This is an optimization exercise on Yosys and OpenROAD, whose aim is small area, not a production implementation. Where RTL was checked, it was by simulation tests only, not by an equivalence proof against the original. Not every run is shown, and edits may drop behaviour that the tests do not exercise. Only the layout flow was run in runs 6, 12 and 13; the RTL was not checked for function there. Power and IR drop assume default switching activity.

$ cat flow/config.mk
export PLATFORM = sky130hd
export DESIGN_NAME = wal_video
export DESIGN_NICKNAME = wal_video
export VERILOG_FILES = /design/flow/design.v
export SDC_FILE = /design/flow/constraint.sdc
export NUM_CORES = 4
export LEC_CHECK = 0
export ABC_AREA = 1
export CAP_MARGIN = 20
export CORE_MARGIN = 2
export CORE_UTILIZATION = 40
export SLEW_MARGIN = 20
export SYNTH_MEMORY_MAX_BITS = 32768
$ cat flow/constraint.sdc
create_clock -name core_clock -period 18.0 [get_ports {clk}]
set_input_delay 3.6000 -clock core_clock [delete_from_list [all_inputs] [get_ports {clk}]]
set_output_delay 3.6000 -clock core_clock [all_outputs]
set_load 0.01 [all_outputs]
$ cat flow/design.v
module sprite_rom (
    input  logic [1:0] img,
    input  logic [4:0] dy,
    input  logic [3:0] c,
    output logic [2:0] code
);
    always_comb begin
        case ({img, dy, c})
            11'd6: code = 3'd1;
            11'd19: code = 3'd1;
            11'd21: code = 3'd1;
            11'd22: code = 3'd2;
            11'd23: code = 3'd1;
            11'd27: code = 3'd1;
            11'd34: code = 3'd1;
            11'd35: code = 3'd2;
            11'd36: code = 3'd1;
            11'd37: code = 3'd2;
            11'd38: code = 3'd2;
            11'd39: code = 3'd3;
            11'd40: code = 3'd1;
            11'd42: code = 3'd1;
            11'd43: code = 3'd2;
            11'd44: code = 3'd1;
            11'd50: code = 3'd1;
            11'd51: code = 3'd2;
            11'd52: code = 3'd3;
            11'd53: code = 3'd2;
            11'd54: code = 3'd3;
            11'd55: code = 3'd3;
            11'd56: code = 3'd2;
            11'd57: code = 3'd1;
            11'd58: code = 3'd3;
            11'd59: code = 3'd2;
            11'd60: code = 3'd3;
            11'd61: code = 3'd1;
            11'd66: code = 3'd1;
            11'd67: code = 3'd2;
            11'd68: code = 3'd3;
            11'd69: code = 3'd3;
            11'd70: code = 3'd3;
            11'd71: code = 3'd3;
            11'd72: code = 3'd2;
            11'd73: code = 3'd3;
            11'd74: code = 3'd2;
            11'd75: code = 3'd3;
            11'd76: code = 3'd2;
            11'd77: code = 3'd1;
            11'd82: code = 3'd1;
            11'd83: code = 3'd3;
            11'd84: code = 3'd3;
            11'd85: code = 3'd3;
            11'd86: code = 3'd3;
            11'd87: code = 3'd3;
            11'd88: code = 3'd3;
            11'd89: code = 3'd3;
            11'd90: code = 3'd2;
            11'd91: code = 3'd3;
            11'd92: code = 3'd2;
            11'd93: code = 3'd1;
            11'd98: code = 3'd1;
            11'd99: code = 3'd3;
            11'd100: code = 3'd3;
            11'd101: code = 3'd3;
            11'd102: code = 3'd3;
            11'd103: code = 3'd3;
            11'd104: code = 3'd3;
            11'd105: code = 3'd3;
            11'd106: code = 3'd3;
            11'd107: code = 3'd3;
            11'd108: code = 3'd3;
            11'd109: code = 3'd1;
            11'd114: code = 3'd1;
            11'd115: code = 3'd3;
            11'd116: code = 3'd3;
            11'd117: code = 3'd1;
            11'd118: code = 3'd3;
            11'd119: code = 3'd3;
            11'd120: code = 3'd3;
            11'd121: code = 3'd3;
            11'd122: code = 3'd1;
            11'd123: code = 3'd3;
            11'd124: code = 3'd3;
            11'd125: code = 3'd1;
            11'd130: code = 3'd1;
            11'd131: code = 3'd3;
            11'd132: code = 3'd1;
            11'd133: code = 3'd4;
            11'd134: code = 3'd1;
            11'd135: code = 3'd3;
            11'd136: code = 3'd3;
            11'd137: code = 3'd1;
            11'd138: code = 3'd4;
            11'd139: code = 3'd1;
            11'd140: code = 3'd3;
            11'd141: code = 3'd1;
            11'd146: code = 3'd1;
            11'd147: code = 3'd3;
            11'd148: code = 3'd3;
            11'd149: code = 3'd1;
            11'd150: code = 3'd3;
            11'd151: code = 3'd3;
            11'd152: code = 3'd3;
            11'd153: code = 3'd3;
            11'd154: code = 3'd1;
            11'd155: code = 3'd3;
            11'd156: code = 3'd2;
            11'd157: code = 3'd1;
            11'd162: code = 3'd1;
            11'd163: code = 3'd2;
            11'd164: code = 3'd3;
            11'd165: code = 3'd3;
            11'd166: code = 3'd3;
            11'd167: code = 3'd3;
            11'd168: code = 3'd3;
            11'd169: code = 3'd3;
            11'd170: code = 3'd3;
            11'd171: code = 3'd3;
            11'd172: code = 3'd2;
            11'd173: code = 3'd1;
            11'd178: code = 3'd1;
            11'd179: code = 3'd2;
            11'd180: code = 3'd3;
            11'd181: code = 3'd3;
            11'd182: code = 3'd3;
            11'd183: code = 3'd3;
            11'd184: code = 3'd3;
            11'd185: code = 3'd3;
            11'd186: code = 3'd3;
            11'd187: code = 3'd3;
            11'd188: code = 3'd2;
            11'd189: code = 3'd1;
            11'd194: code = 3'd1;
            11'd195: code = 3'd2;
            11'd196: code = 3'd3;
            11'd197: code = 3'd3;
            11'd198: code = 3'd3;
            11'd199: code = 3'd3;
            11'd200: code = 3'd3;
            11'd201: code = 3'd3;
            11'd202: code = 3'd1;
            11'd203: code = 3'd3;
            11'd204: code = 3'd2;
            11'd205: code = 3'd1;
            11'd211: code = 3'd1;
            11'd212: code = 3'd2;
            11'd213: code = 3'd3;
            11'd214: code = 3'd1;
            11'd215: code = 3'd1;
            11'd216: code = 3'd1;
            11'd217: code = 3'd1;
            11'd218: code = 3'd3;
            11'd219: code = 3'd3;
            11'd220: code = 3'd1;
            11'd228: code = 3'd1;
            11'd229: code = 3'd3;
            11'd230: code = 3'd3;
            11'd231: code = 3'd3;
            11'd232: code = 3'd3;
            11'd233: code = 3'd3;
            11'd234: code = 3'd3;
            11'd235: code = 3'd1;
            11'd245: code = 3'd1;
            11'd246: code = 3'd1;
            11'd247: code = 3'd1;
            11'd248: code = 3'd1;
            11'd249: code = 3'd1;
            11'd250: code = 3'd1;
            11'd262: code = 3'd1;
            11'd263: code = 3'd3;
            11'd264: code = 3'd3;
            11'd265: code = 3'd1;
            11'd277: code = 3'd1;
            11'd278: code = 3'd3;
            11'd279: code = 3'd3;
            11'd280: code = 3'd3;
            11'd281: code = 3'd3;
            11'd282: code = 3'd1;
            11'd292: code = 3'd1;
            11'd293: code = 3'd3;
            11'd294: code = 3'd3;
            11'd295: code = 3'd3;
            11'd296: code = 3'd3;
            11'd297: code = 3'd3;
            11'd298: code = 3'd3;
            11'd299: code = 3'd1;
            11'd307: code = 3'd1;
            11'd308: code = 3'd3;
            11'd309: code = 3'd3;
            11'd310: code = 3'd3;
            11'd311: code = 3'd3;
            11'd312: code = 3'd3;
            11'd313: code = 3'd3;
            11'd314: code = 3'd3;
            11'd315: code = 3'd3;
            11'd316: code = 3'd1;
            11'd322: code = 3'd1;
            11'd323: code = 3'd3;
            11'd324: code = 3'd3;
            11'd325: code = 3'd3;
            11'd326: code = 3'd3;
            11'd327: code = 3'd3;
            11'd328: code = 3'd3;
            11'd329: code = 3'd3;
            11'd330: code = 3'd3;
            11'd331: code = 3'd3;
            11'd332: code = 3'd3;
            11'd333: code = 3'd1;
            11'd337: code = 3'd1;
            11'd338: code = 3'd3;
            11'd339: code = 3'd3;
            11'd340: code = 3'd1;
            11'd341: code = 3'd1;
            11'd342: code = 3'd3;
            11'd343: code = 3'd3;
            11'd344: code = 3'd3;
            11'd345: code = 3'd3;
            11'd346: code = 3'd1;
            11'd347: code = 3'd1;
            11'd348: code = 3'd3;
            11'd349: code = 3'd3;
            11'd350: code = 3'd1;
            11'd353: code = 3'd1;
            11'd354: code = 3'd3;
            11'd355: code = 3'd1;
            11'd357: code = 3'd1;
            11'd358: code = 3'd3;
            11'd359: code = 3'd3;
            11'd360: code = 3'd3;
            11'd361: code = 3'd3;
            11'd362: code = 3'd1;
            11'd364: code = 3'd1;
            11'd365: code = 3'd3;
            11'd366: code = 3'd1;
            11'd370: code = 3'd1;
            11'd373: code = 3'd1;
            11'd374: code = 3'd3;
            11'd375: code = 3'd3;
            11'd376: code = 3'd3;
            11'd377: code = 3'd3;
            11'd378: code = 3'd1;
            11'd381: code = 3'd1;
            11'd389: code = 3'd1;
            11'd390: code = 3'd3;
            11'd391: code = 3'd3;
            11'd392: code = 3'd3;
            11'd393: code = 3'd3;
            11'd394: code = 3'd1;
            11'd405: code = 3'd1;
            11'd406: code = 3'd3;
            11'd407: code = 3'd3;
            11'd408: code = 3'd3;
            11'd409: code = 3'd3;
            11'd410: code = 3'd1;
            11'd420: code = 3'd1;
            11'd421: code = 3'd3;
            11'd422: code = 3'd3;
            11'd423: code = 3'd1;
            11'd424: code = 3'd1;
            11'd425: code = 3'd3;
            11'd426: code = 3'd3;
            11'd427: code = 3'd1;
            11'd436: code = 3'd1;
            11'd437: code = 3'd3;
            11'd438: code = 3'd1;
            11'd441: code = 3'd1;
            11'd442: code = 3'd3;
            11'd443: code = 3'd1;
            11'd452: code = 3'd1;
            11'd453: code = 3'd3;
            11'd454: code = 3'd1;
            11'd457: code = 3'd1;
            11'd458: code = 3'd3;
            11'd459: code = 3'd1;
            11'd468: code = 3'd1;
            11'd469: code = 3'd3;
            11'd470: code = 3'd1;
            11'd473: code = 3'd1;
            11'd474: code = 3'd3;
            11'd475: code = 3'd1;
            11'd484: code = 3'd1;
            11'd485: code = 3'd3;
            11'd486: code = 3'd1;
            11'd489: code = 3'd1;
            11'd490: code = 3'd3;
            11'd491: code = 3'd1;
            11'd500: code = 3'd1;
            11'd501: code = 3'd1;
            11'd502: code = 3'd1;
            11'd505: code = 3'd1;
            11'd506: code = 3'd1;
            11'd507: code = 3'd1;
            11'd523: code = 3'd1;
            11'd524: code = 3'd1;
            11'd538: code = 3'd1;
            11'd539: code = 3'd3;
            11'd540: code = 3'd3;
            11'd541: code = 3'd1;
            11'd553: code = 3'd1;
            11'd554: code = 3'd3;
            11'd555: code = 3'd3;
            11'd556: code = 3'd2;
            11'd557: code = 3'd1;
            11'd558: code = 3'd1;
            11'd568: code = 3'd1;
            11'd569: code = 3'd3;
            11'd570: code = 3'd3;
            11'd571: code = 3'd2;
            11'd572: code = 3'd1;
            11'd573: code = 3'd3;
            11'd574: code = 3'd2;
            11'd575: code = 3'd1;
            11'd583: code = 3'd1;
            11'd584: code = 3'd3;
            11'd585: code = 3'd3;
            11'd586: code = 3'd2;
            11'd587: code = 3'd1;
            11'd588: code = 3'd3;
            11'd589: code = 3'd2;
            11'd590: code = 3'd1;
            11'd597: code = 3'd1;
            11'd598: code = 3'd1;
            11'd599: code = 3'd1;
            11'd600: code = 3'd3;
            11'd601: code = 3'd3;
            11'd602: code = 3'd1;
            11'd603: code = 3'd3;
            11'd604: code = 3'd3;
            11'd605: code = 3'd1;
            11'd606: code = 3'd3;
            11'd607: code = 3'd1;
            11'd612: code = 3'd1;
            11'd613: code = 3'd3;
            11'd614: code = 3'd3;
            11'd615: code = 3'd3;
            11'd616: code = 3'd3;
            11'd617: code = 3'd1;
            11'd618: code = 3'd3;
            11'd619: code = 3'd3;
            11'd620: code = 3'd1;
            11'd621: code = 3'd3;
            11'd622: code = 3'd2;
            11'd623: code = 3'd1;
            11'd627: code = 3'd1;
            11'd628: code = 3'd3;
            11'd629: code = 3'd3;
            11'd630: code = 3'd3;
            11'd631: code = 3'd3;
            11'd632: code = 3'd3;
            11'd633: code = 3'd3;
            11'd634: code = 3'd2;
            11'd635: code = 3'd3;
            11'd636: code = 3'd3;
            11'd637: code = 3'd2;
            11'd638: code = 3'd1;
            11'd642: code = 3'd1;
            11'd643: code = 3'd3;
            11'd644: code = 3'd3;
            11'd645: code = 3'd3;
            11'd646: code = 3'd1;
            11'd647: code = 3'd3;
            11'd648: code = 3'd3;
            11'd649: code = 3'd2;
            11'd650: code = 3'd3;
            11'd651: code = 3'd3;
            11'd652: code = 3'd2;
            11'd653: code = 3'd1;
            11'd654: code = 3'd3;
            11'd655: code = 3'd1;
            11'd658: code = 3'd1;
            11'd659: code = 3'd3;
            11'd660: code = 3'd3;
            11'd661: code = 3'd1;
            11'd662: code = 3'd4;
            11'd663: code = 3'd1;
            11'd664: code = 3'd3;
            11'd665: code = 3'd3;
            11'd666: code = 3'd3;
            11'd667: code = 3'd3;
            11'd668: code = 3'd1;
            11'd669: code = 3'd3;
            11'd670: code = 3'd2;
            11'd671: code = 3'd1;
            11'd674: code = 3'd1;
            11'd675: code = 3'd3;
            11'd676: code = 3'd3;
            11'd677: code = 3'd3;
            11'd678: code = 3'd1;
            11'd679: code = 3'd3;
            11'd680: code = 3'd3;
            11'd681: code = 3'd3;
            11'd682: code = 3'd3;
            11'd683: code = 3'd3;
            11'd684: code = 3'd3;
            11'd685: code = 3'd3;
            11'd686: code = 3'd1;
            11'd690: code = 3'd1;
            11'd691: code = 3'd3;
            11'd692: code = 3'd3;
            11'd693: code = 3'd3;
            11'd694: code = 3'd3;
            11'd695: code = 3'd3;
            11'd696: code = 3'd3;
            11'd697: code = 3'd3;
            11'd698: code = 3'd3;
            11'd699: code = 3'd3;
            11'd700: code = 3'd3;
            11'd701: code = 3'd2;
            11'd702: code = 3'd1;
            11'd706: code = 3'd1;
            11'd707: code = 3'd3;
            11'd708: code = 3'd3;
            11'd709: code = 3'd3;
            11'd710: code = 3'd3;
            11'd711: code = 3'd3;
            11'd712: code = 3'd1;
            11'd713: code = 3'd3;
            11'd714: code = 3'd3;
            11'd715: code = 3'd3;
            11'd716: code = 3'd2;
            11'd717: code = 3'd1;
            11'd723: code = 3'd1;
            11'd724: code = 3'd3;
            11'd725: code = 3'd1;
            11'd726: code = 3'd1;
            11'd727: code = 3'd1;
            11'd728: code = 3'd3;
            11'd729: code = 3'd3;
            11'd730: code = 3'd3;
            11'd731: code = 3'd2;
            11'd732: code = 3'd1;
            11'd740: code = 3'd1;
            11'd741: code = 3'd3;
            11'd742: code = 3'd3;
            11'd743: code = 3'd2;
            11'd744: code = 3'd2;
            11'd745: code = 3'd2;
            11'd746: code = 3'd3;
            11'd747: code = 3'd1;
            11'd757: code = 3'd1;
            11'd758: code = 3'd1;
            11'd759: code = 3'd1;
            11'd760: code = 3'd1;
            11'd761: code = 3'd1;
            11'd762: code = 3'd1;
            11'd774: code = 3'd1;
            11'd775: code = 3'd3;
            11'd776: code = 3'd3;
            11'd777: code = 3'd1;
            11'd790: code = 3'd1;
            11'd791: code = 3'd3;
            11'd792: code = 3'd3;
            11'd793: code = 3'd1;
            11'd806: code = 3'd1;
            11'd807: code = 3'd3;
            11'd808: code = 3'd3;
            11'd809: code = 3'd1;
            11'd822: code = 3'd1;
            11'd823: code = 3'd3;
            11'd824: code = 3'd3;
            11'd825: code = 3'd1;
            11'd826: code = 3'd1;
            11'd837: code = 3'd1;
            11'd838: code = 3'd3;
            11'd839: code = 3'd3;
            11'd840: code = 3'd3;
            11'd841: code = 3'd1;
            11'd842: code = 3'd3;
            11'd843: code = 3'd1;
            11'd852: code = 3'd1;
            11'd853: code = 3'd3;
            11'd854: code = 3'd3;
            11'd855: code = 3'd3;
            11'd856: code = 3'd3;
            11'd857: code = 3'd1;
            11'd858: code = 3'd3;
            11'd859: code = 3'd3;
            11'd860: code = 3'd1;
            11'd867: code = 3'd1;
            11'd868: code = 3'd3;
            11'd869: code = 3'd3;
            11'd870: code = 3'd1;
            11'd871: code = 3'd3;
            11'd872: code = 3'd3;
            11'd873: code = 3'd1;
            11'd874: code = 3'd1;
            11'd875: code = 3'd3;
            11'd876: code = 3'd3;
            11'd877: code = 3'd1;
            11'd883: code = 3'd1;
            11'd884: code = 3'd3;
            11'd885: code = 3'd1;
            11'd886: code = 3'd1;
            11'd887: code = 3'd3;
            11'd888: code = 3'd3;
            11'd889: code = 3'd1;
            11'd891: code = 3'd1;
            11'd892: code = 3'd3;
            11'd893: code = 3'd1;
            11'd900: code = 3'd1;
            11'd902: code = 3'd1;
            11'd903: code = 3'd3;
            11'd904: code = 3'd3;
            11'd905: code = 3'd1;
            11'd908: code = 3'd1;
            11'd918: code = 3'd1;
            11'd919: code = 3'd3;
            11'd920: code = 3'd3;
            11'd921: code = 3'd1;
            11'd934: code = 3'd1;
            11'd935: code = 3'd3;
            11'd936: code = 3'd3;
            11'd937: code = 3'd1;
            11'd949: code = 3'd1;
            11'd950: code = 3'd1;
            11'd951: code = 3'd3;
            11'd952: code = 3'd3;
            11'd953: code = 3'd3;
            11'd954: code = 3'd1;
            11'd964: code = 3'd1;
            11'd965: code = 3'd3;
            11'd966: code = 3'd3;
            11'd967: code = 3'd1;
            11'd968: code = 3'd3;
            11'd969: code = 3'd3;
            11'd970: code = 3'd3;
            11'd971: code = 3'd1;
            11'd979: code = 3'd1;
            11'd980: code = 3'd3;
            11'd981: code = 3'd3;
            11'd982: code = 3'd1;
            11'd984: code = 3'd1;
            11'd985: code = 3'd3;
            11'd986: code = 3'd3;
            11'd987: code = 3'd3;
            11'd988: code = 3'd1;
            11'd995: code = 3'd1;
            11'd996: code = 3'd3;
            11'd997: code = 3'd1;
            11'd1001: code = 3'd1;
            11'd1002: code = 3'd3;
            11'd1003: code = 3'd3;
            11'd1004: code = 3'd1;
            11'd1011: code = 3'd1;
            11'd1012: code = 3'd1;
            11'd1018: code = 3'd1;
            11'd1019: code = 3'd1;
            11'd1033: code = 3'd1;
            11'd1048: code = 3'd1;
            11'd1049: code = 3'd3;
            11'd1050: code = 3'd1;
            11'd1063: code = 3'd1;
            11'd1064: code = 3'd3;
            11'd1065: code = 3'd2;
            11'd1066: code = 3'd3;
            11'd1067: code = 3'd1;
            11'd1076: code = 3'd1;
            11'd1077: code = 3'd1;
            11'd1078: code = 3'd1;
            11'd1079: code = 3'd1;
            11'd1080: code = 3'd1;
            11'd1081: code = 3'd3;
            11'd1082: code = 3'd1;
            11'd1083: code = 3'd1;
            11'd1084: code = 3'd1;
            11'd1091: code = 3'd1;
            11'd1092: code = 3'd2;
            11'd1093: code = 3'd3;
            11'd1094: code = 3'd3;
            11'd1095: code = 3'd3;
            11'd1096: code = 3'd3;
            11'd1097: code = 3'd1;
            11'd1098: code = 3'd2;
            11'd1099: code = 3'd3;
            11'd1100: code = 3'd3;
            11'd1101: code = 3'd1;
            11'd1106: code = 3'd1;
            11'd1107: code = 3'd3;
            11'd1108: code = 3'd3;
            11'd1109: code = 3'd2;
            11'd1110: code = 3'd3;
            11'd1111: code = 3'd3;
            11'd1112: code = 3'd3;
            11'd1113: code = 3'd1;
            11'd1114: code = 3'd3;
            11'd1115: code = 3'd2;
            11'd1116: code = 3'd3;
            11'd1117: code = 3'd3;
            11'd1118: code = 3'd1;
            11'd1121: code = 3'd1;
            11'd1122: code = 3'd3;
            11'd1123: code = 3'd3;
            11'd1124: code = 3'd3;
            11'd1125: code = 3'd3;
            11'd1126: code = 3'd2;
            11'd1127: code = 3'd3;
            11'd1128: code = 3'd3;
            11'd1129: code = 3'd1;
            11'd1130: code = 3'd3;
            11'd1131: code = 3'd3;
            11'd1132: code = 3'd2;
            11'd1133: code = 3'd3;
            11'd1134: code = 3'd3;
            11'd1135: code = 3'd1;
            11'd1136: code = 3'd1;
            11'd1137: code = 3'd3;
            11'd1138: code = 3'd3;
            11'd1139: code = 3'd3;
            11'd1140: code = 3'd3;
            11'd1141: code = 3'd3;
            11'd1142: code = 3'd3;
            11'd1143: code = 3'd2;
            11'd1144: code = 3'd1;
            11'd1145: code = 3'd3;
            11'd1146: code = 3'd1;
            11'd1147: code = 3'd3;
            11'd1148: code = 3'd3;
            11'd1149: code = 3'd2;
            11'd1150: code = 3'd3;
            11'd1151: code = 3'd1;
            11'd1152: code = 3'd1;
            11'd1153: code = 3'd3;
            11'd1154: code = 3'd1;
            11'd1155: code = 3'd1;
            11'd1156: code = 3'd1;
            11'd1157: code = 3'd1;
            11'd1158: code = 3'd1;
            11'd1159: code = 3'd1;
            11'd1160: code = 3'd3;
            11'd1161: code = 3'd3;
            11'd1162: code = 3'd3;
            11'd1163: code = 3'd1;
            11'd1164: code = 3'd1;
            11'd1165: code = 3'd1;
            11'd1166: code = 3'd1;
            11'd1169: code = 3'd1;
            11'd1170: code = 3'd1;
            11'd1171: code = 3'd3;
            11'd1172: code = 3'd3;
            11'd1173: code = 3'd1;
            11'd1174: code = 3'd3;
            11'd1175: code = 3'd3;
            11'd1176: code = 3'd3;
            11'd1177: code = 3'd3;
            11'd1178: code = 3'd1;
            11'd1179: code = 3'd3;
            11'd1180: code = 3'd3;
            11'd1181: code = 3'd1;
            11'd1186: code = 3'd1;
            11'd1187: code = 3'd3;
            11'd1188: code = 3'd1;
            11'd1189: code = 3'd2;
            11'd1190: code = 3'd1;
            11'd1191: code = 3'd3;
            11'd1192: code = 3'd3;
            11'd1193: code = 3'd1;
            11'd1194: code = 3'd2;
            11'd1195: code = 3'd1;
            11'd1196: code = 3'd3;
            11'd1197: code = 3'd1;
            11'd1202: code = 3'd1;
            11'd1203: code = 3'd3;
            11'd1204: code = 3'd3;
            11'd1205: code = 3'd3;
            11'd1206: code = 3'd3;
            11'd1207: code = 3'd3;
            11'd1208: code = 3'd3;
            11'd1209: code = 3'd3;
            11'd1210: code = 3'd3;
            11'd1211: code = 3'd3;
            11'd1212: code = 3'd3;
            11'd1213: code = 3'd1;
            11'd1218: code = 3'd1;
            11'd1219: code = 3'd3;
            11'd1220: code = 3'd3;
            11'd1221: code = 3'd1;
            11'd1222: code = 3'd3;
            11'd1223: code = 3'd3;
            11'd1224: code = 3'd3;
            11'd1225: code = 3'd3;
            11'd1226: code = 3'd3;
            11'd1227: code = 3'd3;
            11'd1228: code = 3'd3;
            11'd1229: code = 3'd1;
            11'd1235: code = 3'd1;
            11'd1236: code = 3'd3;
            11'd1237: code = 3'd2;
            11'd1238: code = 3'd1;
            11'd1239: code = 3'd1;
            11'd1240: code = 3'd1;
            11'd1241: code = 3'd1;
            11'd1242: code = 3'd3;
            11'd1243: code = 3'd3;
            11'd1244: code = 3'd1;
            11'd1245: code = 3'd3;
            11'd1246: code = 3'd1;
            11'd1252: code = 3'd1;
            11'd1253: code = 3'd2;
            11'd1254: code = 3'd2;
            11'd1255: code = 3'd3;
            11'd1256: code = 3'd3;
            11'd1257: code = 3'd3;
            11'd1258: code = 3'd3;
            11'd1259: code = 3'd1;
            11'd1260: code = 3'd3;
            11'd1261: code = 3'd3;
            11'd1262: code = 3'd1;
            11'd1269: code = 3'd1;
            11'd1270: code = 3'd1;
            11'd1271: code = 3'd1;
            11'd1272: code = 3'd1;
            11'd1273: code = 3'd1;
            11'd1274: code = 3'd1;
            11'd1276: code = 3'd1;
            11'd1277: code = 3'd3;
            11'd1278: code = 3'd3;
            11'd1279: code = 3'd1;
            11'd1286: code = 3'd1;
            11'd1287: code = 3'd3;
            11'd1288: code = 3'd3;
            11'd1289: code = 3'd1;
            11'd1293: code = 3'd1;
            11'd1294: code = 3'd3;
            11'd1295: code = 3'd1;
            11'd1301: code = 3'd1;
            11'd1302: code = 3'd3;
            11'd1303: code = 3'd3;
            11'd1304: code = 3'd3;
            11'd1305: code = 3'd3;
            11'd1306: code = 3'd1;
            11'd1310: code = 3'd1;
            11'd1316: code = 3'd1;
            11'd1317: code = 3'd3;
            11'd1318: code = 3'd3;
            11'd1319: code = 3'd3;
            11'd1320: code = 3'd3;
            11'd1321: code = 3'd3;
            11'd1322: code = 3'd3;
            11'd1323: code = 3'd1;
            11'd1331: code = 3'd1;
            11'd1332: code = 3'd3;
            11'd1333: code = 3'd3;
            11'd1334: code = 3'd3;
            11'd1335: code = 3'd3;
            11'd1336: code = 3'd3;
            11'd1337: code = 3'd3;
            11'd1338: code = 3'd3;
            11'd1339: code = 3'd3;
            11'd1340: code = 3'd1;
            11'd1346: code = 3'd1;
            11'd1347: code = 3'd3;
            11'd1348: code = 3'd3;
            11'd1349: code = 3'd3;
            11'd1350: code = 3'd3;
            11'd1351: code = 3'd3;
            11'd1352: code = 3'd3;
            11'd1353: code = 3'd3;
            11'd1354: code = 3'd3;
            11'd1355: code = 3'd3;
            11'd1356: code = 3'd3;
            11'd1357: code = 3'd1;
            11'd1361: code = 3'd1;
            11'd1362: code = 3'd3;
            11'd1363: code = 3'd3;
            11'd1364: code = 3'd1;
            11'd1365: code = 3'd1;
            11'd1366: code = 3'd3;
            11'd1367: code = 3'd3;
            11'd1368: code = 3'd3;
            11'd1369: code = 3'd3;
            11'd1370: code = 3'd1;
            11'd1371: code = 3'd1;
            11'd1372: code = 3'd3;
            11'd1373: code = 3'd3;
            11'd1374: code = 3'd1;
            11'd1377: code = 3'd1;
            11'd1378: code = 3'd3;
            11'd1379: code = 3'd1;
            11'd1381: code = 3'd1;
            11'd1382: code = 3'd3;
            11'd1383: code = 3'd3;
            11'd1384: code = 3'd3;
            11'd1385: code = 3'd3;
            11'd1386: code = 3'd1;
            11'd1388: code = 3'd1;
            11'd1389: code = 3'd3;
            11'd1390: code = 3'd1;
            11'd1394: code = 3'd1;
            11'd1397: code = 3'd1;
            11'd1398: code = 3'd3;
            11'd1399: code = 3'd3;
            11'd1400: code = 3'd3;
            11'd1401: code = 3'd3;
            11'd1402: code = 3'd1;
            11'd1405: code = 3'd1;
            11'd1413: code = 3'd1;
            11'd1414: code = 3'd3;
            11'd1415: code = 3'd3;
            11'd1416: code = 3'd3;
            11'd1417: code = 3'd3;
            11'd1418: code = 3'd1;
            11'd1429: code = 3'd1;
            11'd1430: code = 3'd3;
            11'd1431: code = 3'd3;
            11'd1432: code = 3'd3;
            11'd1433: code = 3'd3;
            11'd1434: code = 3'd1;
            11'd1444: code = 3'd1;
            11'd1445: code = 3'd3;
            11'd1446: code = 3'd3;
            11'd1447: code = 3'd1;
            11'd1448: code = 3'd1;
            11'd1449: code = 3'd3;
            11'd1450: code = 3'd3;
            11'd1451: code = 3'd1;
            11'd1460: code = 3'd1;
            11'd1461: code = 3'd3;
            11'd1462: code = 3'd1;
            11'd1465: code = 3'd1;
            11'd1466: code = 3'd3;
            11'd1467: code = 3'd1;
            11'd1476: code = 3'd1;
            11'd1477: code = 3'd3;
            11'd1478: code = 3'd1;
            11'd1481: code = 3'd1;
            11'd1482: code = 3'd3;
            11'd1483: code = 3'd1;
            11'd1492: code = 3'd1;
            11'd1493: code = 3'd3;
            11'd1494: code = 3'd1;
            11'd1497: code = 3'd1;
            11'd1498: code = 3'd3;
            11'd1499: code = 3'd1;
            11'd1508: code = 3'd1;
            11'd1509: code = 3'd3;
            11'd1510: code = 3'd1;
            11'd1513: code = 3'd1;
            11'd1514: code = 3'd3;
            11'd1515: code = 3'd1;
            11'd1524: code = 3'd1;
            11'd1525: code = 3'd1;
            11'd1526: code = 3'd1;
            11'd1529: code = 3'd1;
            11'd1530: code = 3'd1;
            11'd1531: code = 3'd1;
            11'd1572: code = 3'd1;
            11'd1574: code = 3'd1;
            11'd1575: code = 3'd1;
            11'd1576: code = 3'd1;
            11'd1577: code = 3'd1;
            11'd1578: code = 3'd1;
            11'd1587: code = 3'd1;
            11'd1588: code = 3'd3;
            11'd1589: code = 3'd1;
            11'd1590: code = 3'd3;
            11'd1591: code = 3'd3;
            11'd1592: code = 3'd2;
            11'd1593: code = 3'd3;
            11'd1594: code = 3'd3;
            11'd1595: code = 3'd1;
            11'd1602: code = 3'd1;
            11'd1603: code = 3'd3;
            11'd1604: code = 3'd3;
            11'd1605: code = 3'd1;
            11'd1606: code = 3'd3;
            11'd1607: code = 3'd3;
            11'd1608: code = 3'd3;
            11'd1609: code = 3'd2;
            11'd1610: code = 3'd3;
            11'd1611: code = 3'd3;
            11'd1612: code = 3'd1;
            11'd1617: code = 3'd1;
            11'd1618: code = 3'd2;
            11'd1619: code = 3'd3;
            11'd1620: code = 3'd3;
            11'd1621: code = 3'd3;
            11'd1622: code = 3'd1;
            11'd1623: code = 3'd3;
            11'd1624: code = 3'd3;
            11'd1625: code = 3'd3;
            11'd1626: code = 3'd2;
            11'd1627: code = 3'd3;
            11'd1628: code = 3'd3;
            11'd1629: code = 3'd1;
            11'd1632: code = 3'd1;
            11'd1633: code = 3'd3;
            11'd1634: code = 3'd3;
            11'd1635: code = 3'd2;
            11'd1636: code = 3'd3;
            11'd1637: code = 3'd3;
            11'd1638: code = 3'd1;
            11'd1639: code = 3'd1;
            11'd1640: code = 3'd1;
            11'd1641: code = 3'd3;
            11'd1642: code = 3'd3;
            11'd1643: code = 3'd2;
            11'd1644: code = 3'd3;
            11'd1645: code = 3'd3;
            11'd1646: code = 3'd1;
            11'd1648: code = 3'd1;
            11'd1649: code = 3'd3;
            11'd1650: code = 3'd3;
            11'd1651: code = 3'd3;
            11'd1652: code = 3'd2;
            11'd1653: code = 3'd1;
            11'd1654: code = 3'd3;
            11'd1655: code = 3'd3;
            11'd1656: code = 3'd3;
            11'd1657: code = 3'd1;
            11'd1658: code = 3'd1;
            11'd1659: code = 3'd3;
            11'd1660: code = 3'd2;
            11'd1661: code = 3'd3;
            11'd1662: code = 3'd3;
            11'd1663: code = 3'd1;
            11'd1665: code = 3'd1;
            11'd1666: code = 3'd1;
            11'd1667: code = 3'd1;
            11'd1668: code = 3'd1;
            11'd1669: code = 3'd3;
            11'd1670: code = 3'd3;
            11'd1671: code = 3'd3;
            11'd1672: code = 3'd3;
            11'd1673: code = 3'd3;
            11'd1674: code = 3'd3;
            11'd1675: code = 3'd1;
            11'd1676: code = 3'd1;
            11'd1677: code = 3'd2;
            11'd1678: code = 3'd3;
            11'd1679: code = 3'd1;
            11'd1682: code = 3'd1;
            11'd1683: code = 3'd3;
            11'd1684: code = 3'd3;
            11'd1685: code = 3'd3;
            11'd1686: code = 3'd1;
            11'd1687: code = 3'd3;
            11'd1688: code = 3'd3;
            11'd1689: code = 3'd3;
            11'd1690: code = 3'd3;
            11'd1691: code = 3'd3;
            11'd1692: code = 3'd3;
            11'd1693: code = 3'd1;
            11'd1694: code = 3'd2;
            11'd1695: code = 3'd1;
            11'd1698: code = 3'd1;
            11'd1699: code = 3'd3;
            11'd1700: code = 3'd3;
            11'd1701: code = 3'd1;
            11'd1702: code = 3'd2;
            11'd1703: code = 3'd1;
            11'd1704: code = 3'd3;
            11'd1705: code = 3'd3;
            11'd1706: code = 3'd2;
            11'd1707: code = 3'd3;
            11'd1708: code = 3'd3;
            11'd1709: code = 3'd1;
            11'd1710: code = 3'd3;
            11'd1711: code = 3'd1;
            11'd1714: code = 3'd1;
            11'd1715: code = 3'd3;
            11'd1716: code = 3'd3;
            11'd1717: code = 3'd3;
            11'd1718: code = 3'd3;
            11'd1719: code = 3'd3;
            11'd1720: code = 3'd3;
            11'd1721: code = 3'd2;
            11'd1722: code = 3'd3;
            11'd1723: code = 3'd2;
            11'd1724: code = 3'd3;
            11'd1725: code = 3'd1;
            11'd1726: code = 3'd3;
            11'd1727: code = 3'd1;
            11'd1730: code = 3'd1;
            11'd1731: code = 3'd3;
            11'd1732: code = 3'd3;
            11'd1733: code = 3'd3;
            11'd1734: code = 3'd3;
            11'd1735: code = 3'd3;
            11'd1736: code = 3'd1;
            11'd1737: code = 3'd3;
            11'd1738: code = 3'd2;
            11'd1739: code = 3'd3;
            11'd1740: code = 3'd3;
            11'd1741: code = 3'd1;
            11'd1742: code = 3'd3;
            11'd1743: code = 3'd1;
            11'd1747: code = 3'd1;
            11'd1748: code = 3'd3;
            11'd1749: code = 3'd1;
            11'd1750: code = 3'd1;
            11'd1751: code = 3'd1;
            11'd1752: code = 3'd3;
            11'd1753: code = 3'd3;
            11'd1754: code = 3'd3;
            11'd1755: code = 3'd3;
            11'd1756: code = 3'd1;
            11'd1757: code = 3'd3;
            11'd1758: code = 3'd3;
            11'd1759: code = 3'd1;
            11'd1764: code = 3'd1;
            11'd1765: code = 3'd3;
            11'd1766: code = 3'd3;
            11'd1767: code = 3'd3;
            11'd1768: code = 3'd3;
            11'd1769: code = 3'd3;
            11'd1770: code = 3'd3;
            11'd1771: code = 3'd1;
            11'd1773: code = 3'd1;
            11'd1774: code = 3'd3;
            11'd1775: code = 3'd1;
            11'd1781: code = 3'd1;
            11'd1782: code = 3'd1;
            11'd1783: code = 3'd1;
            11'd1784: code = 3'd1;
            11'd1785: code = 3'd1;
            11'd1786: code = 3'd1;
            11'd1790: code = 3'd1;
            11'd1798: code = 3'd1;
            11'd1799: code = 3'd3;
            11'd1800: code = 3'd3;
            11'd1801: code = 3'd1;
            11'd1814: code = 3'd1;
            11'd1815: code = 3'd3;
            11'd1816: code = 3'd3;
            11'd1817: code = 3'd1;
            11'd1830: code = 3'd1;
            11'd1831: code = 3'd3;
            11'd1832: code = 3'd3;
            11'd1833: code = 3'd1;
            11'd1846: code = 3'd1;
            11'd1847: code = 3'd3;
            11'd1848: code = 3'd3;
            11'd1849: code = 3'd1;
            11'd1850: code = 3'd1;
            11'd1861: code = 3'd1;
            11'd1862: code = 3'd3;
            11'd1863: code = 3'd3;
            11'd1864: code = 3'd3;
            11'd1865: code = 3'd1;
            11'd1866: code = 3'd3;
            11'd1867: code = 3'd1;
            11'd1876: code = 3'd1;
            11'd1877: code = 3'd3;
            11'd1878: code = 3'd3;
            11'd1879: code = 3'd3;
            11'd1880: code = 3'd3;
            11'd1881: code = 3'd1;
            11'd1882: code = 3'd3;
            11'd1883: code = 3'd3;
            11'd1884: code = 3'd1;
            11'd1891: code = 3'd1;
            11'd1892: code = 3'd3;
            11'd1893: code = 3'd3;
            11'd1894: code = 3'd1;
            11'd1895: code = 3'd3;
            11'd1896: code = 3'd3;
            11'd1897: code = 3'd1;
            11'd1898: code = 3'd1;
            11'd1899: code = 3'd3;
            11'd1900: code = 3'd3;
            11'd1901: code = 3'd1;
            11'd1907: code = 3'd1;
            11'd1908: code = 3'd3;
            11'd1909: code = 3'd1;
            11'd1910: code = 3'd1;
            11'd1911: code = 3'd3;
            11'd1912: code = 3'd3;
            11'd1913: code = 3'd1;
            11'd1915: code = 3'd1;
            11'd1916: code = 3'd3;
            11'd1917: code = 3'd1;
            11'd1924: code = 3'd1;
            11'd1926: code = 3'd1;
            11'd1927: code = 3'd3;
            11'd1928: code = 3'd3;
            11'd1929: code = 3'd1;
            11'd1932: code = 3'd1;
            11'd1942: code = 3'd1;
            11'd1943: code = 3'd3;
            11'd1944: code = 3'd3;
            11'd1945: code = 3'd1;
            11'd1958: code = 3'd1;
            11'd1959: code = 3'd3;
            11'd1960: code = 3'd3;
            11'd1961: code = 3'd1;
            11'd1973: code = 3'd1;
            11'd1974: code = 3'd1;
            11'd1975: code = 3'd3;
            11'd1976: code = 3'd3;
            11'd1977: code = 3'd3;
            11'd1978: code = 3'd1;
            11'd1988: code = 3'd1;
            11'd1989: code = 3'd3;
            11'd1990: code = 3'd3;
            11'd1991: code = 3'd1;
            11'd1992: code = 3'd3;
            11'd1993: code = 3'd3;
            11'd1994: code = 3'd3;
            11'd1995: code = 3'd1;
            11'd2003: code = 3'd1;
            11'd2004: code = 3'd3;
            11'd2005: code = 3'd3;
            11'd2006: code = 3'd1;
            11'd2008: code = 3'd1;
            11'd2009: code = 3'd3;
            11'd2010: code = 3'd3;
            11'd2011: code = 3'd3;
            11'd2012: code = 3'd1;
            11'd2019: code = 3'd1;
            11'd2020: code = 3'd3;
            11'd2021: code = 3'd1;
            11'd2025: code = 3'd1;
            11'd2026: code = 3'd3;
            11'd2027: code = 3'd3;
            11'd2028: code = 3'd1;
            11'd2035: code = 3'd1;
            11'd2036: code = 3'd1;
            11'd2042: code = 3'd1;
            11'd2043: code = 3'd1;
            default: code = 3'd0;
        endcase
    end
endmodule
module tile_rom (
    input  logic [3:0] t,
    input  logic [3:0] y,
    input  logic [2:0] x,
    output logic       fg
);
    always_comb begin
        case ({t, y, x})
            11'd0: fg = 1'b1;
            11'd6: fg = 1'b1;
            11'd7: fg = 1'b1;
            11'd9: fg = 1'b1;
            11'd10: fg = 1'b1;
            11'd14: fg = 1'b1;
            11'd15: fg = 1'b1;
            11'd17: fg = 1'b1;
            11'd18: fg = 1'b1;
            11'd19: fg = 1'b1;
            11'd27: fg = 1'b1;
            11'd35: fg = 1'b1;
            11'd36: fg = 1'b1;
            11'd44: fg = 1'b1;
            11'd45: fg = 1'b1;
            11'd46: fg = 1'b1;
            11'd54: fg = 1'b1;
            11'd62: fg = 1'b1;
            11'd63: fg = 1'b1;
            11'd64: fg = 1'b1;
            11'd70: fg = 1'b1;
            11'd71: fg = 1'b1;
            11'd73: fg = 1'b1;
            11'd74: fg = 1'b1;
            11'd78: fg = 1'b1;
            11'd79: fg = 1'b1;
            11'd81: fg = 1'b1;
            11'd82: fg = 1'b1;
            11'd83: fg = 1'b1;
            11'd91: fg = 1'b1;
            11'd99: fg = 1'b1;
            11'd100: fg = 1'b1;
            11'd108: fg = 1'b1;
            11'd109: fg = 1'b1;
            11'd110: fg = 1'b1;
            11'd118: fg = 1'b1;
            11'd126: fg = 1'b1;
            11'd127: fg = 1'b1;
            11'd128: fg = 1'b1;
            11'd134: fg = 1'b1;
            11'd135: fg = 1'b1;
            11'd137: fg = 1'b1;
            11'd138: fg = 1'b1;
            11'd142: fg = 1'b1;
            11'd143: fg = 1'b1;
            11'd145: fg = 1'b1;
            11'd146: fg = 1'b1;
            11'd147: fg = 1'b1;
            11'd155: fg = 1'b1;
            11'd163: fg = 1'b1;
            11'd164: fg = 1'b1;
            11'd172: fg = 1'b1;
            11'd173: fg = 1'b1;
            11'd174: fg = 1'b1;
            11'd182: fg = 1'b1;
            11'd190: fg = 1'b1;
            11'd191: fg = 1'b1;
            11'd192: fg = 1'b1;
            11'd198: fg = 1'b1;
            11'd199: fg = 1'b1;
            11'd201: fg = 1'b1;
            11'd202: fg = 1'b1;
            11'd206: fg = 1'b1;
            11'd207: fg = 1'b1;
            11'd209: fg = 1'b1;
            11'd210: fg = 1'b1;
            11'd211: fg = 1'b1;
            11'd219: fg = 1'b1;
            11'd227: fg = 1'b1;
            11'd228: fg = 1'b1;
            11'd236: fg = 1'b1;
            11'd237: fg = 1'b1;
            11'd238: fg = 1'b1;
            11'd246: fg = 1'b1;
            11'd254: fg = 1'b1;
            11'd255: fg = 1'b1;
            11'd256: fg = 1'b1;
            11'd257: fg = 1'b1;
            11'd258: fg = 1'b1;
            11'd259: fg = 1'b1;
            11'd260: fg = 1'b1;
            11'd261: fg = 1'b1;
            11'd262: fg = 1'b1;
            11'd263: fg = 1'b1;
            11'd264: fg = 1'b1;
            11'd266: fg = 1'b1;
            11'd271: fg = 1'b1;
            11'd272: fg = 1'b1;
            11'd275: fg = 1'b1;
            11'd279: fg = 1'b1;
            11'd280: fg = 1'b1;
            11'd282: fg = 1'b1;
            11'd286: fg = 1'b1;
            11'd287: fg = 1'b1;
            11'd288: fg = 1'b1;
            11'd289: fg = 1'b1;
            11'd293: fg = 1'b1;
            11'd295: fg = 1'b1;
            11'd296: fg = 1'b1;
            11'd300: fg = 1'b1;
            11'd303: fg = 1'b1;
            11'd304: fg = 1'b1;
            11'd307: fg = 1'b1;
            11'd311: fg = 1'b1;
            11'd312: fg = 1'b1;
            11'd316: fg = 1'b1;
            11'd319: fg = 1'b1;
            11'd320: fg = 1'b1;
            11'd321: fg = 1'b1;
            11'd322: fg = 1'b1;
            11'd323: fg = 1'b1;
            11'd324: fg = 1'b1;
            11'd325: fg = 1'b1;
            11'd326: fg = 1'b1;
            11'd327: fg = 1'b1;
            11'd328: fg = 1'b1;
            11'd330: fg = 1'b1;
            11'd335: fg = 1'b1;
            11'd336: fg = 1'b1;
            11'd339: fg = 1'b1;
            11'd343: fg = 1'b1;
            11'd344: fg = 1'b1;
            11'd346: fg = 1'b1;
            11'd350: fg = 1'b1;
            11'd351: fg = 1'b1;
            11'd352: fg = 1'b1;
            11'd353: fg = 1'b1;
            11'd357: fg = 1'b1;
            11'd359: fg = 1'b1;
            11'd360: fg = 1'b1;
            11'd364: fg = 1'b1;
            11'd367: fg = 1'b1;
            11'd368: fg = 1'b1;
            11'd371: fg = 1'b1;
            11'd375: fg = 1'b1;
            11'd376: fg = 1'b1;
            11'd380: fg = 1'b1;
            11'd383: fg = 1'b1;
            11'd384: fg = 1'b1;
            11'd385: fg = 1'b1;
            11'd386: fg = 1'b1;
            11'd387: fg = 1'b1;
            11'd388: fg = 1'b1;
            11'd389: fg = 1'b1;
            11'd390: fg = 1'b1;
            11'd391: fg = 1'b1;
            11'd392: fg = 1'b1;
            11'd394: fg = 1'b1;
            11'd399: fg = 1'b1;
            11'd400: fg = 1'b1;
            11'd403: fg = 1'b1;
            11'd407: fg = 1'b1;
            11'd408: fg = 1'b1;
            11'd410: fg = 1'b1;
            11'd414: fg = 1'b1;
            11'd415: fg = 1'b1;
            11'd416: fg = 1'b1;
            11'd417: fg = 1'b1;
            11'd421: fg = 1'b1;
            11'd423: fg = 1'b1;
            11'd424: fg = 1'b1;
            11'd428: fg = 1'b1;
            11'd431: fg = 1'b1;
            11'd432: fg = 1'b1;
            11'd435: fg = 1'b1;
            11'd439: fg = 1'b1;
            11'd440: fg = 1'b1;
            11'd444: fg = 1'b1;
            11'd447: fg = 1'b1;
            11'd448: fg = 1'b1;
            11'd449: fg = 1'b1;
            11'd450: fg = 1'b1;
            11'd451: fg = 1'b1;
            11'd452: fg = 1'b1;
            11'd453: fg = 1'b1;
            11'd454: fg = 1'b1;
            11'd455: fg = 1'b1;
            11'd456: fg = 1'b1;
            11'd458: fg = 1'b1;
            11'd463: fg = 1'b1;
            11'd464: fg = 1'b1;
            11'd467: fg = 1'b1;
            11'd471: fg = 1'b1;
            11'd472: fg = 1'b1;
            11'd474: fg = 1'b1;
            11'd478: fg = 1'b1;
            11'd479: fg = 1'b1;
            11'd480: fg = 1'b1;
            11'd481: fg = 1'b1;
            11'd485: fg = 1'b1;
            11'd487: fg = 1'b1;
            11'd488: fg = 1'b1;
            11'd492: fg = 1'b1;
            11'd495: fg = 1'b1;
            11'd496: fg = 1'b1;
            11'd499: fg = 1'b1;
            11'd503: fg = 1'b1;
            11'd504: fg = 1'b1;
            11'd508: fg = 1'b1;
            11'd511: fg = 1'b1;
            11'd513: fg = 1'b1;
            11'd517: fg = 1'b1;
            11'd522: fg = 1'b1;
            11'd524: fg = 1'b1;
            11'd531: fg = 1'b1;
            11'd538: fg = 1'b1;
            11'd540: fg = 1'b1;
            11'd545: fg = 1'b1;
            11'd549: fg = 1'b1;
            11'd552: fg = 1'b1;
            11'd558: fg = 1'b1;
            11'd561: fg = 1'b1;
            11'd567: fg = 1'b1;
            11'd570: fg = 1'b1;
            11'd574: fg = 1'b1;
            11'd579: fg = 1'b1;
            11'd581: fg = 1'b1;
            11'd588: fg = 1'b1;
            11'd596: fg = 1'b1;
            11'd603: fg = 1'b1;
            11'd605: fg = 1'b1;
            11'd610: fg = 1'b1;
            11'd614: fg = 1'b1;
            11'd617: fg = 1'b1;
            11'd623: fg = 1'b1;
            11'd624: fg = 1'b1;
            11'd630: fg = 1'b1;
            11'd633: fg = 1'b1;
            11'd637: fg = 1'b1;
            11'd645: fg = 1'b1;
            11'd652: fg = 1'b1;
            11'd654: fg = 1'b1;
            11'd661: fg = 1'b1;
            11'd674: fg = 1'b1;
            11'd681: fg = 1'b1;
            11'd683: fg = 1'b1;
            11'd690: fg = 1'b1;
            11'd709: fg = 1'b1;
            11'd716: fg = 1'b1;
            11'd718: fg = 1'b1;
            11'd725: fg = 1'b1;
            11'd738: fg = 1'b1;
            11'd745: fg = 1'b1;
            11'd747: fg = 1'b1;
            11'd754: fg = 1'b1;
            11'd787: fg = 1'b1;
            11'd788: fg = 1'b1;
            11'd795: fg = 1'b1;
            11'd796: fg = 1'b1;
            11'd803: fg = 1'b1;
            11'd804: fg = 1'b1;
            11'd811: fg = 1'b1;
            11'd812: fg = 1'b1;
            11'd817: fg = 1'b1;
            11'd818: fg = 1'b1;
            11'd819: fg = 1'b1;
            11'd820: fg = 1'b1;
            11'd821: fg = 1'b1;
            11'd822: fg = 1'b1;
            11'd825: fg = 1'b1;
            11'd830: fg = 1'b1;
            11'd834: fg = 1'b1;
            11'd837: fg = 1'b1;
            11'd843: fg = 1'b1;
            11'd844: fg = 1'b1;
            11'd873: fg = 1'b1;
            11'd874: fg = 1'b1;
            11'd875: fg = 1'b1;
            11'd876: fg = 1'b1;
            11'd877: fg = 1'b1;
            11'd878: fg = 1'b1;
            11'd880: fg = 1'b1;
            11'd887: fg = 1'b1;
            11'd888: fg = 1'b1;
            11'd895: fg = 1'b1;
            11'd896: fg = 1'b1;
            11'd897: fg = 1'b1;
            11'd898: fg = 1'b1;
            11'd899: fg = 1'b1;
            11'd900: fg = 1'b1;
            11'd901: fg = 1'b1;
            11'd902: fg = 1'b1;
            11'd903: fg = 1'b1;
            11'd904: fg = 1'b1;
            11'd911: fg = 1'b1;
            11'd912: fg = 1'b1;
            11'd919: fg = 1'b1;
            11'd920: fg = 1'b1;
            11'd927: fg = 1'b1;
            11'd928: fg = 1'b1;
            11'd931: fg = 1'b1;
            11'd932: fg = 1'b1;
            11'd935: fg = 1'b1;
            11'd936: fg = 1'b1;
            11'd938: fg = 1'b1;
            11'd941: fg = 1'b1;
            11'd943: fg = 1'b1;
            11'd944: fg = 1'b1;
            11'd946: fg = 1'b1;
            11'd949: fg = 1'b1;
            11'd951: fg = 1'b1;
            11'd952: fg = 1'b1;
            11'd955: fg = 1'b1;
            11'd956: fg = 1'b1;
            11'd959: fg = 1'b1;
            11'd960: fg = 1'b1;
            11'd963: fg = 1'b1;
            11'd967: fg = 1'b1;
            11'd968: fg = 1'b1;
            11'd971: fg = 1'b1;
            11'd972: fg = 1'b1;
            11'd975: fg = 1'b1;
            11'd976: fg = 1'b1;
            11'd979: fg = 1'b1;
            11'd983: fg = 1'b1;
            11'd984: fg = 1'b1;
            11'd987: fg = 1'b1;
            11'd988: fg = 1'b1;
            11'd991: fg = 1'b1;
            11'd992: fg = 1'b1;
            11'd999: fg = 1'b1;
            11'd1000: fg = 1'b1;
            11'd1007: fg = 1'b1;
            11'd1008: fg = 1'b1;
            11'd1015: fg = 1'b1;
            11'd1016: fg = 1'b1;
            11'd1017: fg = 1'b1;
            11'd1018: fg = 1'b1;
            11'd1019: fg = 1'b1;
            11'd1020: fg = 1'b1;
            11'd1021: fg = 1'b1;
            11'd1022: fg = 1'b1;
            11'd1023: fg = 1'b1;
            11'd1027: fg = 1'b1;
            11'd1034: fg = 1'b1;
            11'd1043: fg = 1'b1;
            11'd1052: fg = 1'b1;
            11'd1059: fg = 1'b1;
            11'd1066: fg = 1'b1;
            11'd1068: fg = 1'b1;
            11'd1073: fg = 1'b1;
            11'd1077: fg = 1'b1;
            11'd1082: fg = 1'b1;
            11'd1084: fg = 1'b1;
            11'd1091: fg = 1'b1;
            11'd1100: fg = 1'b1;
            11'd1109: fg = 1'b1;
            11'd1116: fg = 1'b1;
            11'd1123: fg = 1'b1;
            11'd1130: fg = 1'b1;
            11'd1139: fg = 1'b1;
            11'd1148: fg = 1'b1;
            default: fg = 1'b0;
        endcase
    end
endmodule
module vga_controller (
    input  logic       clk,
    input  logic       rst,
    output logic [9:0] x,        
    output logic [9:0] y,        
    output logic [9:0] yn,       
    output logic       hs,
    output logic       vs,
    output logic       vde
);
    logic       xlast;
    logic [9:0] xn;
    assign xlast = (x == 10'd799);
    assign xn = (rst | xlast) ? 10'd0 : x + 10'd1;
    assign yn = rst ? 10'd0 : xlast ? ((y == 10'd524) ? 10'd0 : y + 10'd1) : y;
    always_ff @(posedge clk) begin
        x <= xn;
        y <= yn;
        hs <= ~rst & ~((x >= 10'd655) & (x <= 10'd750));
        vs <= ~rst & ~((y == 10'd489) | (y == 10'd490));
    end
    assign vde = (x < 10'd640) & (y < 10'd480);
endmodule
module color_mapper (
    input  logic [9:0]      x,
    input  logic [9:0]      y,
    input  logic [7:0]      scene,
    output logic [11:0]     vram_addr,
    input  logic [31:0]     vram_rdata,
    input  logic [9:0]      hit,       
    input  logic [9:0][2:0] ty,        
    input  logic [9:0][3:0] sxl,       
    input  logic [9:0][4:0] syl,       
    output logic [3:0]      red,
    output logic [3:0]      green,
    output logic [3:0]      blue
);
    assign vram_addr = {7'd0, x[9:5]} + {y[8:4], 4'd0} + {2'd0, y[8:4], 2'd0}
                     + {scene, 3'd0} + {scene[7:0], 4'd0} + {scene[5:0], 6'd0} + {scene[2:0], 9'd0};
    logic [6:0] t;
    always_comb begin
        case (x[4:3])
            2'd0: t = vram_rdata[6:0];
            2'd1: t = vram_rdata[14:8];
            2'd2: t = vram_rdata[22:16];
            default: t = vram_rdata[30:24];
        endcase
    end
    logic tfg;
    tile_rom tr (.t(t[3:0]), .y(y[3:0]), .x(x[2:0]), .fg(tfg));
    logic [11:0] tcol;
    always_comb begin
        case (t)
            7'd0, 7'd1: tcol = tfg ? 12'h630 : 12'h000;
            7'd2:       tcol = tfg ? 12'hf00 : 12'ha20;
            7'd3:       tcol = tfg ? 12'h00f : 12'h019;
            7'd4:       tcol = tfg ? 12'hc60 : 12'hf00;
            7'd5:       tcol = tfg ? 12'h0bf : 12'h00f;
            7'd6, 7'd7: tcol = tfg ? 12'h000 : 12'ha30;
            7'd8:       tcol = tfg ? 12'h070 : 12'h330;
            default:    tcol = tfg ? 12'hfff : 12'h000;
        endcase
    end
    logic [9:0] win;
    always_comb begin
        for (int i = 0; i < 10; i++) begin
            win[i] = hit[i];
            for (int j = 0; j < i; j++)
                if (hit[j]) win[i] = 1'b0;
        end
    end
    logic       any;
    logic [2:0] wty;
    logic [3:0] wsx;
    logic [4:0] wsy;
    always_comb begin
        any = |hit;
        wty = 3'd0;
        wsx = 4'd0;
        wsy = 5'd0;
        for (int i = 0; i < 10; i++) begin
            wty = wty | (ty[i]  & {3{win[i]}});
            wsx = wsx | (sxl[i] & {4{win[i]}});
            wsy = wsy | (syl[i] & {5{win[i]}});
        end
    end
    logic [3:0] dx, c;
    logic [4:0] dy;
    logic [2:0] code;
    assign dx = x[3:0] - wsx;
    assign dy = y[4:0] - wsy;
    assign c  = dx ^ {4{wty[0]}};
    sprite_rom sr (.img(wty[2:1]), .dy(dy), .c(c), .code(code));
    logic        son;
    logic [11:0] scol;
    always_comb begin
        son  = 1'b0;
        scol = 12'h000;
        if (wty[2]) begin
            case (code)
                3'd1: begin son = 1'b1; scol = 12'h000; end
                3'd2: begin son = 1'b1; scol = 12'h1cf; end
                3'd3: begin son = 1'b1; scol = 12'h0af; end
                default: ;
            endcase
        end else begin
            case (code)
                3'd1: begin son = 1'b1; scol = 12'h000; end
                3'd2: begin son = 1'b1; scol = 12'hf40; end
                3'd3: begin son = 1'b1; scol = 12'hf30; end
                3'd4: begin son = 1'b1; scol = 12'hef8; end
                default: ;
            endcase
        end
        if (~any | (~wty[1] & wty[0])) son = 1'b0;
    end
    assign {red, green, blue} = son ? scol : tcol;
endmodule
module wal_video (
    input  logic        clk,
    input  logic        rst,         
    input  logic        reg_we,
    input  logic [3:0]  reg_addr,    
    input  logic [31:0] reg_wdata,
    output logic [11:0] vram_addr,
    input  logic [31:0] vram_rdata,
    output logic        hs,
    output logic        vs,
    output logic        vde,
    output logic [3:0]  red,
    output logic [3:0]  green,
    output logic [3:0]  blue
);
    logic [9:0] x, y, yn;
    vga_controller vga (
        .clk(clk), .rst(rst), .x(x), .y(y), .yn(yn),
        .hs(hs), .vs(vs), .vde(vde)
    );
    logic [7:0]      scene;
    logic [9:0][9:0] sx;
    logic [9:0][8:0] sy;
    logic [9:0][2:0] ty;
    logic [9:0]      fx, fy, hx, hit;
    logic [9:0][3:0] sxl;
    logic [9:0][4:0] syl;
    logic [11:0] wsx, wsy;
    logic [6:0]  wtype;
    logic        wvalid, wfx, wfy;
    logic [2:0]  wty;
    logic [11:0] ddx, ddy;
    assign wsx    = reg_wdata[23:12];
    assign wsy    = reg_wdata[11:0];
    assign wtype  = reg_wdata[30:24];
    assign wvalid = reg_wdata[31] & (wsx < 12'd640) & (wsy < 12'd480);
    assign ddx    = {2'd0, x} - wsx;
    assign ddy    = {2'd0, yn} - wsy;
    assign wfx    = ~rst & (ddx < 12'd16);
    assign wfy    = wvalid & (ddy < 12'd32);
    always_comb begin
        case (wtype)
            7'd0:    wty = 3'b000;
            7'd1:    wty = 3'b010;
            7'd2:    wty = 3'b011;
            7'd3:    wty = 3'b100;
            7'd4:    wty = 3'b110;
            7'd5:    wty = 3'b111;
            default: wty = 3'b001;
        endcase
    end
    always_ff @(posedge clk) begin
        if (reg_we && reg_addr == 4'd10)
            scene <= reg_wdata[7:0];
    end
    for (genvar i = 0; i < 10; i++) begin : g_spr
        logic we;
        assign we = reg_we && (reg_addr == 4'(i));
        assign hx[i]  = (x == sx[i]) | (fx[i] & (x[3:0] != sx[i][3:0]));
        assign hit[i] = hx[i] & fy[i];
        assign sxl[i] = sx[i][3:0];
        assign syl[i] = sy[i][4:0];
        always_ff @(posedge clk) begin
            if (we) begin
                sx[i] <= wsx[9:0];
                sy[i] <= wvalid ? wsy[8:0] : 9'h1ff;
                ty[i] <= wty;
                fx[i] <= wfx;
                fy[i] <= wfy;
            end else begin
                fx[i] <= ~rst & hx[i];
                fy[i] <= (yn[8:0] == sy[i]) | (fy[i] & (yn != 10'd0) & (yn[4:0] != sy[i][4:0]));
            end
        end
    end
    color_mapper cm (
        .x(x), .y(y), .scene(scene),
        .vram_addr(vram_addr), .vram_rdata(vram_rdata),
        .hit(hit), .ty(ty), .sxl(sxl), .syl(syl),
        .red(red), .green(green), .blue(blue)
    );
endmodule
$ cat flow/run.sh
#!/bin/bash
# synth_recipe.tcl (not shown) runs the flow's synth.tcl, then flattens the netlist and writes it again
# the make line also repeats each setting of config.mk as NAME=value (left out here)
make -C /OpenROAD-flow-scripts/flow DESIGN_CONFIG=/design/flow/config.mk WORK_HOME=/design/flow/orfs CLKGATE_MAP_FILE= SYNTH_SCRIPT=/design/flow/synth_recipe.tcl finish
Run 1, clock routing:
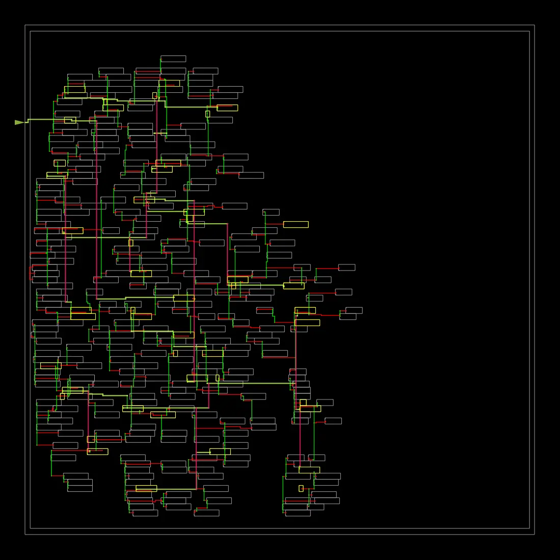
Worst Skew: 14.5 ps
clkbuf count: 31

Run 1, selected gate families:
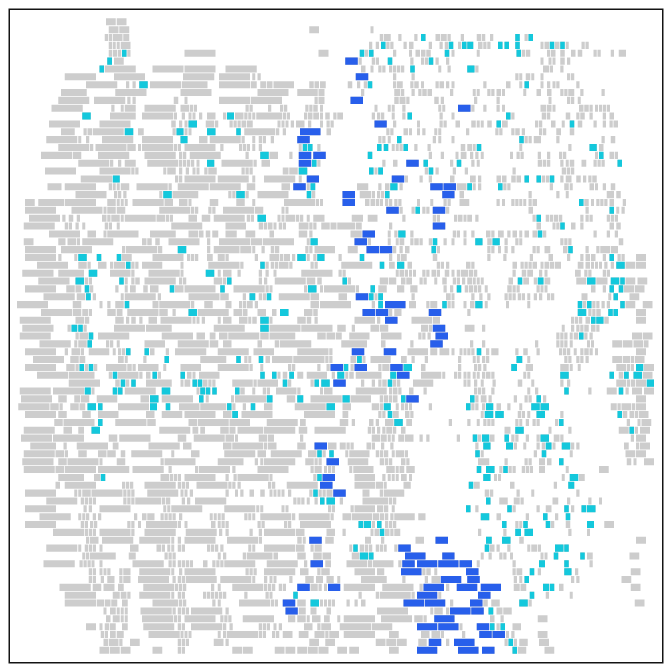
legend:
  fa/ha/maj cells:
    colour: blue
    cells: 87
    most_used: ha_1
    where: a vertical strip down the middle
  aoi and oai cells:
    colour: cyan
    cells: 291
    most_used: a21oi_1
    where: widely spread

==> flow_summary.toml, run 1 <==
[status]
status = "complete, no violations"

[final_layout]
final_common_cell = "nand2_1"
final_util_pct = 45.5
fin_area_sq_um = 22200
mostFrequentLayoutCells = "nand2_1, inv_1, nor2_1"
final_cells = 3331
num-fill-cells = 4849
drive_gt1_share_pct = 5.89
area_delta_synth_final_pct = 12.7
nNetsFinal = 2806

[worst_setup_path]
critPathMaxFanout = 18
crit_slowest_cell = "dfxtp_1"
start_kind = "register"
path_class = "register to output port"
path_delay_family = "simple AND/OR/NAND/NOR gates"
worst-path-buf-inv = 5
required_ps = 14400
slowest_delay_ps = 880
reg2reg_slack_ps = 12380
crit_top_cell = "nand2_1"
critPathArrivalTime_ps = 9200
endpoint_kind = "output port"

[clock_tree]
clkLatencyLatePin_ps = 550
htreeDepth = 1
cts_resized = 0
clkSinkCount = 270
numCtsBuffers = 27
cts_tree = "yes"
clk_pin_slew_ps = 60
post_cts_buffers = 0
root_buffer = "clkbuf_16"
clockBufferDepth = 3
ctsHoldBuffers = 0

[floorplan]
core_area_sq_um = 48700
start_util_pct = 40.4
rows = 81
io_pins = 98
die-area_sq_um = 51000
die_y_microns = 226
die_w_microns = 226

[routing]
viasPerCell = 5.41
drc = 0
wire_per_inst_microns = 20.4
wl_microns = 68100
drt_iter0_drc = 1471
vias = 18000
first_pass_iters = 7
detail-route-antenna-nets = 0

[timing]
grt_setup_unrepaired = "false"
worst_slack_ps = 5200
slew_headroom_pct = 36.6
whs_ps = 589
slew_violations = 0
hold_viol = 0
fin_crit_sh_pct = 71.1
tightestPinTransition_ps = 941
min_period_ps = 12800
fin_tns_setup_ps = 0
finalSetupViolations = 0
max_clock_freq_mhz = 78.1

[power]
pwr-share-clk_pct = 38.1
p_int_mw = 1.13
switching_share_pct = 27.4
p_total_mw = 1.56
p_leak_nw = 9.95
seqPwrFrac_pct = 44.6
power_frac_comb_pct = 17.3
ir_drop_mv = 0.0802
p_per_area_nw_per_um2 = 70.3
p_switching_mw = 0.427

[worst_hold_path]
hold_path_class = "register to register"

[yosys]
synth.avg_cell_area_sq_um = 7.67
ys_seq_area_share_pct = 39.1
syn-num-nets = 2724
ys_async_sr_fraction_pct = 0
synth_area_sq_um = 19700
synth.distinct_cells = 63
synth_ff_type = "edfxtp_1"
ys_seq_elements = 270
syn_inst = 2566
synth_edf_count = 228
synth_warnings = 5

[global_routing]
grt_util_all_layers_pct = 26.4
grt_max_degree = 53
grt_pass1_wl_microns = 103000
grt_pass1_vias = 17300
antenna_found_initial = 0
grt_overflow = 0

[flow_run]
maxCapViolCount = 0

[placed_design]
hpwl_microns = 51800
placedCellCount = 3283
place_area_sq_um = 21200
place_congestion = 0.994
pre_cts_ws_ps = 5990
portBuffers = 93
Run 1, I/O pins on the die edge:
The bar under the picture is 50 microns long. Pins as bars across the die edge, other pins in grey.
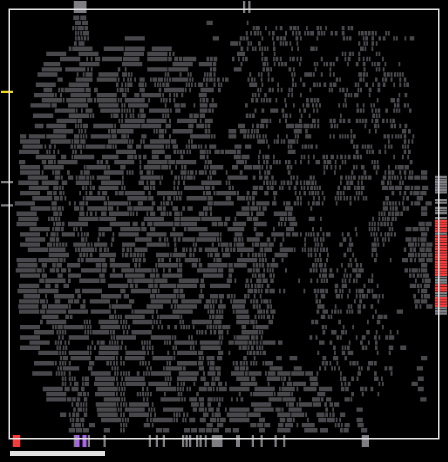
legend:
  vram_rdata:
    colour: red
    pins: 32
    direction: input
    edge: 28 right, 4 bottom
  reg_addr:
    colour: purple
    pins: 4
    direction: input
    edge: bottom
  clk:
    colour: yellow
    pins: 1
    direction: input
    edge: left

## run 1: registers in the layout (all words and copies together) (netlist names)
register,flops
vga.hs,1
vga.x,10
ty,30
sy,90
sx,100
vga.vs,1
fy,10
fx,10
scene,8
vga.y,10
## run 1: synth_stat cells (all sizes together) (19+ instances only)
library cell,instances,area [sq um]
buf,45,342
nand2,766,3020
xnor2,57,499
a221oi,19,166
nand4,41,257
clkbuf,22,82.6
dfxtp,42,841
ha,67,838
inv,343,1290
fa,20,400
nor3,21,105
a21oi,91,455
edfxtp,228,6850
nor4,24,150
o21ai,103,531
nor2,253,1010
xor2,95,832
nand3,214,1150
## run 1: worst reg2reg max path, cell delays in order (launching register included)
cell	delay (ps)
dfxtp_1	340
buf_4	260
ha_1	270
nand2_1	260
nor2_1	170
inv_1	100
nor4_1	540
inv_1	130
o21ai_0	190
nand3_1	590
inv_1	540
ha_1	330
a21oi_1	150
nand2_1	60
a21oi_1	120
o21bai_1	120
a21oi_1	220
xnor2_1	110
nor4_1	240
nand3b_1	440
o21ai_0	320
## run 1: layer usage
layer / track usage [%] / vias to the layer above / part of all wire [%]
met5: 0 / - / 0
met4: 8.18 / 0 / 3.0
met3: 2.71 / 105 / 6.4
met2: 45.2 / 694 / 47
met1: 35.2 / 8561 / 44
li1: - / 8649 / -
## run 1: logic make-up after synthesis
logic type      share of synthesized area [%]
compound gates                           9.67
xor+xnor                                 6.77
fa+ha+maj                                6.30
buf+inv                                  8.85
flops                                    39.1
simple gates                             29.4
## run 1: final timing paths
check	startpoint	endpoint	cells past startpoint
worst max-delay path	vga.x[7]	red[3]	36
worst min-delay path	fx[4]	fx[4]	4
worst max register to register	vga.x[1]	fy[5]	20
worst min register to register	fx[4]	fx[4]	4
## run 1: final cells by class
cell class / instances / area [sq um] / area share (%)
clock buffer: 31 / 711 / 3.21
multi-input combinational: 1879 / 10300 / 46.3
clock inverter: 16 / 214 / 0.965
antenna: 1 / 2.50 / 0.0113
tap: 664 / 831 / 3.75
inverter: 350 / 1320 / 5.94
timing repair buffer: 120 / 1130 / 5.11
sequential: 270 / 7690 / 34.7
## run 1: power by group through the flow
stage	clock network (mW)	registers (mW)	logic (mW)
final	0.593	0.695	0.270
after global routing	0.623	0.696	0.297
after CTS	0.600	0.695	0.267
after detailed placement	0	0.709	0.266
after global placement	0	0.708	0.269
after floorplan	0	0.707	0.171
Run 1, cell sizes after repair:
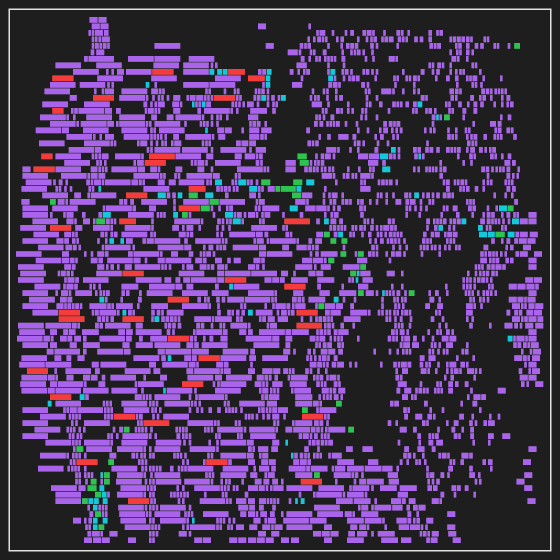

==> run 2: a larger rewrite; changed files in full <==
removed: flow/run.sh
==> flow/design.v <==
module sprite_rom(img, dy, c, code);
  input [1:0] img;
  wire [1:0] img;
  input [4:0] dy;
  wire [4:0] dy;
  input [3:0] c;
  wire [3:0] c;
  output [2:0] code;
  wire [2:0] code;
  wire _0_;
  wire _100_;
  wire _101_;
  wire _102_;
  wire _103_;
  wire _104_;
  wire _105_;
  wire _106_;
  wire _107_;
  wire _108_;
  wire _109_;
  wire _10_;
  wire _110_;
  wire _111_;
  wire _112_;
  wire _113_;
  wire _114_;
  wire _115_;
  wire _116_;
  wire _117_;
  wire _118_;
  wire _119_;
  wire _11_;
  wire _120_;
  wire _121_;
  wire _122_;
  wire _123_;
  wire _124_;
  wire _125_;
  wire _126_;
  wire _127_;
  wire _128_;
  wire _129_;
  wire _12_;
  wire _130_;
  wire _131_;
  wire _132_;
  wire _133_;
  wire _134_;
  wire _135_;
  wire _136_;
  wire _137_;
  wire _138_;
  wire _139_;
  wire _13_;
  wire _140_;
  wire _141_;
  wire _142_;
  wire _143_;
  wire _144_;
  wire _145_;
  wire _146_;
  wire _147_;
  wire _148_;
  wire _149_;
  wire _14_;
  wire _150_;
  wire _151_;
  wire _152_;
  wire _153_;
  wire _154_;
  wire _155_;
  wire _156_;
  wire _157_;
  wire _158_;
  wire _159_;
  wire _15_;
  wire _160_;
  wire _161_;
  wire _162_;
  wire _163_;
  wire _164_;
  wire _165_;
  wire _166_;
  wire _167_;
  wire _168_;
  wire _169_;
  wire _16_;
  wire _170_;
  wire _171_;
  wire _172_;
  wire _173_;
  wire _174_;
  wire _175_;
  wire _176_;
  wire _177_;
  wire _178_;
  wire _179_;
  wire _17_;
  wire _180_;
  wire _181_;
  wire _182_;
  wire _183_;
  wire _184_;
  wire _185_;
  wire _186_;
  wire _187_;
  wire _188_;
  wire _189_;
  wire _18_;
  wire _190_;
  wire _191_;
  wire _192_;
  wire _193_;
  wire _194_;
  wire _195_;
  wire _196_;
  wire _197_;
  wire _198_;
  wire _199_;
  wire _19_;
  wire _1_;
  wire _200_;
  wire _201_;
  wire _202_;
  wire _203_;
  wire _204_;
  wire _205_;
  wire _206_;
  wire _207_;
  wire _208_;
  wire _209_;
  wire _20_;
  wire _210_;
  wire _211_;
  wire _212_;
  wire _213_;
  wire _214_;
  wire _215_;
  wire _216_;
  wire _217_;
  wire _218_;
  wire _219_;
  wire _21_;
  wire _220_;
  wire _221_;
  wire _222_;
  wire _223_;
  wire _224_;
  wire _225_;
  wire _226_;
  wire _227_;
  wire _228_;
  wire _229_;
  wire _22_;
  wire _230_;
  wire _231_;
  wire _232_;
  wire _233_;
  wire _234_;
  wire _235_;
  wire _236_;
  wire _237_;
  wire _238_;
  wire _239_;
  wire _23_;
  wire _240_;
  wire _241_;
  wire _242_;
  wire _243_;
  wire _244_;
  wire _245_;
  wire _246_;
  wire _247_;
  wire _248_;
  wire _249_;
  wire _24_;
  wire _250_;
  wire _251_;
  wire _252_;
  wire _253_;
  wire _254_;
  wire _255_;
  wire _256_;
  wire _257_;
  wire _258_;
  wire _259_;
  wire _25_;
  wire _260_;
  wire _261_;
  wire _262_;
  wire _263_;
  wire _264_;
  wire _265_;
  wire _266_;
  wire _267_;
  wire _268_;
  wire _269_;
  wire _26_;
  wire _270_;
  wire _271_;
  wire _272_;
  wire _273_;
  wire _274_;
  wire _275_;
  wire _276_;
  wire _277_;
  wire _278_;
  wire _279_;
  wire _27_;
  wire _280_;
  wire _281_;
  wire _282_;
  wire _283_;
  wire _284_;
  wire _285_;
  wire _286_;
  wire _287_;
  wire _288_;
  wire _289_;
  wire _28_;
  wire _290_;
  wire _291_;
  wire _292_;
  wire _293_;
  wire _294_;
  wire _295_;
  wire _296_;
  wire _297_;
  wire _298_;
  wire _299_;
  wire _29_;
  wire _2_;
  wire _300_;
  wire _301_;
  wire _302_;
  wire _303_;
  wire _304_;
  wire _305_;
  wire _306_;
  wire _307_;
  wire _308_;
  wire _309_;
  wire _30_;
  wire _310_;
  wire _311_;
  wire _312_;
  wire _313_;
  wire _314_;
  wire _315_;
  wire _316_;
  wire _317_;
  wire _318_;
  wire _319_;
  wire _31_;
  wire _320_;
  wire _321_;
  wire _322_;
  wire _323_;
  wire _324_;
  wire _325_;
  wire _326_;
  wire _327_;
  wire _328_;
  wire _329_;
  wire _32_;
  wire _330_;
  wire _331_;
  wire _332_;
  wire _333_;
  wire _334_;
  wire _335_;
  wire _336_;
  wire _337_;
  wire _338_;
  wire _339_;
  wire _33_;
  wire _340_;
  wire _341_;
  wire _342_;
  wire _343_;
  wire _344_;
  wire _345_;
  wire _346_;
  wire _347_;
  wire _348_;
  wire _349_;
  wire _34_;
  wire _350_;
  wire _351_;
  wire _352_;
  wire _353_;
  wire _354_;
  wire _355_;
  wire _356_;
  wire _357_;
  wire _358_;
  wire _359_;
  wire _35_;
  wire _360_;
  wire _361_;
  wire _362_;
  wire _363_;
  wire _364_;
  wire _365_;
  wire _366_;
  wire _367_;
  wire _368_;
  wire _369_;
  wire _36_;
  wire _370_;
  wire _371_;
  wire _372_;
  wire _373_;
  wire _374_;
  wire _375_;
  wire _376_;
  wire _377_;
  wire _378_;
  wire _379_;
  wire _37_;
  wire _380_;
  wire _381_;
  wire _382_;
  wire _383_;
  wire _384_;
  wire _385_;
  wire _386_;
  wire _387_;
  wire _388_;
  wire _389_;
  wire _38_;
  wire _390_;
  wire _391_;
  wire _392_;
  wire _393_;
  wire _394_;
  wire _395_;
  wire _396_;
  wire _397_;
  wire _398_;
  wire _399_;
  wire _39_;
  wire _3_;
  wire _400_;
  wire _401_;
  wire _402_;
  wire _403_;
  wire _404_;
  wire _405_;
  wire _406_;
  wire _407_;
  wire _408_;
  wire _409_;
  wire _40_;
  wire _410_;
  wire _411_;
  wire _412_;
  wire _413_;
  wire _414_;
  wire _415_;
  wire _416_;
  wire _417_;
  wire _418_;
  wire _419_;
  wire _41_;
  wire _420_;
  wire _421_;
  wire _422_;
  wire _423_;
  wire _424_;
  wire _425_;
  wire _426_;
  wire _427_;
  wire _428_;
  wire _429_;
  wire _42_;
  wire _430_;
  wire _431_;
  wire _432_;
  wire _433_;
  wire _434_;
  wire _435_;
  wire _436_;
  wire _437_;
  wire _438_;
  wire _439_;
  wire _43_;
  wire _440_;
  wire _441_;
  wire _442_;
  wire _443_;
  wire _444_;
  wire _445_;
  wire _446_;
  wire _447_;
  wire _448_;
  wire _449_;
  wire _44_;
  wire _450_;
  wire _451_;
  wire _452_;
  wire _453_;
  wire _454_;
  wire _455_;
  wire _456_;
  wire _457_;
  wire _458_;
  wire _459_;
  wire _45_;
  wire _460_;
  wire _461_;
  wire _462_;
  wire _463_;
  wire _464_;
  wire _465_;
  wire _466_;
  wire _467_;
  wire _468_;
  wire _469_;
  wire _46_;
  wire _470_;
  wire _471_;
  wire _472_;
  wire _473_;
  wire _474_;
  wire _475_;
  wire _476_;
  wire _477_;
  wire _478_;
  wire _479_;
  wire _47_;
  wire _480_;
  wire _481_;
  wire _482_;
  wire _48_;
  wire _49_;
  wire _4_;
  wire _50_;
  wire _51_;
  wire _52_;
  wire _53_;
  wire _54_;
  wire _55_;
  wire _56_;
  wire _57_;
  wire _58_;
  wire _59_;
  wire _5_;
  wire _60_;
  wire _61_;
  wire _62_;
  wire _63_;
  wire _64_;
  wire _65_;
  wire _66_;
  wire _67_;
  wire _68_;
  wire _69_;
  wire _6_;
  wire _70_;
  wire _71_;
  wire _72_;
  wire _73_;
  wire _74_;
  wire _75_;
  wire _76_;
  wire _77_;
  wire _78_;
  wire _79_;
  wire _7_;
  wire _80_;
  wire _81_;
  wire _82_;
  wire _83_;
  wire _84_;
  wire _85_;
  wire _86_;
  wire _87_;
  wire _88_;
  wire _89_;
  wire _8_;
  wire _90_;
  wire _91_;
  wire _92_;
  wire _93_;
  wire _94_;
  wire _95_;
  wire _96_;
  wire _97_;
  wire _98_;
  wire _99_;
  wire _9_;
  assign _468_ = 4'h8 >> dy[3:2];
  assign _467_ = 4'h1 >> c[1:0];
  assign _466_ = 4'h8 >> { _467_, c[2] };
  assign _465_ = 4'h2 >> { dy[0], c[0] };
  assign _464_ = 4'h8 >> { c[1], c[2] };
  assign _463_ = 4'h1 >> { c[1], c[2] };
  assign _462_ = 4'h1 >> { _463_, _464_ };
  assign _461_ = 4'h8 >> { _462_, _465_ };
  assign _460_ = 4'h1 >> { _461_, _466_ };
  assign _459_ = 4'h1 >> { _460_, dy[1] };
  assign _458_ = 4'h4 >> c[1:0];
  assign _457_ = 4'h8 >> { _458_, dy[1] };
  assign _456_ = 4'h2 >> c[1:0];
  assign _455_ = 4'h8 >> dy[1:0];
  assign _454_ = 4'h1 >> { _455_, c[2] };
  assign _453_ = 4'h8 >> { _454_, _456_ };
  assign _452_ = 4'h1 >> { _453_, _457_ };
  assign _451_ = 4'h4 >> { _452_, _459_ };
  assign _450_ = 4'h1 >> { _451_, _468_ };
  assign _449_ = 4'h8 >> c[3:2];
  assign _448_ = 4'h1 >> c[3:2];
  assign _447_ = 4'h1 >> { _448_, _449_ };
  assign _446_ = 4'h1 >> { _447_, _466_ };
  assign _445_ = 4'h2 >> { _446_, dy[2] };
  assign _444_ = 4'h1 >> { c[3], c[0] };
  assign _443_ = 4'h8 >> { c[3], c[1] };
  assign _442_ = 4'h1 >> { c[3], c[1] };
  assign _441_ = 4'h1 >> { _442_, _443_ };
  assign _440_ = 4'h8 >> { _441_, _447_ };
  assign _439_ = 4'h4 >> { _440_, _444_ };
  assign _438_ = 4'h1 >> { _439_, _445_ };
  assign _437_ = 4'h2 >> { dy[3], c[0] };
  assign _436_ = 4'h4 >> { _455_, _464_ };
  assign _435_ = 4'h8 >> { _436_, _437_ };
  assign _434_ = 4'h1 >> { _435_, _438_ };
  assign _433_ = 4'h4 >> { _434_, _450_ };
  assign _432_ = 4'h1 >> { _456_, _458_ };
  assign _431_ = 4'h4 >> { c[3], c[1] };
  assign _430_ = 4'h1 >> { _431_, _464_ };
  assign _429_ = 4'h4 >> { _430_, dy[0] };
  assign _428_ = 4'h8 >> { _429_, _432_ };
  assign _427_ = 4'h1 >> dy[1:0];
  assign _426_ = 4'h4 >> { _427_, c[0] };
  assign _425_ = 4'h4 >> { _426_, c[1] };
  assign _424_ = 4'h4 >> { _447_, _455_ };
  assign _423_ = 4'h4 >> { _424_, _425_ };
  assign _422_ = 4'h4 >> { _423_, _428_ };
  assign _421_ = 4'h2 >> dy[1:0];
  assign _420_ = 4'h8 >> { _421_, c[2] };
  assign _419_ = 4'h4 >> { _441_, _456_ };
  assign _418_ = 4'h8 >> { _419_, _420_ };
  assign _417_ = 4'h4 >> { _456_, c[3] };
  assign _416_ = 4'h8 >> { _417_, _421_ };
  assign _415_ = 4'h8 >> c[1:0];
  assign _414_ = 4'h2 >> { _415_, _448_ };
  assign _413_ = 4'h2 >> { _414_, dy[3] };
  assign _412_ = 4'h4 >> { _413_, _416_ };
  assign _411_ = 4'h4 >> { _412_, _418_ };
  assign _410_ = 4'h8 >> { _458_, c[3] };
  assign _409_ = 4'h1 >> { _410_, _417_ };
  assign _408_ = 4'h4 >> { _409_, _411_ };
  assign _407_ = 4'h8 >> dy[2:1];
  assign _406_ = 4'h4 >> { _407_, _408_ };
  assign _405_ = 4'h4 >> { _406_, _422_ };
  assign _404_ = 4'h1 >> { c[0], c[2] };
  assign _403_ = 4'h4 >> dy[1:0];
  assign _402_ = 4'h8 >> { _403_, _467_ };
  assign _401_ = 4'h1 >> { _402_, _442_ };
  assign _400_ = 4'h2 >> { _401_, _404_ };
  assign _399_ = 4'h4 >> { dy[0], c[0] };
  assign _398_ = 4'h1 >> { _399_, dy[1] };
  assign _397_ = 4'h2 >> { _455_, _464_ };
  assign _396_ = 4'h4 >> { _397_, _398_ };
  assign _395_ = 4'h1 >> { _396_, _400_ };
  assign _394_ = 4'h1 >> dy[3:2];
  assign _393_ = 4'h4 >> { _394_, dy[1] };
  assign _392_ = 4'h8 >> { _393_, _395_ };
  assign _391_ = 4'h2 >> { _467_, dy[1] };
  assign _390_ = 4'h8 >> { dy[2], dy[0] };
  assign _389_ = 4'h8 >> { _441_, dy[3] };
  assign _388_ = 4'h8 >> { _389_, _390_ };
  assign _387_ = 4'h2 >> dy[3:2];
  assign _386_ = 4'h1 >> { _387_, _390_ };
  assign _385_ = 4'h8 >> { _386_, _410_ };
  assign _384_ = 4'h1 >> { dy[2], dy[0] };
  assign _383_ = 4'h8 >> { c[3], c[0] };
  assign _382_ = 4'h2 >> { _383_, dy[3] };
  assign _381_ = 4'h2 >> { _382_, _384_ };
  assign _380_ = 4'h1 >> { _381_, _385_ };
  assign _379_ = 4'h4 >> { _380_, _388_ };
  assign _378_ = 4'h1 >> { _379_, _391_ };
  assign _377_ = 4'h4 >> { _415_, c[2] };
  assign _376_ = 4'h1 >> { _377_, _466_ };
  assign _375_ = 4'h4 >> { _376_, _447_ };
  assign _374_ = 4'h2 >> { dy[3], c[3] };
  assign _373_ = 4'h1 >> { dy[1], c[3] };
  assign _372_ = 4'h8 >> { _373_, dy[3] };
  assign _371_ = 4'h1 >> { _372_, _374_ };
  assign _370_ = 4'h1 >> { _371_, dy[2] };
  assign _369_ = 4'h1 >> { _399_, _415_ };
  assign _368_ = 4'h8 >> { _369_, _370_ };
  assign _367_ = 4'h1 >> { _368_, _375_ };
  assign _366_ = 4'h4 >> { _367_, _378_ };
  assign _365_ = 4'h4 >> { _366_, _392_ };
  assign _364_ = 4'h4 >> { _365_, _405_ };
  assign _363_ = 4'h4 >> { _449_, c[1] };
  assign _362_ = 4'h1 >> { _363_, _370_ };
  assign _361_ = 4'h1 >> { _362_, _399_ };
  assign _360_ = 4'h1 >> { _361_, _364_ };
  assign _359_ = 4'h1 >> { _410_, dy[0] };
  assign _358_ = 4'h8 >> { _359_, _360_ };
  assign _357_ = 4'h1 >> { _359_, _360_ };
  assign _356_ = 4'h4 >> { _369_, dy[1] };
  assign _355_ = 4'h4 >> { _356_, _466_ };
  assign _354_ = 4'h2 >> { _355_, _468_ };
  assign _353_ = 4'h4 >> { _354_, _357_ };
  assign _352_ = 4'h4 >> { _353_, _358_ };
  assign _351_ = 4'h2 >> { _352_, _433_ };
  assign _350_ = 4'h2 >> { _351_, dy[4] };
  assign _349_ = 4'h8 >> { dy[0], c[0] };
  assign _348_ = 4'h8 >> { _349_, _449_ };
  assign _347_ = 4'h1 >> { _387_, _414_ };
  assign _346_ = 4'h4 >> { _347_, _348_ };
  assign _345_ = 4'h8 >> { _437_, _462_ };
  assign _344_ = 4'h8 >> { _377_, _427_ };
  assign _343_ = 4'h4 >> { _394_, _455_ };
  assign _342_ = 4'h1 >> { _343_, _468_ };
  assign _341_ = 4'h4 >> { _342_, _344_ };
  assign _340_ = 4'h4 >> { _341_, _345_ };
  assign _339_ = 4'h8 >> { _340_, _346_ };
  assign _338_ = 4'h8 >> { _465_, dy[1] };
  assign _337_ = 4'h1 >> { _338_, _374_ };
  assign _336_ = 4'h4 >> { _337_, _425_ };
  assign _335_ = 4'h2 >> { _336_, c[2] };
  assign _334_ = 4'h2 >> { c[3], c[1] };
  assign _333_ = 4'h4 >> { _399_, dy[1] };
  assign _332_ = 4'h8 >> { _333_, _334_ };
  assign _331_ = 4'h1 >> { _332_, _335_ };
  assign _330_ = 4'h8 >> { _331_, _339_ };
  assign _329_ = 4'h2 >> { _376_, _427_ };
  assign _328_ = 4'h2 >> { _329_, dy[2] };
  assign _327_ = 4'h4 >> { _328_, _422_ };
  assign _326_ = 4'h4 >> { _327_, _432_ };
  assign _325_ = 4'h4 >> { _326_, _334_ };
  assign _324_ = 4'h8 >> { _325_, _365_ };
  assign _323_ = 4'h4 >> { _356_, _447_ };
  assign _322_ = 4'h8 >> { _417_, _427_ };
  assign _321_ = 4'h2 >> { _322_, _387_ };
  assign _320_ = 4'h8 >> { _321_, _395_ };
  assign _319_ = 4'h4 >> { _320_, _323_ };
  assign _318_ = 4'h4 >> { _319_, _324_ };
  assign _317_ = 4'h1 >> { _318_, _330_ };
  assign _316_ = 4'h8 >> { _415_, _449_ };
  assign _315_ = 4'h1 >> { _316_, _317_ };
  assign _314_ = 4'h4 >> { img[1], dy[4] };
  assign _313_ = 4'h8 >> { _456_, dy[0] };
  assign _312_ = 4'h1 >> { _313_, _458_ };
  assign _311_ = 4'h8 >> { _312_, _327_ };
  assign _310_ = 4'h8 >> { _411_, dy[2] };
  assign _309_ = 4'h4 >> { _310_, _311_ };
  assign _308_ = 4'h4 >> { _309_, _455_ };
  assign _307_ = 4'h2 >> { _308_, _314_ };
  assign _306_ = 4'h4 >> { _307_, _315_ };
  assign _305_ = 4'h4 >> { _427_, _447_ };
  assign _304_ = 4'h4 >> { _305_, _441_ };
  assign _303_ = 4'h2 >> { _304_, _387_ };
  assign _302_ = 4'h8 >> { _455_, c[3] };
  assign _301_ = 4'h2 >> { _464_, dy[0] };
  assign _300_ = 4'h1 >> { _301_, _302_ };
  assign _299_ = 4'h2 >> { _300_, c[1] };
  assign _298_ = 4'h8 >> { c[0], c[2] };
  assign _297_ = 4'h1 >> { _298_, _404_ };
  assign _296_ = 4'h4 >> { _403_, _458_ };
  assign _295_ = 4'h8 >> { _296_, _297_ };
  assign _294_ = 4'h1 >> { _348_, _448_ };
  assign _293_ = 4'h8 >> { _383_, c[1] };
  assign _292_ = 4'h1 >> { _293_, _373_ };
  assign _291_ = 4'h8 >> { _292_, _294_ };
  assign _290_ = 4'h4 >> { _291_, _295_ };
  assign _289_ = 4'h4 >> { _290_, _299_ };
  assign _288_ = 4'h8 >> { _289_, _303_ };
  assign _287_ = 4'h8 >> { _384_, _444_ };
  assign _286_ = 4'h1 >> { dy[1], c[0] };
  assign _285_ = 4'h2 >> { _286_, _449_ };
  assign _284_ = 4'h1 >> { _285_, _287_ };
  assign _283_ = 4'h4 >> { _427_, _442_ };
  assign _282_ = 4'h1 >> { _283_, c[1] };
  assign _281_ = 4'h1 >> { _282_, _284_ };
  assign _280_ = 4'h2 >> { _281_, _411_ };
  assign _279_ = 4'h4 >> { _280_, _327_ };
  assign _278_ = 4'h1 >> { _403_, _421_ };
  assign _277_ = 4'h2 >> { _278_, _466_ };
  assign _276_ = 4'h8 >> { _455_, _458_ };
  assign _275_ = 4'h1 >> { _276_, _277_ };
  assign _274_ = 4'h2 >> { _275_, _370_ };
  assign _273_ = 4'h8 >> { _455_, _456_ };
  assign _272_ = 4'h8 >> { _273_, _374_ };
  assign _271_ = 4'h1 >> { _349_, dy[1] };
  assign _270_ = 4'h1 >> { dy[3], c[2] };
  assign _269_ = 4'h8 >> { _270_, _443_ };
  assign _268_ = 4'h4 >> { _269_, _271_ };
  assign _267_ = 4'h1 >> { img[1], dy[4] };
  assign _266_ = 4'h4 >> { _267_, _268_ };
  assign _265_ = 4'h4 >> { _266_, _272_ };
  assign _264_ = 4'h4 >> { _265_, _274_ };
  assign _263_ = 4'h4 >> { _264_, _279_ };
  assign _262_ = 4'h4 >> { _263_, _288_ };
  assign _261_ = 4'h2 >> { _262_, img[0] };
  assign _260_ = 4'h4 >> { _261_, _306_ };
  assign _259_ = 4'h4 >> { _260_, _350_ };
  assign _258_ = 4'h1 >> { _399_, _465_ };
  assign _257_ = 4'h2 >> { _258_, _464_ };
  assign _256_ = 4'h8 >> { _257_, _302_ };
  assign _255_ = 4'h1 >> { _360_, _427_ };
  assign _254_ = 4'h1 >> { _255_, _256_ };
  assign _253_ = 4'h8 >> { dy[2], c[1] };
  assign _252_ = 4'h1 >> { _253_, _463_ };
  assign _251_ = 4'h2 >> { _327_, _427_ };
  assign _250_ = 4'h4 >> { _251_, _408_ };
  assign _249_ = 4'h4 >> { _250_, _252_ };
  assign _248_ = 4'h2 >> { _426_, dy[2] };
  assign _247_ = 4'h1 >> { _383_, _444_ };
  assign _246_ = 4'h4 >> { _398_, _443_ };
  assign _245_ = 4'h2 >> { _246_, _247_ };
  assign _244_ = 4'h2 >> { _245_, _384_ };
  assign _243_ = 4'h1 >> { _244_, _248_ };
  assign _242_ = 4'h1 >> { _305_, dy[3] };
  assign _241_ = 4'h8 >> { _302_, _404_ };
  assign _240_ = 4'h1 >> { _241_, _453_ };
  assign _239_ = 4'h8 >> { _240_, _242_ };
  assign _238_ = 4'h1 >> { _239_, _243_ };
  assign _237_ = 4'h2 >> { _271_, _326_ };
  assign _236_ = 4'h4 >> { _376_, _429_ };
  assign _235_ = 4'h1 >> dy[2:1];
  assign _234_ = 4'h4 >> { _235_, _236_ };
  assign _233_ = 4'h1 >> { _234_, _365_ };
  assign _232_ = 4'h4 >> { _233_, _237_ };
  assign _231_ = 4'h1 >> { _232_, _238_ };
  assign _230_ = 4'h1 >> { _231_, _249_ };
  assign _229_ = 4'h4 >> { _270_, dy[2] };
  assign _228_ = 4'h8 >> { _229_, _230_ };
  assign _227_ = 4'h1 >> { _228_, _468_ };
  assign _226_ = 4'h1 >> { _227_, _254_ };
  assign _225_ = 4'h1 >> { _230_, _394_ };
  assign _224_ = 4'h2 >> { _225_, _314_ };
  assign _223_ = 4'h4 >> { _224_, _226_ };
  assign _222_ = 4'h1 >> { _346_, _441_ };
  assign _221_ = 4'h2 >> { _389_, _447_ };
  assign _220_ = 4'h4 >> { _421_, _443_ };
  assign _219_ = 4'h1 >> { _444_, _456_ };
  assign _218_ = 4'h2 >> { _219_, _403_ };
  assign _217_ = 4'h1 >> { _218_, _220_ };
  assign _216_ = 4'h4 >> { _217_, _221_ };
  assign _215_ = 4'h1 >> { _216_, _222_ };
  assign _214_ = 4'h1 >> { _215_, _329_ };
  assign _213_ = 4'h4 >> { _214_, _250_ };
  assign _212_ = 4'h1 >> { _409_, _455_ };
  assign _211_ = 4'h2 >> { _212_, _468_ };
  assign _210_ = 4'h4 >> { img[1], dy[1] };
  assign _209_ = 4'h1 >> { _210_, _447_ };
  assign _208_ = 4'h4 >> { _209_, _301_ };
  assign _207_ = 4'h1 >> { _208_, _234_ };
  assign _206_ = 4'h1 >> { _441_, dy[1] };
  assign _205_ = 4'h2 >> { _206_, _447_ };
  assign _204_ = 4'h4 >> { _205_, _428_ };
  assign _203_ = 4'h2 >> { _455_, dy[3] };
  assign _202_ = 4'h1 >> { _427_, dy[3] };
  assign _201_ = 4'h2 >> { _202_, _297_ };
  assign _200_ = 4'h4 >> { _201_, _203_ };
  assign _199_ = 4'h4 >> { _200_, _204_ };
  assign _198_ = 4'h8 >> { _199_, _207_ };
  assign _197_ = 4'h2 >> { _200_, _204_ };
  assign _196_ = 4'h1 >> { _197_, dy[2] };
  assign _195_ = 4'h4 >> { _196_, _198_ };
  assign _194_ = 4'h1 >> { _195_, _211_ };
  assign _193_ = 4'h4 >> { _194_, _213_ };
  assign _192_ = 4'h2 >> { _193_, dy[4] };
  assign _191_ = 4'h4 >> { _267_, _364_ };
  assign _190_ = 4'h1 >> { _191_, img[0] };
  assign _189_ = 4'h4 >> { _190_, _192_ };
  assign _188_ = 4'h4 >> { _189_, _223_ };
  assign code[1] = 4'he >> { _188_, _259_ };
  assign _187_ = 4'h8 >> { _333_, _464_ };
  assign _186_ = 4'h8 >> { _415_, dy[1] };
  assign _185_ = 4'h1 >> { _186_, _463_ };
  assign _184_ = 4'h1 >> { _185_, _364_ };
  assign _183_ = 4'h1 >> { _184_, _187_ };
  assign _182_ = 4'h1 >> { _183_, _433_ };
  assign _181_ = 4'h1 >> { _273_, _425_ };
  assign _180_ = 4'h1 >> { _253_, _407_ };
  assign _179_ = 4'h8 >> { _180_, _181_ };
  assign _178_ = 4'h2 >> { _179_, _449_ };
  assign _177_ = 4'h4 >> dy[3:2];
  assign _176_ = 4'h8 >> { _296_, _460_ };
  assign _175_ = 4'h2 >> { _398_, _448_ };
  assign _174_ = 4'h2 >> { _175_, dy[3] };
  assign _173_ = 4'h8 >> { _455_, _466_ };
  assign _172_ = 4'h2 >> { _463_, c[3] };
  assign _171_ = 4'h8 >> { _172_, _349_ };
  assign _170_ = 4'h1 >> { _171_, _173_ };
  assign _169_ = 4'h8 >> { _170_, _174_ };
  assign _168_ = 4'h4 >> { _169_, _176_ };
  assign _167_ = 4'h1 >> { _168_, _177_ };
  assign _166_ = 4'h1 >> { _167_, _178_ };
  assign _165_ = 4'h4 >> { _166_, _182_ };
  assign _164_ = 4'h2 >> { _320_, _406_ };
  assign _163_ = 4'h4 >> { _420_, _467_ };
  assign _162_ = 4'h8 >> { _377_, _455_ };
  assign _161_ = 4'h4 >> { _373_, _415_ };
  assign _160_ = 4'h1 >> { _161_, _448_ };
  assign _159_ = 4'h1 >> { _160_, _162_ };
  assign _158_ = 4'h1 >> { _283_, _302_ };
  assign _157_ = 4'h4 >> { _172_, _297_ };
  assign _156_ = 4'h4 >> { _157_, _158_ };
  assign _155_ = 4'h1 >> { _156_, _159_ };
  assign _154_ = 4'h1 >> { _155_, _163_ };
  assign _153_ = 4'h2 >> { _154_, _387_ };
  assign _152_ = 4'h1 >> { _432_, dy[0] };
  assign _151_ = 4'h2 >> { _152_, _462_ };
  assign _150_ = 4'h1 >> { _151_, dy[1] };
  assign _149_ = 4'h1 >> { _257_, _402_ };
  assign _148_ = 4'h4 >> { _149_, _162_ };
  assign _147_ = 4'h8 >> { _148_, _370_ };
  assign _146_ = 4'h4 >> { _147_, _150_ };
  assign _145_ = 4'h1 >> { _146_, _153_ };
  assign _144_ = 4'h1 >> { _145_, _164_ };
  assign _143_ = 4'h2 >> { _144_, _267_ };
  assign _142_ = 4'h4 >> { _143_, _165_ };
  assign _141_ = 4'h8 >> { _443_, c[2] };
  assign _140_ = 4'h8 >> { _141_, _279_ };
  assign _139_ = 4'h4 >> { _463_, c[3] };
  assign _138_ = 4'h1 >> { _139_, _140_ };
  assign _137_ = 4'h1 >> { _138_, _250_ };
  assign _136_ = 4'h2 >> { _280_, _431_ };
  assign _135_ = 4'h8 >> { _136_, _250_ };
  assign _134_ = 4'h1 >> { _171_, _466_ };
  assign _133_ = 4'h2 >> { _134_, dy[1] };
  assign _132_ = 4'h4 >> { _443_, c[2] };
  assign _131_ = 4'h8 >> { _132_, _426_ };
  assign _130_ = 4'h2 >> { _131_, _174_ };
  assign _129_ = 4'h4 >> { _130_, _133_ };
  assign _128_ = 4'h1 >> { _129_, _177_ };
  assign _127_ = 4'h1 >> { _377_, _447_ };
  assign _126_ = 4'h2 >> { _390_, dy[1] };
  assign _125_ = 4'h8 >> { _399_, _431_ };
  assign _124_ = 4'h2 >> { _125_, _126_ };
  assign _123_ = 4'h4 >> { _124_, _461_ };
  assign _122_ = 4'h4 >> { _123_, _127_ };
  assign _121_ = 4'h2 >> { _122_, _128_ };
  assign _120_ = 4'h1 >> { _200_, _457_ };
  assign _119_ = 4'h4 >> { _177_, _399_ };
  assign _118_ = 4'h8 >> { _119_, _447_ };
  assign _117_ = 4'h4 >> { _118_, _120_ };
  assign _116_ = 4'h1 >> { _117_, _121_ };
  assign _115_ = 4'h4 >> { _116_, _135_ };
  assign _114_ = 4'h4 >> { _115_, _137_ };
  assign _113_ = 4'h1 >> { dy[0], c[0] };
  assign _112_ = 4'h2 >> { _113_, _141_ };
  assign _111_ = 4'h4 >> { _112_, _278_ };
  assign _110_ = 4'h8 >> { _403_, _415_ };
  assign _109_ = 4'h1 >> { _110_, _173_ };
  assign _108_ = 4'h8 >> { _283_, _456_ };
  assign _107_ = 4'h2 >> c[3:2];
  assign _106_ = 4'h1 >> { _107_, _431_ };
  assign _105_ = 4'h8 >> { _106_, _333_ };
  assign _104_ = 4'h1 >> { _105_, _108_ };
  assign _103_ = 4'h8 >> { _104_, _109_ };
  assign _102_ = 4'h4 >> { _103_, _111_ };
  assign _101_ = 4'h8 >> { _102_, _303_ };
  assign _100_ = 4'h2 >> { _101_, _314_ };
  assign _99_ = 4'h4 >> { _100_, _114_ };
  assign _98_ = 4'h8 >> { _158_, _468_ };
  assign _97_ = 4'h4 >> { _246_, _417_ };
  assign _96_ = 4'h2 >> { _97_, _387_ };
  assign _95_ = 4'h1 >> { _96_, _98_ };
  assign _94_ = 4'h2 >> { _419_, _424_ };
  assign _93_ = 4'h2 >> { _345_, _376_ };
  assign _92_ = 4'h4 >> { _93_, _94_ };
  assign _91_ = 4'h1 >> { _92_, _95_ };
  assign _90_ = 4'h2 >> { _181_, _339_ };
  assign _89_ = 4'h8 >> { _126_, _399_ };
  assign _88_ = 4'h1 >> { _89_, _468_ };
  assign _87_ = 4'h2 >> { _88_, _132_ };
  assign _86_ = 4'h2 >> { _271_, _468_ };
  assign _85_ = 4'h2 >> { _86_, _440_ };
  assign _84_ = 4'h2 >> { _85_, dy[4] };
  assign _83_ = 4'h4 >> { _84_, _87_ };
  assign _82_ = 4'h4 >> { _83_, _90_ };
  assign _81_ = 4'h4 >> { _82_, _91_ };
  assign _80_ = 4'h2 >> { _81_, img[0] };
  assign _79_ = 4'h4 >> { _80_, _99_ };
  assign _78_ = 4'h4 >> { _79_, _142_ };
  assign _77_ = 4'h4 >> { _441_, dy[1] };
  assign _76_ = 4'h4 >> { _77_, _309_ };
  assign _75_ = 4'h1 >> { _76_, _447_ };
  assign _74_ = 4'h8 >> { _431_, dy[0] };
  assign _73_ = 4'h1 >> { _74_, _152_ };
  assign _72_ = 4'h1 >> { _73_, dy[2] };
  assign _71_ = 4'h4 >> { _271_, dy[3] };
  assign _70_ = 4'h8 >> { _390_, _444_ };
  assign _69_ = 4'h8 >> { dy[1], c[0] };
  assign _68_ = 4'h4 >> { _69_, _334_ };
  assign _67_ = 4'h1 >> { _68_, _70_ };
  assign _66_ = 4'h4 >> { _67_, _71_ };
  assign _65_ = 4'h4 >> { _66_, _72_ };
  assign _64_ = 4'h4 >> { _65_, _75_ };
  assign _63_ = 4'h2 >> { _128_, _205_ };
  assign _62_ = 4'h1 >> { _373_, _442_ };
  assign _61_ = 4'h4 >> { _62_, _113_ };
  assign _60_ = 4'h1 >> { _61_, c[2] };
  assign _59_ = 4'h8 >> { _421_, _443_ };
  assign _58_ = 4'h4 >> { _387_, _449_ };
  assign _57_ = 4'h4 >> { _58_, _59_ };
  assign _56_ = 4'h4 >> { _57_, _60_ };
  assign _55_ = 4'h8 >> { _107_, _283_ };
  assign _54_ = 4'h2 >> { dy[3], dy[1] };
  assign _53_ = 4'h8 >> { _54_, _462_ };
  assign _52_ = 4'h1 >> { _53_, _55_ };
  assign _51_ = 4'h1 >> { _52_, c[0] };
  assign _50_ = 4'h1 >> { _219_, _442_ };
  assign _49_ = 4'h8 >> { _50_, _342_ };
  assign _48_ = 4'h2 >> { _49_, _267_ };
  assign _47_ = 4'h4 >> { _48_, _51_ };
  assign _46_ = 4'h4 >> { _47_, _56_ };
  assign _45_ = 4'h4 >> { _46_, _63_ };
  assign _44_ = 4'h4 >> { _45_, _64_ };
  assign _43_ = 4'h2 >> { _50_, _327_ };
  assign _42_ = 4'h2 >> { _43_, _303_ };
  assign _41_ = 4'h4 >> { _303_, _455_ };
  assign _40_ = 4'h1 >> { _203_, dy[2] };
  assign _39_ = 4'h4 >> { _447_, _468_ };
  assign _38_ = 4'h4 >> { _39_, _40_ };
  assign _37_ = 4'h1 >> { _38_, _41_ };
  assign _36_ = 4'h2 >> { _37_, _247_ };
  assign _469_ = 4'h8 >> { _247_, _441_ };
  assign _470_ = 4'h2 >> { _469_, _447_ };
  assign _471_ = 4'h2 >> { _470_, dy[3] };
  assign _472_ = 4'h2 >> { _471_, _346_ };
  assign _473_ = 4'h8 >> { _472_, _207_ };
  assign _474_ = 4'h2 >> { _473_, dy[4] };
  assign _475_ = 4'h4 >> { _474_, _36_ };
  assign _476_ = 4'h4 >> { _475_, _42_ };
  assign _477_ = 4'h8 >> { _286_, _429_ };
  assign _478_ = 4'h8 >> { _258_, c[2] };
  assign _479_ = 4'h8 >> { _441_, dy[1] };
  assign _480_ = 4'h8 >> { _479_, _478_ };
  assign _481_ = 4'h8 >> { _59_, c[0] };
  assign _482_ = 4'h1 >> { _481_, dy[3] };
  assign _0_ = 4'h4 >> { _482_, _480_ };
  assign _1_ = 4'h4 >> { _0_, _477_ };
  assign _2_ = 4'h8 >> { _200_, _430_ };
  assign _3_ = 4'h4 >> { _316_, _455_ };
  assign _4_ = 4'h4 >> { _403_, c[3] };
  assign _5_ = 4'h4 >> { _4_, _432_ };
  assign _6_ = 4'h1 >> { _5_, _3_ };
  assign _7_ = 4'h8 >> { _6_, _174_ };
  assign _8_ = 4'h4 >> { _7_, _2_ };
  assign _9_ = 4'h1 >> { _8_, _1_ };
  assign _10_ = 4'h2 >> { _113_, dy[1] };
  assign _11_ = 4'h2 >> { _10_, _139_ };
  assign _12_ = 4'h2 >> { _416_, dy[2] };
  assign _13_ = 4'h4 >> { _12_, _11_ };
  assign _14_ = 4'h4 >> { _13_, _304_ };
  assign _15_ = 4'h4 >> { _14_, _9_ };
  assign _16_ = 4'h4 >> { _174_, _391_ };
  assign _17_ = 4'h2 >> { _218_, _294_ };
  assign _18_ = 4'h1 >> { _10_, _270_ };
  assign _19_ = 4'h4 >> { _398_, _456_ };
  assign _20_ = 4'h1 >> { _19_, _18_ };
  assign _21_ = 4'h8 >> { _20_, _17_ };
  assign _22_ = 4'h1 >> { _21_, _389_ };
  assign _23_ = 4'h4 >> { _22_, _16_ };
  assign _24_ = 4'h1 >> { _112_, dy[2] };
  assign _25_ = 4'h4 >> { _24_, _23_ };
  assign _26_ = 4'h2 >> { _25_, _314_ };
  assign _27_ = 4'h4 >> { _26_, _15_ };
  assign _28_ = 4'h1 >> { _27_, img[0] };
  assign _29_ = 4'h4 >> { _28_, _476_ };
  assign _30_ = 4'h4 >> { _29_, _44_ };
  assign code[0] = 4'he >> { _30_, _78_ };
  assign _31_ = 4'h8 >> { _258_, c[3] };
  assign _32_ = 4'h1 >> { _31_, _107_ };
  assign _33_ = 4'h8 >> { _177_, _267_ };
  assign _34_ = 4'h4 >> { _33_, _478_ };
  assign _35_ = 4'h4 >> { _34_, _32_ };
  assign code[2] = 4'h4 >> { _35_, code[1] };
endmodule
module tile_rom(t, y, x, fg);
  input [3:0] t;
  wire [3:0] t;
  input [3:0] y;
  wire [3:0] y;
  input [2:0] x;
  wire [2:0] x;
  output fg;
  wire fg;
  wire _0_;
  wire _100_;
  wire _101_;
  wire _102_;
  wire _103_;
  wire _104_;
  wire _105_;
  wire _106_;
  wire _107_;
  wire _108_;
  wire _109_;
  wire _10_;
  wire _110_;
  wire _111_;
  wire _112_;
  wire _113_;
  wire _114_;
  wire _115_;
  wire _116_;
  wire _117_;
  wire _118_;
  wire _119_;
  wire _11_;
  wire _120_;
  wire _121_;
  wire _122_;
  wire _123_;
  wire _124_;
  wire _125_;
  wire _126_;
  wire _127_;
  wire _128_;
  wire _129_;
  wire _12_;
  wire _130_;
  wire _131_;
  wire _132_;
  wire _133_;
  wire _134_;
  wire _135_;
  wire _136_;
  wire _13_;
  wire _14_;
  wire _15_;
  wire _16_;
  wire _17_;
  wire _18_;
  wire _19_;
  wire _1_;
  wire _20_;
  wire _21_;
  wire _22_;
  wire _23_;
  wire _24_;
  wire _25_;
  wire _26_;
  wire _27_;
  wire _28_;
  wire _29_;
  wire _2_;
  wire _30_;
  wire _31_;
  wire _32_;
  wire _33_;
  wire _34_;
  wire _35_;
  wire _36_;
  wire _37_;
  wire _38_;
  wire _39_;
  wire _3_;
  wire _40_;
  wire _41_;
  wire _42_;
  wire _43_;
  wire _44_;
  wire _45_;
  wire _46_;
  wire _47_;
  wire _48_;
  wire _49_;
  wire _4_;
  wire _50_;
  wire _51_;
  wire _52_;
  wire _53_;
  wire _54_;
  wire _55_;
  wire _56_;
  wire _57_;
  wire _58_;
  wire _59_;
  wire _5_;
  wire _60_;
  wire _61_;
  wire _62_;
  wire _63_;
  wire _64_;
  wire _65_;
  wire _66_;
  wire _67_;
  wire _68_;
  wire _69_;
  wire _6_;
  wire _70_;
  wire _71_;
  wire _72_;
  wire _73_;
  wire _74_;
  wire _75_;
  wire _76_;
  wire _77_;
  wire _78_;
  wire _79_;
  wire _7_;
  wire _80_;
  wire _81_;
  wire _82_;
  wire _83_;
  wire _84_;
  wire _85_;
  wire _86_;
  wire _87_;
  wire _88_;
  wire _89_;
  wire _8_;
  wire _90_;
  wire _91_;
  wire _92_;
  wire _93_;
  wire _94_;
  wire _95_;
  wire _96_;
  wire _97_;
  wire _98_;
  wire _99_;
  wire _9_;
  assign _124_ = 4'h4 >> { x[2], y[0] };
  assign _123_ = 4'h1 >> { _124_, x[1] };
  assign _122_ = 4'h4 >> { y[2], x[0] };
  assign _121_ = 4'h4 >> { _122_, _123_ };
  assign _120_ = 4'h8 >> x[1:0];
  assign _119_ = 4'h1 >> x[1:0];
  assign _118_ = 4'h1 >> { _119_, _120_ };
  assign _117_ = 4'h4 >> y[1:0];
  assign _116_ = 4'h8 >> { _117_, _118_ };
  assign _115_ = 4'h8 >> x[2:1];
  assign _114_ = 4'h8 >> { y[0], x[0] };
  assign _113_ = 4'h4 >> { _114_, _115_ };
  assign _112_ = 4'h2 >> { _113_, t[1] };
  assign _111_ = 4'h4 >> { _112_, _116_ };
  assign _110_ = 4'h4 >> { _111_, _121_ };
  assign _109_ = 4'h4 >> { y[2], x[2] };
  assign _108_ = 4'h1 >> { x[2], x[0] };
  assign _107_ = 4'h2 >> { _108_, y[1] };
  assign _106_ = 4'h2 >> { _107_, _109_ };
  assign _105_ = 4'h8 >> { _106_, _120_ };
  assign _104_ = 4'h2 >> { y[2], x[2] };
  assign _103_ = 4'h4 >> { y[1], x[1] };
  assign _102_ = 4'h2 >> y[1:0];
  assign _101_ = 4'h4 >> { _102_, x[0] };
  assign _100_ = 4'h1 >> { _101_, _103_ };
  assign _99_ = 4'h2 >> { _100_, _104_ };
  assign _98_ = 4'h1 >> { _99_, _105_ };
  assign _97_ = 4'h8 >> { _98_, _110_ };
  assign _96_ = 4'h1 >> { _97_, t[2] };
  assign _95_ = 4'h1 >> { _96_, t[3] };
  assign _94_ = 4'h2 >> { y[1], x[1] };
  assign _93_ = 4'h2 >> { y[0], x[0] };
  assign _92_ = 4'h2 >> y[2:1];
  assign _91_ = 4'h2 >> { _92_, _93_ };
  assign _90_ = 4'h4 >> { y[0], x[0] };
  assign _89_ = 4'h1 >> { _90_, _104_ };
  assign _88_ = 4'h1 >> { _89_, y[2] };
  assign _87_ = 4'h1 >> { _88_, _91_ };
  assign _86_ = 4'h1 >> { _87_, _94_ };
  assign _85_ = 4'h1 >> { _103_, _109_ };
  assign _84_ = 4'h1 >> { _85_, _93_ };
  assign _83_ = 4'h4 >> { _94_, _109_ };
  assign _82_ = 4'h8 >> { _83_, _89_ };
  assign _81_ = 4'h1 >> { _82_, t[3] };
  assign _80_ = 4'h4 >> { _81_, _84_ };
  assign _79_ = 4'h4 >> { _80_, _86_ };
  assign _78_ = 4'h4 >> y[3:2];
  assign _77_ = 4'h2 >> y[3:2];
  assign _76_ = 4'h1 >> { _77_, _78_ };
  assign _75_ = 4'h2 >> { _76_, _117_ };
  assign _74_ = 4'h8 >> { x[2], y[0] };
  assign _73_ = 4'h1 >> { _74_, x[1] };
  assign _72_ = 4'h8 >> y[1:0];
  assign _71_ = 4'h2 >> { _72_, x[1] };
  assign _70_ = 4'h4 >> { _76_, _103_ };
  assign _69_ = 4'h4 >> { _70_, _71_ };
  assign _68_ = 4'h1 >> { _69_, _73_ };
  assign _67_ = 4'h4 >> { _78_, _124_ };
  assign _66_ = 4'h1 >> { _67_, _68_ };
  assign _65_ = 4'h2 >> { _66_, _75_ };
  assign _64_ = 4'h1 >> { _68_, _75_ };
  assign _63_ = 4'h8 >> { x[2], x[0] };
  assign _62_ = 4'h1 >> { _63_, _108_ };
  assign _61_ = 4'h2 >> { _62_, _78_ };
  assign _60_ = 4'h2 >> { _61_, _90_ };
  assign _59_ = 4'h1 >> { _60_, _93_ };
  assign _58_ = 4'h1 >> { t[2], t[0] };
  assign _57_ = 4'h8 >> { _58_, t[3] };
  assign _56_ = 4'h4 >> { _57_, _115_ };
  assign _55_ = 4'h4 >> { _56_, _59_ };
  assign _54_ = 4'h4 >> { _55_, _64_ };
  assign _53_ = 4'h4 >> { _54_, _65_ };
  assign _52_ = 4'h1 >> { _53_, _79_ };
  assign _51_ = 4'h1 >> { _52_, t[1] };
  assign _50_ = 4'h1 >> { _51_, _95_ };
  assign _49_ = 4'h4 >> { _72_, y[3] };
  assign _48_ = 4'h8 >> { _72_, y[2] };
  assign _47_ = 4'h1 >> y[1:0];
  assign _46_ = 4'h4 >> { _47_, y[3] };
  assign _45_ = 4'h1 >> { _46_, _48_ };
  assign _44_ = 4'h2 >> { _47_, _109_ };
  assign _43_ = 4'h2 >> { _44_, _45_ };
  assign _42_ = 4'h1 >> { _43_, _49_ };
  assign _41_ = 4'h1 >> { _42_, _104_ };
  assign _40_ = 4'h2 >> { y[3], x[0] };
  assign _39_ = 4'h4 >> { _40_, _91_ };
  assign _38_ = 4'h1 >> { _39_, x[1] };
  assign _37_ = 4'h4 >> { _38_, _41_ };
  assign _36_ = 4'h8 >> { _41_, x[1] };
  assign _35_ = 4'h1 >> { _36_, t[0] };
  assign _34_ = 4'h4 >> { _35_, _37_ };
  assign _33_ = 4'h1 >> { _107_, y[2] };
  assign _32_ = 4'h4 >> { y[3], t[0] };
  assign _31_ = 4'h4 >> { _32_, _33_ };
  assign _30_ = 4'h4 >> { _106_, _119_ };
  assign _29_ = 4'h1 >> { _30_, _31_ };
  assign _28_ = 4'h8 >> { _29_, _59_ };
  assign _27_ = 4'h4 >> { y[1], x[0] };
  assign _26_ = 4'h4 >> { _104_, _120_ };
  assign _25_ = 4'h4 >> { _26_, _27_ };
  assign _24_ = 4'h2 >> { _25_, t[0] };
  assign _23_ = 4'h1 >> { _24_, _31_ };
  assign _22_ = 4'h1 >> { _23_, _59_ };
  assign _21_ = 4'h1 >> { _22_, t[1] };
  assign _20_ = 4'h4 >> { _21_, _28_ };
  assign _19_ = 4'h4 >> { _20_, _34_ };
  assign _18_ = 4'h4 >> { _62_, _67_ };
  assign _17_ = 4'h2 >> { _77_, _118_ };
  assign _16_ = 4'h1 >> { _17_, _18_ };
  assign _15_ = 4'h2 >> { _45_, t[0] };
  assign _14_ = 4'h1 >> { _15_, _16_ };
  assign _13_ = 4'h8 >> y[2:1];
  assign _12_ = 4'h8 >> { _13_, y[3] };
  assign _11_ = 4'h1 >> { _12_, t[0] };
  assign _10_ = 4'h8 >> { _77_, _118_ };
  assign _9_ = 4'h4 >> { _10_, _45_ };
  assign _8_ = 4'h1 >> { _9_, _11_ };
  assign _7_ = 4'h4 >> { _8_, _14_ };
  assign _6_ = 4'h8 >> { _47_, _61_ };
  assign _5_ = 4'h2 >> { _118_, y[2] };
  assign _4_ = 4'h1 >> { y[3], y[1] };
  assign _3_ = 4'h4 >> { _4_, _5_ };
  assign _2_ = 4'h4 >> { _118_, y[2] };
  assign _1_ = 4'h4 >> { _48_, _118_ };
  assign _0_ = 4'h2 >> { _102_, y[3] };
  assign _136_ = 4'h1 >> { _0_, _1_ };
  assign _135_ = 4'h4 >> { _136_, _2_ };
  assign _134_ = 4'h4 >> { _135_, _3_ };
  assign _133_ = 4'h1 >> { _134_, _6_ };
  assign _132_ = 4'h2 >> { _72_, _118_ };
  assign _131_ = 4'h1 >> { _132_, _62_ };
  assign _130_ = 4'h1 >> { _131_, t[0] };
  assign _129_ = 4'h4 >> { _130_, _133_ };
  assign _128_ = 4'h1 >> { _129_, _7_ };
  assign _127_ = 4'h2 >> { _128_, t[1] };
  assign _126_ = 4'h2 >> { _127_, t[2] };
  assign _125_ = 4'h4 >> { _126_, _19_ };
  assign fg = 4'h1 >> { _125_, _50_ };
endmodule
module vga_controller (
    input  logic       clk,
    input  logic       rst,
    output logic [9:0] x,        
    output logic [9:0] y,        
    output logic [9:0] yn,       
    output logic       hs,
    output logic       vs,
    output logic       vde
);
    logic       xlast, ylast;
    logic [9:0] xi, yi;
    logic [10:0] cx, cy;
    assign cx[0] = 1'b1;
    assign cy[0] = 1'b1;
    for (genvar i = 0; i < 10; i++) begin : g_inc
        assign xi[i]   = x[i] ^ cx[i];
        assign cx[i+1] = x[i] & cx[i];
        assign yi[i]   = y[i] ^ cy[i];
        assign cy[i+1] = y[i] & cy[i];
    end
    assign xlast = (x == 10'd799);
    assign ylast = (y == 10'd524);
    assign yn = rst ? 10'd0 : xlast ? (ylast ? 10'd0 : yi) : y;
    always_ff @(posedge clk) begin
        x  <= (rst | xlast) ? 10'd0 : xi;
        y  <= yn;
        hs <= ~rst & ~((x >= 10'd655) & (x <= 10'd750));
        vs <= ~rst & ~((y == 10'd489) | (y == 10'd490));
    end
    assign vde = ~(x[9] & (x[8] | x[7])) & ~y[9] & ~(y[8] & y[7] & y[6] & y[5]);
endmodule
module rca #(parameter int W = 8) (
    input  logic [W-1:0] a,
    input  logic [W-1:0] b,
    input  logic         ci,
    output logic [W-1:0] s,
    output logic         co
);
    logic [W:0] c;
    assign c[0] = ci;
    for (genvar i = 0; i < W; i++) begin : g
        assign s[i]   = a[i] ^ b[i] ^ c[i];
        assign c[i+1] = (a[i] & b[i]) | (c[i] & (a[i] ^ b[i]));
    end
    assign co = c[W];
endmodule
module color_mapper (
    input  logic [9:0]      x,
    input  logic [9:0]      y,
    input  logic [7:0]      scene,
    output logic [11:0]     vram_addr,
    input  logic [31:0]     vram_rdata,
    input  logic [9:0]      hit,       
    input  logic [9:0][2:0] ty,        
    input  logic [9:0][3:0] sxl,       
    input  logic [9:0][4:0] syl,       
    output logic [3:0]      red,
    output logic [3:0]      green,
    output logic [3:0]      blue
);
    logic [9:0] u, v;
    logic [7:0] hi;
    logic       co1, co2, co3;
    rca #(10) a_u (.a({scene[4:0], y[8:4]}), .b(~{1'b0, scene, 1'b0}), .ci(1'b1), .s(u), .co(co1));
    rca #(10) a_v (.a(u), .b({7'd0, x[9:7]}), .ci(1'b0), .s(v), .co(co2));
    rca #(8)  a_h (.a(v[9:2]), .b(u[7:0]), .ci(1'b0), .s(hi), .co(co3));
    assign vram_addr = {hi, v[1:0], x[6:5]};
    logic [6:0] t;
    always_comb begin
        case (x[4:3])
            2'd0: t = vram_rdata[6:0];
            2'd1: t = vram_rdata[14:8];
            2'd2: t = vram_rdata[22:16];
            default: t = vram_rdata[30:24];
        endcase
    end
    logic tfg;
    tile_rom tr (.t(t[3:0]), .y(y[3:0]), .x(x[2:0]), .fg(tfg));
    logic [11:0] tcol;
    always_comb begin
        case (t)
            7'd0, 7'd1: tcol = tfg ? 12'h630 : 12'h000;
            7'd2:       tcol = tfg ? 12'hf00 : 12'ha20;
            7'd3:       tcol = tfg ? 12'h00f : 12'h019;
            7'd4:       tcol = tfg ? 12'hc60 : 12'hf00;
            7'd5:       tcol = tfg ? 12'h0bf : 12'h00f;
            7'd6, 7'd7: tcol = tfg ? 12'h000 : 12'ha30;
            7'd8:       tcol = tfg ? 12'h070 : 12'h330;
            default:    tcol = tfg ? 12'hfff : 12'h000;
        endcase
    end
    logic [9:0] win, prior;
    assign prior[0] = 1'b0;
    for (genvar i = 1; i < 10; i++) begin : g_pri
        assign prior[i] = prior[i-1] | hit[i-1];
    end
    assign win = hit & ~prior;
    logic       any;
    logic [2:0] wty;
    logic [3:0] wsx;
    logic [4:0] wsy;
    always_comb begin
        wty = 3'd0;
        wsx = 4'd0;
        wsy = 5'd0;
        for (int i = 0; i < 10; i++) begin
            wty = wty | (ty[i]  & {3{win[i]}});
            wsx = wsx | (sxl[i] & {4{win[i]}});
            wsy = wsy | (syl[i] & {5{win[i]}});
        end
    end
    assign any = prior[9] | hit[9];
    logic [3:0] dx, c;
    logic [4:0] dy;
    logic [2:0] code;
    logic       cox, coy;
    rca #(4) a_dx (.a(x[3:0]), .b(~wsx), .ci(1'b1), .s(dx), .co(cox));
    rca #(5) a_dy (.a(y[4:0]), .b(~wsy), .ci(1'b1), .s(dy), .co(coy));
    assign c = dx ^ {4{wty[0]}};
    sprite_rom sr (.img(wty[2:1]), .dy(dy), .c(c), .code(code));
    logic        son;
    logic [11:0] scol;
    always_comb begin
        son  = 1'b0;
        scol = 12'h000;
        if (wty[2]) begin
            case (code)
                3'd1: begin son = 1'b1; scol = 12'h000; end
                3'd2: begin son = 1'b1; scol = 12'h1cf; end
                3'd3: begin son = 1'b1; scol = 12'h0af; end
                default: ;
            endcase
        end else begin
            case (code)
                3'd1: begin son = 1'b1; scol = 12'h000; end
                3'd2: begin son = 1'b1; scol = 12'hf40; end
                3'd3: begin son = 1'b1; scol = 12'hf30; end
                3'd4: begin son = 1'b1; scol = 12'hef8; end
                default: ;
            endcase
        end
        if (~any | (~wty[1] & wty[0])) son = 1'b0;
    end
    assign {red, green, blue} = son ? scol : tcol;
endmodule
module wal_video (
    input  logic        clk,
    input  logic        rst,         
    input  logic        reg_we,
    input  logic [3:0]  reg_addr,    
    input  logic [31:0] reg_wdata,
    output logic [11:0] vram_addr,
    input  logic [31:0] vram_rdata,
    output logic        hs,
    output logic        vs,
    output logic        vde,
    output logic [3:0]  red,
    output logic [3:0]  green,
    output logic [3:0]  blue
);
    logic [9:0] x, y, yn;
    vga_controller vga (
        .clk(clk), .rst(rst), .x(x), .y(y), .yn(yn),
        .hs(hs), .vs(vs), .vde(vde)
    );
    logic [7:0]      scene;
    logic [9:0][9:0] sx;
    logic [9:0][8:0] sy;
    logic [9:0][2:0] ty;
    logic [9:0]      fx, fy, hx, hit;
    logic [9:0][3:0] sxl;
    logic [9:0][4:0] syl;
    logic [11:0] wsx, wsy;
    logic [6:0]  wtype;
    logic        wvalid, wfx, wfy;
    logic [2:0]  wty;
    logic [9:0]  ddx;
    logic [8:0]  ddy;
    assign wsx    = reg_wdata[23:12];
    assign wsy    = reg_wdata[11:0];
    assign wtype  = reg_wdata[30:24];
    assign wvalid = reg_wdata[31] & (wsx[11:10] == 2'd0) & ~(wsx[9] & (wsx[8] | wsx[7]))
                  & (wsy[11:9] == 3'd0) & ~(wsy[8] & wsy[7] & wsy[6] & wsy[5]);
    logic        cdx, cdy;
    rca #(10) a_dx (.a(x), .b(~wsx[9:0]), .ci(1'b1), .s(ddx), .co(cdx));
    rca #(9)  a_dy (.a(yn[8:0]), .b(~wsy[8:0]), .ci(1'b1), .s(ddy), .co(cdy));
    assign wfx    = ~rst & (ddx[9:4] == 6'd0);
    assign wfy    = wvalid & (ddy[8:5] == 4'd0);
    always_comb begin
        case (wtype)
            7'd0:    wty = 3'b000;
            7'd1:    wty = 3'b010;
            7'd2:    wty = 3'b011;
            7'd3:    wty = 3'b100;
            7'd4:    wty = 3'b110;
            7'd5:    wty = 3'b111;
            default: wty = 3'b001;
        endcase
    end
    always_ff @(posedge clk) begin
        if (reg_we && reg_addr == 4'd10)
            scene <= reg_wdata[7:0];
    end
    for (genvar i = 0; i < 10; i++) begin : g_spr
        logic we;
        assign we = reg_we && (reg_addr == 4'(i));
        assign hx[i]  = (x == sx[i]) | (fx[i] & (x[3:0] != sx[i][3:0]));
        assign hit[i] = hx[i] & fy[i];
        assign sxl[i] = sx[i][3:0];
        assign syl[i] = sy[i][4:0];
        always_ff @(posedge clk) begin
            if (we) begin
                sx[i] <= wsx[9:0];
                sy[i] <= wvalid ? wsy[8:0] : 9'h1ff;
                ty[i] <= wty;
                fx[i] <= wfx;
                fy[i] <= wfy;
            end else begin
                fx[i] <= ~rst & hx[i];
                fy[i] <= (yn[8:0] == sy[i]) | (fy[i] & (yn != 10'd0) & (yn[4:0] != sy[i][4:0]));
            end
        end
    end
    color_mapper cm (
        .x(x), .y(y), .scene(scene),
        .vram_addr(vram_addr), .vram_rdata(vram_rdata),
        .hit(hit), .ty(ty), .sxl(sxl), .syl(syl),
        .red(red), .green(green), .blue(blue)
    );
endmodule
==> flow/flow/run.sh <==
#!/bin/bash
# Own layout flow: the standard layout (standard.sh), except that
#  - synthesis maps the combinational logic with an area-oriented ABC script
#    (flow/area.script); everything else in synthesis, including the
#    registers, is the standard synthesis (flow/my_synth.tcl is
#    synth_recipe.tcl with the abc call's script swapped);
#  - port buffers are the smallest buffer (sky130_fd_sc_hd__buf_1).
set -euo pipefail
W=$(pwd)
F=$W/flow
sed "s#SYNTH_SCRIPT=[^ ]*#SYNTH_SCRIPT=$F/my_synth.tcl#" standard.sh > $W/my_standard.sh
grep -q "SYNTH_SCRIPT=$F/my_synth.tcl" $W/my_standard.sh
export MY_ABC_SCRIPT=$F/area.script
export BUFFER_PORTS_ARGS="-buffer_cell sky130_fd_sc_hd__buf_1"
bash $W/my_standard.sh finish > $W/flow_make.log 2>&1
==> flow/flow/area.script <==
strash
dch
amap
strash
dch
amap
topo
==> flow/flow/my_synth.tcl <==
proc synth {args} { yosys synth -nofsm -noshare {*}$args }
proc abc {args} {
  set i [lsearch -exact $args -script]
  if {$i >= 0} { set args [lreplace $args $i [expr {$i+1}] -script $::env(MY_ABC_SCRIPT)] }
  yosys abc {*}$args
}
source $::env(SCRIPTS_DIR)/synth.tcl
# left out here: clear keep_hierarchy, flatten, clean up, hide names made inside functions, write 1_2_yosys.v
==> flow/standard.sh <==
#!/bin/bash
# synth_recipe.tcl (not shown) runs the flow's synth.tcl, then flattens the netlist and writes it again
# the make line also repeats each setting of config.mk as NAME=value (left out here)
make -C /OpenROAD-flow-scripts/flow DESIGN_CONFIG=/design/flow/config.mk WORK_HOME=/design/flow/orfs CLKGATE_MAP_FILE= SYNTH_SCRIPT=/design/flow/synth_recipe.tcl "${@:-finish}"
Run 2, cell sizes after repair:
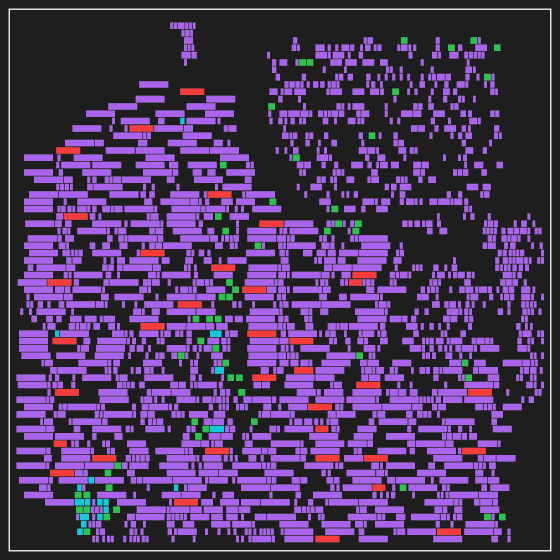
legend:
  x6 and larger:
    colour: red
    cells: 35
    most_used: clkbuf_16
  x3 and x4:
    colour: green
    cells: 55
    most_used: buf_4
  x1 and smaller:
    colour: purple
    cells: 1627
    most_used: edfxtp_1
  x2:
    colour: cyan
    cells: 17
    most_used: nor2_2
final setup margin: 1590 ps
Syn-to-layout area delta: 15.2%
Non-Clock Buffer Count: 147
design area: 17800 sq um

Run 2, I/O pins on the die edge:
The bar under the picture is 50 microns long. Pins as bars across the die edge, other pins in grey.
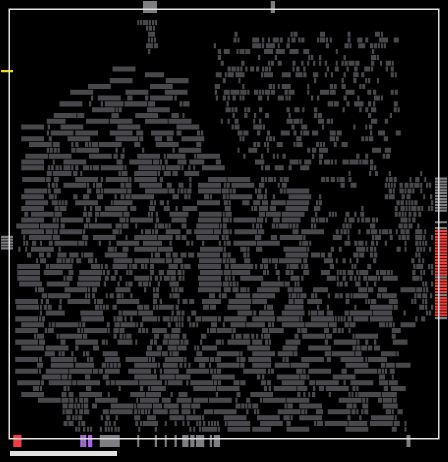
legend:
  vram_rdata:
    colour: red
    pins: 32
    direction: input
    edge: 28 right, 4 bottom
  reg_addr:
    colour: purple
    pins: 4
    direction: input
    edge: bottom
  clk:
    colour: yellow
    pins: 1
    direction: input
    edge: left
number of port buffers: 93
Die Wd: 200 microns
die height: 200 microns

Run 2, selected gate families:
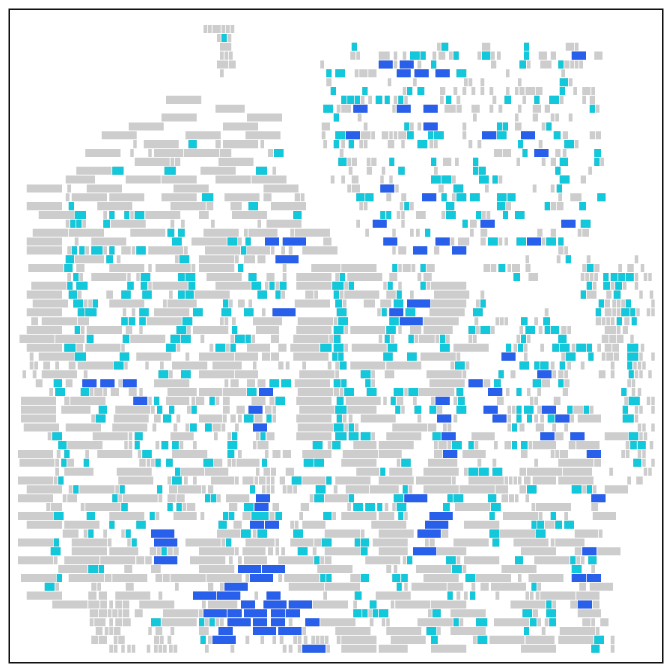
legend:
  aoi and oai cells:
    colour: cyan
    cells: 466
    most_used: o21ai_0
    where: widely spread
  fa/ha/maj cells:
    colour: blue
    cells: 94
    most_used: ha_1
Finished Layout Cells: 2247
multi-input gate share of the layout cell area: 39.4%
commonest non-fill, non-tap cell in the layout: edfxtp_1

==> run 2 against run 1 <==
Net effect: global-route usage shrank 0.52 points; clock power is 3% lower; non-clock buffer count grew 27; first-iteration DRC count down 5.0%; clock-buffer cell count is 14 higher; design area is 20% lower; flip-flop and latch count stayed put; largest cell class is now flip-flops and latches.
==> flow_summary.toml, run 2 <==
[power]
p_leak_nw = 6.04
seqPwrFrac_pct = 49.2
pwr-share-clk_pct = 40.7
power_frac_comb_pct = 10.1
p_per_area_nw_per_um2 = 79.6
ir_drop_mv = 0.0759
p_switching_mw = 0.351
p_int_mw = 1.06
switching_share_pct = 24.8

[worst_setup_path]
slowest_delay_ps = 750
endpoint_kind = "output port"
critPathMaxFanout = 20
critPathArrivalTime_ps = 12810
required_ps = 14400
crit_slowest_cell = "dfxtp_1"
path_class = "register to output port"
reg2reg_slack_ps = 10460
crit_top_cell = "nor2_1"
start_kind = "register"

[final_layout]
final_util_pct = 46.9
nNetsFinal = 1876
reg.largest.list = "sx: 100 flops, sy: 90 flops, ty: 30 flops"
regMostFlops = "sx"
mostFrequentLayoutCells = "edfxtp_1, clkinv_1, nor2_1"
drive_gt1_share_pct = 6.17
largest_reg_flops = 100

[timing]
skew_ps = 16.0
grt_setup_unrepaired = "false"
fin_crit_sh_pct = 91.2
max_clock_freq_mhz = 60.9
finalSetupViolations = 0
hold_viol = 0
min_period_ps = 16410
fin_tns_setup_ps = 0
slew_violations = 0
tightestPinTransition_ps = 959
slew_headroom_pct = 35.8

[floorplan]
die-area_sq_um = 40100
rows = 71
start_util_pct = 40.7
core_area_sq_um = 37800
io_pins = 98

[global_routing]
grt_pass1_wl_microns = 80300
antenna_found_initial = 2
grt_util_all_layers_pct = 25.9
grt_pass1_vias = 13000
grt_max_degree = 27
grt_overflow = 0

[yosys]
synth.avg_cell_area_sq_um = 10.0
synth_top_area_share_pct = 44.4
ys_async_sr_fraction_pct = 0
synth_edf_count = 228
ys_seq_area_share_pct = 49.9
synth.distinct_cells = 55
syn_inst = 1536
synth_area_leader_cell = "edfxtp_1"
yosysMostFrequentCell = "edfxtp_1"
synth_ff_type = "edfxtp_1"
synth_warnings = 3
synth_common_cells = "edfxtp_1, nor2_1, clkinv_1, o21ai_0, nand2_1"
syn-num-nets = 1701
synth_area_sq_um = 15400
ys_seq_elements = 270
synth_area_leaders = "edfxtp_1, dfxtp_1, ha_1"

[clock_tree]
cts_resized = 0
cts_tree = "yes"
clk_pin_slew_ps = 60
numCtsBuffers = 29
post_cts_buffers = 0
root_buffer = "clkbuf_16"
clkSinkCount = 270
htreeDepth = 1
clkLatencyLatePin_ps = 570
ctsHoldBuffers = 0
clockBufferDepth = 3

[routing]
viasPerCell = 6.07
drc = 0
vias = 13600
first_pass_iters = 8
wire_per_inst_microns = 23.6
drt_iter0_drc = 1398
wl_microns = 53000
detail-route-antenna-nets = 0

[placed_design]
pre_cts_ws_ps = 2510
place_congestion = 0.950
place_area_sq_um = 16800
hpwl_microns = 38100

[status]
status = "complete, no violations"

[flow_run]
maxCapViolCount = 0

[worst_hold_path]
hold_path_class = "register to register"
-- run 2: changes by cell type in the layout (fill, tap and decap cells not counted), sizes merged, moves of 92 or more --
| cell | previous run | this run |
|---|---|---|
| nand2 | 766 | 96 |
| clkinv | 16 | 208 |
| buf | 27 | 147 |
| inv | 343 | 1 |
| clkdlybuf4s50 | 93 | 0 |
| nand3 | 214 | 14 |
| xor2 | 95 | 3 |
-- run 2: path summary, 6_finish.rpt --
kind         startpoint       to  cells past startpoint
max reg2reg    vga.x[2]    fy[9]                     23
min               fy[5]    fy[5]                      3
max            vga.x[3]  blue[2]                     50
min reg2reg       fy[5]    fy[5]                      3
-- run 2: through the flow --
step,cells,hold slack (ps),power [mW]
6_report,2247,617,1.41
5_1_grt,2247,659,1.46
4_1_cts,2245,620,1.42
3_5_place_dp,2191,607,0.848
3_3_place_gp,2191,598,0.849
2_1_floorplan,1536,539,0.790
-- run 2: final cells by class --
class	count	area, sq um
sequential	270	7690
clock inverter	9	85.1
multi-input combinational	1061	7000
antenna	2	5.00
clock buffer	45	826
tap	511	639
timing repair buffer	147	754
inverter	202	758
fill	3609	20100
-- run 2: logic make-up after synthesis --
family          synth area share, %
compound gates                 22.9
xor+xnor                      0.227
fa+ha+maj                      8.99
buf+inv                        5.06
flops                          49.9
simple gates                   12.9
-- run 2: critical path: cells and delay by family (launching register included) --
family                     cells  cell delay (ps)
DFF                            1              750
and+or+nand+nor               18             3070
buffers and inverters         14             3280
adders and majority gates      3             1030
AOI/OAI and AO/OA             15             4100
-- run 2: power groups by stage --
stage,clock network [mW],logic (mW),registers [mW]
floorplan,0,0.0820,0.708
global placement,0,0.141,0.708
detailed placement,0,0.139,0.709
CTS,0.580,0.140,0.695
global route,0.604,0.156,0.697
finish,0.576,0.143,0.696
-- run 2: routing by layer --
| layer | GRT usage (%) | share of wire, % |
|---|---|---|
| met2 | 41.4 | 45 |
| met5 | 0 | 0 |
| met3 | 3.38 | 7.5 |
| met1 | 37.5 | 45 |
| met4 | 6.22 | 2.7 |
Run 2, metal 3:
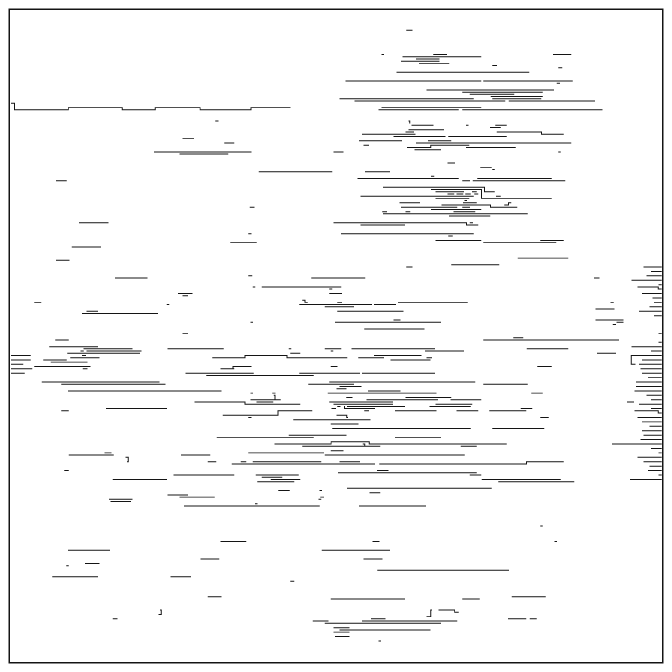

==> run 3: changes to the inputs <==
==> flow/flow/area.script (replaced) <==
strash
ifraig
scorr
dc2
dch -f
amap -m -F 2 -A 6
strash
dch -f
amap -m -F 2 -A 6
topo
--- a/flow/config.mk
+++ b/flow/config.mk
@@ -6,8 +6,10 @@
 export NUM_CORES = 4
 export LEC_CHECK = 0
 export ABC_AREA = 1
-export CAP_MARGIN = 20
+export CAP_MARGIN = 0
 export CORE_MARGIN = 2
 export CORE_UTILIZATION = 40
-export SLEW_MARGIN = 20
+export CTS_CLUSTER_DIAMETER = 80
+export CTS_CLUSTER_SIZE = 30
+export SLEW_MARGIN = 0
 export SYNTH_MEMORY_MAX_BITS = 32768
Run 3, metal 3:
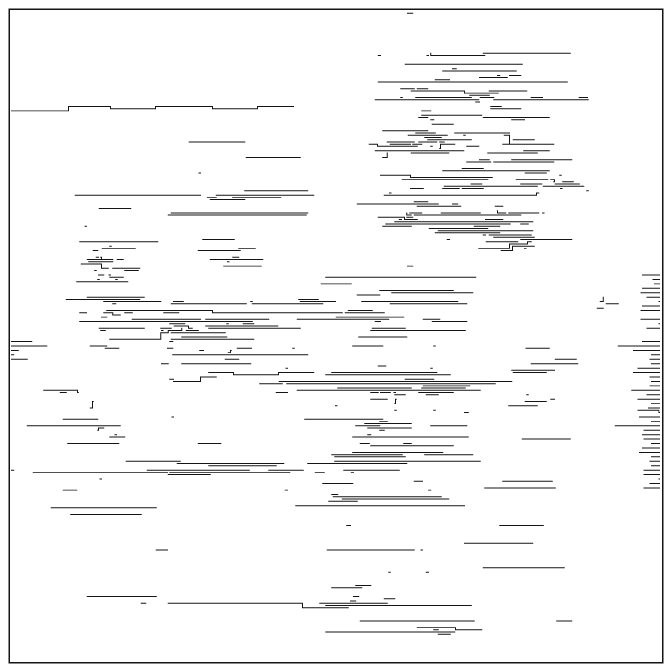
main direction: horizontal
nets with wire on the layer: 260
wire length on this layer: 4580 microns
share of all routed wire: 8.9%
longest straight run: 71.3 microns
final WL: 51300 microns
routed via count: 13.5k
GR Util met3: 3.48%

Run 3, cell sizes after repair:
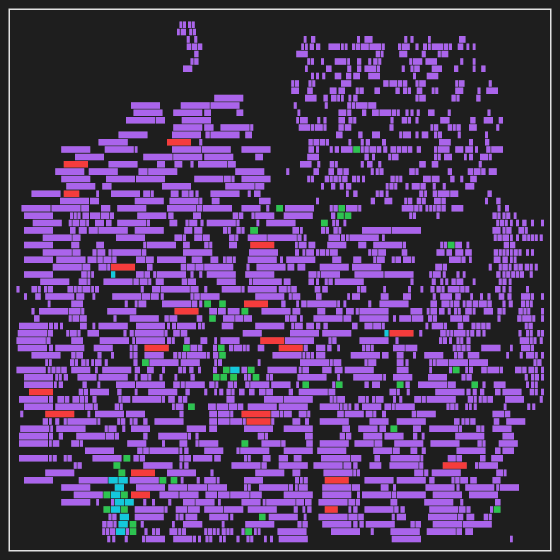
legend:
  x6 and larger:
    colour: red
    cells: 20
    most_used: clkbuf_16
  x2:
    colour: cyan
    cells: 13
    most_used: nor3_2
  x1 and smaller:
    colour: purple
    cells: 1594
    most_used: edfxtp_1
  x3 and x4:
    colour: green
    cells: 44
    most_used: buf_4

Run 3, selected gate families:
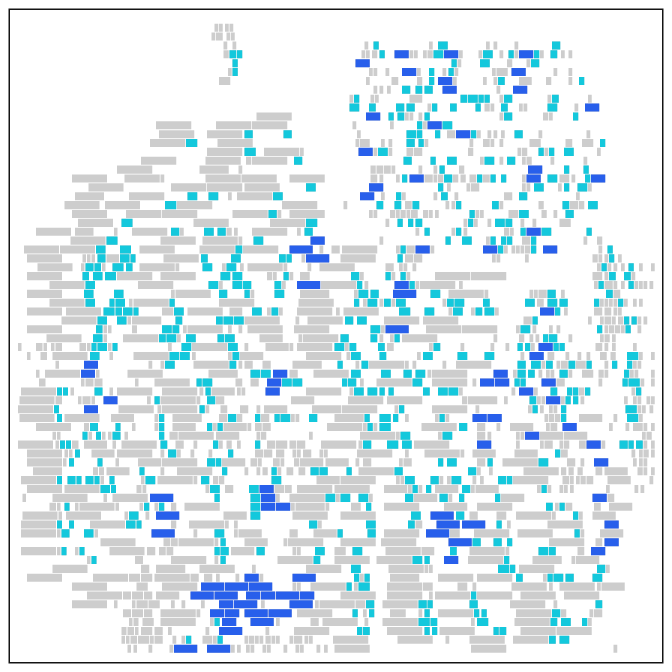
legend:
  aoi and oai cells:
    colour: cyan
    cells: 498
    most_used: a21oi_1
    where: widely spread
  fa/ha/maj cells:
    colour: blue
    cells: 94
    most_used: ha_1

==> run 3 against run 2 <==
Net effect: first-iteration DRC count up 13%; critical path depth up 1; global-route usage is 0.28 points lower; die area down 0.43%; register-to-register slack improved by 490 ps; design area fell by 3.1%; critical path type unchanged; highest routed layer unchanged.
==> flow_summary.toml, run 3 <==
[global_routing]
grt_pass1_wl_microns = 76800
grt_pass1_vias = 12900
grt_util_all_layers_pct = 25.6
grt_max_degree = 31

[final_layout]
final_common_cell = "edfxtp_1"
reg.largest.list = "sx: 100 flops, sy: 90 flops, ty: 30 flops"
mostFrequentLayoutCells = "edfxtp_1, clkinv_1, nor2_1"
regMostFlops = "sx"
fin_area_sq_um = 17200
drive_gt1_share_pct = 4.61
seq_area_sq_um = 7690
area_delta_synth_final_pct = 12.1
num-fill-cells = 3558

[clock_tree]
cts_resized = 0
htreeDepth = 1
clkLatencyLatePin_ps = 500
cts_tree = "yes"
clockBufferDepth = 3
clk_pin_slew_ps = 120
ctsHoldBuffers = 0
numCtsBuffers = 14
root_buffer = "clkbuf_16"

[worst_setup_path]
crit_slowest_cell = "clkinv_1"
start_kind = "register"
slowest_delay_ps = 740
reg2reg_depth = 24
endpoint_kind = "output port"
critPathArrivalTime_ps = 12640
crit_top_cell = "nor2_1"
required_ps = 14400
critPathMaxFanout = 20
regToRegStartpoint = "vga.x[3]"
path_class = "register to output port"

[floorplan]
die_w_microns = 200
io_pins = 98
die_y_microns = 200

[timing]
hold_viol = 0
tightestPinTransition_ps = 1040
grt_setup_unrepaired = "false"
min_period_ps = 16240
slew_violations = 0
whs_ps = 609
fin_tns_setup_ps = 0

[power]
p_leak_nw = 5.70
p_total_mw = 1.24
ir_drop_mv = 0.103

[yosys]
ys_seq_elements = 270
ys_seq_area_share_pct = 50.1
synth_ff_type = "edfxtp_1"
synth_edf_count = 228
synth.distinct_cells = 56
synth_top_area_share_pct = 44.6
synth_area_leader_cell = "edfxtp_1"
syn-num-nets = 1680
synth_area_leaders = "edfxtp_1, dfxtp_1, ha_1"
ys_async_sr_fraction_pct = 0

[placed_design]
portBuffers = 93
hpwl_microns = 36800
place_area_sq_um = 16700
pre_cts_ws_ps = 2590

[routing]
wl_met3_microns = 4580
route.met2.wl_microns = 23400
detail-route-antenna-nets = 0
m1WireLength_microns = 21900
drc = 0
first_pass_iters = 6

[status]
status = "complete, no violations"

[worst_hold_path]
hp-start = "fy[6]"
==> run 3: where the power goes <==
part	switching [mW]	leakage [nW]	internal, mW
clock network	0.210	0.249	0.193
registers	0.00819	2.63	0.687
logic	0.0979	2.82	0.0454
total	0.316	5.70	0.925
==> run 3: critical path, delay by kind of cell (launching register included) <==
kind | cells | cell delay [ps]
AO/OA/AOI/OAI | 20 | 5300
adder cells (fa/ha/maj) | 4 | 1150
buffers and inverters | 11 | 2710
flip-flops | 1 | 730
AND/OR/NAND/NOR | 16 | 2280
==> run 3: through the flow <==
stage          util (%)  cells
2_1_floorplan         -   1515
3_3_place_gp       44.2   2158
3_5_place_dp       44.2   2158
4_1_cts            45.6   2182
5_1_grt            45.6   2183
6_report           45.6   2184
==> run 3: layout make-up <==
cell class	instances	area share, %
Clock buffer	16	2.26
Antenna cell	2	0.0291
Inverter	196	4.28
Multi-Input combinational cell	1046	40.5
Sequential cell	270	44.7
Tap cell	511	3.72
Clock inverter	8	0.713
Timing Repair Buffer	135	3.86
==> run 3: cell families after synthesis <==
kind of cell	share of synthesized area [%]
buffers and inverters	4.94
adder cells (fa/ha/maj)	9.03
AND/OR/NAND/NOR	12.1
flip-flops	50.1
AO/OA/AOI/OAI	23.8
XOR/XNOR	0.0571
==> run 3: metal layers <==
layer / vias up / track usage (%)
met3: 103 / 3.48
met5: - / 0
met4: 0 / 7.00
li1: 6182 / -
met2: 706 / 41.3
met1: 6532 / 36.4
==> run 3: worst paths after layout <==
kind / to
setup reg to reg: fy[2]
hold / removal: fy[6]
hold reg to reg: fy[6]
setup / recovery: blue[1]
Run 3, clock routing:
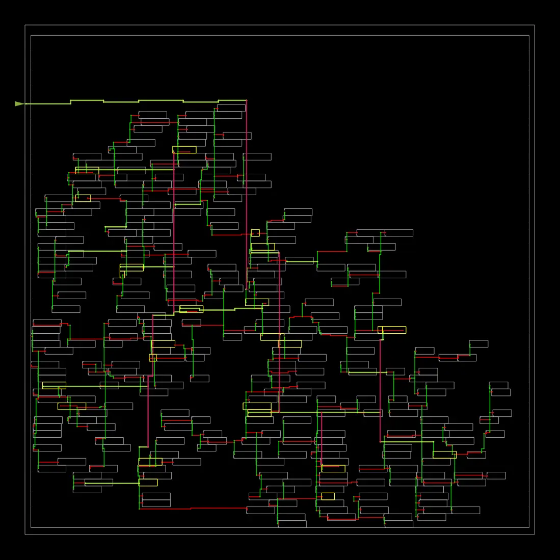

==> run 4: changes to the inputs <==
--- a/flow/config.mk
+++ b/flow/config.mk
@@ -9,7 +9,8 @@
 export CAP_MARGIN = 0
 export CORE_MARGIN = 2
 export CORE_UTILIZATION = 40
-export CTS_CLUSTER_DIAMETER = 80
-export CTS_CLUSTER_SIZE = 30
+export CTS_BUF_LIST = sky130_fd_sc_hd__clkbuf_4 sky130_fd_sc_hd__clkbuf_8
+export CTS_CLUSTER_DIAMETER = 60
+export CTS_CLUSTER_SIZE = 20
 export SLEW_MARGIN = 0
 export SYNTH_MEMORY_MAX_BITS = 32768
Run 4, clock routing:
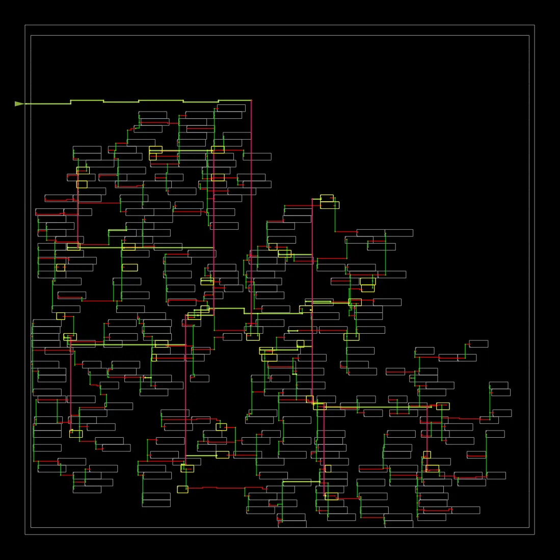
clkbuf count: 27
FFs & Latches: 270

Run 4, cell sizes after repair:
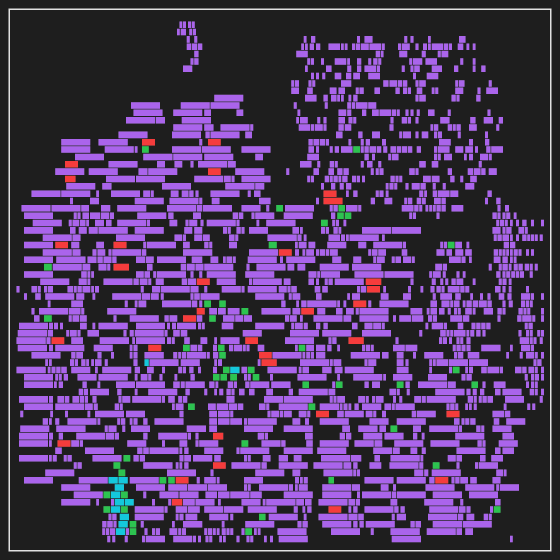
legend:
  x6 and larger:
    colour: red
    cells: 33
    most_used: clkbuf_8
  x3 and x4:
    colour: green
    cells: 50
    most_used: buf_4
  x1 and smaller:
    colour: purple
    cells: 1594
    most_used: edfxtp_1
  x2:
    colour: cyan
    cells: 12
    most_used: nor3_2
Syn-to-layout area delta: 12.1%
final setup margin: 1690 ps

==> run 4 against run 3 <==
Net effect: still clean; synthesized area unchanged; final cell count increased by 0.78%; sequential power about the same; flip-flop and latch count unchanged; clock power decreased by 3%; synthesized cell count unchanged; core utilization about the same; power decreased by 1.0%.
==> flow_summary.toml, run 4 <==
[routing]
drc = 0
detail-route-antenna-nets = 0
wl_microns = 51500
vias = 13600
first_pass_iters = 8

[final_layout]
final_util_pct = 45.6
mostFrequentLayoutCells = "edfxtp_1, clkinv_1, nor2_1"
reg.largest.list = "sx: 100 flops, sy: 90 flops, ty: 30 flops"
num-fill-cells = 3579
regMostFlops = "sx"
drive_gt1_share_pct = 5.62
nNetsFinal = 1837
final_common_cell = "edfxtp_1"

[clock_tree]
numCtsBuffers = 23
ctsHoldBuffers = 0
root_buffer = "clkbuf_8"
clkSinkCount = 270
clockBufferDepth = 3
htreeDepth = 1
cts_resized = 0
cts_tree = "yes"
clk_pin_slew_ps = 120
clkLatencyLatePin_ps = 590

[yosys]
syn-num-nets = 1680
synth_top_area_share_pct = 44.6
ys_seq_elements = 270
synth_edf_count = 228
synth.avg_cell_area_sq_um = 10.1
synth_area_leader_cell = "edfxtp_1"
synth_warnings = 3
syn_inst = 1515
synth_area_leaders = "edfxtp_1, dfxtp_1, ha_1"
ys_async_sr_fraction_pct = 0
ys_seq_area_share_pct = 50.1
synth_ff_type = "edfxtp_1"
synth.distinct_cells = 56
synth_area_sq_um = 15400

[worst_setup_path]
crit_top_cell = "nor2_1"
slowest_delay_ps = 730
start_kind = "register"
required_ps = 14400
critPathArrivalTime_ps = 12710
path_class = "register to output port"
critPathMaxFanout = 20
crit_slowest_cell = "dfxtp_1"
endpoint_kind = "output port"
worst-path-buf-inv = 11
path_delay_family = "compound AO/OA/AOI/OAI gates"

[timing]
whs_ps = 607
grt_setup_unrepaired = "false"
hold_viol = 0
fin_tns_setup_ps = 0
slew_violations = 0
tightestPinTransition_ps = 1030
skew_ps = 42.9
min_period_ps = 16310

[status]
status = "complete, no violations"

[floorplan]
die-area_sq_um = 40000
start_util_pct = 40.7
io_pins = 98
rows = 71
die_y_microns = 200
die_w_microns = 200

[global_routing]
grt_max_degree = 27
met3_usage_pct = 3.56
grt_pass1_wl_microns = 77000
use_met1_pct = 36.5
grt_pass1_vias = 12900
grt_util_all_layers_pct = 25.7
grt_overflow = 0
gr-usage-met2_pct = 41.0
busiest_layer = "met2"

[placed_design]
portBuffers = 93
hpwl_microns = 36800

[power]
p_leak_nw = 5.71
ir_drop_mv = 0.0723
Run 4, I/O pins on the die edge:
The bar under the picture is 50 microns long. Pins as bars across the die edge, other pins in grey.
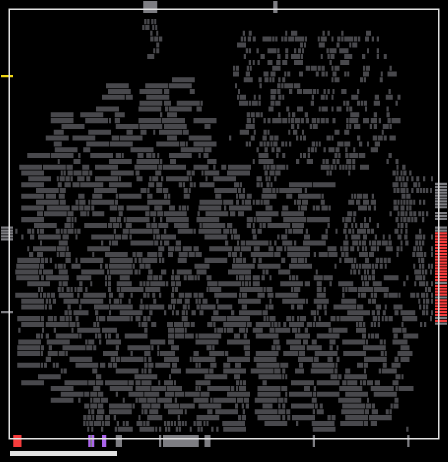
legend:
  vram_rdata:
    colour: red
    pins: 32
    direction: input
    edge: 28 right, 4 bottom
  reg_addr:
    colour: purple
    pins: 4
    direction: input
    edge: bottom
  clk:
    colour: yellow
    pins: 1
    direction: input
    edge: left

-- run 4: cell counts after synthesis --
Identical to the previous run, type by type.
-- run 4: per-stage QoR --
stage                     area (sq um)  power, mW  setup WS [ps]  std cells
after detailed placement         16700      0.849           2590       2158
after floorplan                  15400      0.792           4170       1515
after global routing             17200       1.27            552       2201
final                            17200       1.23           1690       2201
after CTS                        17200       1.23           1920       2200
after global placement           16700      0.850           2730       2158
-- run 4: layer usage --
| layer | up-vias | wire [microns] |
|---|---|---|
| li1 | 6196 | - |
| met1 | 6553 | 22300 |
| met2 | 702 | 23200 |
| met3 | 124 | 4380 |
| met4 | 0 | 1630 |
| met5 | - | 0 |
-- run 4: layout make-up --
| cell class | count | area [sq um] | area share, % |
|---|---|---|---|
| Clock inverter | 15 | 173 | 1.00 |
| Inverter | 196 | 736 | 4.27 |
| Tap cell | 511 | 639 | 3.71 |
| Multi-Input combinational cell | 1046 | 6960 | 40.4 |
| Timing Repair Buffer | 135 | 664 | 3.86 |
| Sequential cell | 270 | 7690 | 44.7 |
| Antenna cell | 1 | 2.50 | 0.0145 |
| Clock buffer | 27 | 353 | 2.05 |
-- run 4: kinds of logic after synthesis --
logic type / synth area share [%]
DFF: 50.1
and+or+nand+nor: 12.1
buffers and inverters: 4.94
xor gates and xnor gates: 0.0571
adders and majority gates: 9.03
AOI/OAI and AO/OA: 23.8
-- run 4: where the power goes --
part | internal [mW] | leakage (nW) | switching [mW] | total, mW
Combinational | 0.0454 | 2.82 | 0.0980 | 0.143
Sequential | 0.687 | 2.63 | 0.00818 | 0.695
Clock | 0.149 | 0.268 | 0.242 | 0.390
-- run 4: worst reg2reg max path: cells and delay by family, from the launching register on --
| family | cells | cell delay [ps] |
|---|---|---|
| AOI/OAI and AO/OA | 8 | 1060 |
| adders and majority gates | 4 | 1610 |
| buffers and inverters | 5 | 1940 |
| DFF | 1 | 750 |
| and+or+nand+nor | 7 | 1590 |
-- run 4: worst paths after layout --
kind	slack (ps)	end	from	cells after the start
min	610	fy[6]	fy[6]	3
max reg2reg	10990	fy[2]	vga.x[2]	24
min reg2reg	610	fy[6]	fy[6]	3
max	1690	blue[1]	vga.x[3]	51
Run 4, selected gate families:
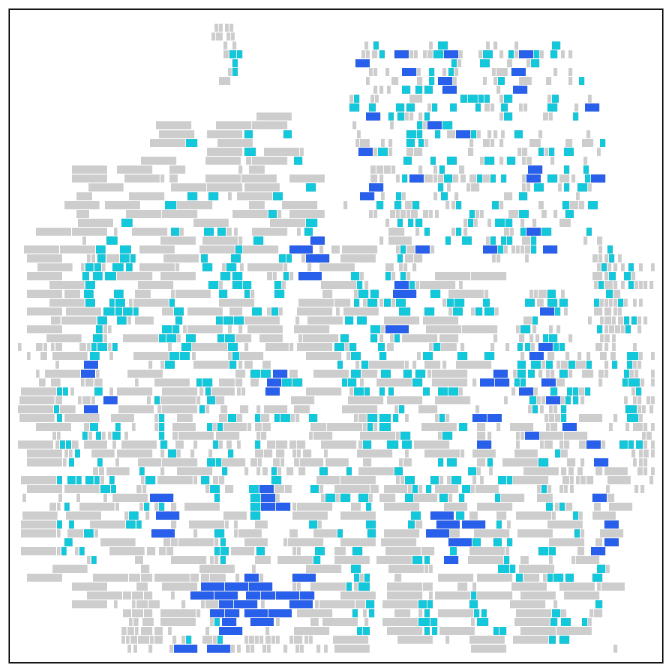

==> run 5: changes to the inputs <==
==> flow/run.sh (new file) <==
#!/bin/bash
# synth_recipe.tcl (not shown) runs the flow's synth.tcl, then flattens the netlist and writes it again
# the make line also repeats each setting of config.mk as NAME=value (left out here)
make -C /OpenROAD-flow-scripts/flow DESIGN_CONFIG=/design/flow/config.mk WORK_HOME=/design/flow/orfs CLKGATE_MAP_FILE= SYNTH_SCRIPT=/design/flow/synth_recipe.tcl finish
==> flow/config.mk (replaced) <==
export PLATFORM = sky130hd
export DESIGN_NAME = wal_video
export DESIGN_NICKNAME = wal_video
export VERILOG_FILES = /design/flow/design.v
export SDC_FILE = /design/flow/constraint.sdc
export NUM_CORES = 4
export LEC_CHECK = 0
export ABC_AREA = 1
export CAP_MARGIN = 20
export CORE_MARGIN = 2
export CORE_UTILIZATION = 40
export SLEW_MARGIN = 20
export SYNTH_MEMORY_MAX_BITS = 32768
removed: flow/flow/run.sh
removed: flow/flow/area.script
removed: flow/flow/my_synth.tcl
removed: flow/standard.sh
Run 5, selected gate families:
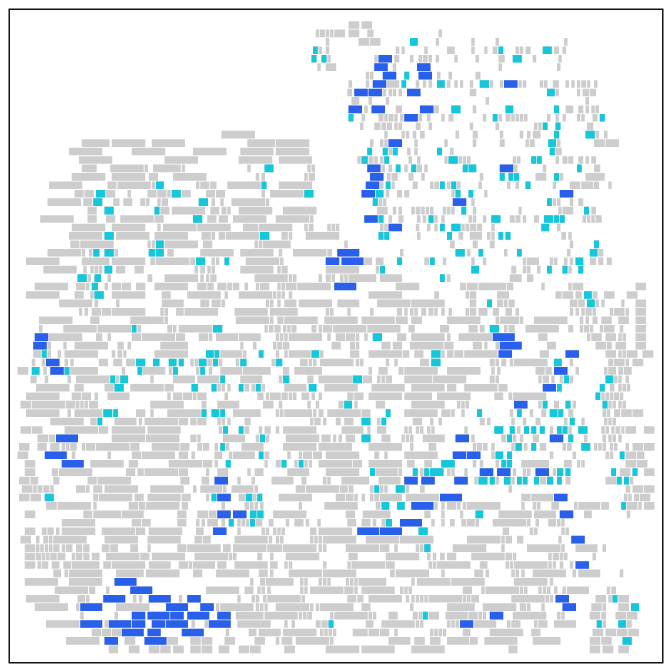
legend:
  aoi and oai cells:
    colour: cyan
    cells: 238
    most_used: o21ai_0
  fa/ha/maj cells:
    colour: blue
    cells: 94
    most_used: ha_1
    where: widely spread
Finished Layout Cells: 2547
multi-input gate share of the layout cell area: 41.6%
commonest non-fill, non-tap cell in the layout: nand2_1

Run 5, I/O pins on the die edge:
The bar under the picture is 50 microns long. Pins as bars across the die edge, other pins in grey.
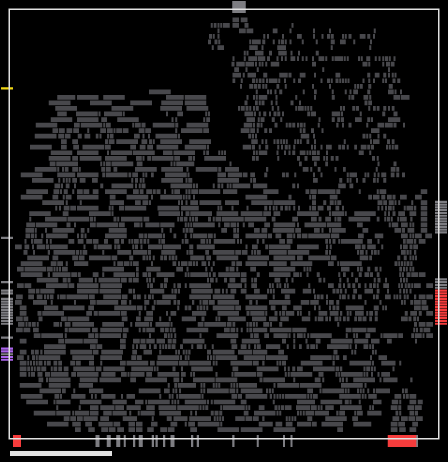
legend:
  vram_rdata:
    colour: red
    pins: 32
    direction: input
    edge: 19 bottom, 13 right
  clk:
    colour: yellow
    pins: 1
    direction: input
    edge: left
  reg_addr:
    colour: purple
    pins: 4
    direction: input
    edge: left
all pins by edge: 41 bottom, 29 right, 21 left, 7 top
Die Wd: 210 microns
die height: 210 microns

==> run 5 against run 4 <==
Net effect: still clean; first-iteration DRC count rose by 4.8%; flip-flop and latch count stayed put; critical path depth decreased by 8; non-clock buffer count decreased by 11; sequential share of layout area down 5.2 points; power increased by 19%; design area is 13% higher; critical endpoint is now green[0]; largest power group unchanged.
==> flow_summary.toml, run 5 <==
[placed_design]
place_congestion = 0.944
portBuffers = 93
pre_cts_ws_ps = 5360
hpwl_microns = 39900

[clock_tree]
cts_resized = 0
clkSinkCount = 270
root_buffer = "clkbuf_16"
htreeDepth = 1
post_cts_buffers = 0
ctsHoldBuffers = 0
clk_pin_slew_ps = 60
numCtsBuffers = 29
clkLatencyLatePin_ps = 570
cts_tree = "yes"
clockBufferDepth = 3

[global_routing]
met3_usage_pct = 2.77
grt_overflow = 0
use_met1_pct = 35.9
gr-usage-met2_pct = 39.7
grt_pass1_wl_microns = 83200
busiest_layer = "met2"
grt_util_all_layers_pct = 24.8
grt_max_degree = 27
antenna_found_initial = 0
grt_pass1_vias = 13800

[final_layout]
reg.largest.list = "sx: 100 flops, sy: 90 flops, ty: 30 flops"
area_delta_synth_final_pct = 14.5
nNetsFinal = 2149
largest_reg_flops = 100
regMostFlops = "sx"
mostFrequentLayoutCells = "nand2_1, edfxtp_1, inv_1"
drive_gt1_share_pct = 8.32
final_util_pct = 46.4
num-fill-cells = 4011

[yosys]
synth.distinct_cells = 63
synth_warnings = 3
synth_top_area_share_pct = 40.3
synth_ff_type = "edfxtp_1"
muxShareOfSynthArea_pct = 0.177
synth_fa_ha_area_share_pct = 8.15
synthSimpleGateAreaFrac_pct = 22.2
yosysMostFrequentCell = "nand2_1"
ys_async_sr_fraction_pct = 0
ys_seq_area_share_pct = 45.2
synth_compound_area_share_pct = 9.01
syn_inst = 1878
synth_area_leaders = "edfxtp_1, nand2_1, xor2_1"
syn-num-nets = 2043
ys_seq_elements = 270
synth_area_sq_um = 17000
synth_area_leader_cell = "edfxtp_1"
synth.avg_cell_area_sq_um = 9.05
synth_common_cells = "nand2_1, edfxtp_1, inv_1, nor2_1, nand3_1"
synth_top_family_by_area = "simple AND/OR/NAND/NOR gates"
synth_edf_count = 228
synth_xor_xnor_area_share_pct = 7.98

[power]
p_total_mw = 1.46
ir_drop_mv = 0.0669
p_per_area_nw_per_um2 = 74.9
p_leak_nw = 8.59

[flow_run]
maxCapViolCount = 0

[worst_setup_path]
required_ps = 14400
reg2reg_slack_ps = 12080
regToRegStartpoint = "vga.x[4]"
crit_slowest_cell = "dfxtp_1"
start_kind = "register"
critPathArrivalTime_ps = 9740
endpoint_kind = "output port"
slowest_delay_ps = 840
crit_top_cell = "nand2_1"
worstSetupStartpoint = "vga.x[4]"
path_class = "register to output port"
critPathMaxFanout = 19

[routing]
drt_iter0_drc = 1536
drc = 0
wl_microns = 54900
wire_per_inst_microns = 21.5
vias = 14100
first_pass_iters = 6
detail-route-antenna-nets = 0
viasPerCell = 5.54

[timing]
hold_viol = 0
slew_headroom_pct = 27.9
skew_ps = 12.4
whs_ps = 529
finalSetupViolations = 0
worst_slack_ps = 4660
fin_crit_sh_pct = 74.1
tightestPinTransition_ps = 1070
slew_violations = 0
min_period_ps = 13340
fin_tns_setup_ps = 0
grt_setup_unrepaired = "false"
max_clock_freq_mhz = 75.0

[worst_hold_path]
hp-start = "fx[7]"
hold_path_class = "register to register"

[status]
status = "complete, no violations"

[floorplan]
die-area_sq_um = 44200
start_util_pct = 40.5
core_area_sq_um = 41900
io_pins = 98
rows = 75
Run 5, cell sizes after repair:
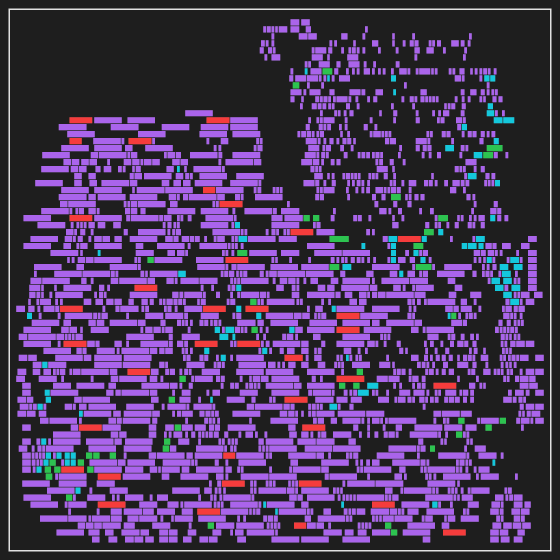
legend:
  x1 and smaller:
    colour: purple
    cells: 1840
    most_used: nand2_1
  x2:
    colour: cyan
    cells: 87
    most_used: nand3_2
  x3 and x4:
    colour: green
    cells: 44
    most_used: buf_4
  x6 and larger:
    colour: red
    cells: 36
    most_used: clkbuf_16

run 5: changes by cell type after synthesis, sizes merged, moves of 25 or more:
cell    delta
a21oi     -49
clkinv   -191
nand4     +25
o22ai     -41
inv      +235
nand2    +302
buf       +31
xnor2     +47
xor2     +107
o221ai    -32
nand3    +127
nor3      -48
run 5: worst paths after layout:
kind              endpoint  cells after the start
hold / removal       fx[7]                      2
setup reg to reg     fy[1]                     23
setup / recovery  green[0]                     43
hold reg to reg      fx[7]                      2
run 5: per-layer routing:
metal / vias up / wire length [microns] / share of wire, %
met4: 0 / 1410 / 2.6
li1: 6582 / - / -
met5: - / 0 / 0
met1: 6821 / 24300 / 44
met3: 96 / 4320 / 7.9
met2: 605 / 24900 / 45
run 5: area by class of cell:
class                   instances  area, sq um  share of cell area (%)
multi-input cells            1319         8110                    41.6
flip-flops and latches        270         7690                    39.5
repair buffers                124         1160                    5.97
inverters                     240          907                    4.66
clock buffers                  43          818                    4.20
well taps                     539          674                    3.46
clock inverters                11          114                   0.585
diodes                          1         2.50                  0.0128
run 5: power by group:
part	switching, mW	internal (mW)	total [mW]
registers	0.00681	0.688	0.695
logic	0.108	0.0647	0.173
clock network	0.249	0.343	0.591
run 5: cells by family (layout without fill, tap and decap cells):
group | after synthesis | after routing
and+or+nand+nor | 821 | 821
muxes | 3 | 3
adders and majority gates | 94 | 94
DFF | 270 | 270
buffers and inverters | 289 | 418
xor gates and xnor gates | 155 | 155
other | 0 | 1
AOI/OAI and AO/OA | 246 | 246
run 5: critical path, delay by kind of cell (launching register included):
kind	cells	cell delay, ps
AOI/OAI and AO/OA	6	1310
xor gates and xnor gates	1	220
adders and majority gates	4	1500
buffers and inverters	8	1810
DFF	1	840
and+or+nand+nor	24	3480
run 5: stage by stage:
step / instances / cell area [sq um]
floorplan: 1878 / 17000
global placement: 2492 / 18500
detailed placement: 2492 / 18500
CTS: 2546 / 19500
finish: 2547 / 19500
global route: 2546 / 19500
Run 5, metal 3:
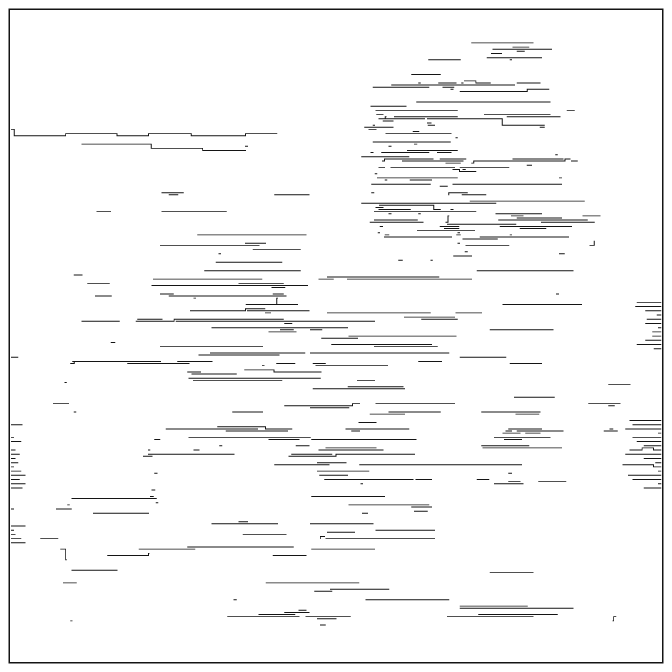

==> run 6: changes to the inputs <==
--- a/flow/design.v
+++ b/flow/design.v
@@ -977,6 +977,154 @@
   assign _35_ = 4'h4 >> { _34_, _32_ };
   assign code[2] = 4'h4 >> { _35_, code[1] };
 endmodule
+module colour_out(t, tfg, code, water, act, rgb);
+  input [6:0] t;
+  wire [6:0] t;
+  input tfg;
+  wire tfg;
+  input [2:0] code;
+  wire [2:0] code;
+  input water;
+  wire water;
+  input act;
+  wire act;
+  output [11:0] rgb;
+  wire [11:0] rgb;
+  wire _0_;
+  wire _10_;
+  wire _11_;
+  wire _12_;
+  wire _13_;
+  wire _14_;
+  wire _15_;
+  wire _16_;
+  wire _17_;
+  wire _18_;
+  wire _19_;
+  wire _1_;
+  wire _20_;
+  wire _21_;
+  wire _22_;
+  wire _23_;
+  wire _24_;
+  wire _25_;
+  wire _26_;
+  wire _27_;
+  wire _28_;
+  wire _29_;
+  wire _2_;
+  wire _30_;
+  wire _31_;
+  wire _32_;
+  wire _33_;
+  wire _34_;
+  wire _35_;
+  wire _36_;
+  wire _37_;
+  wire _38_;
+  wire _39_;
+  wire _3_;
+  wire _40_;
+  wire _41_;
+  wire _42_;
+  wire _43_;
+  wire _44_;
+  wire _45_;
+  wire _46_;
+  wire _47_;
+  wire _48_;
+  wire _49_;
+  wire _4_;
+  wire _50_;
+  wire _51_;
+  wire _52_;
+  wire _53_;
+  wire _54_;
+  wire _55_;
+  wire _56_;
+  wire _57_;
+  wire _58_;
+  wire _59_;
+  wire _5_;
+  wire _60_;
+  wire _6_;
+  wire _7_;
+  wire _8_;
+  wire _9_;
+  assign _60_ = 4'h4 >> { _0_, _33_ };
+  assign _59_ = 4'h1 >> { _60_, _23_ };
+  assign rgb[8] = 4'h8 >> { _59_, _7_ };
+  assign _58_ = 4'h2 >> { _5_, tfg };
+  assign _57_ = 4'h2 >> { _58_, _22_ };
+  assign _56_ = 4'h4 >> { _57_, _10_ };
+  assign _55_ = 4'h4 >> { _13_, _28_ };
+  assign _54_ = 4'h1 >> { _55_, _27_ };
+  assign _53_ = 4'h2 >> { _54_, t[0] };
+  assign _52_ = 4'h1 >> { _57_, _15_ };
+  assign _51_ = 4'h1 >> { _52_, _53_ };
+  assign _50_ = 4'h8 >> { code[1], water };
+  assign _49_ = 4'h1 >> { _50_, _22_ };
+  assign rgb[1] = 4'h1 >> { _49_, _51_ };
+  assign _48_ = 4'h4 >> { _56_, _3_ };
+  assign _47_ = 4'h8 >> { _48_, _4_ };
+  assign rgb[0] = 4'he >> { _47_, rgb[1] };
+  assign rgb[3] = 4'he >> { rgb[0], _23_ };
+  assign rgb[7] = 4'h4 >> { rgb[3], _56_ };
+  assign _46_ = 4'h1 >> { _57_, _0_ };
+  assign rgb[6] = 4'h4 >> { _46_, _9_ };
+  assign _45_ = 4'h8 >> code[1:0];
+  assign _44_ = 4'h2 >> { _45_, _34_ };
+  assign rgb[5] = 4'h1 >> { _44_, _48_ };
+  assign _43_ = 4'h4 >> { _4_, _21_ };
+  assign _42_ = 4'h2 >> { _43_, _56_ };
+  assign _41_ = 4'h1 >> { _26_, _34_ };
+  assign _40_ = 4'h8 >> { _0_, _33_ };
+  assign _39_ = 4'h1 >> { _40_, _23_ };
+  assign _38_ = 4'h4 >> { _39_, _41_ };
+  assign rgb[4] = 4'h1 >> { _38_, _42_ };
+  assign _37_ = 4'h2 >> { _3_, _14_ };
+  assign rgb[11] = 4'h1 >> { _37_, _32_ };
+  assign _36_ = 4'h1 >> code[1:0];
+  assign _35_ = 4'h4 >> { act, code[2] };
+  assign _34_ = 4'h4 >> { _35_, _36_ };
+  assign _33_ = 4'h4 >> { code[1], water };
+  assign _32_ = 4'h2 >> { _33_, _34_ };
+  assign _31_ = 4'h1 >> { t[5], t[6] };
+  assign _30_ = 4'h4 >> { _31_, t[4] };
+  assign _29_ = 4'h4 >> { _30_, t[3] };
+  assign _28_ = 4'h4 >> { _29_, t[1] };
+  assign _27_ = 4'h8 >> { _28_, t[2] };
+  assign _26_ = 4'h4 >> { _27_, t[0] };
+  assign _25_ = 4'h4 >> { code[2], water };
+  assign _24_ = 4'h8 >> { _25_, act };
+  assign _23_ = 4'h8 >> { _24_, _36_ };
+  assign _22_ = 4'h1 >> { _23_, _34_ };
+  assign _21_ = 4'h1 >> { t[2], t[0] };
+  assign _20_ = 4'h2 >> { _21_, _29_ };
+  assign _19_ = 4'h4 >> { _21_, t[1] };
+  assign _18_ = 4'h8 >> { _19_, _30_ };
+  assign _17_ = 4'h2 >> { _18_, tfg };
+  assign _16_ = 4'h4 >> { _17_, _20_ };
+  assign _15_ = 4'h2 >> { _16_, _22_ };
+  assign _14_ = 4'h4 >> { _15_, _26_ };
+  assign _13_ = 4'h4 >> { tfg, t[2] };
+  assign _12_ = 4'h8 >> { _13_, _28_ };
+  assign _11_ = 4'h2 >> { _12_, _14_ };
+  assign rgb[10] = 4'h1 >> { _11_, _32_ };
+  assign _10_ = 4'h8 >> { _18_, t[3] };
+  assign _9_ = 4'h2 >> { _10_, _14_ };
+  assign _8_ = 4'h8 >> { _15_, tfg };
+  assign _7_ = 4'h1 >> { _8_, _9_ };
+  assign _6_ = 4'h2 >> { t[2], t[0] };
+  assign _5_ = 4'h8 >> { _29_, t[1] };
+  assign _4_ = 4'h4 >> { _5_, tfg };
+  assign _3_ = 4'h4 >> { _4_, _6_ };
+  assign _2_ = 4'h1 >> { _3_, _12_ };
+  assign _1_ = 4'h4 >> { _2_, _7_ };
+  assign rgb[9] = 4'h1 >> { _1_, _32_ };
+  assign _0_ = 4'h8 >> { _35_, code[0] };
+  assign rgb[2] = rgb[1];
+endmodule
 module tile_rom(t, y, x, fg);
   input [3:0] t;
   wire [3:0] t;
@@ -1341,19 +1489,6 @@
     end
     logic tfg;
     tile_rom tr (.t(t[3:0]), .y(y[3:0]), .x(x[2:0]), .fg(tfg));
-    logic [11:0] tcol;
-    always_comb begin
-        case (t)
-            7'd0, 7'd1: tcol = tfg ? 12'h630 : 12'h000;
-            7'd2:       tcol = tfg ? 12'hf00 : 12'ha20;
-            7'd3:       tcol = tfg ? 12'h00f : 12'h019;
-            7'd4:       tcol = tfg ? 12'hc60 : 12'hf00;
-            7'd5:       tcol = tfg ? 12'h0bf : 12'h00f;
-            7'd6, 7'd7: tcol = tfg ? 12'h000 : 12'ha30;
-            7'd8:       tcol = tfg ? 12'h070 : 12'h330;
-            default:    tcol = tfg ? 12'hfff : 12'h000;
-        endcase
-    end
     logic [9:0] win, prior;
     assign prior[0] = 1'b0;
     for (genvar i = 1; i < 10; i++) begin : g_pri
@@ -1383,30 +1518,11 @@
     rca #(5) a_dy (.a(y[4:0]), .b(~wsy), .ci(1'b1), .s(dy), .co(coy));
     assign c = dx ^ {4{wty[0]}};
     sprite_rom sr (.img(wty[2:1]), .dy(dy), .c(c), .code(code));
-    logic        son;
-    logic [11:0] scol;
-    always_comb begin
-        son  = 1'b0;
-        scol = 12'h000;
-        if (wty[2]) begin
-            case (code)
-                3'd1: begin son = 1'b1; scol = 12'h000; end
-                3'd2: begin son = 1'b1; scol = 12'h1cf; end
-                3'd3: begin son = 1'b1; scol = 12'h0af; end
-                default: ;
-            endcase
-        end else begin
-            case (code)
-                3'd1: begin son = 1'b1; scol = 12'h000; end
-                3'd2: begin son = 1'b1; scol = 12'hf40; end
-                3'd3: begin son = 1'b1; scol = 12'hf30; end
-                3'd4: begin son = 1'b1; scol = 12'hef8; end
-                default: ;
-            endcase
-        end
-        if (~any | (~wty[1] & wty[0])) son = 1'b0;
-    end
-    assign {red, green, blue} = son ? scol : tcol;
+    colour_out co (
+        .t(t), .tfg(tfg), .code(code), .water(wty[2]),
+        .act(any & ~(~wty[1] & wty[0])),    
+        .rgb({red, green, blue})
+    );
 endmodule
 module wal_video (
     input  logic        clk,
==> flow/flow/run.sh (new file) <==
#!/bin/bash
# Own layout flow: the standard layout (standard.sh), except that
#  - synthesis maps the combinational logic with an area-oriented ABC script
#    (flow/area.script); everything else in synthesis, including the
#    registers, is the standard synthesis (flow/my_synth.tcl is
#    synth_recipe.tcl with the abc call's script swapped);
#  - synthesis leaves adders to ABC instead of mapping them to the
#    library's full/half-adder cells (ADDER_MAP_FILE empty);
#  - port buffers are the smallest buffer (sky130_fd_sc_hd__buf_1).
set -euo pipefail
W=$(pwd)
F=$W/flow
sed "s#SYNTH_SCRIPT=[^ ]*#SYNTH_SCRIPT=$F/my_synth.tcl#" standard.sh > $W/my_standard.sh
grep -q "SYNTH_SCRIPT=$F/my_synth.tcl" $W/my_standard.sh
export MY_ABC_SCRIPT=$F/area.script
export ADDER_MAP_FILE=
export BUFFER_PORTS_ARGS="-buffer_cell sky130_fd_sc_hd__buf_1"
bash $W/my_standard.sh finish > $W/flow_make.log 2>&1
==> flow/flow/area.script (new file) <==
strash
ifraig
scorr
dc2
dch -f
amap -m -F 2 -A 6
strash
dch -f
amap -m -F 2 -A 6
topo
==> flow/flow/my_synth.tcl (new file) <==
proc synth {args} { yosys synth -nofsm -noshare {*}$args }
proc abc {args} {
  set i [lsearch -exact $args -script]
  if {$i >= 0} { set args [lreplace $args $i [expr {$i+1}] -script $::env(MY_ABC_SCRIPT)] }
  yosys abc {*}$args
}
source $::env(SCRIPTS_DIR)/synth.tcl
# left out here: clear keep_hierarchy, flatten, clean up, hide names made inside functions, write 1_2_yosys.v
==> flow/standard.sh (new file) <==
#!/bin/bash
# synth_recipe.tcl (not shown) runs the flow's synth.tcl, then flattens the netlist and writes it again
# the make line also repeats each setting of config.mk as NAME=value (left out here)
make -C /OpenROAD-flow-scripts/flow DESIGN_CONFIG=/design/flow/config.mk WORK_HOME=/design/flow/orfs CLKGATE_MAP_FILE= SYNTH_SCRIPT=/design/flow/synth_recipe.tcl "${@:-finish}"
--- a/flow/config.mk
+++ b/flow/config.mk
@@ -6,8 +6,10 @@
 export NUM_CORES = 4
 export LEC_CHECK = 0
 export ABC_AREA = 1
-export CAP_MARGIN = 20
+export CAP_MARGIN = 0
 export CORE_MARGIN = 2
 export CORE_UTILIZATION = 40
-export SLEW_MARGIN = 20
+export CTS_CLUSTER_DIAMETER = 70
+export CTS_CLUSTER_SIZE = 24
+export SLEW_MARGIN = 0
 export SYNTH_MEMORY_MAX_BITS = 32768
removed: flow/run.sh
Run 6, metal 3:
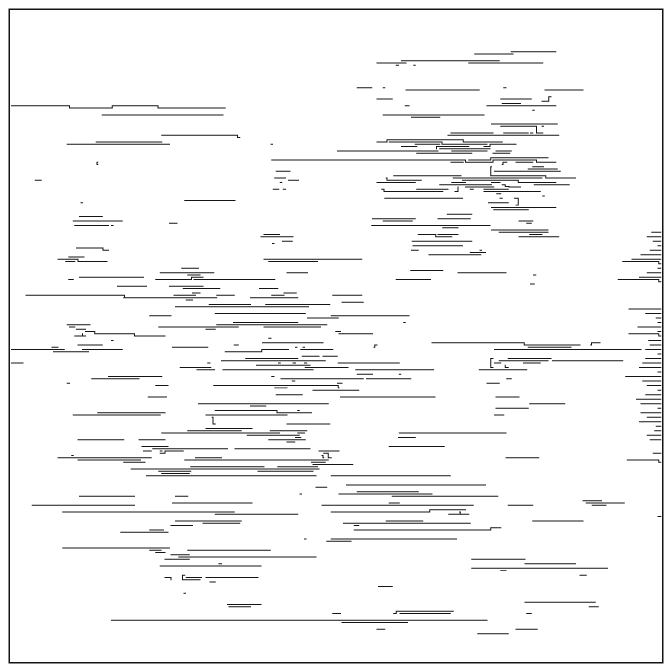
main direction: horizontal
longest straight run: 113 microns
share of all routed wire: 8.9%
nets with wire on the layer: 254
wire length on this layer: 4780 microns
final WL: 53900 microns
GR Util met3: 2.98%
routed via count: 14.2k

Run 6, clock routing:
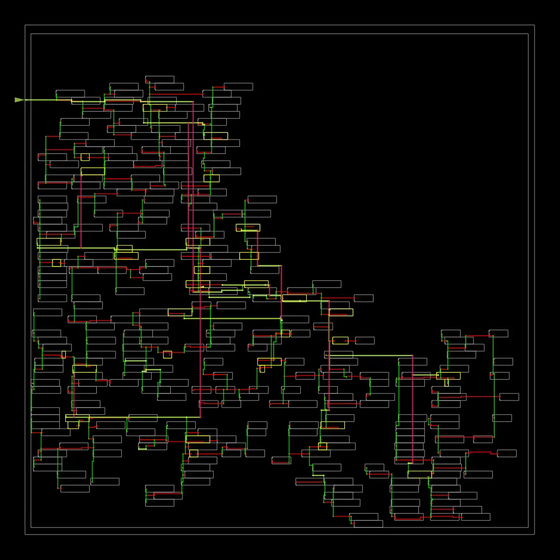
CTS Buf Count: 19
CTS sink count: 270
clk pwr: 0.448 mW
Worst Skew: 13.1 ps

Run 6, I/O pins on the die edge:
The bar under the picture is 50 microns long. Pins as bars across the die edge, other pins in grey.
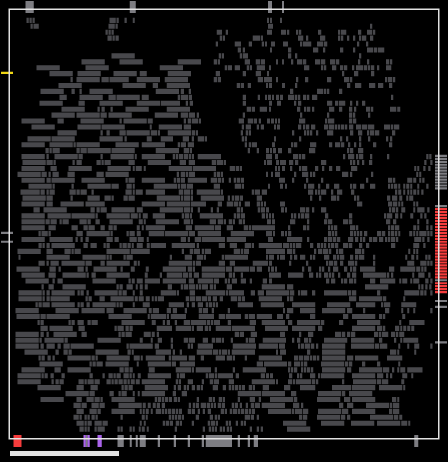
legend:
  vram_rdata:
    colour: red
    pins: 32
    direction: input
    edge: 28 right, 4 bottom
  clk:
    colour: yellow
    pins: 1
    direction: input
    edge: left
  reg_addr:
    colour: purple
    pins: 4
    direction: input
    edge: bottom

==> run 6 against run 5 <==
Net effect: still clean; clock skew grew 0.68 ps; die area shrank 13%; fmax shrank 17%; wire length shrank 1.8%; register-to-register slack lost 900 ps; global-route usage grew 2.7 points; clock-buffer cell count shrank 23; highest routed layer unchanged.
==> flow_summary.toml, run 6 <==
[floorplan]
start_util_pct = 40.6
io_pins = 98
die_w_microns = 197
core_area_sq_um = 36500
rows = 70
die-area_sq_um = 38600
die_y_microns = 197

[clock_tree]
htreeDepth = 1
clkLatencyLatePin_ps = 520
ctsHoldBuffers = 0
cts_resized = 0
clk_pin_slew_ps = 100
clockBufferDepth = 3
cts_tree = "yes"
post_cts_buffers = 0
root_buffer = "clkbuf_16"

[final_layout]
largest_reg_flops = 100
final_util_pct = 46.6
fin_area_sq_um = 17000
regMostFlops = "sx"
num_antenna_cells = 0
mostFrequentLayoutCells = "nor2_1, edfxtp_1, clkinv_1"
drive_gt1_share_pct = 6.70
final_common_cell = "nor2_1"
num-fill-cells = 3491
area_delta_synth_final_pct = 14.8
nNetsFinal = 1865
reg.largest.list = "sx: 100 flops, sy: 90 flops, ty: 30 flops"

[worst_setup_path]
critPathMaxFanout = 15
critPathArrivalTime_ps = 12540
crit_top_cell = "nor2_1"
path_class = "register to output port"
required_ps = 14400
endpoint_kind = "output port"
start_kind = "register"
crit_slowest_cell = "nor3_1"
slowest_delay_ps = 890

[yosys]
synth_warnings = 3
synth.avg_cell_area_sq_um = 9.24
synth_area_leaders = "edfxtp_1, nor2_1, dfxtp_1"
ys_seq_elements = 270
synth_ff_type = "edfxtp_1"
syn-num-nets = 1676
synth.distinct_cells = 54
synth_top_area_share_pct = 46.2
synth_common_cells = "nor2_1, edfxtp_1, clkinv_1, a21oi_1, o21ai_0"
synth_edf_count = 228
synth_area_sq_um = 14800
ys_seq_area_share_pct = 51.9
syn_inst = 1605
ys_async_sr_fraction_pct = 0
synth_area_leader_cell = "edfxtp_1"
yosysMostFrequentCell = "nor2_1"

[routing]
detail-route-antenna-nets = 0
wire_per_inst_microns = 23.7
viasPerCell = 6.26
drt_iter0_drc = 1911
first_pass_iters = 8
drc = 0

[timing]
tightestPinTransition_ps = 1180
grt_setup_unrepaired = "false"
max_clock_freq_mhz = 61.9
finalSetupViolations = 0
slew_violations = 0
min_period_ps = 16140
hold_viol = 0
fin_tns_setup_ps = 0
fin_crit_sh_pct = 89.7
slew_headroom_pct = 19.2
whs_ps = 621

[placed_design]
place_congestion = 1.04
portBuffers = 93
place_area_sq_um = 16400
hpwl_microns = 39100

[global_routing]
grt_max_degree = 30
grt_pass1_vias = 13200
antenna_found_initial = 0
grt_overflow = 0
grt_pass1_wl_microns = 80700
grt_util_all_layers_pct = 27.5

[power]
p_total_mw = 1.32
p_per_area_nw_per_um2 = 77.3
ir_drop_mv = 0.0909
p_leak_nw = 5.51

[status]
status = "complete, no violations"

[worst_hold_path]
hold_path_class = "register to register"

[flow_run]
maxCapViolCount = 0
## run 6: cell count changes after synthesis, moves of 89 or more
cell and delta:
nand2_1 -259, xor2_1 -108, inv_1 -220, nor2_1 +89, clkinv_1 +184, nand3_1 -101, a21oi_1 +92
## run 6: power breakdown
part,internal [mW],switching (mW)
sequential,0.687,0.00674
clock,0.209,0.238
combinational,0.0541,0.120
## run 6: routing by layer
| metal | GRT usage [%] | vias to the layer above | share of wire (%) |
|---|---|---|---|
| li1 | - | 6658 | - |
| met1 | 40.1 | 6750 | 44 |
| met2 | 43.1 | 741 | 44 |
| met3 | 2.98 | 98 | 8.9 |
| met4 | 8.64 | 0 | 3.1 |
| met5 | 0 | - | 0 |
## run 6: final cells by class
cell class / count / area, sq um / area share (%)
clock inverter: 14 / 158 / 0.927
timing repair buffer: 171 / 935 / 5.49
clock buffer: 20 / 479 / 2.82
tap: 468 / 586 / 3.44
inverter: 188 / 706 / 4.15
sequential: 270 / 7690 / 45.2
multi-input combinational: 1144 / 6460 / 38.0
## run 6: cell families after synthesis
group	Yosys count	synth area share, %
AOI/OAI and AO/OA	622	28.2
and+or+nand+nor	522	15.0
DFF	270	51.9
buffers and inverters	191	4.91
## run 6: worst paths after layout
kind / start / end / slack (ps) / depth (start not counted)
hold reg to reg: fy[3] / fy[3] / 620 / 2
setup / recovery: vga.x[3] / green[3] / 1860 / 45
hold / removal: fy[3] / fy[3] / 620 / 2
setup reg to reg: vga.x[2] / fy[4] / 11180 / 22
## run 6: worst max-delay path: cells and delay by family, from the launching register on
family / cells / cell delay [ps]
AO/OA/AOI/OAI: 22 / 6010
AND/OR/NAND/NOR: 14 / 2980
buffers and inverters: 9 / 2220
flip-flops: 1 / 790
## run 6: stage by stage
| step | setup WS, ps | std cells |
|---|---|---|
| floorplan | 5090 | 1605 |
| global placement | 2780 | 2241 |
| detailed placement | 2760 | 2241 |
| CTS | 2140 | 2275 |
| global route | 858 | 2275 |
| finish | 1860 | 2275 |
Run 6, cell sizes after repair:
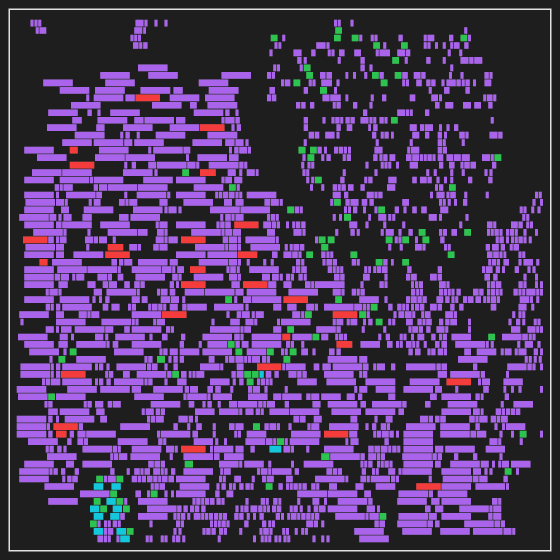

==> run 7: changes to the inputs <==
--- a/flow/design.v
+++ b/flow/design.v
@@ -1415,13 +1415,12 @@
     input  logic       rst,
     output logic [9:0] x,        
     output logic [9:0] y,        
-    output logic [9:0] yn,       
     output logic       hs,
     output logic       vs,
     output logic       vde
 );
     logic       xlast, ylast;
-    logic [9:0] xi, yi;
+    logic [9:0] xi, yi, yn;
     logic [10:0] cx, cy;
     assign cx[0] = 1'b1;
     assign cy[0] = 1'b1;
@@ -1539,34 +1538,27 @@
     output logic [3:0]  green,
     output logic [3:0]  blue
 );
-    logic [9:0] x, y, yn;
+    logic [9:0] x, y;
     vga_controller vga (
-        .clk(clk), .rst(rst), .x(x), .y(y), .yn(yn),
+        .clk(clk), .rst(rst), .x(x), .y(y),
         .hs(hs), .vs(vs), .vde(vde)
     );
     logic [7:0]      scene;
     logic [9:0][9:0] sx;
     logic [9:0][8:0] sy;
     logic [9:0][2:0] ty;
-    logic [9:0]      fx, fy, hx, hit;
+    logic [9:0]      hit;
     logic [9:0][3:0] sxl;
     logic [9:0][4:0] syl;
     logic [11:0] wsx, wsy;
     logic [6:0]  wtype;
-    logic        wvalid, wfx, wfy;
+    logic        wvalid;
     logic [2:0]  wty;
-    logic [9:0]  ddx;
-    logic [8:0]  ddy;
     assign wsx    = reg_wdata[23:12];
     assign wsy    = reg_wdata[11:0];
     assign wtype  = reg_wdata[30:24];
     assign wvalid = reg_wdata[31] & (wsx[11:10] == 2'd0) & ~(wsx[9] & (wsx[8] | wsx[7]))
                   & (wsy[11:9] == 3'd0) & ~(wsy[8] & wsy[7] & wsy[6] & wsy[5]);
-    logic        cdx, cdy;
-    rca #(10) a_dx (.a(x), .b(~wsx[9:0]), .ci(1'b1), .s(ddx), .co(cdx));
-    rca #(9)  a_dy (.a(yn[8:0]), .b(~wsy[8:0]), .ci(1'b1), .s(ddy), .co(cdy));
-    assign wfx    = ~rst & (ddx[9:4] == 6'd0);
-    assign wfy    = wvalid & (ddy[8:5] == 4'd0);
     always_comb begin
         case (wtype)
             7'd0:    wty = 3'b000;
@@ -1582,23 +1574,30 @@
         if (reg_we && reg_addr == 4'd10)
             scene <= reg_wdata[7:0];
     end
+    logic [5:0] xh1;
+    logic [3:0] yh1;
+    logic       cxh, cyh;
+    rca #(6) a_xh (.a(x[9:4]), .b(6'h3f), .ci(1'b0), .s(xh1), .co(cxh));
+    rca #(4) a_yh (.a(y[8:5]), .b(4'hf), .ci(1'b0), .s(yh1), .co(cyh));
     for (genvar i = 0; i < 10; i++) begin : g_spr
-        logic we;
-        assign we = reg_we && (reg_addr == 4'(i));
-        assign hx[i]  = (x == sx[i]) | (fx[i] & (x[3:0] != sx[i][3:0]));
-        assign hit[i] = hx[i] & fy[i];
+        logic we, ltx, lty, hx, hy, nbx, nby;
+        logic [3:0] dxs;
+        logic [4:0] dys;
+        assign we  = reg_we && (reg_addr == 4'(i));
+        rca #(4) a_lx (.a(x[3:0]), .b(~sx[i][3:0]), .ci(1'b1), .s(dxs), .co(nbx));
+        rca #(5) a_ly (.a(y[4:0]), .b(~sy[i][4:0]), .ci(1'b1), .s(dys), .co(nby));
+        assign ltx = ~nbx;
+        assign lty = ~nby;
+        assign hx  = ltx ? (xh1 == sx[i][9:4]) : (x[9:4] == sx[i][9:4]);
+        assign hy  = lty ? (yh1 == sy[i][8:5]) : (y[8:5] == sy[i][8:5]);
+        assign hit[i] = hx & hy;
         assign sxl[i] = sx[i][3:0];
         assign syl[i] = sy[i][4:0];
         always_ff @(posedge clk) begin
             if (we) begin
                 sx[i] <= wsx[9:0];
-                sy[i] <= wvalid ? wsy[8:0] : 9'h1ff;
+                sy[i] <= wvalid ? wsy[8:0] : 9'd480;
                 ty[i] <= wty;
-                fx[i] <= wfx;
-                fy[i] <= wfy;
-            end else begin
-                fx[i] <= ~rst & hx[i];
-                fy[i] <= (yn[8:0] == sy[i]) | (fy[i] & (yn != 10'd0) & (yn[4:0] != sy[i][4:0]));
             end
         end
     end
--- a/flow/config.mk
+++ b/flow/config.mk
@@ -11,5 +11,6 @@
 export CORE_UTILIZATION = 40
 export CTS_CLUSTER_DIAMETER = 70
 export CTS_CLUSTER_SIZE = 24
+export GPL_TIMING_DRIVEN = 0
 export SLEW_MARGIN = 0
 export SYNTH_MEMORY_MAX_BITS = 32768
Run 7, cell sizes after repair:
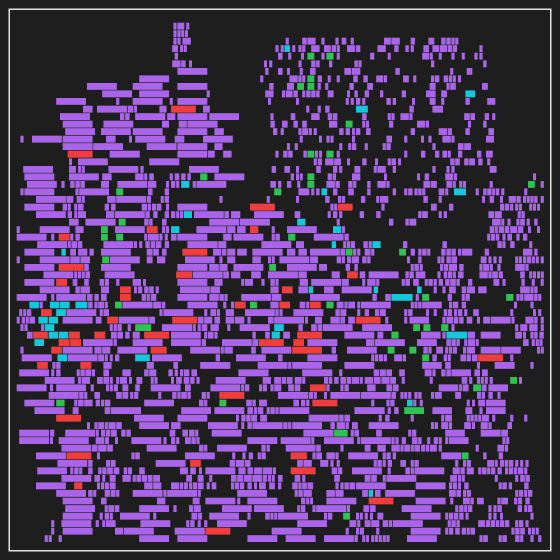
legend:
  x1 and smaller:
    colour: purple
    cells: 1695
    most_used: nor2_1
  x6 and larger:
    colour: red
    cells: 48
    most_used: buf_6
  x3 and x4:
    colour: green
    cells: 44
    most_used: buf_4
  x2:
    colour: cyan
    cells: 35
    most_used: nor3_2

Run 7, clock routing:
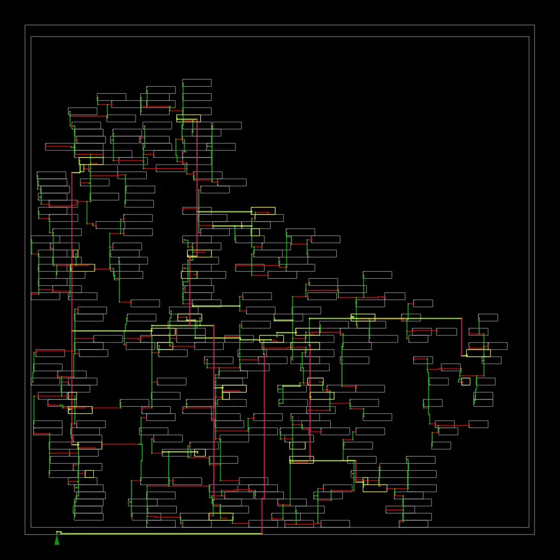
CTS sink count: 250
Worst Skew: 11.6 ps

==> run 7 against run 6 <==
Net effect: global-route usage shrank 0.22 points; clock power decreased by 4.9%; power shrank 7.7%; combinational power shrank 19%; sequential share of layout area decreased by 1.7 points; via count grew 0.65%; flip-flop and latch count is 20 lower; clock skew fell by 1.5 ps; critical path depth is 10 higher.
==> flow_summary.toml, run 7 <==
[status]
status = "complete, no violations"

[worst_setup_path]
slowest_delay_ps = 770
path_class = "register to output port"
crit_slowest_cell = "nor3_1"
required_ps = 14400
worstSetupStartpoint = "vga.x[6]"
regToRegStartpoint = "vga.x[1]"
critPathMaxFanout = 11
endpoint_kind = "output port"
rr_endpoint = "vga.y[9]"
critPathArrivalTime_ps = 13350
reg2reg_slack_ps = 13130
reg2reg_depth = 18
endpoint = "green[3]"
start_kind = "register"
crit_top_cell = "nor2_1"

[yosys]
syn_inst = 1649
ys_async_sr_fraction_pct = 0
ys_seq_elements = 250
yosysMostFrequentCell = "nor2_1"
syn-num-nets = 1720
synth_common_cells = "nor2_1, edfxtp_1, clkinv_1, a21oi_1, o22ai_1"
synth_area_leader_cell = "edfxtp_1"
synth_top_area_share_pct = 47.0
synth.distinct_cells = 51
synth.avg_cell_area_sq_um = 8.84
synth_area_leaders = "edfxtp_1, nor2_1, a21oi_1"
synth_ff_type = "edfxtp_1"
ys_seq_area_share_pct = 50.0
synth_warnings = 3
synth_edf_count = 228
synth_area_sq_um = 14600

[timing]
tightestPinTransition_ps = 1390
whs_ps = 520
grt_setup_unrepaired = "false"
worst_slack_ps = 1050
fin_crit_sh_pct = 94.2
slew_headroom_pct = 7.10
slew_violations = 0
max_clock_freq_mhz = 59.0
hold_viol = 0
fin_tns_setup_ps = 0
min_period_ps = 16950
finalSetupViolations = 0

[floorplan]
core_area_sq_um = 35700
start_util_pct = 40.8
die_y_microns = 195
die-area_sq_um = 38000
die_w_microns = 195
rows = 69
io_pins = 98

[global_routing]
antenna_found_initial = 0
grt_max_degree = 34
grt_util_all_layers_pct = 27.3
grt_pass1_vias = 13000
grt_overflow = 0
grt_pass1_wl_microns = 78900

[final_layout]
final_common_cell = "nor2_1"
multiInputGateArea_sq_um = 6670
final_util_pct = 46.9
largest_reg_flops = 100
mostFrequentLayoutCells = "nor2_1, edfxtp_1, clkinv_1"
area_delta_synth_final_pct = 15.0
fin_area_sq_um = 16800
seq_area_sq_um = 7290
final_cells = 2283
drive_gt1_share_pct = 6.97
num_antenna_cells = 0
nNetsFinal = 1881
regMostFlops = "sx"
reg.largest.list = "sx: 100 flops, sy: 90 flops, ty: 30 flops"
num-fill-cells = 3442

[power]
ir_drop_mv = 0.0683
p_per_area_nw_per_um2 = 72.5
p_total_mw = 1.21
p_leak_nw = 5.08

[routing]
drc = 0
viasPerCell = 6.28
wire_per_inst_microns = 23.5
drt_iter0_drc = 1741
wl_microns = 53600
vias = 14300
first_pass_iters = 6
detail-route-antenna-nets = 0

[placed_design]
place_area_sq_um = 15800
portBuffers = 93
hpwl_microns = 39400
place_congestion = 0.958
placedCellCount = 2227
pre_cts_ws_ps = -1050

[clock_tree]
cts_tree = "yes"
root_buffer = "clkbuf_16"
htreeDepth = 1
clockBufferDepth = 3
numCtsBuffers = 18
clk_pin_slew_ps = 80
clkLatencyLatePin_ps = 510

[flow_run]
maxCapViolCount = 0

[worst_hold_path]
hold_path_class = "register to register"
Run 7, metal 3:
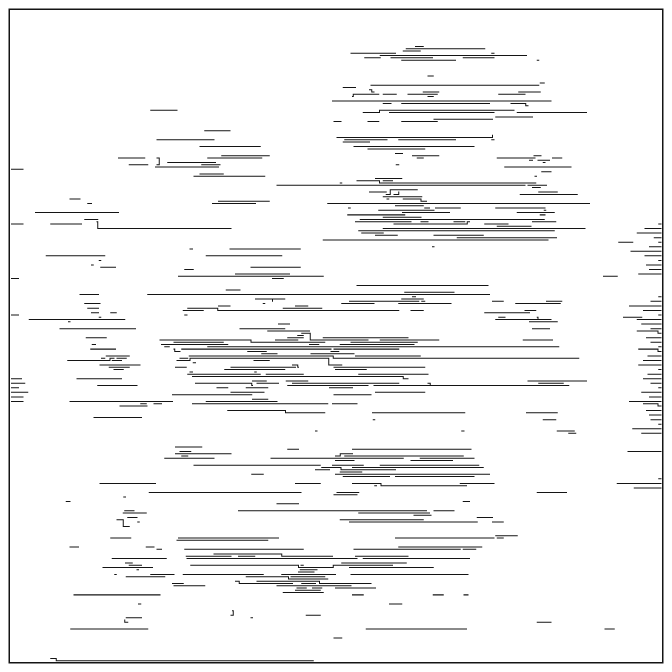
wire length on this layer: 5660 microns
share of all routed wire: 11%
longest straight run: 105 microns
main direction: horizontal
nets with wire on the layer: 309

[run 7: cell count changes in the layout (fill, tap and decap cells not counted), sizes merged, moves of 9 or more]
| cell | change |
|---|---|
| o22ai | +42 |
| a21oi | +33 |
| buf | -31 |
| nor2 | +24 |
| o221ai | -21 |
| dfxtp | -20 |
| a221oi | -19 |
| clkinvlp | +17 |
| a2111oi | -14 |
| o32ai | -12 |
| a22o | +10 |
| o211ai | -10 |
| nor2b | +9 |
[run 7: how the worst min path moves through the flow]
stage,cells past startpoint,endpoint,start,slack (ps)
after global placement,1,vga.y[9],vga.y[9],480
final,1,vga.y[9],vga.y[9],520
after CTS,1,vga.y[9],vga.y[9],510
after detailed placement,1,vga.y[9],vga.y[9],490
after global routing,1,vga.y[9],vga.y[9],570
after floorplan,1,vga.y[9],vga.y[9],460
[run 7: power by group]
part	switching [mW]	internal, mW
Clock	0.228	0.198
Combinational	0.0993	0.0414
Sequential	0.00760	0.640
Total	0.335	0.880
[run 7: routing by layer]
| metal | track usage, % | up-vias | part of all wire (%) |
|---|---|---|---|
| met1 | 39.7 | 6798 | 44 |
| met3 | 5.76 | 87 | 11 |
| met5 | 0 | - | 0 |
| met2 | 41.2 | 794 | 43 |
| li1 | - | 6660 | - |
| met4 | 7.52 | 0 | 2.5 |
[run 7: final cells by class]
type	count	share of cell area (%)
Multi-Input combinational cell	1199	39.8
Timing Repair Buffer	137	4.59
Clock buffer	19	2.71
Buffer	3	0.134
Tap cell	461	3.44
Sequential cell	250	43.5
Clock inverter	13	0.948
Inverter	197	4.70
Timing Repair inverter	4	0.119
[run 7: cells by family (layout without fill, tap and decap cells)]
kind of cell,after synthesis,in the layout,synth area share [%]
AOI/OAI and AO/OA,639,639,28.1
buffers and inverters,200,373,5.23
xor gates and xnor gates,9,9,0.541
and+or+nand+nor,551,551,16.1
DFF,250,250,50.0
[run 7: worst max-delay path, delay by kind of cell (launching register included)]
family	cells	cell delay (ps)
buf+inv	8	2440
flops	1	760
compound gates	24	4520
simple gates	23	5040
[run 7: what timing repair did]
item,4_1_cts,5_1_grt
hold buffers,0,0
gates resized for setup,9,28
setup buffers,0,20
cloned,0,4
setup endpoints to repair,12,12
pin swaps,0,0
Run 7, selected gate families:
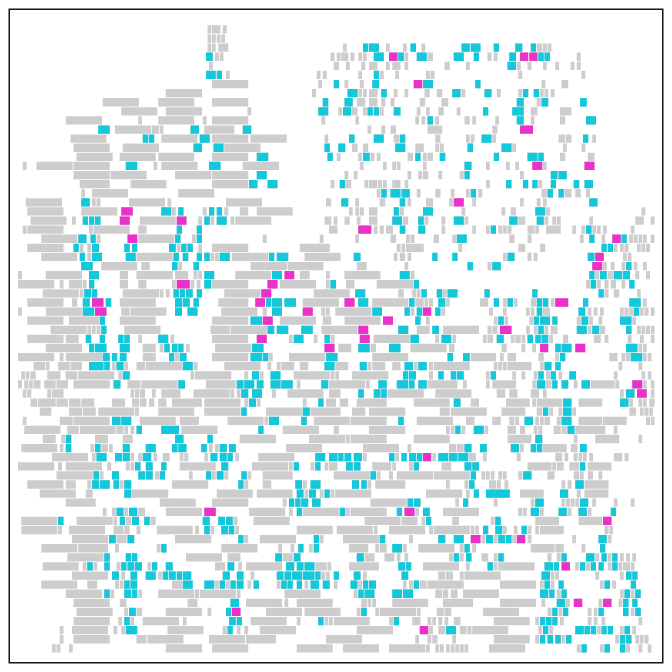

==> run 8: changes to the inputs <==
--- a/flow/config.mk
+++ b/flow/config.mk
@@ -11,6 +11,5 @@
 export CORE_UTILIZATION = 40
 export CTS_CLUSTER_DIAMETER = 70
 export CTS_CLUSTER_SIZE = 24
-export GPL_TIMING_DRIVEN = 0
 export SLEW_MARGIN = 0
 export SYNTH_MEMORY_MAX_BITS = 32768
Run 8, selected gate families:
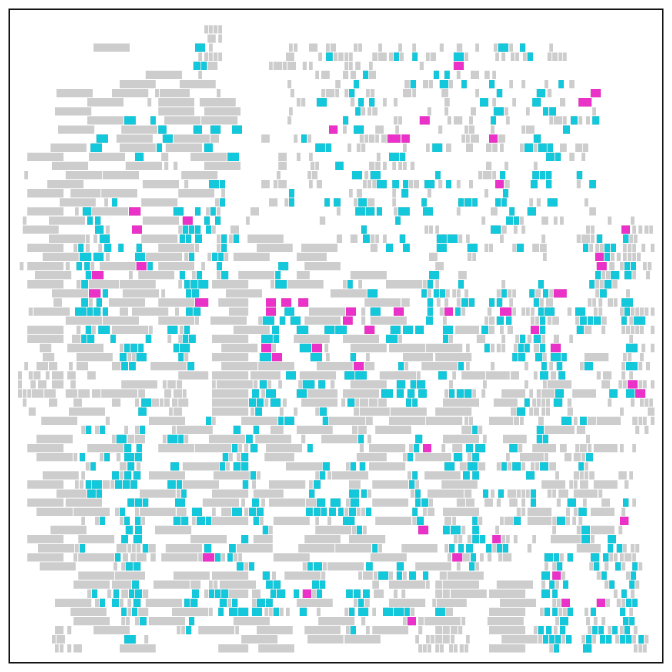
legend:
  aoi and oai cells:
    colour: cyan
    cells: 590
    most_used: a21oi_1
    where: widely spread
  non-inverting ao/oa cells:
    colour: magenta
    cells: 49
    most_used: o21a_1
    where: widely spread
Finished Layout Cells: 2298
commonest non-fill, non-tap cell in the layout: nor2_1
multi-input gate share of the layout cell area: 39.4%

Run 8, I/O pins on the die edge:
The bar under the picture is 50 microns long. Pins as bars across the die edge, other pins in grey.
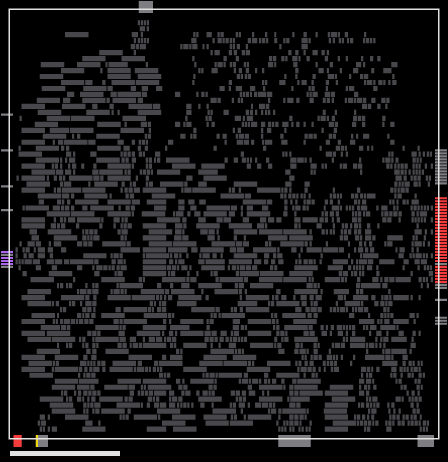
legend:
  reg_addr:
    colour: purple
    pins: 4
    direction: input
    edge: left
  clk:
    colour: yellow
    pins: 1
    direction: input
    edge: bottom
  vram_rdata:
    colour: red
    pins: 32
    direction: input
    edge: 28 right, 4 bottom
all pins by edge: 47 right, 34 bottom, 10 left, 7 top

==> run 8 against run 7 <==
Net effect: register-to-register slack gained 170 ps; clock-buffer cell count is 1 higher; combinational power is essentially flat; design area decreased by 0.43%; synthesized area is the same; non-clock buffer count increased by 18; wire length is 0.81% higher; power grew 3.2%; die area unchanged; first-iteration DRC count grew 1.9%; setup slack better by 3.6 ps; critical endpoint unchanged.
==> flow_summary.toml, run 8 <==
[status]
status = "complete, no violations"

[final_layout]
seq_area_sq_um = 7290
reg.largest.list = "sx: 100 flops, sy: 90 flops, ty: 30 flops"
regMostFlops = "sx"
num_antenna_cells = 0
multiInputGateArea_sq_um = 6570
drive_gt1_share_pct = 5.82
num-fill-cells = 3478
area_delta_synth_final_pct = 14.5
mostFrequentLayoutCells = "nor2_1, edfxtp_1, clkinv_1"
nNetsFinal = 1896
largest_reg_flops = 100

[clock_tree]
clkSinkCount = 250
clk_pin_slew_ps = 70
ctsHoldBuffers = 0
clkLatencyLatePin_ps = 500
cts_tree = "yes"
numCtsBuffers = 19
root_buffer = "clkbuf_16"
htreeDepth = 1
clockBufferDepth = 3
cts_resized = 0
post_cts_buffers = 0

[worst_setup_path]
endpoint_kind = "output port"
required_ps = 14400
worstSetupStartpoint = "vga.y[2]"
slowest_delay_ps = 770
crit_slowest_cell = "clkinv_1"
critPathMaxFanout = 24
start_kind = "register"
critPathArrivalTime_ps = 13350
worst-path-buf-inv = 8
path_class = "register to output port"
crit_top_cell = "a21oi_1"
regToRegStartpoint = "vga.x[0]"
path_delay_family = "compound AO/OA/AOI/OAI gates"

[timing]
tightestPinTransition_ps = 1160
min_period_ps = 16950
slew_violations = 0
fin_tns_setup_ps = 0
fin_crit_sh_pct = 94.2
whs_ps = 508
max_clock_freq_mhz = 59.0
finalSetupViolations = 0
skew_ps = 10.3
hold_viol = 0
grt_setup_unrepaired = "false"
slew_headroom_pct = 22.7

[worst_hold_path]
hold_path_class = "register to register"
hp-start = "vga.y[9]"

[yosys]
synth_area_leader_cell = "edfxtp_1"
ys_seq_elements = 250
synth.avg_cell_area_sq_um = 8.84
yosysMostFrequentCell = "nor2_1"
syn_inst = 1649
synth_ff_type = "edfxtp_1"
synth.distinct_cells = 51
synth_warnings = 3
synth_area_sq_um = 14600
syn-num-nets = 1720
ys_async_sr_fraction_pct = 0
synth_common_cells = "nor2_1, edfxtp_1, clkinv_1, a21oi_1, o22ai_1"
synth_area_leaders = "edfxtp_1, nor2_1, a21oi_1"
synth_edf_count = 228
synth_top_area_share_pct = 47.0
ys_seq_area_share_pct = 50.0

[global_routing]
grt_max_degree = 34
grt_util_all_layers_pct = 27.9
antenna_found_initial = 1
grt_pass1_wl_microns = 80700
grt_pass1_vias = 13100
grt_overflow = 0

[floorplan]
rows = 69
io_pins = 98
die_y_microns = 195
core_area_sq_um = 35700
die_w_microns = 195
start_util_pct = 40.8
die-area_sq_um = 38000

[placed_design]
hpwl_microns = 39700
place_congestion = 0.980
portBuffers = 93

[routing]
first_pass_iters = 7
wire_per_inst_microns = 23.5
viasPerCell = 6.22
drc = 0
drt_iter0_drc = 1774
detail-route-antenna-nets = 0

[flow_run]
maxCapViolCount = 0

[power]
p_per_area_nw_per_um2 = 75.1
p_leak_nw = 5.18
p_total_mw = 1.25
ir_drop_mv = 0.0934
Run 8, metal 3:
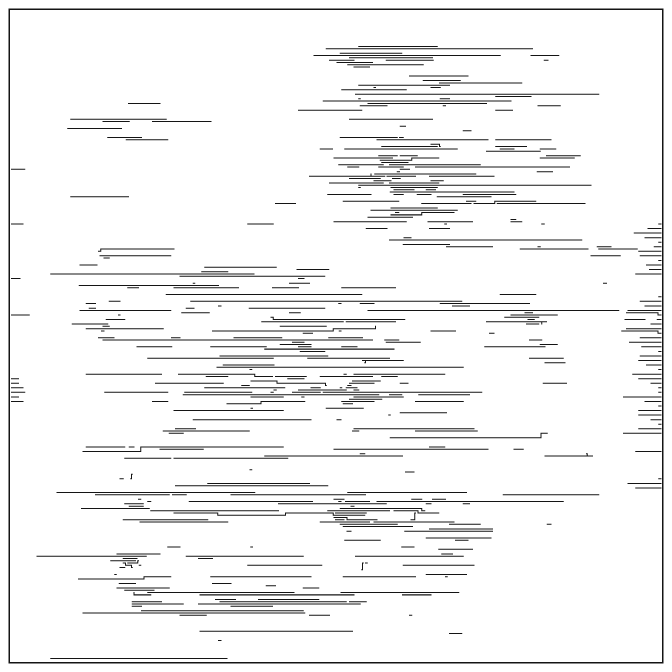
nets with wire on the layer: 281
longest straight run: 81.0 microns
final WL: 54100 microns
routed via count: 14.3k

[run 8: cell counts after synthesis]
Identical to the previous run, type by type.
[run 8: per-stage QoR]
stage                     cells  setup WS, ps  cell area (sq um)  utilization (%)
after floorplan            1649          4240              14600                -
after global placement     2265          2110              16000             44.8
after detailed placement   2265          2050              16000             44.8
after CTS                  2298          1520              16700             46.7
after global routing       2298          1.80              16700             46.7
final                      2298          1050              16700             46.7
[run 8: path summary, 6_finish.rpt]
| kind | to | depth (start not counted) | slack [ps] |
|---|---|---|---|
| setup / recovery | green[3] | 46 | 1050 |
| hold reg to reg | vga.y[9] | 1 | 510 |
| hold / removal | vga.y[9] | 1 | 510 |
| setup reg to reg | vga.y[9] | 18 | 13300 |
[run 8: cell families after synthesis]
kind of cell	Yosys count	synth area share, %
AND/OR/NAND/NOR	551	16.1
buffers and inverters	200	5.23
XOR/XNOR	9	0.541
AO/OA/AOI/OAI	639	28.1
flip-flops	250	50.0
[run 8: routing by layer]
layer	GRT usage [%]	up-vias	wire [microns]
li1	-	6702	-
met1	41.0	6689	23500
met2	42.4	803	23400
met3	5.28	91	6030
met4	6.62	0	1180
met5	0	-	0
[run 8: final cells by class]
cell class	instances	area share, %
inverters	197	4.43
clock inverters	13	1.13
multi-input cells	1199	39.4
clock buffers	20	2.87
flip-flops and latches	250	43.7
repair buffers	158	5.02
well taps	461	3.46
[run 8: power breakdown]
part	internal [mW]	switching, mW
Clock	0.236	0.228
Sequential	0.640	0.00563
Combinational	0.0423	0.101
Total	0.918	0.335
Run 8, clock routing:
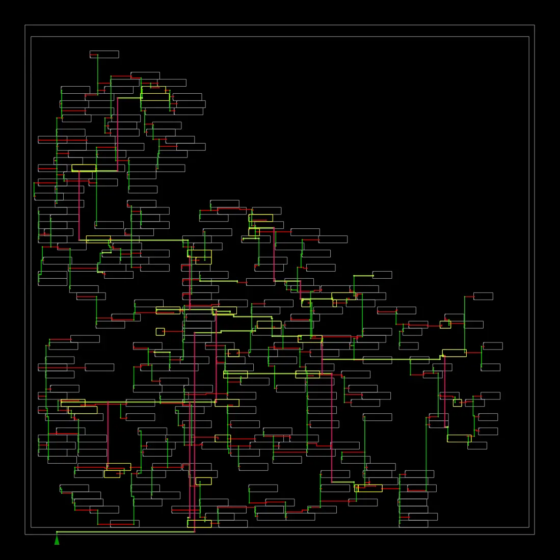

==> run 9: too many edits to list; what changed since run 8 <==
flow/design.v: 1610 -> 1480 lines; modules unchanged: 4
  sprite_rom: edited, 979 -> 857 lines
  colour_out: edited, 148 -> 142 lines
  vga_controller: edited, 31 -> 29 lines
==> module colour_out as of run 9 <==
module colour_out(t, tfg, code, water, act, rgb);
  input [6:0] t;
  wire [6:0] t;
  input tfg;
  wire tfg;
  input [2:0] code;
  wire [2:0] code;
  input water;
  wire water;
  input act;
  wire act;
  output [11:0] rgb;
  wire [11:0] rgb;
  wire _0_;
  wire _10_;
  wire _11_;
  wire _12_;
  wire _13_;
  wire _14_;
  wire _15_;
  wire _16_;
  wire _17_;
  wire _18_;
  wire _19_;
  wire _1_;
  wire _20_;
  wire _21_;
  wire _22_;
  wire _23_;
  wire _24_;
  wire _25_;
  wire _26_;
  wire _27_;
  wire _28_;
  wire _29_;
  wire _2_;
  wire _30_;
  wire _31_;
  wire _32_;
  wire _33_;
  wire _34_;
  wire _35_;
  wire _36_;
  wire _37_;
  wire _38_;
  wire _39_;
  wire _3_;
  wire _40_;
  wire _41_;
  wire _42_;
  wire _43_;
  wire _44_;
  wire _45_;
  wire _46_;
  wire _47_;
  wire _48_;
  wire _49_;
  wire _4_;
  wire _50_;
  wire _51_;
  wire _52_;
  wire _53_;
  wire _54_;
  wire _55_;
  wire _56_;
  wire _57_;
  wire _5_;
  wire _6_;
  wire _7_;
  wire _8_;
  wire _9_;
  assign _52_ = 4'h2 >> { rgb[11], _4_ };
  assign rgb[0] = 4'he >> { _52_, _54_ };
  assign _51_ = 4'h2 >> { _22_, _27_ };
  assign _50_ = 4'h2 >> { _51_, rgb[0] };
  assign rgb[7] = 4'he >> { _50_, _7_ };
  assign _49_ = 4'h4 >> { rgb[7], _11_ };
  assign _48_ = 4'h1 >> { _2_, _21_ };
  assign _47_ = 4'h1 >> { _48_, _49_ };
  assign _46_ = 4'h1 >> { _47_, _54_ };
  assign _45_ = 4'h4 >> { _11_, code[0] };
  assign _44_ = 4'h1 >> { _45_, _7_ };
  assign rgb[6] = 4'h7 >> { _44_, _57_ };
  assign _43_ = 4'h1 >> { rgb[6], rgb[11] };
  assign _42_ = 4'h2 >> { _43_, _46_ };
  assign _41_ = 4'h8 >> { _46_, t[3] };
  assign _40_ = 4'h2 >> { _41_, _43_ };
  assign rgb[8] = 4'h1 >> { _40_, _42_ };
  assign _39_ = 4'h8 >> { _11_, code[0] };
  assign rgb[5] = 4'hd >> { _39_, _47_ };
  assign _38_ = 4'h8 >> { _24_, _27_ };
  assign _37_ = 4'h8 >> { _38_, t[0] };
  assign _36_ = 4'h4 >> { _39_, water };
  assign _35_ = 4'h1 >> { _36_, _13_ };
  assign _34_ = 4'h4 >> { _35_, _37_ };
  assign rgb[4] = 4'hb >> { _34_, _49_ };
  assign rgb[3] = 4'he >> { rgb[0], _7_ };
  assign rgb[1] = 4'h2 >> { _38_, rgb[0] };
  assign _33_ = 4'h1 >> code[1:0];
  assign _32_ = 4'h4 >> { act, code[2] };
  assign _31_ = 4'h4 >> { _32_, _33_ };
  assign _30_ = 4'h1 >> { t[5], t[6] };
  assign _29_ = 4'h4 >> { _30_, t[4] };
  assign _28_ = 4'h4 >> { _29_, _31_ };
  assign _27_ = 4'h4 >> { _28_, t[3] };
  assign _26_ = 4'h2 >> { _31_, tfg };
  assign _25_ = 4'h4 >> { _26_, _27_ };
  assign _24_ = 4'h2 >> { tfg, t[1] };
  assign _23_ = 4'h1 >> { _24_, t[3] };
  assign _22_ = 4'h4 >> { tfg, t[1] };
  assign _21_ = 4'h2 >> { _22_, _23_ };
  assign _20_ = 4'h1 >> { t[2], t[0] };
  assign _19_ = 4'h2 >> { _20_, t[3] };
  assign _18_ = 4'h1 >> t[2:1];
  assign _17_ = 4'h8 >> t[2:1];
  assign _16_ = 4'h1 >> { _17_, _18_ };
  assign _15_ = 4'h1 >> { _16_, _19_ };
  assign _14_ = 4'h8 >> { _15_, _28_ };
  assign _13_ = 4'h4 >> { _14_, _21_ };
  assign _12_ = 4'h2 >> { _13_, _25_ };
  assign _11_ = 4'h8 >> { _32_, code[1] };
  assign _10_ = 4'h4 >> { _11_, water };
  assign _9_ = 4'h4 >> { code[2], water };
  assign _8_ = 4'h8 >> { _9_, act };
  assign _7_ = 4'h8 >> { _8_, _33_ };
  assign _6_ = 4'h1 >> { _7_, _10_ };
  assign _5_ = 4'h4 >> { _6_, _12_ };
  assign _4_ = 4'h8 >> { _16_, _27_ };
  assign _3_ = 4'h4 >> { _4_, t[0] };
  assign _2_ = 4'h1 >> { _3_, _13_ };
  assign _1_ = 4'h2 >> { _2_, _23_ };
  assign rgb[10] = 4'hd >> { _1_, _5_ };
  assign _0_ = 4'h8 >> { _3_, _22_ };
  assign _57_ = 4'h1 >> { _0_, _25_ };
  assign _56_ = 4'h4 >> { _57_, _2_ };
  assign rgb[9] = 4'hd >> { _56_, _5_ };
  assign _55_ = 4'h1 >> { _11_, _12_ };
  assign _54_ = 4'h2 >> { _55_, _6_ };
  assign _53_ = 4'h1 >> { _2_, _18_ };
  assign rgb[11] = 4'hd >> { _53_, _5_ };
  assign rgb[2] = rgb[1];
endmodule
==> module vga_controller as of run 9 <==
module vga_controller (
    input  logic       clk,
    input  logic       rst,
    output logic [9:0] x,        
    output logic [9:0] y,        
    output logic       hs,
    output logic       vs,
    output logic       vde
);
    logic       xlast, ylast;
    logic [9:0] ci, inc, yn;
    logic [10:0] c;
    assign xlast = (x == 10'd799);
    assign ylast = (y == 10'd524);
    assign ci   = xlast ? y : x;
    assign c[0] = 1'b1;
    for (genvar i = 0; i < 10; i++) begin : g_inc
        assign inc[i]  = ci[i] ^ c[i];
        assign c[i+1]  = ci[i] & c[i];
    end
    assign yn = rst ? 10'd0 : xlast ? (ylast ? 10'd0 : inc) : y;
    always_ff @(posedge clk) begin
        x  <= (rst | xlast) ? 10'd0 : inc;
        y  <= yn;
        hs <= ~rst & ~((x >= 10'd655) & (x <= 10'd750));
        vs <= ~rst & ~((y == 10'd489) | (y == 10'd490));
    end
    assign vde = ~(x[9] & (x[8] | x[7])) & ~y[9] & ~(y[8] & y[7] & y[6] & y[5]);
endmodule
--- a/flow/flow/run.sh
+++ b/flow/flow/run.sh
@@ -7,5 +7,8 @@
 #  - synthesis leaves adders to ABC instead of mapping them to the
 #    library's full/half-adder cells (ADDER_MAP_FILE empty);
-#  - port buffers are the smallest buffer (sky130_fd_sc_hd__buf_1).
+#  - port buffers are the smallest buffer (sky130_fd_sc_hd__buf_1);
+#  - clock tree synthesis without dummy loads (CTS_ARGS: the standard
+#    arguments with CTS_CLUSTER_SIZE / CTS_CLUSTER_DIAMETER from config.mk,
+#    plus -dont_use_dummy_load).
 set -euo pipefail
 W=$(pwd)
@@ -16,3 +19,4 @@
 export ADDER_MAP_FILE=
 export BUFFER_PORTS_ARGS="-buffer_cell sky130_fd_sc_hd__buf_1"
+export CTS_ARGS="-sink_clustering_enable -repair_clock_nets -sink_clustering_size 24 -sink_clustering_max_diameter 70 -dont_use_dummy_load"
 bash $W/my_standard.sh finish > $W/flow_make.log 2>&1
==> flow/flow/area.script (replaced) <==
strash
ifraig
scorr
dc2
dch -f
amap -m -F 2 -A 6
strash
dch -f
amap -m -F 2 -A 6
strash
dch -f
amap -m -F 2 -A 6
topo
--- a/flow/config.mk
+++ b/flow/config.mk
@@ -7,9 +7,10 @@
 export LEC_CHECK = 0
 export ABC_AREA = 1
-export CAP_MARGIN = 0
+export CAP_MARGIN = 20
 export CORE_MARGIN = 2
 export CORE_UTILIZATION = 40
 export CTS_CLUSTER_DIAMETER = 70
 export CTS_CLUSTER_SIZE = 24
-export SLEW_MARGIN = 0
+export PLACE_DENSITY = 0.95
+export SLEW_MARGIN = 20
 export SYNTH_MEMORY_MAX_BITS = 32768
Run 9, clock routing:
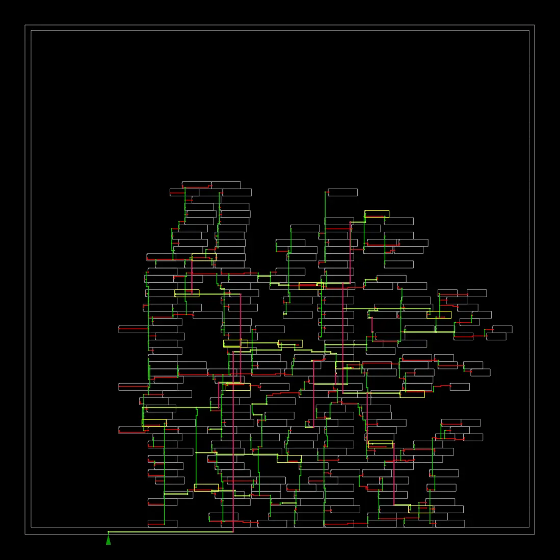
CTS Buf Count: 15
clk pwr: 0.328 mW
FFs & Latches: 250

Run 9, selected gate families:
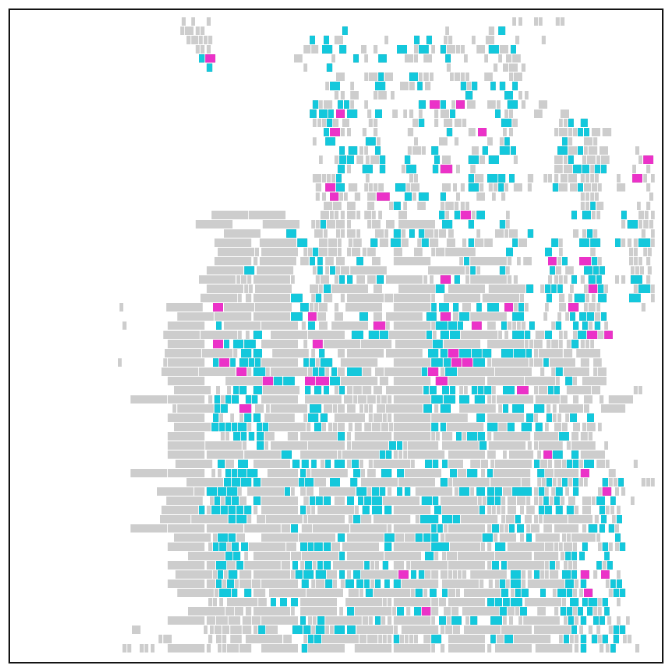
legend:
  aoi and oai cells:
    colour: cyan
    cells: 577
    most_used: o21ai_0
  non-inverting ao/oa cells:
    colour: magenta
    cells: 48
    most_used: a22o_1
Finished Layout Cells: 2296
multi-input gate share of the layout cell area: 38.1%

==> run 9 against run 8 <==
Net effect: critical path type unchanged; wire length shrank 0.21%; critical endpoint is now red[0]; highest routed layer unchanged; hold slack gained 26 ps; clock skew grew 2.0 ps; critical path depth grew 20; design area grew 1.4%; die area shrank 2.4%; global-route usage grew 0.50 points; clock-buffer cell count shrank 5.
==> flow_summary.toml, run 9 <==
[status]
status = "complete, no violations"

[floorplan]
core_area_sq_um = 35300
start_util_pct = 40.2
die_y_microns = 192
rows = 69
io_pins = 98
die_w_microns = 192
die-area_sq_um = 37000

[yosys]
synth_common_cells = "nor2_1, edfxtp_1, clkinv_1, o21ai_0, o22ai_1"
synth_area_leaders = "edfxtp_1, nor2_1, o22ai_1"
synth_area_sq_um = 14200
ys_seq_area_share_pct = 51.3
synth.avg_cell_area_sq_um = 9.11
synth_top_area_share_pct = 48.2
yosysMostFrequentCell = "nor2_1"
ys_seq_elements = 250
ys_async_sr_fraction_pct = 0
synth_area_leader_cell = "edfxtp_1"
synth_ff_type = "edfxtp_1"
synth.distinct_cells = 51
syn_inst = 1559
synth_warnings = 3
synth_edf_count = 228
syn-num-nets = 1630

[placed_design]
pre_cts_ws_ps = 1270
place_area_sq_um = 16400
place_congestion = 1.01
hpwl_microns = 37800
portBuffers = 93

[power]
ir_drop_mv = 0.0504
power_frac_comb_pct = 14.4
p_int_mw = 0.849
seqPwrFrac_pct = 56.8
switching_share_pct = 25.4
p_per_area_nw_per_um2 = 67.3
p_total_mw = 1.14
p_switching_mw = 0.289
pwr-share-clk_pct = 28.9
p_leak_nw = 5.56

[final_layout]
regMostFlops = "sx"
largest_reg_flops = 100
nNetsFinal = 1908
reg.largest.list = "sx: 100 flops, sy: 90 flops, ty: 30 flops"
num_antenna_cells = 0
mostFrequentLayoutCells = "nor2_1, edfxtp_1, buf_4"
area_delta_synth_final_pct = 19.1
final_common_cell = "nor2_1"
drive_gt1_share_pct = 11.8
fin_area_sq_um = 16900

[clock_tree]
cts_tree = "yes"
clkLatencyLatePin_ps = 500
clkSinkCount = 250
clk_pin_slew_ps = 100
clockBufferDepth = 3
htreeDepth = 1
root_buffer = "clkbuf_16"

[routing]
drc = 0
first_pass_iters = 17
vias = 15400
wire_per_inst_microns = 23.5
viasPerCell = 6.71
detail-route-antenna-nets = 0
drt_iter0_drc = 3152
wl_microns = 54000

[timing]
hold_viol = 0
slew_headroom_pct = 23.5
slew_violations = 0
skew_ps = 12.4
finalSetupViolations = 0
max_clock_freq_mhz = 58.6
worst_slack_ps = 940
min_period_ps = 17060
fin_tns_setup_ps = 0
tightestPinTransition_ps = 1150
fin_crit_sh_pct = 94.8

[global_routing]
grt_util_all_layers_pct = 28.4
antenna_found_initial = 0
grt_overflow = 0
grt_pass1_wl_microns = 81100
grt_pass1_vias = 14800
grt_max_degree = 29

[worst_hold_path]
hold_path_class = "register to register"

[worst_setup_path]
required_ps = 14400
critPathMaxFanout = 28
path_class = "register to output port"
endpoint_kind = "output port"
critPathArrivalTime_ps = 13460
crit_slowest_cell = "a2111oi_0"
slowest_delay_ps = 910
start_kind = "register"

[flow_run]
maxCapViolCount = 0
Run 9, cell sizes after repair:
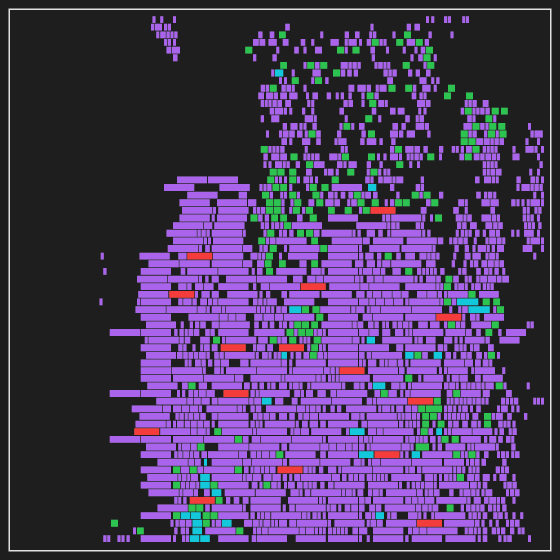
legend:
  x2:
    colour: cyan
    cells: 27
    most_used: nor3_2
  x6 and larger:
    colour: red
    cells: 15
    most_used: clkbuf_16
  x1 and smaller:
    colour: purple
    cells: 1618
    most_used: nor2_1
  x3 and x4:
    colour: green
    cells: 175
    most_used: buf_4

## run 9: cell types whose count changed in the layout (fill, tap and decap cells not counted), sizes merged, moves of 6 or more
cell / delta
clkinv: -50
o22ai: +16
nor3: -22
nor2: -34
xnor2: +8
a2111oi: +7
o21ai: +33
a211oi: -11
buf: +106
inv: -6
a21oi: -53
nand2: +20
## run 9: area by class of cell
type / count / area [sq um]
Fill cell: 3015 / 18400
Sequential cell: 250 / 7290
Multi-Input combinational cell: 1152 / 6450
Timing Repair Buffer: 264 / 1630
Inverter: 154 / 586
Tap cell: 461 / 577
Clock buffer: 15 / 375
## run 9: cells by family after synthesis
group | synth area share (%)
flops | 51.3
simple gates | 15.2
buf+inv | 4.23
compound gates | 28.4
xor+xnor | 0.925
## run 9: critical path, delay by kind of cell, from the launching register on
kind / cells / cell delay, ps
flip-flops: 1 / 560
AND/OR/NAND/NOR: 20 / 3110
AO/OA/AOI/OAI: 29 / 6470
buffers and inverters: 17 / 2830
## run 9: path summary, 6_finish.rpt
check,from,endpoint,slack (ps),depth (start not counted)
worst max-delay path,vga.y[3],red[0],940,66
worst max register to register,vga.x[1],vga.y[9],14070,18
worst min register to register,vga.y[9],vga.y[9],530,2
worst min-delay path,vga.y[9],vga.y[9],530,2
## run 9: per-layer routing
metal	part of all wire [%]	global-route usage, %	routed length, microns	up-vias
li1	-	-	-	6599
met1	33	33.9	17600	6888
met2	44	45.8	23600	1480
met3	17	9.62	8910	441
met4	7.1	13.8	3820	0
met5	0	0	0	-
## run 9: power by group through the flow
| stage | logic (mW) | registers [mW] | clock network (mW) |
|---|---|---|---|
| finish | 0.163 | 0.646 | 0.328 |
| global route | 0.176 | 0.647 | 0.341 |
| CTS | 0.156 | 0.645 | 0.320 |
| detailed placement | 0.155 | 0.658 | 0 |
| global placement | 0.154 | 0.658 | 0 |
| floorplan | 0.0773 | 0.658 | 0 |
## run 9: what timing repair did
action                                  CTS  global route
hold buffers                              0             0
resized for setup                         0            30
setup buffers                             0             2
endpoints found under the setup margin    0            12
## run 9: per-stage QoR
step / hold WS [ps] / util (%) / std cells
detailed placement: 521 / 46.5 / 2279
floorplan: 481 / - / 1559
global placement: 511 / 46.5 / 2279
finish: 535 / 47.9 / 2296
global route: 569 / 47.9 / 2296
CTS: 534 / 47.6 / 2294
Run 9, I/O pins on the die edge:
The bar under the picture is 50 microns long. Pins as bars across the die edge, other pins in grey.
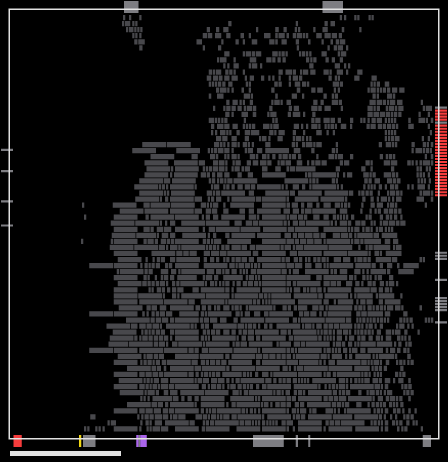

==> run 10: changes to the inputs <==
--- a/flow/config.mk
+++ b/flow/config.mk
@@ -6,11 +6,11 @@
 export NUM_CORES = 4
 export LEC_CHECK = 0
 export ABC_AREA = 1
-export CAP_MARGIN = 20
+export CAP_MARGIN = 5
 export CORE_MARGIN = 2
 export CORE_UTILIZATION = 40
 export CTS_CLUSTER_DIAMETER = 70
 export CTS_CLUSTER_SIZE = 24
-export PLACE_DENSITY = 0.95
-export SLEW_MARGIN = 20
+export PLACE_DENSITY = 0.9
+export SLEW_MARGIN = 5
 export SYNTH_MEMORY_MAX_BITS = 32768
Run 10, I/O pins on the die edge:
The bar under the picture is 50 microns long. Pins as bars across the die edge, other pins in grey.
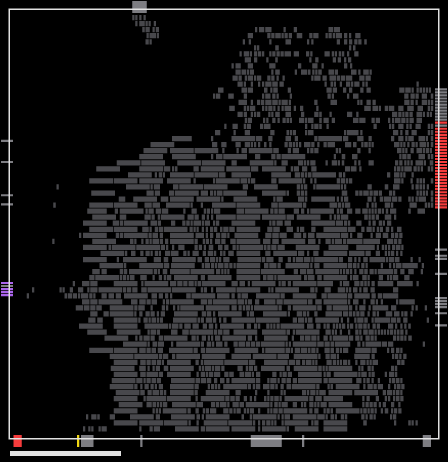
legend:
  vram_rdata:
    colour: red
    pins: 32
    direction: input
    edge: 28 right, 4 bottom
  reg_addr:
    colour: purple
    pins: 4
    direction: input
    edge: left
  clk:
    colour: yellow
    pins: 1
    direction: input
    edge: bottom
all pins by edge: 50 right, 32 bottom, 9 left, 7 top
Die Wd: 192 microns
die height: 192 microns

Run 10, metal 3:
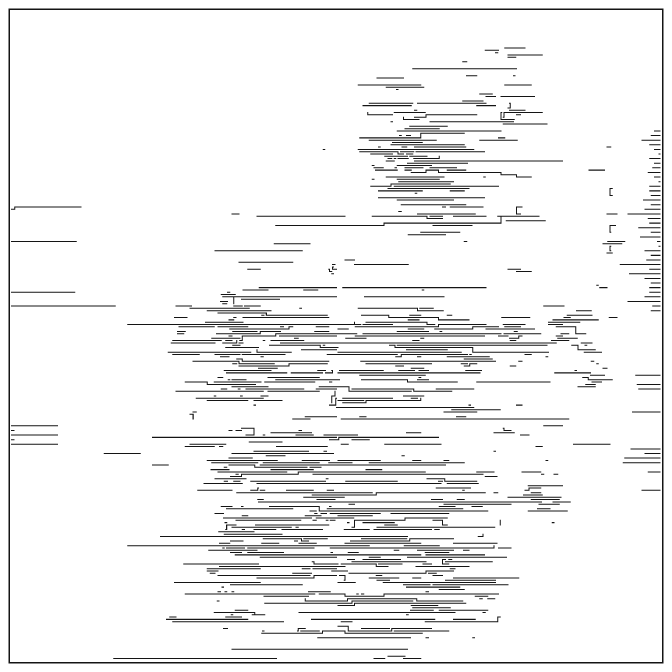
longest straight run: 83.5 microns
share of all routed wire: 14%
nets with wire on the layer: 367

Run 10, cell sizes after repair:
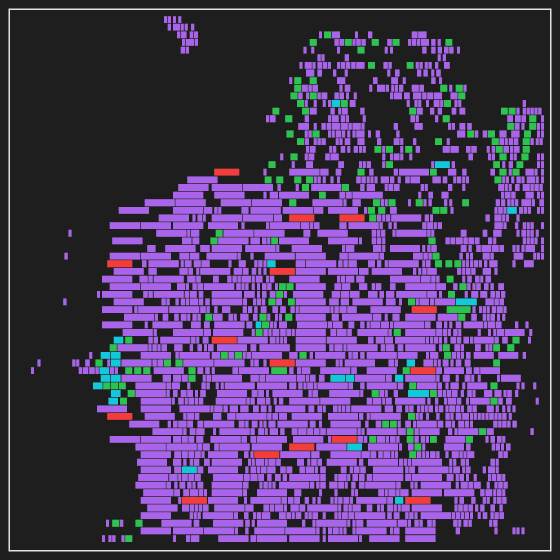
legend:
  x1 and smaller:
    colour: purple
    cells: 1619
    most_used: nor2_1
  x3 and x4:
    colour: green
    cells: 143
    most_used: buf_4
  x2:
    colour: cyan
    cells: 24
    most_used: nor3_2
  x6 and larger:
    colour: red
    cells: 15
    most_used: clkbuf_16

==> run 10 against run 9 <==
Net effect: critical path depth grew 8; die area unchanged; sequential share of layout area rose by 0.70 points; setup slack improved by 15 ps; power decreased by 1.1%; first-iteration DRC count decreased by 30%; synthesized area unchanged; sequential power barely moved; largest power group unchanged; via count shrank 5.0%; fmax hardly changed; clock power about the same; design area down 1.5%.
==> flow_summary.toml, run 10 <==
[status]
status = "complete, no violations"

[power]
p_int_mw = 0.843
seqPwrFrac_pct = 57.4
power_frac_comb_pct = 13.4
switching_share_pct = 25.1
p_per_area_nw_per_um2 = 67.6
ir_drop_mv = 0.0544
p_total_mw = 1.13
p_switching_mw = 0.283
pwr-share-clk_pct = 29.2
p_leak_nw = 5.40

[yosys]
synthSimpleGateAreaFrac_pct = 15.2
synth_compound_area_share_pct = 28.4
ys_seq_elements = 250
syn-num-nets = 1630
synth.avg_cell_area_sq_um = 9.11
ys_async_sr_fraction_pct = 0
synth_common_cells = "nor2_1, edfxtp_1, clkinv_1, o21ai_0, o22ai_1"
ys_seq_area_share_pct = 51.3
synth_edf_count = 228
synth_fa_ha_area_share_pct = 0
muxShareOfSynthArea_pct = 0
synth.distinct_cells = 51
synth_area_leaders = "edfxtp_1, nor2_1, o22ai_1"
synth_warnings = 3
synth_area_sq_um = 14200
yosysMostFrequentCell = "nor2_1"
synth_top_area_share_pct = 48.2
synth_top_family_by_area = "compound AO/OA/AOI/OAI gates"
syn_inst = 1559
synth_ff_type = "edfxtp_1"
synth_area_leader_cell = "edfxtp_1"

[clock_tree]
clkSinkCount = 250
numCtsBuffers = 15
ctsHoldBuffers = 0
htreeDepth = 1
root_buffer = "clkbuf_16"
clockBufferDepth = 3
clkLatencyLatePin_ps = 490
clk_pin_slew_ps = 90
cts_tree = "yes"

[routing]
viasPerCell = 6.47
drc = 0
first_pass_iters = 9
drt_iter0_drc = 2222
detail-route-antenna-nets = 0
wire_per_inst_microns = 22.0
vias = 14600
wl_microns = 49900

[worst_hold_path]
hold-path-endpoint = "vga.y[9]"
holdPathStages = 2
hold_path_class = "register to register"
hp-start = "vga.y[9]"

[final_layout]
mostFrequentLayoutCells = "nor2_1, edfxtp_1, clkinv_1"
regMostFlops = "sx"
final_util_pct = 47.2
final_common_cell = "nor2_1"
drive_gt1_share_pct = 10.1
area_delta_synth_final_pct = 17.2
num-fill-cells = 3198
fin_area_sq_um = 16600
nNetsFinal = 1874
final_cells = 2262
num_antenna_cells = 0
reg.largest.list = "sx: 100 flops, sy: 90 flops, ty: 30 flops"
largest_reg_flops = 100

[worst_setup_path]
required_ps = 14400
rr_endpoint = "vga.y[9]"
reg2reg_slack_ps = 14170
regToRegStartpoint = "vga.x[0]"
crit_slowest_cell = "or4_1"
cp.depth = 74
worst-path-buf-inv = 14
start_kind = "register"
critPathMaxFanout = 19
worstSetupStartpoint = "vga.x[1]"
reg2reg_depth = 18
critPathArrivalTime_ps = 13450
slowest_delay_ps = 500
path_class = "register to output port"
endpoint_kind = "output port"
path_delay_family = "compound AO/OA/AOI/OAI gates"

[timing]
whs_ps = 536
slew_violations = 0
tightestPinTransition_ps = 1240
min_period_ps = 17050
worst_slack_ps = 955
max_clock_freq_mhz = 58.7
finalSetupViolations = 0
fin_tns_setup_ps = 0
slew_headroom_pct = 16.4
hold_viol = 0
fin_crit_sh_pct = 94.7

[global_routing]
antenna_found_initial = 0
grt_pass1_vias = 14000
grt_max_degree = 25
grt_overflow = 0
grt_util_all_layers_pct = 26.3
grt_pass1_wl_microns = 75600

[floorplan]
core_area_sq_um = 35300
die-area_sq_um = 37000
rows = 69
io_pins = 98
start_util_pct = 40.2

[placed_design]
pre_cts_ws_ps = 1330
place_congestion = 0.985
portBuffers = 93
placedCellCount = 2247
place_area_sq_um = 16200

[flow_run]
maxCapViolCount = 0
-- run 10: kinds of logic after synthesis --
logic type                after synthesis
and+or+nand+nor                       512
buffers and inverters                 157
AOI/OAI and AO/OA                     625
xor gates and xnor gates               15
DFF                                   250
-- run 10: area by class of cell --
| type | instances | area, sq um | share of cell area, % |
|---|---|---|---|
| Tap cell | 461 | 577 | 3.46 |
| Multi-Input combinational cell | 1152 | 6430 | 38.6 |
| Clock buffer | 15 | 375 | 2.25 |
| Sequential cell | 250 | 7290 | 43.8 |
| Inverter | 154 | 593 | 3.56 |
| Timing Repair Buffer | 230 | 1380 | 8.27 |
-- run 10: how the worst max path moves through the flow --
stage / end / slack, ps
3_5_place_dp: red[0] / 1330
3_3_place_gp: red[0] / 1530
2_1_floorplan: red[0] / 1880
5_1_grt: red[0] / 4
6_report: red[0] / 950
4_1_cts: red[0] / 650
-- run 10: metal layers --
layer / track usage (%) / share of wire (%) / up-vias
met5: 0 / 0 / -
met4: 11.5 / 4.5 / 0
met3: 6.46 / 14 / 233
met2: 42.9 / 45 / 1151
met1: 33.2 / 36 / 6726
li1: - / - / 6526
-- run 10: worst reg2reg max path: cells and delay by family, from the launching register on --
family / cells / cell delay (ps)
buf+inv: 4 / 680
simple gates: 11 / 2000
flops: 1 / 390
compound gates: 3 / 630
-- run 10: power by group through the flow --
stage	logic [mW]	registers, mW	clock network, mW
finish	0.151	0.646	0.329
global route	0.163	0.647	0.345
CTS	0.145	0.646	0.327
detailed placement	0.144	0.659	0
global placement	0.142	0.658	0
floorplan	0.0773	0.658	0
-- run 10: what timing repair did --
item / in CTS / in global routing
setup buffers: 0 / 0
endpoints found under the setup margin: 0 / 9
gates resized for setup: 0 / 26
==> run 11: changes to the inputs <==
--- a/flow/config.mk
+++ b/flow/config.mk
@@ -6,11 +6,11 @@
 export NUM_CORES = 4
 export LEC_CHECK = 0
 export ABC_AREA = 1
-export CAP_MARGIN = 5
+export CAP_MARGIN = 0
 export CORE_MARGIN = 2
 export CORE_UTILIZATION = 40
 export CTS_CLUSTER_DIAMETER = 70
 export CTS_CLUSTER_SIZE = 24
 export PLACE_DENSITY = 0.9
-export SLEW_MARGIN = 5
+export SLEW_MARGIN = 0
 export SYNTH_MEMORY_MAX_BITS = 32768
Run 11, clock routing:
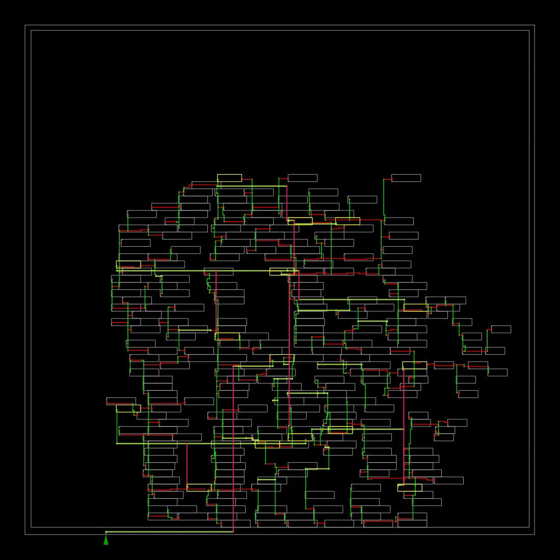
Worst Skew: 20.2 ps
clkbuf count: 15
Worst-Skew Late Latency: 490 ps
clk pwr: 0.329 mW

Run 11, selected gate families:
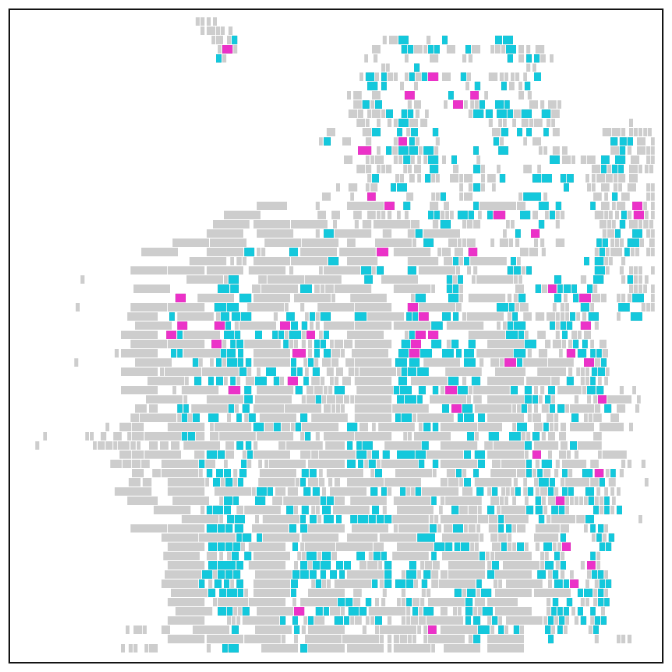
legend:
  non-inverting ao/oa cells:
    colour: magenta
    cells: 48
    most_used: a22o_1
  aoi and oai cells:
    colour: cyan
    cells: 577
    most_used: o21ai_0

==> run 11 against run 10 <==
Net effect: die area is the same; synthesized area is the same; synthesized cell count is the same; register-to-register slack is essentially flat; clock skew is the same; sequential power is essentially flat; clock-buffer cell count is the same; sequential share of layout area is the same.
==> flow_summary.toml, run 11 <==
[timing]
whs_ps = 536
finalSetupViolations = 0
hold_viol = 0
fin_crit_sh_pct = 94.7
grt_setup_unrepaired = "false"
slew_violations = 0
max_clock_freq_mhz = 58.7
fin_tns_setup_ps = 0
min_period_ps = 17050
tightestPinTransition_ps = 1240
slew_headroom_pct = 16.4

[yosys]
synth_warnings = 3
synth_area_sq_um = 14200
ys_seq_area_share_pct = 51.3
syn-num-nets = 1630
synth_area_leader_cell = "edfxtp_1"
ys_async_sr_fraction_pct = 0
synth_area_leaders = "edfxtp_1, nor2_1, o22ai_1"
syn_inst = 1559
ys_seq_elements = 250
synth_edf_count = 228
synth.avg_cell_area_sq_um = 9.11
synth_ff_type = "edfxtp_1"
synth_common_cells = "nor2_1, edfxtp_1, clkinv_1, o21ai_0, o22ai_1"
yosysMostFrequentCell = "nor2_1"
synth.distinct_cells = 51
synth_top_area_share_pct = 48.2

[power]
p_leak_nw = 5.40
p_per_area_nw_per_um2 = 67.6
ir_drop_mv = 0.0544
p_total_mw = 1.13

[worst_setup_path]
crit_top_cell = "nor2_1"
reg2reg_slack_ps = 14170
path_delay_family = "compound AO/OA/AOI/OAI gates"
path_class = "register to output port"
crit_slowest_cell = "or4_1"
required_ps = 14400
critPathArrivalTime_ps = 13450
endpoint_kind = "output port"
start_kind = "register"
rr_endpoint = "vga.y[9]"
slowest_delay_ps = 500
worst-path-buf-inv = 14
regToRegStartpoint = "vga.x[0]"
reg2reg_depth = 18
critPathMaxFanout = 19

[worst_hold_path]
hp-start = "vga.y[9]"
hold-path-endpoint = "vga.y[9]"
holdPathStages = 2
hold_path_class = "register to register"

[global_routing]
antenna_found_initial = 0
grt_pass1_vias = 14000
grt_max_degree = 25
grt_pass1_wl_microns = 75600
grt_overflow = 0
grt_util_all_layers_pct = 26.3

[final_layout]
area_delta_synth_final_pct = 17.2
mostFrequentLayoutCells = "nor2_1, edfxtp_1, clkinv_1"
reg.largest.list = "sx: 100 flops, sy: 90 flops, ty: 30 flops"
final_common_cell = "nor2_1"
num_antenna_cells = 0
drive_gt1_share_pct = 10.1
largest_reg_flops = 100
nNetsFinal = 1874
regMostFlops = "sx"

[routing]
viasPerCell = 6.47
drt_iter0_drc = 2222
wl_microns = 49900
drc = 0
wire_per_inst_microns = 22.0
detail-route-antenna-nets = 0
first_pass_iters = 9
vias = 14600

[placed_design]
place_congestion = 0.985
portBuffers = 93
hpwl_microns = 36100

[floorplan]
io_pins = 98
die_y_microns = 192
die-area_sq_um = 37000
start_util_pct = 40.2
rows = 69
core_area_sq_um = 35300
die_w_microns = 192

[clock_tree]
clockBufferDepth = 3
cts_tree = "yes"
numCtsBuffers = 15
clkSinkCount = 250
post_cts_buffers = 0
root_buffer = "clkbuf_16"
htreeDepth = 1
clk_pin_slew_ps = 90
ctsHoldBuffers = 0

[status]
status = "complete, no violations"

[flow_run]
maxCapViolCount = 0
-- run 11: cell counts in the layout (fill, tap and decap cells not counted) --
No cell type changed its count.
-- run 11: final cells by class --
type	count	area, sq um
Fill cell	3198	18700
Sequential cell	250	7290
Clock buffer	15	375
Tap cell	461	577
Multi-Input combinational cell	1152	6430
Timing Repair Buffer	230	1380
Inverter	154	593
-- run 11: where the power goes --
part           internal, mW  switching (mW)  total [mW]
clock                 0.150           0.179       0.329
combinational        0.0533          0.0973       0.151
sequential            0.640         0.00654       0.646
-- run 11: metrics by stage --
stage,instances,area [sq um],util [%],setup slack (ps)
final,2262,16600,47.2,955
after detailed placement,2247,16200,45.9,1330
after global routing,2262,16600,47.2,3.53
after global placement,2247,16200,45.9,1530
after CTS,2262,16600,46.9,649
after floorplan,1559,14200,-,1880
-- run 11: worst max-delay path by stage --
stage | startpoint | endpoint | slack (ps) | cells past startpoint
6_report | vga.x[1] | red[0] | 950 | 74
5_1_grt | vga.x[1] | red[0] | 4 | 74
4_1_cts | vga.y[0] | red[0] | 650 | 70
3_5_place_dp | vga.x[1] | red[0] | 1330 | 73
3_3_place_gp | vga.y[0] | red[0] | 1530 | 66
2_1_floorplan | vga.y[2] | red[0] | 1880 | 65
-- run 11: layer usage --
layer,routed length (microns),GRT usage [%],vias to the layer above
met5,0,0,-
met4,2230,11.5,0
met3,7160,6.46,233
met2,22500,42.9,1151
met1,18000,33.2,6726
li1,-,-,6526
-- run 11: cell families (layout without fill, tap and decap cells) --
| logic type | after synthesis | in the layout | synth area share, % |
|---|---|---|---|
| AO/OA/AOI/OAI | 625 | 625 | 28.4 |
| AND/OR/NAND/NOR | 512 | 512 | 15.2 |
| flip-flops | 250 | 250 | 51.3 |
| buffers and inverters | 157 | 399 | 4.23 |
| XOR/XNOR | 15 | 15 | 0.925 |
-- run 11: repair_timing --
item / CTS / global route
endpoints found under the setup margin: 0 / 9
gates resized for setup: 0 / 26
endpoints found under the hold margin: 0 / 0
-- run 11: worst register-to-register path: stages, from the launching register on --
cell and delay [ps]:
dfxtp_1 390, clkinvlp_4 310, nor2_1 360, nand3_1 220, or3_1 420, nor2_1 130
clkinv_1 220, o21ai_0 320, or2_0 250, or3_1 190, nor2_1 80, nand2_1 100
clkinv_1 80, nand2_1 80, clkinv_1 70, nand2_1 90, nor2_1 80, a21oi_1 200
o22ai_1 110
==> run 12: too many edits to list; what changed since run 11 <==
flow/design.v: 1480 -> 1556 lines; modules unchanged: 4
  sprite_rom: edited, 857 -> 925 lines
  colour_out: edited, 142 -> 148 lines
  vga_controller: edited, 29 -> 31 lines
==> module vga_controller as of run 12 <==
module vga_controller (
    input  logic       clk,
    input  logic       rst,
    output logic [9:0] x,        
    output logic [9:0] y,        
    output logic       hs,
    output logic       vs,
    output logic       vde
);
    logic       xlast, ylast;
    logic [9:0] xi, yi, yn;
    logic [10:0] cx, cy;
    assign cx[0] = 1'b1;
    assign cy[0] = 1'b1;
    for (genvar i = 0; i < 10; i++) begin : g_inc
        assign xi[i]   = x[i] ^ cx[i];
        assign cx[i+1] = x[i] & cx[i];
        assign yi[i]   = y[i] ^ cy[i];
        assign cy[i+1] = y[i] & cy[i];
    end
    assign xlast = (x == 10'd799);
    assign ylast = (y == 10'd524);
    assign yn = rst ? 10'd0 : xlast ? (ylast ? 10'd0 : yi) : y;
    always_ff @(posedge clk) begin
        x  <= (rst | xlast) ? 10'd0 : xi;
        y  <= yn;
        hs <= ~rst & ~((x >= 10'd655) & (x <= 10'd750));
        vs <= ~rst & ~((y == 10'd489) | (y == 10'd490));
    end
    assign vde = ~(x[9] & (x[8] | x[7])) & ~y[9] & ~(y[8] & y[7] & y[6] & y[5]);
endmodule
==> module colour_out as of run 12 <==
module colour_out(t, tfg, code, water, act, rgb);
  input [6:0] t;
  wire [6:0] t;
  input tfg;
  wire tfg;
  input [2:0] code;
  wire [2:0] code;
  input water;
  wire water;
  input act;
  wire act;
  output [11:0] rgb;
  wire [11:0] rgb;
  wire _0_;
  wire _10_;
  wire _11_;
  wire _12_;
  wire _13_;
  wire _14_;
  wire _15_;
  wire _16_;
  wire _17_;
  wire _18_;
  wire _19_;
  wire _1_;
  wire _20_;
  wire _21_;
  wire _22_;
  wire _23_;
  wire _24_;
  wire _25_;
  wire _26_;
  wire _27_;
  wire _28_;
  wire _29_;
  wire _2_;
  wire _30_;
  wire _31_;
  wire _32_;
  wire _33_;
  wire _34_;
  wire _35_;
  wire _36_;
  wire _37_;
  wire _38_;
  wire _39_;
  wire _3_;
  wire _40_;
  wire _41_;
  wire _42_;
  wire _43_;
  wire _44_;
  wire _45_;
  wire _46_;
  wire _47_;
  wire _48_;
  wire _49_;
  wire _4_;
  wire _50_;
  wire _51_;
  wire _52_;
  wire _53_;
  wire _54_;
  wire _55_;
  wire _56_;
  wire _57_;
  wire _58_;
  wire _59_;
  wire _5_;
  wire _60_;
  wire _6_;
  wire _7_;
  wire _8_;
  wire _9_;
  assign _60_ = 4'h4 >> { _0_, _33_ };
  assign _59_ = 4'h1 >> { _60_, _23_ };
  assign rgb[8] = 4'h8 >> { _59_, _7_ };
  assign _58_ = 4'h2 >> { _5_, tfg };
  assign _57_ = 4'h2 >> { _58_, _22_ };
  assign _56_ = 4'h4 >> { _57_, _10_ };
  assign _55_ = 4'h4 >> { _13_, _28_ };
  assign _54_ = 4'h1 >> { _55_, _27_ };
  assign _53_ = 4'h2 >> { _54_, t[0] };
  assign _52_ = 4'h1 >> { _57_, _15_ };
  assign _51_ = 4'h1 >> { _52_, _53_ };
  assign _50_ = 4'h8 >> { code[1], water };
  assign _49_ = 4'h1 >> { _50_, _22_ };
  assign rgb[1] = 4'h1 >> { _49_, _51_ };
  assign _48_ = 4'h4 >> { _56_, _3_ };
  assign _47_ = 4'h8 >> { _48_, _4_ };
  assign rgb[0] = 4'he >> { _47_, rgb[1] };
  assign rgb[3] = 4'he >> { rgb[0], _23_ };
  assign rgb[7] = 4'h4 >> { rgb[3], _56_ };
  assign _46_ = 4'h1 >> { _57_, _0_ };
  assign rgb[6] = 4'h4 >> { _46_, _9_ };
  assign _45_ = 4'h8 >> code[1:0];
  assign _44_ = 4'h2 >> { _45_, _34_ };
  assign rgb[5] = 4'h1 >> { _44_, _48_ };
  assign _43_ = 4'h4 >> { _4_, _21_ };
  assign _42_ = 4'h2 >> { _43_, _56_ };
  assign _41_ = 4'h1 >> { _26_, _34_ };
  assign _40_ = 4'h8 >> { _0_, _33_ };
  assign _39_ = 4'h1 >> { _40_, _23_ };
  assign _38_ = 4'h4 >> { _39_, _41_ };
  assign rgb[4] = 4'h1 >> { _38_, _42_ };
  assign _37_ = 4'h2 >> { _3_, _14_ };
  assign rgb[11] = 4'h1 >> { _37_, _32_ };
  assign _36_ = 4'h1 >> code[1:0];
  assign _35_ = 4'h4 >> { act, code[2] };
  assign _34_ = 4'h4 >> { _35_, _36_ };
  assign _33_ = 4'h4 >> { code[1], water };
  assign _32_ = 4'h2 >> { _33_, _34_ };
  assign _31_ = 4'h1 >> { t[5], t[6] };
  assign _30_ = 4'h4 >> { _31_, t[4] };
  assign _29_ = 4'h4 >> { _30_, t[3] };
  assign _28_ = 4'h4 >> { _29_, t[1] };
  assign _27_ = 4'h8 >> { _28_, t[2] };
  assign _26_ = 4'h4 >> { _27_, t[0] };
  assign _25_ = 4'h4 >> { code[2], water };
  assign _24_ = 4'h8 >> { _25_, act };
  assign _23_ = 4'h8 >> { _24_, _36_ };
  assign _22_ = 4'h1 >> { _23_, _34_ };
  assign _21_ = 4'h1 >> { t[2], t[0] };
  assign _20_ = 4'h2 >> { _21_, _29_ };
  assign _19_ = 4'h4 >> { _21_, t[1] };
  assign _18_ = 4'h8 >> { _19_, _30_ };
  assign _17_ = 4'h2 >> { _18_, tfg };
  assign _16_ = 4'h4 >> { _17_, _20_ };
  assign _15_ = 4'h2 >> { _16_, _22_ };
  assign _14_ = 4'h4 >> { _15_, _26_ };
  assign _13_ = 4'h4 >> { tfg, t[2] };
  assign _12_ = 4'h8 >> { _13_, _28_ };
  assign _11_ = 4'h2 >> { _12_, _14_ };
  assign rgb[10] = 4'h1 >> { _11_, _32_ };
  assign _10_ = 4'h8 >> { _18_, t[3] };
  assign _9_ = 4'h2 >> { _10_, _14_ };
  assign _8_ = 4'h8 >> { _15_, tfg };
  assign _7_ = 4'h1 >> { _8_, _9_ };
  assign _6_ = 4'h2 >> { t[2], t[0] };
  assign _5_ = 4'h8 >> { _29_, t[1] };
  assign _4_ = 4'h4 >> { _5_, tfg };
  assign _3_ = 4'h4 >> { _4_, _6_ };
  assign _2_ = 4'h1 >> { _3_, _12_ };
  assign _1_ = 4'h4 >> { _2_, _7_ };
  assign rgb[9] = 4'h1 >> { _1_, _32_ };
  assign _0_ = 4'h8 >> { _35_, code[0] };
  assign rgb[2] = rgb[1];
endmodule
==> flow/flow/area.script (replaced) <==
strash
ifraig
scorr
dc2
dch -f
amap -m -F 2 -A 6
strash
dch -f
amap -m -F 2 -A 6
topo
--- a/flow/config.mk
+++ b/flow/config.mk
@@ -12,5 +12,4 @@
 export CTS_CLUSTER_DIAMETER = 70
 export CTS_CLUSTER_SIZE = 24
-export PLACE_DENSITY = 0.9
 export SLEW_MARGIN = 0
 export SYNTH_MEMORY_MAX_BITS = 32768
Run 12, metal 3:
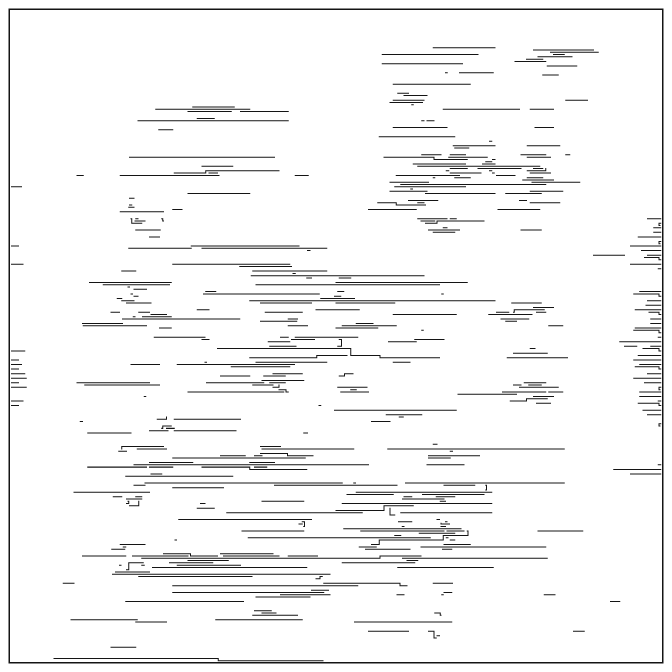
nets with wire on the layer: 262
longest straight run: 73.1 microns
share of all routed wire: 9.5%
main direction: horizontal
wire length on this layer: 4910 microns
final WL: 51800 microns
GR Util met3: 3.68%

Run 12, clock routing:
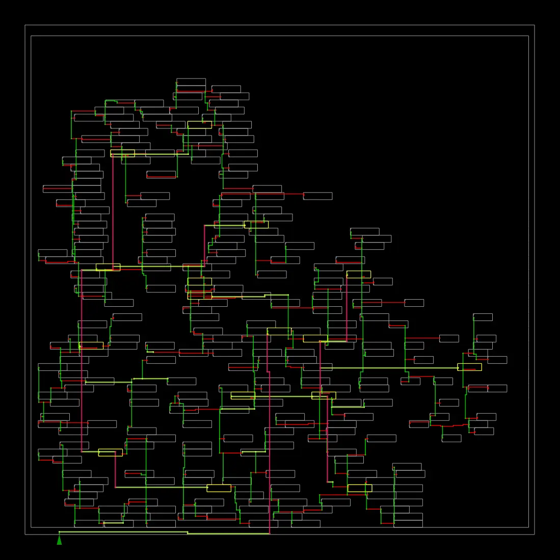
CTS Buf Count: 16
clk pwr: 0.340 mW
Worst Skew: 4.74 ps
Worst-Skew Late Latency: 470 ps

Run 12, I/O pins on the die edge:
The bar under the picture is 50 microns long. Pins as bars across the die edge, other pins in grey.
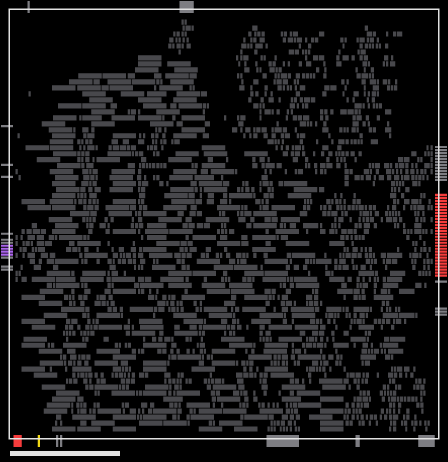
legend:
  reg_addr:
    colour: purple
    pins: 4
    direction: input
    edge: left
  vram_rdata:
    colour: red
    pins: 32
    direction: input
    edge: 28 right, 4 bottom
  clk:
    colour: yellow
    pins: 1
    direction: input
    edge: bottom
all pins by edge: 44 right, 33 bottom, 13 left, 8 top

==> run 12 against run 11 <==
Net effect: die area rose by 2.2%; sequential share of layout area rose by 0.32 points; still clean on timing, DRC and antenna; clock-buffer cell count rose by 1; power rose by 0.11%; synthesized cell count rose by 5.1%; critical path type unchanged; hold slack got worse by 31 ps; global-route usage rose by 0.32 points; largest cell class unchanged.
==> flow_summary.toml, run 12 <==
[routing]
first_pass_iters = 6
drt_iter0_drc = 1598
drc = 0
viasPerCell = 6.20
wire_per_inst_microns = 22.7
detail-route-antenna-nets = 0
vias = 14200

[final_layout]
reg.largest.list = "sx: 100 flops, sy: 90 flops, ty: 30 flops"
area_delta_synth_final_pct = 13.8
final_common_cell = "nor2_1"
multiInputGateArea_sq_um = 6540
seq_area_sq_um = 7290
drive_gt1_share_pct = 6.18
largest_reg_flops = 100
nNetsFinal = 1901
regMostFlops = "sx"
num_antenna_cells = 0
num-fill-cells = 3457
mostFrequentLayoutCells = "nor2_1, edfxtp_1, clkinv_1"

[worst_setup_path]
reg2reg_slack_ps = 13410
slowest_delay_ps = 650
reg2reg_depth = 20
crit_top_cell = "nor2_1"
path_class = "register to output port"
endpoint_kind = "output port"
critPathArrivalTime_ps = 12760
crit_slowest_cell = "dfxtp_1"
start_kind = "register"
critPathMaxFanout = 19
required_ps = 14400

[global_routing]
grt_overflow = 0
grt_max_degree = 30
grt_util_all_layers_pct = 26.6
grt_pass1_wl_microns = 77600
antenna_found_initial = 0
grt_pass1_vias = 13100

[floorplan]
start_util_pct = 40.7
die_w_microns = 195
die_y_microns = 195
core_area_sq_um = 35700
io_pins = 98
die-area_sq_um = 37800
rows = 69

[yosys]
syn_inst = 1639
synth.distinct_cells = 53
ys_seq_elements = 250
yosysMostFrequentCell = "nor2_1"
ys_async_sr_fraction_pct = 0
synth_area_sq_um = 14500
synth_warnings = 3
synth_edf_count = 228
syn-num-nets = 1710
synth_top_area_share_pct = 47.2
ys_seq_area_share_pct = 50.2
synth_ff_type = "edfxtp_1"
synth_area_leaders = "edfxtp_1, nor2_1, a21oi_1"
synth_common_cells = "nor2_1, edfxtp_1, clkinv_1, a21oi_1, o21ai_0"
synth.avg_cell_area_sq_um = 8.86
synth_area_leader_cell = "edfxtp_1"

[status]
status = "complete, no violations"

[worst_hold_path]
hold_path_class = "register to register"
holdPathStages = 1

[flow_run]
maxCapViolCount = 0

[timing]
slew_violations = 0
min_period_ps = 16360
finalSetupViolations = 0
whs_ps = 505
slew_headroom_pct = 17.9
fin_crit_sh_pct = 90.9
fin_tns_setup_ps = 0
max_clock_freq_mhz = 61.1
hold_viol = 0
tightestPinTransition_ps = 1230
grt_setup_unrepaired = "false"

[placed_design]
place_congestion = 0.932
portBuffers = 93
hpwl_microns = 37500

[clock_tree]
clk_pin_slew_ps = 90
post_cts_buffers = 0
ctsHoldBuffers = 0
htreeDepth = 1
clockBufferDepth = 3
cts_tree = "yes"
root_buffer = "clkbuf_16"
clkSinkCount = 250
cts_resized = 0

[power]
p_per_area_nw_per_um2 = 68.2
p_leak_nw = 5.17
ir_drop_mv = 0.0577
-- run 12: cell types whose count changed in the layout (fill, tap and decap cells not counted), sizes merged, moves of 10 or more --
cell / delta
nor3: +17
buf: -54
clkinv: +48
o22ai: -25
a211oi: +10
nand2: -24
nor2: +34
o21ai: -13
a21oi: +40
-- run 12: cell families (layout without fill, tap and decap cells) --
kind of cell | after synthesis | after routing | synth area share, %
buffers and inverters | 201 | 390 | 5.27
XOR/XNOR | 8 | 8 | 0.483
AND/OR/NAND/NOR | 537 | 537 | 15.6
AO/OA/AOI/OAI | 643 | 643 | 28.4
flip-flops | 250 | 250 | 50.2
-- run 12: stage by stage --
| step | setup slack [ps] | std cells | util, % | power (mW) | area (sq um) |
|---|---|---|---|---|---|
| floorplan | 3220 | 1639 | - | 0.737 | 14500 |
| global placement | 2140 | 2273 | 45.2 | 0.798 | 16100 |
| detailed placement | 2090 | 2273 | 45.2 | 0.796 | 16100 |
| CTS | 1510 | 2289 | 46.3 | 1.13 | 16500 |
| global route | 311 | 2289 | 46.3 | 1.16 | 16500 |
| finish | 1640 | 2289 | 46.3 | 1.13 | 16500 |
-- run 12: layout make-up --
| cell class | count | share of cell area (%) |
|---|---|---|
| clock buffer | 16 | 2.42 |
| inverter | 198 | 4.50 |
| multi-input combinational | 1188 | 39.6 |
| sequential | 250 | 44.1 |
| tap | 461 | 3.49 |
| timing repair buffer | 176 | 5.89 |
-- run 12: worst max-delay path, delay by kind of cell (launching register included) --
| kind | cells | cell delay (ps) |
|---|---|---|
| AO/OA/AOI/OAI | 31 | 6670 |
| AND/OR/NAND/NOR | 17 | 2550 |
| flip-flops | 1 | 650 |
| buffers and inverters | 12 | 2360 |
-- run 12: worst paths after layout --
check             end  startpoint
min reg2reg  vga.y[9]    vga.y[9]
max reg2reg  vga.y[9]    vga.x[1]
min          vga.y[9]    vga.y[9]
max           blue[3]    vga.x[1]
-- run 12: metal layers --
layer	vias up	wire length [microns]	track usage, %	share of wire, %
li1	6637	-	-	-
met3	102	4910	3.68	9.5
met5	-	0	0	0
met4	0	1420	7.64	2.7
met2	768	22800	41.6	44
met1	6694	22700	38.6	44
-- run 12: report_power, final --
part           internal (mW)  total, mW  switching (mW)  leakage [nW]
logic                 0.0460      0.141          0.0954          2.74
registers              0.640      0.646         0.00583          2.23
clock network          0.159      0.340           0.181         0.197
total                  0.844       1.13           0.282          5.17
==> run 13: changes to the inputs <==
--- a/flow/flow/run.sh
+++ b/flow/flow/run.sh
@@ -6,6 +6,8 @@
 #    synth_recipe.tcl with the abc call's script swapped);
 #  - synthesis leaves adders to ABC instead of mapping them to the
 #    library's full/half-adder cells (ADDER_MAP_FILE empty);
+#  - the resizer may swap a cell for one of another footprint
+#    (MATCH_CELL_FOOTPRINT=0);
 #  - port buffers are the smallest buffer (sky130_fd_sc_hd__buf_1);
 #  - clock tree synthesis without dummy loads (CTS_ARGS: the standard
 #    arguments with CTS_CLUSTER_SIZE / CTS_CLUSTER_DIAMETER from config.mk,
@@ -13,7 +15,7 @@
 set -euo pipefail
 W=$(pwd)
 F=$W/flow
-sed "s#SYNTH_SCRIPT=[^ ]*#SYNTH_SCRIPT=$F/my_synth.tcl#" standard.sh > $W/my_standard.sh
+sed -e "s#SYNTH_SCRIPT=[^ ]*#SYNTH_SCRIPT=$F/my_synth.tcl MATCH_CELL_FOOTPRINT=0#" standard.sh > $W/my_standard.sh
 grep -q "SYNTH_SCRIPT=$F/my_synth.tcl" $W/my_standard.sh
 export MY_ABC_SCRIPT=$F/area.script
 export ADDER_MAP_FILE=
Run 13, cell sizes after repair:
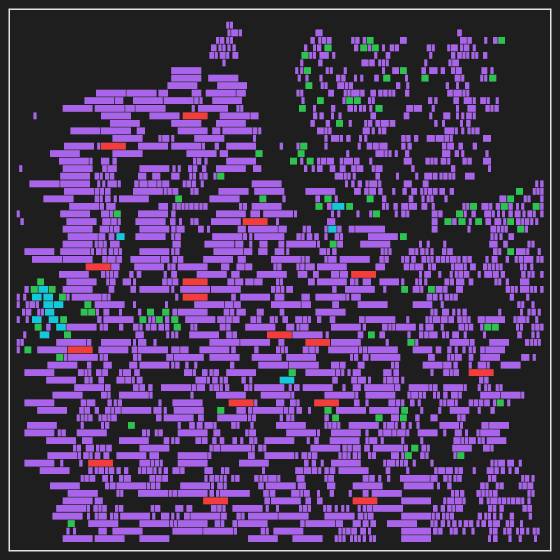
legend:
  x1 and smaller:
    colour: purple
    cells: 1715
    most_used: nor2_1
  x6 and larger:
    colour: red
    cells: 16
    most_used: clkbuf_16
  x3 and x4:
    colour: green
    cells: 83
    most_used: buf_4
  x2:
    colour: cyan
    cells: 14
    most_used: nor3_2
Syn-to-layout area delta: 13.8%
design area: 16500 sq um
Non-Clock Buffer Count: 176
final setup margin: 1640 ps

Run 13, selected gate families:
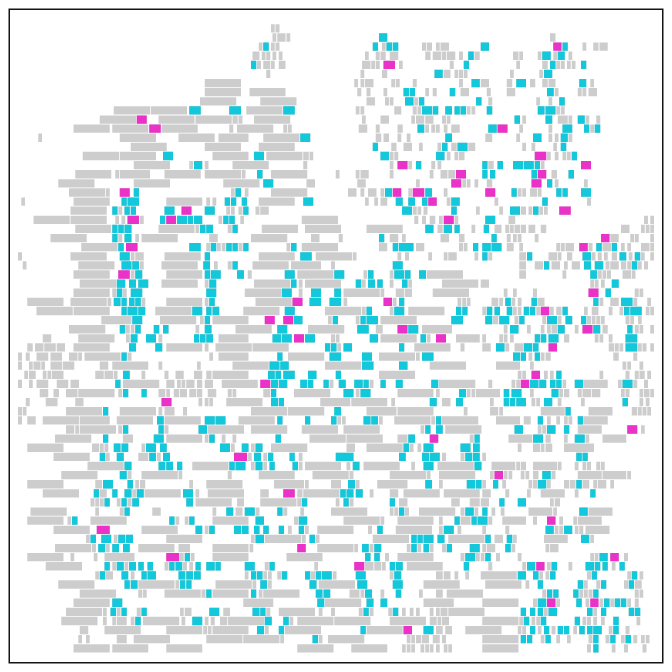
legend:
  aoi and oai cells:
    colour: cyan
    cells: 587
    most_used: a21oi_1
    where: widely spread
  non-inverting ao/oa cells:
    colour: magenta
    cells: 56
    most_used: o21a_1
    where: widely spread

==> run 13 against run 12 <==
Net effect: critical path type unchanged; critical endpoint unchanged; clock-buffer cell count unchanged; global-route usage unchanged; highest routed layer unchanged; synthesized area unchanged; largest cell class unchanged; largest power group unchanged.
==> flow_summary.toml, run 13 <==
[status]
status = "complete, no violations"

[global_routing]
grt_max_degree = 30
grt_overflow = 0
grt_pass1_vias = 13100
gr-usage-met2_pct = 41.6
antenna_found_initial = 0
grt_util_all_layers_pct = 26.6
use_met1_pct = 38.6
busiest_layer = "met2"
met3_usage_pct = 3.68
grt_pass1_wl_microns = 77600

[timing]
max_clock_freq_mhz = 61.1
hold_viol = 0
grt_setup_unrepaired = "false"
slew_headroom_pct = 17.9
whs_ps = 505
fin_tns_setup_ps = 0
finalSetupViolations = 0
min_period_ps = 16360
fin_crit_sh_pct = 90.9
slew_violations = 0
tightestPinTransition_ps = 1230
skew_ps = 4.74

[final_layout]
final_common_cell = "nor2_1"
nNetsFinal = 1901
num-fill-cells = 3457
final_util_pct = 46.3
final_cells = 2289
mostFrequentLayoutCells = "nor2_1, edfxtp_1, clkinv_1"
reg.largest.list = "sx: 100 flops, sy: 90 flops, ty: 30 flops"
regMostFlops = "sx"
num_antenna_cells = 0
largest_reg_flops = 100
drive_gt1_share_pct = 6.18

[worst_setup_path]
critPathArrivalTime_ps = 12760
worst-path-buf-inv = 12
crit_slowest_cell = "dfxtp_1"
start_kind = "register"
regToRegStartpoint = "vga.x[1]"
required_ps = 14400
path_delay_family = "compound AO/OA/AOI/OAI gates"
worstSetupStartpoint = "vga.x[1]"
critPathMaxFanout = 19
crit_top_cell = "nor2_1"
slowest_delay_ps = 650
path_class = "register to output port"
endpoint_kind = "output port"

[clock_tree]
root_buffer = "clkbuf_16"
numCtsBuffers = 16
post_cts_buffers = 0
clkSinkCount = 250
clk_pin_slew_ps = 90
htreeDepth = 1
cts_tree = "yes"
clkLatencyLatePin_ps = 470
clockBufferDepth = 3

[flow_run]
maxCapViolCount = 0

[placed_design]
hpwl_microns = 37500
placedCellCount = 2273
place_congestion = 0.932
place_area_sq_um = 16100
portBuffers = 93
pre_cts_ws_ps = 2090

[power]
p_per_area_nw_per_um2 = 68.2
ir_drop_mv = 0.0577
p_leak_nw = 5.17
p_total_mw = 1.13

[routing]
detail-route-antenna-nets = 0
wl_microns = 51800
viasPerCell = 6.20
drc = 0
first_pass_iters = 6
vias = 14200
drt_iter0_drc = 1598
wire_per_inst_microns = 22.7

[yosys]
synth_area_sq_um = 14500
synth_top_area_share_pct = 47.2
ys_async_sr_fraction_pct = 0
synth_ff_type = "edfxtp_1"
ys_seq_area_share_pct = 50.2
syn-num-nets = 1710
synth_warnings = 3
syn_inst = 1639
synth_area_leaders = "edfxtp_1, nor2_1, a21oi_1"
synth_common_cells = "nor2_1, edfxtp_1, clkinv_1, a21oi_1, o21ai_0"
synth_edf_count = 228
synth.avg_cell_area_sq_um = 8.86
ys_seq_elements = 250
synth_area_leader_cell = "edfxtp_1"
yosysMostFrequentCell = "nor2_1"
synth.distinct_cells = 53

[floorplan]
die_w_microns = 195
rows = 69
die_y_microns = 195
die-area_sq_um = 37800
start_util_pct = 40.7
core_area_sq_um = 35700
io_pins = 98

[worst_hold_path]
hold_path_class = "register to register"
hp-start = "vga.y[9]"
## run 13: worst paths after layout
path	slack, ps	end	cells after the start
setup / recovery	1640	blue[3]	60
hold / removal	510	vga.y[9]	1
setup reg to reg	13410	vga.y[9]	20
hold reg to reg	510	vga.y[9]	1
## run 13: layout make-up
type	count	area, sq um	area share (%)
well taps	461	577	3.49
multi-input cells	1188	6540	39.6
inverters	198	743	4.50
flip-flops and latches	250	7290	44.1
repair buffers	176	972	5.89
clock buffers	16	400	2.42
## run 13: report_power, final
group          internal (mW)  switching [mW]  total, mW  leakage, nW
logic                 0.0460          0.0954      0.141         2.74
clock network          0.159           0.181      0.340        0.197
registers              0.640         0.00583      0.646         2.23
## run 13: what timing repair did
item | 4_1_cts | 5_1_grt
endpoints found under the setup margin | 0 | 2
gates resized for setup | 0 | 1
hold buffers | 0 | 0
## run 13: cell families after synthesis
family                 count (synthesis)  synth area share (%)
AO/OA/AOI/OAI                        643                  28.4
AND/OR/NAND/NOR                      537                  15.6
flip-flops                           250                  50.2
buffers and inverters                201                  5.27
XOR/XNOR                               8                 0.483
## run 13: routing by layer
| metal | wire length (microns) | vias up |
|---|---|---|
| met2 | 22800 | 768 |
| li1 | - | 6637 |
| met4 | 1420 | 0 |
| met1 | 22700 | 6694 |
| met3 | 4910 | 102 |
| met5 | 0 | - |

port drivers added, routing unchanged:
Ports are ideal in the flow. The routed layouts listed here were re-timed in OpenROAD. Step 1 assumes that a clkbuf_16 drives the clock port and a buf_2 every other input. Step 2 also shifts input and output timing later by t, the mid clock arrival at the registers, as if the neighbouring blocks saw the same clock. a / b / c = no drivers / after step 1 / after step 2; a / b = the first two.
| run | shift t [ns] | slack for setup (ns) | worst setup path at the end |
|---|---|---|---|
| run 1 | 0.591 | 5.199 / 5.151 / 5.742 | register to output |
| run 2 | 0.610 | 1.590 / 1.541 / 2.151 | register to output |
| run 3 | 0.542 | 1.762 / 1.713 / 2.255 | register to output |
| run 4 | 0.621 | 1.686 / 1.638 / 2.259 | register to output |
| run 5 | 0.617 | 4.663 / 4.611 / 5.228 | register to output |
| run 6 | 0.562 | 1.856 / 1.807 / 2.370 | register to output |
| run 7 | 0.559 | 1.045 / 1.002 / 1.562 | register to output |
| run 8 | 0.561 | 1.049 / 1.001 / 1.562 | register to output |
| run 9 | 0.520 | 0.940 / 0.894 / 1.413 | register to output |
| run 10 | 0.527 | 0.955 / 0.912 / 1.439 | register to output |
| run 11 | 0.527 | 0.955 / 0.912 / 1.439 | register to output |
| run 12 | 0.531 | 1.643 / 1.600 / 2.131 | register to output |
| run 13 | 0.531 | 1.643 / 1.600 / 2.131 | register to output |
After both steps every run listed still meets setup and hold.
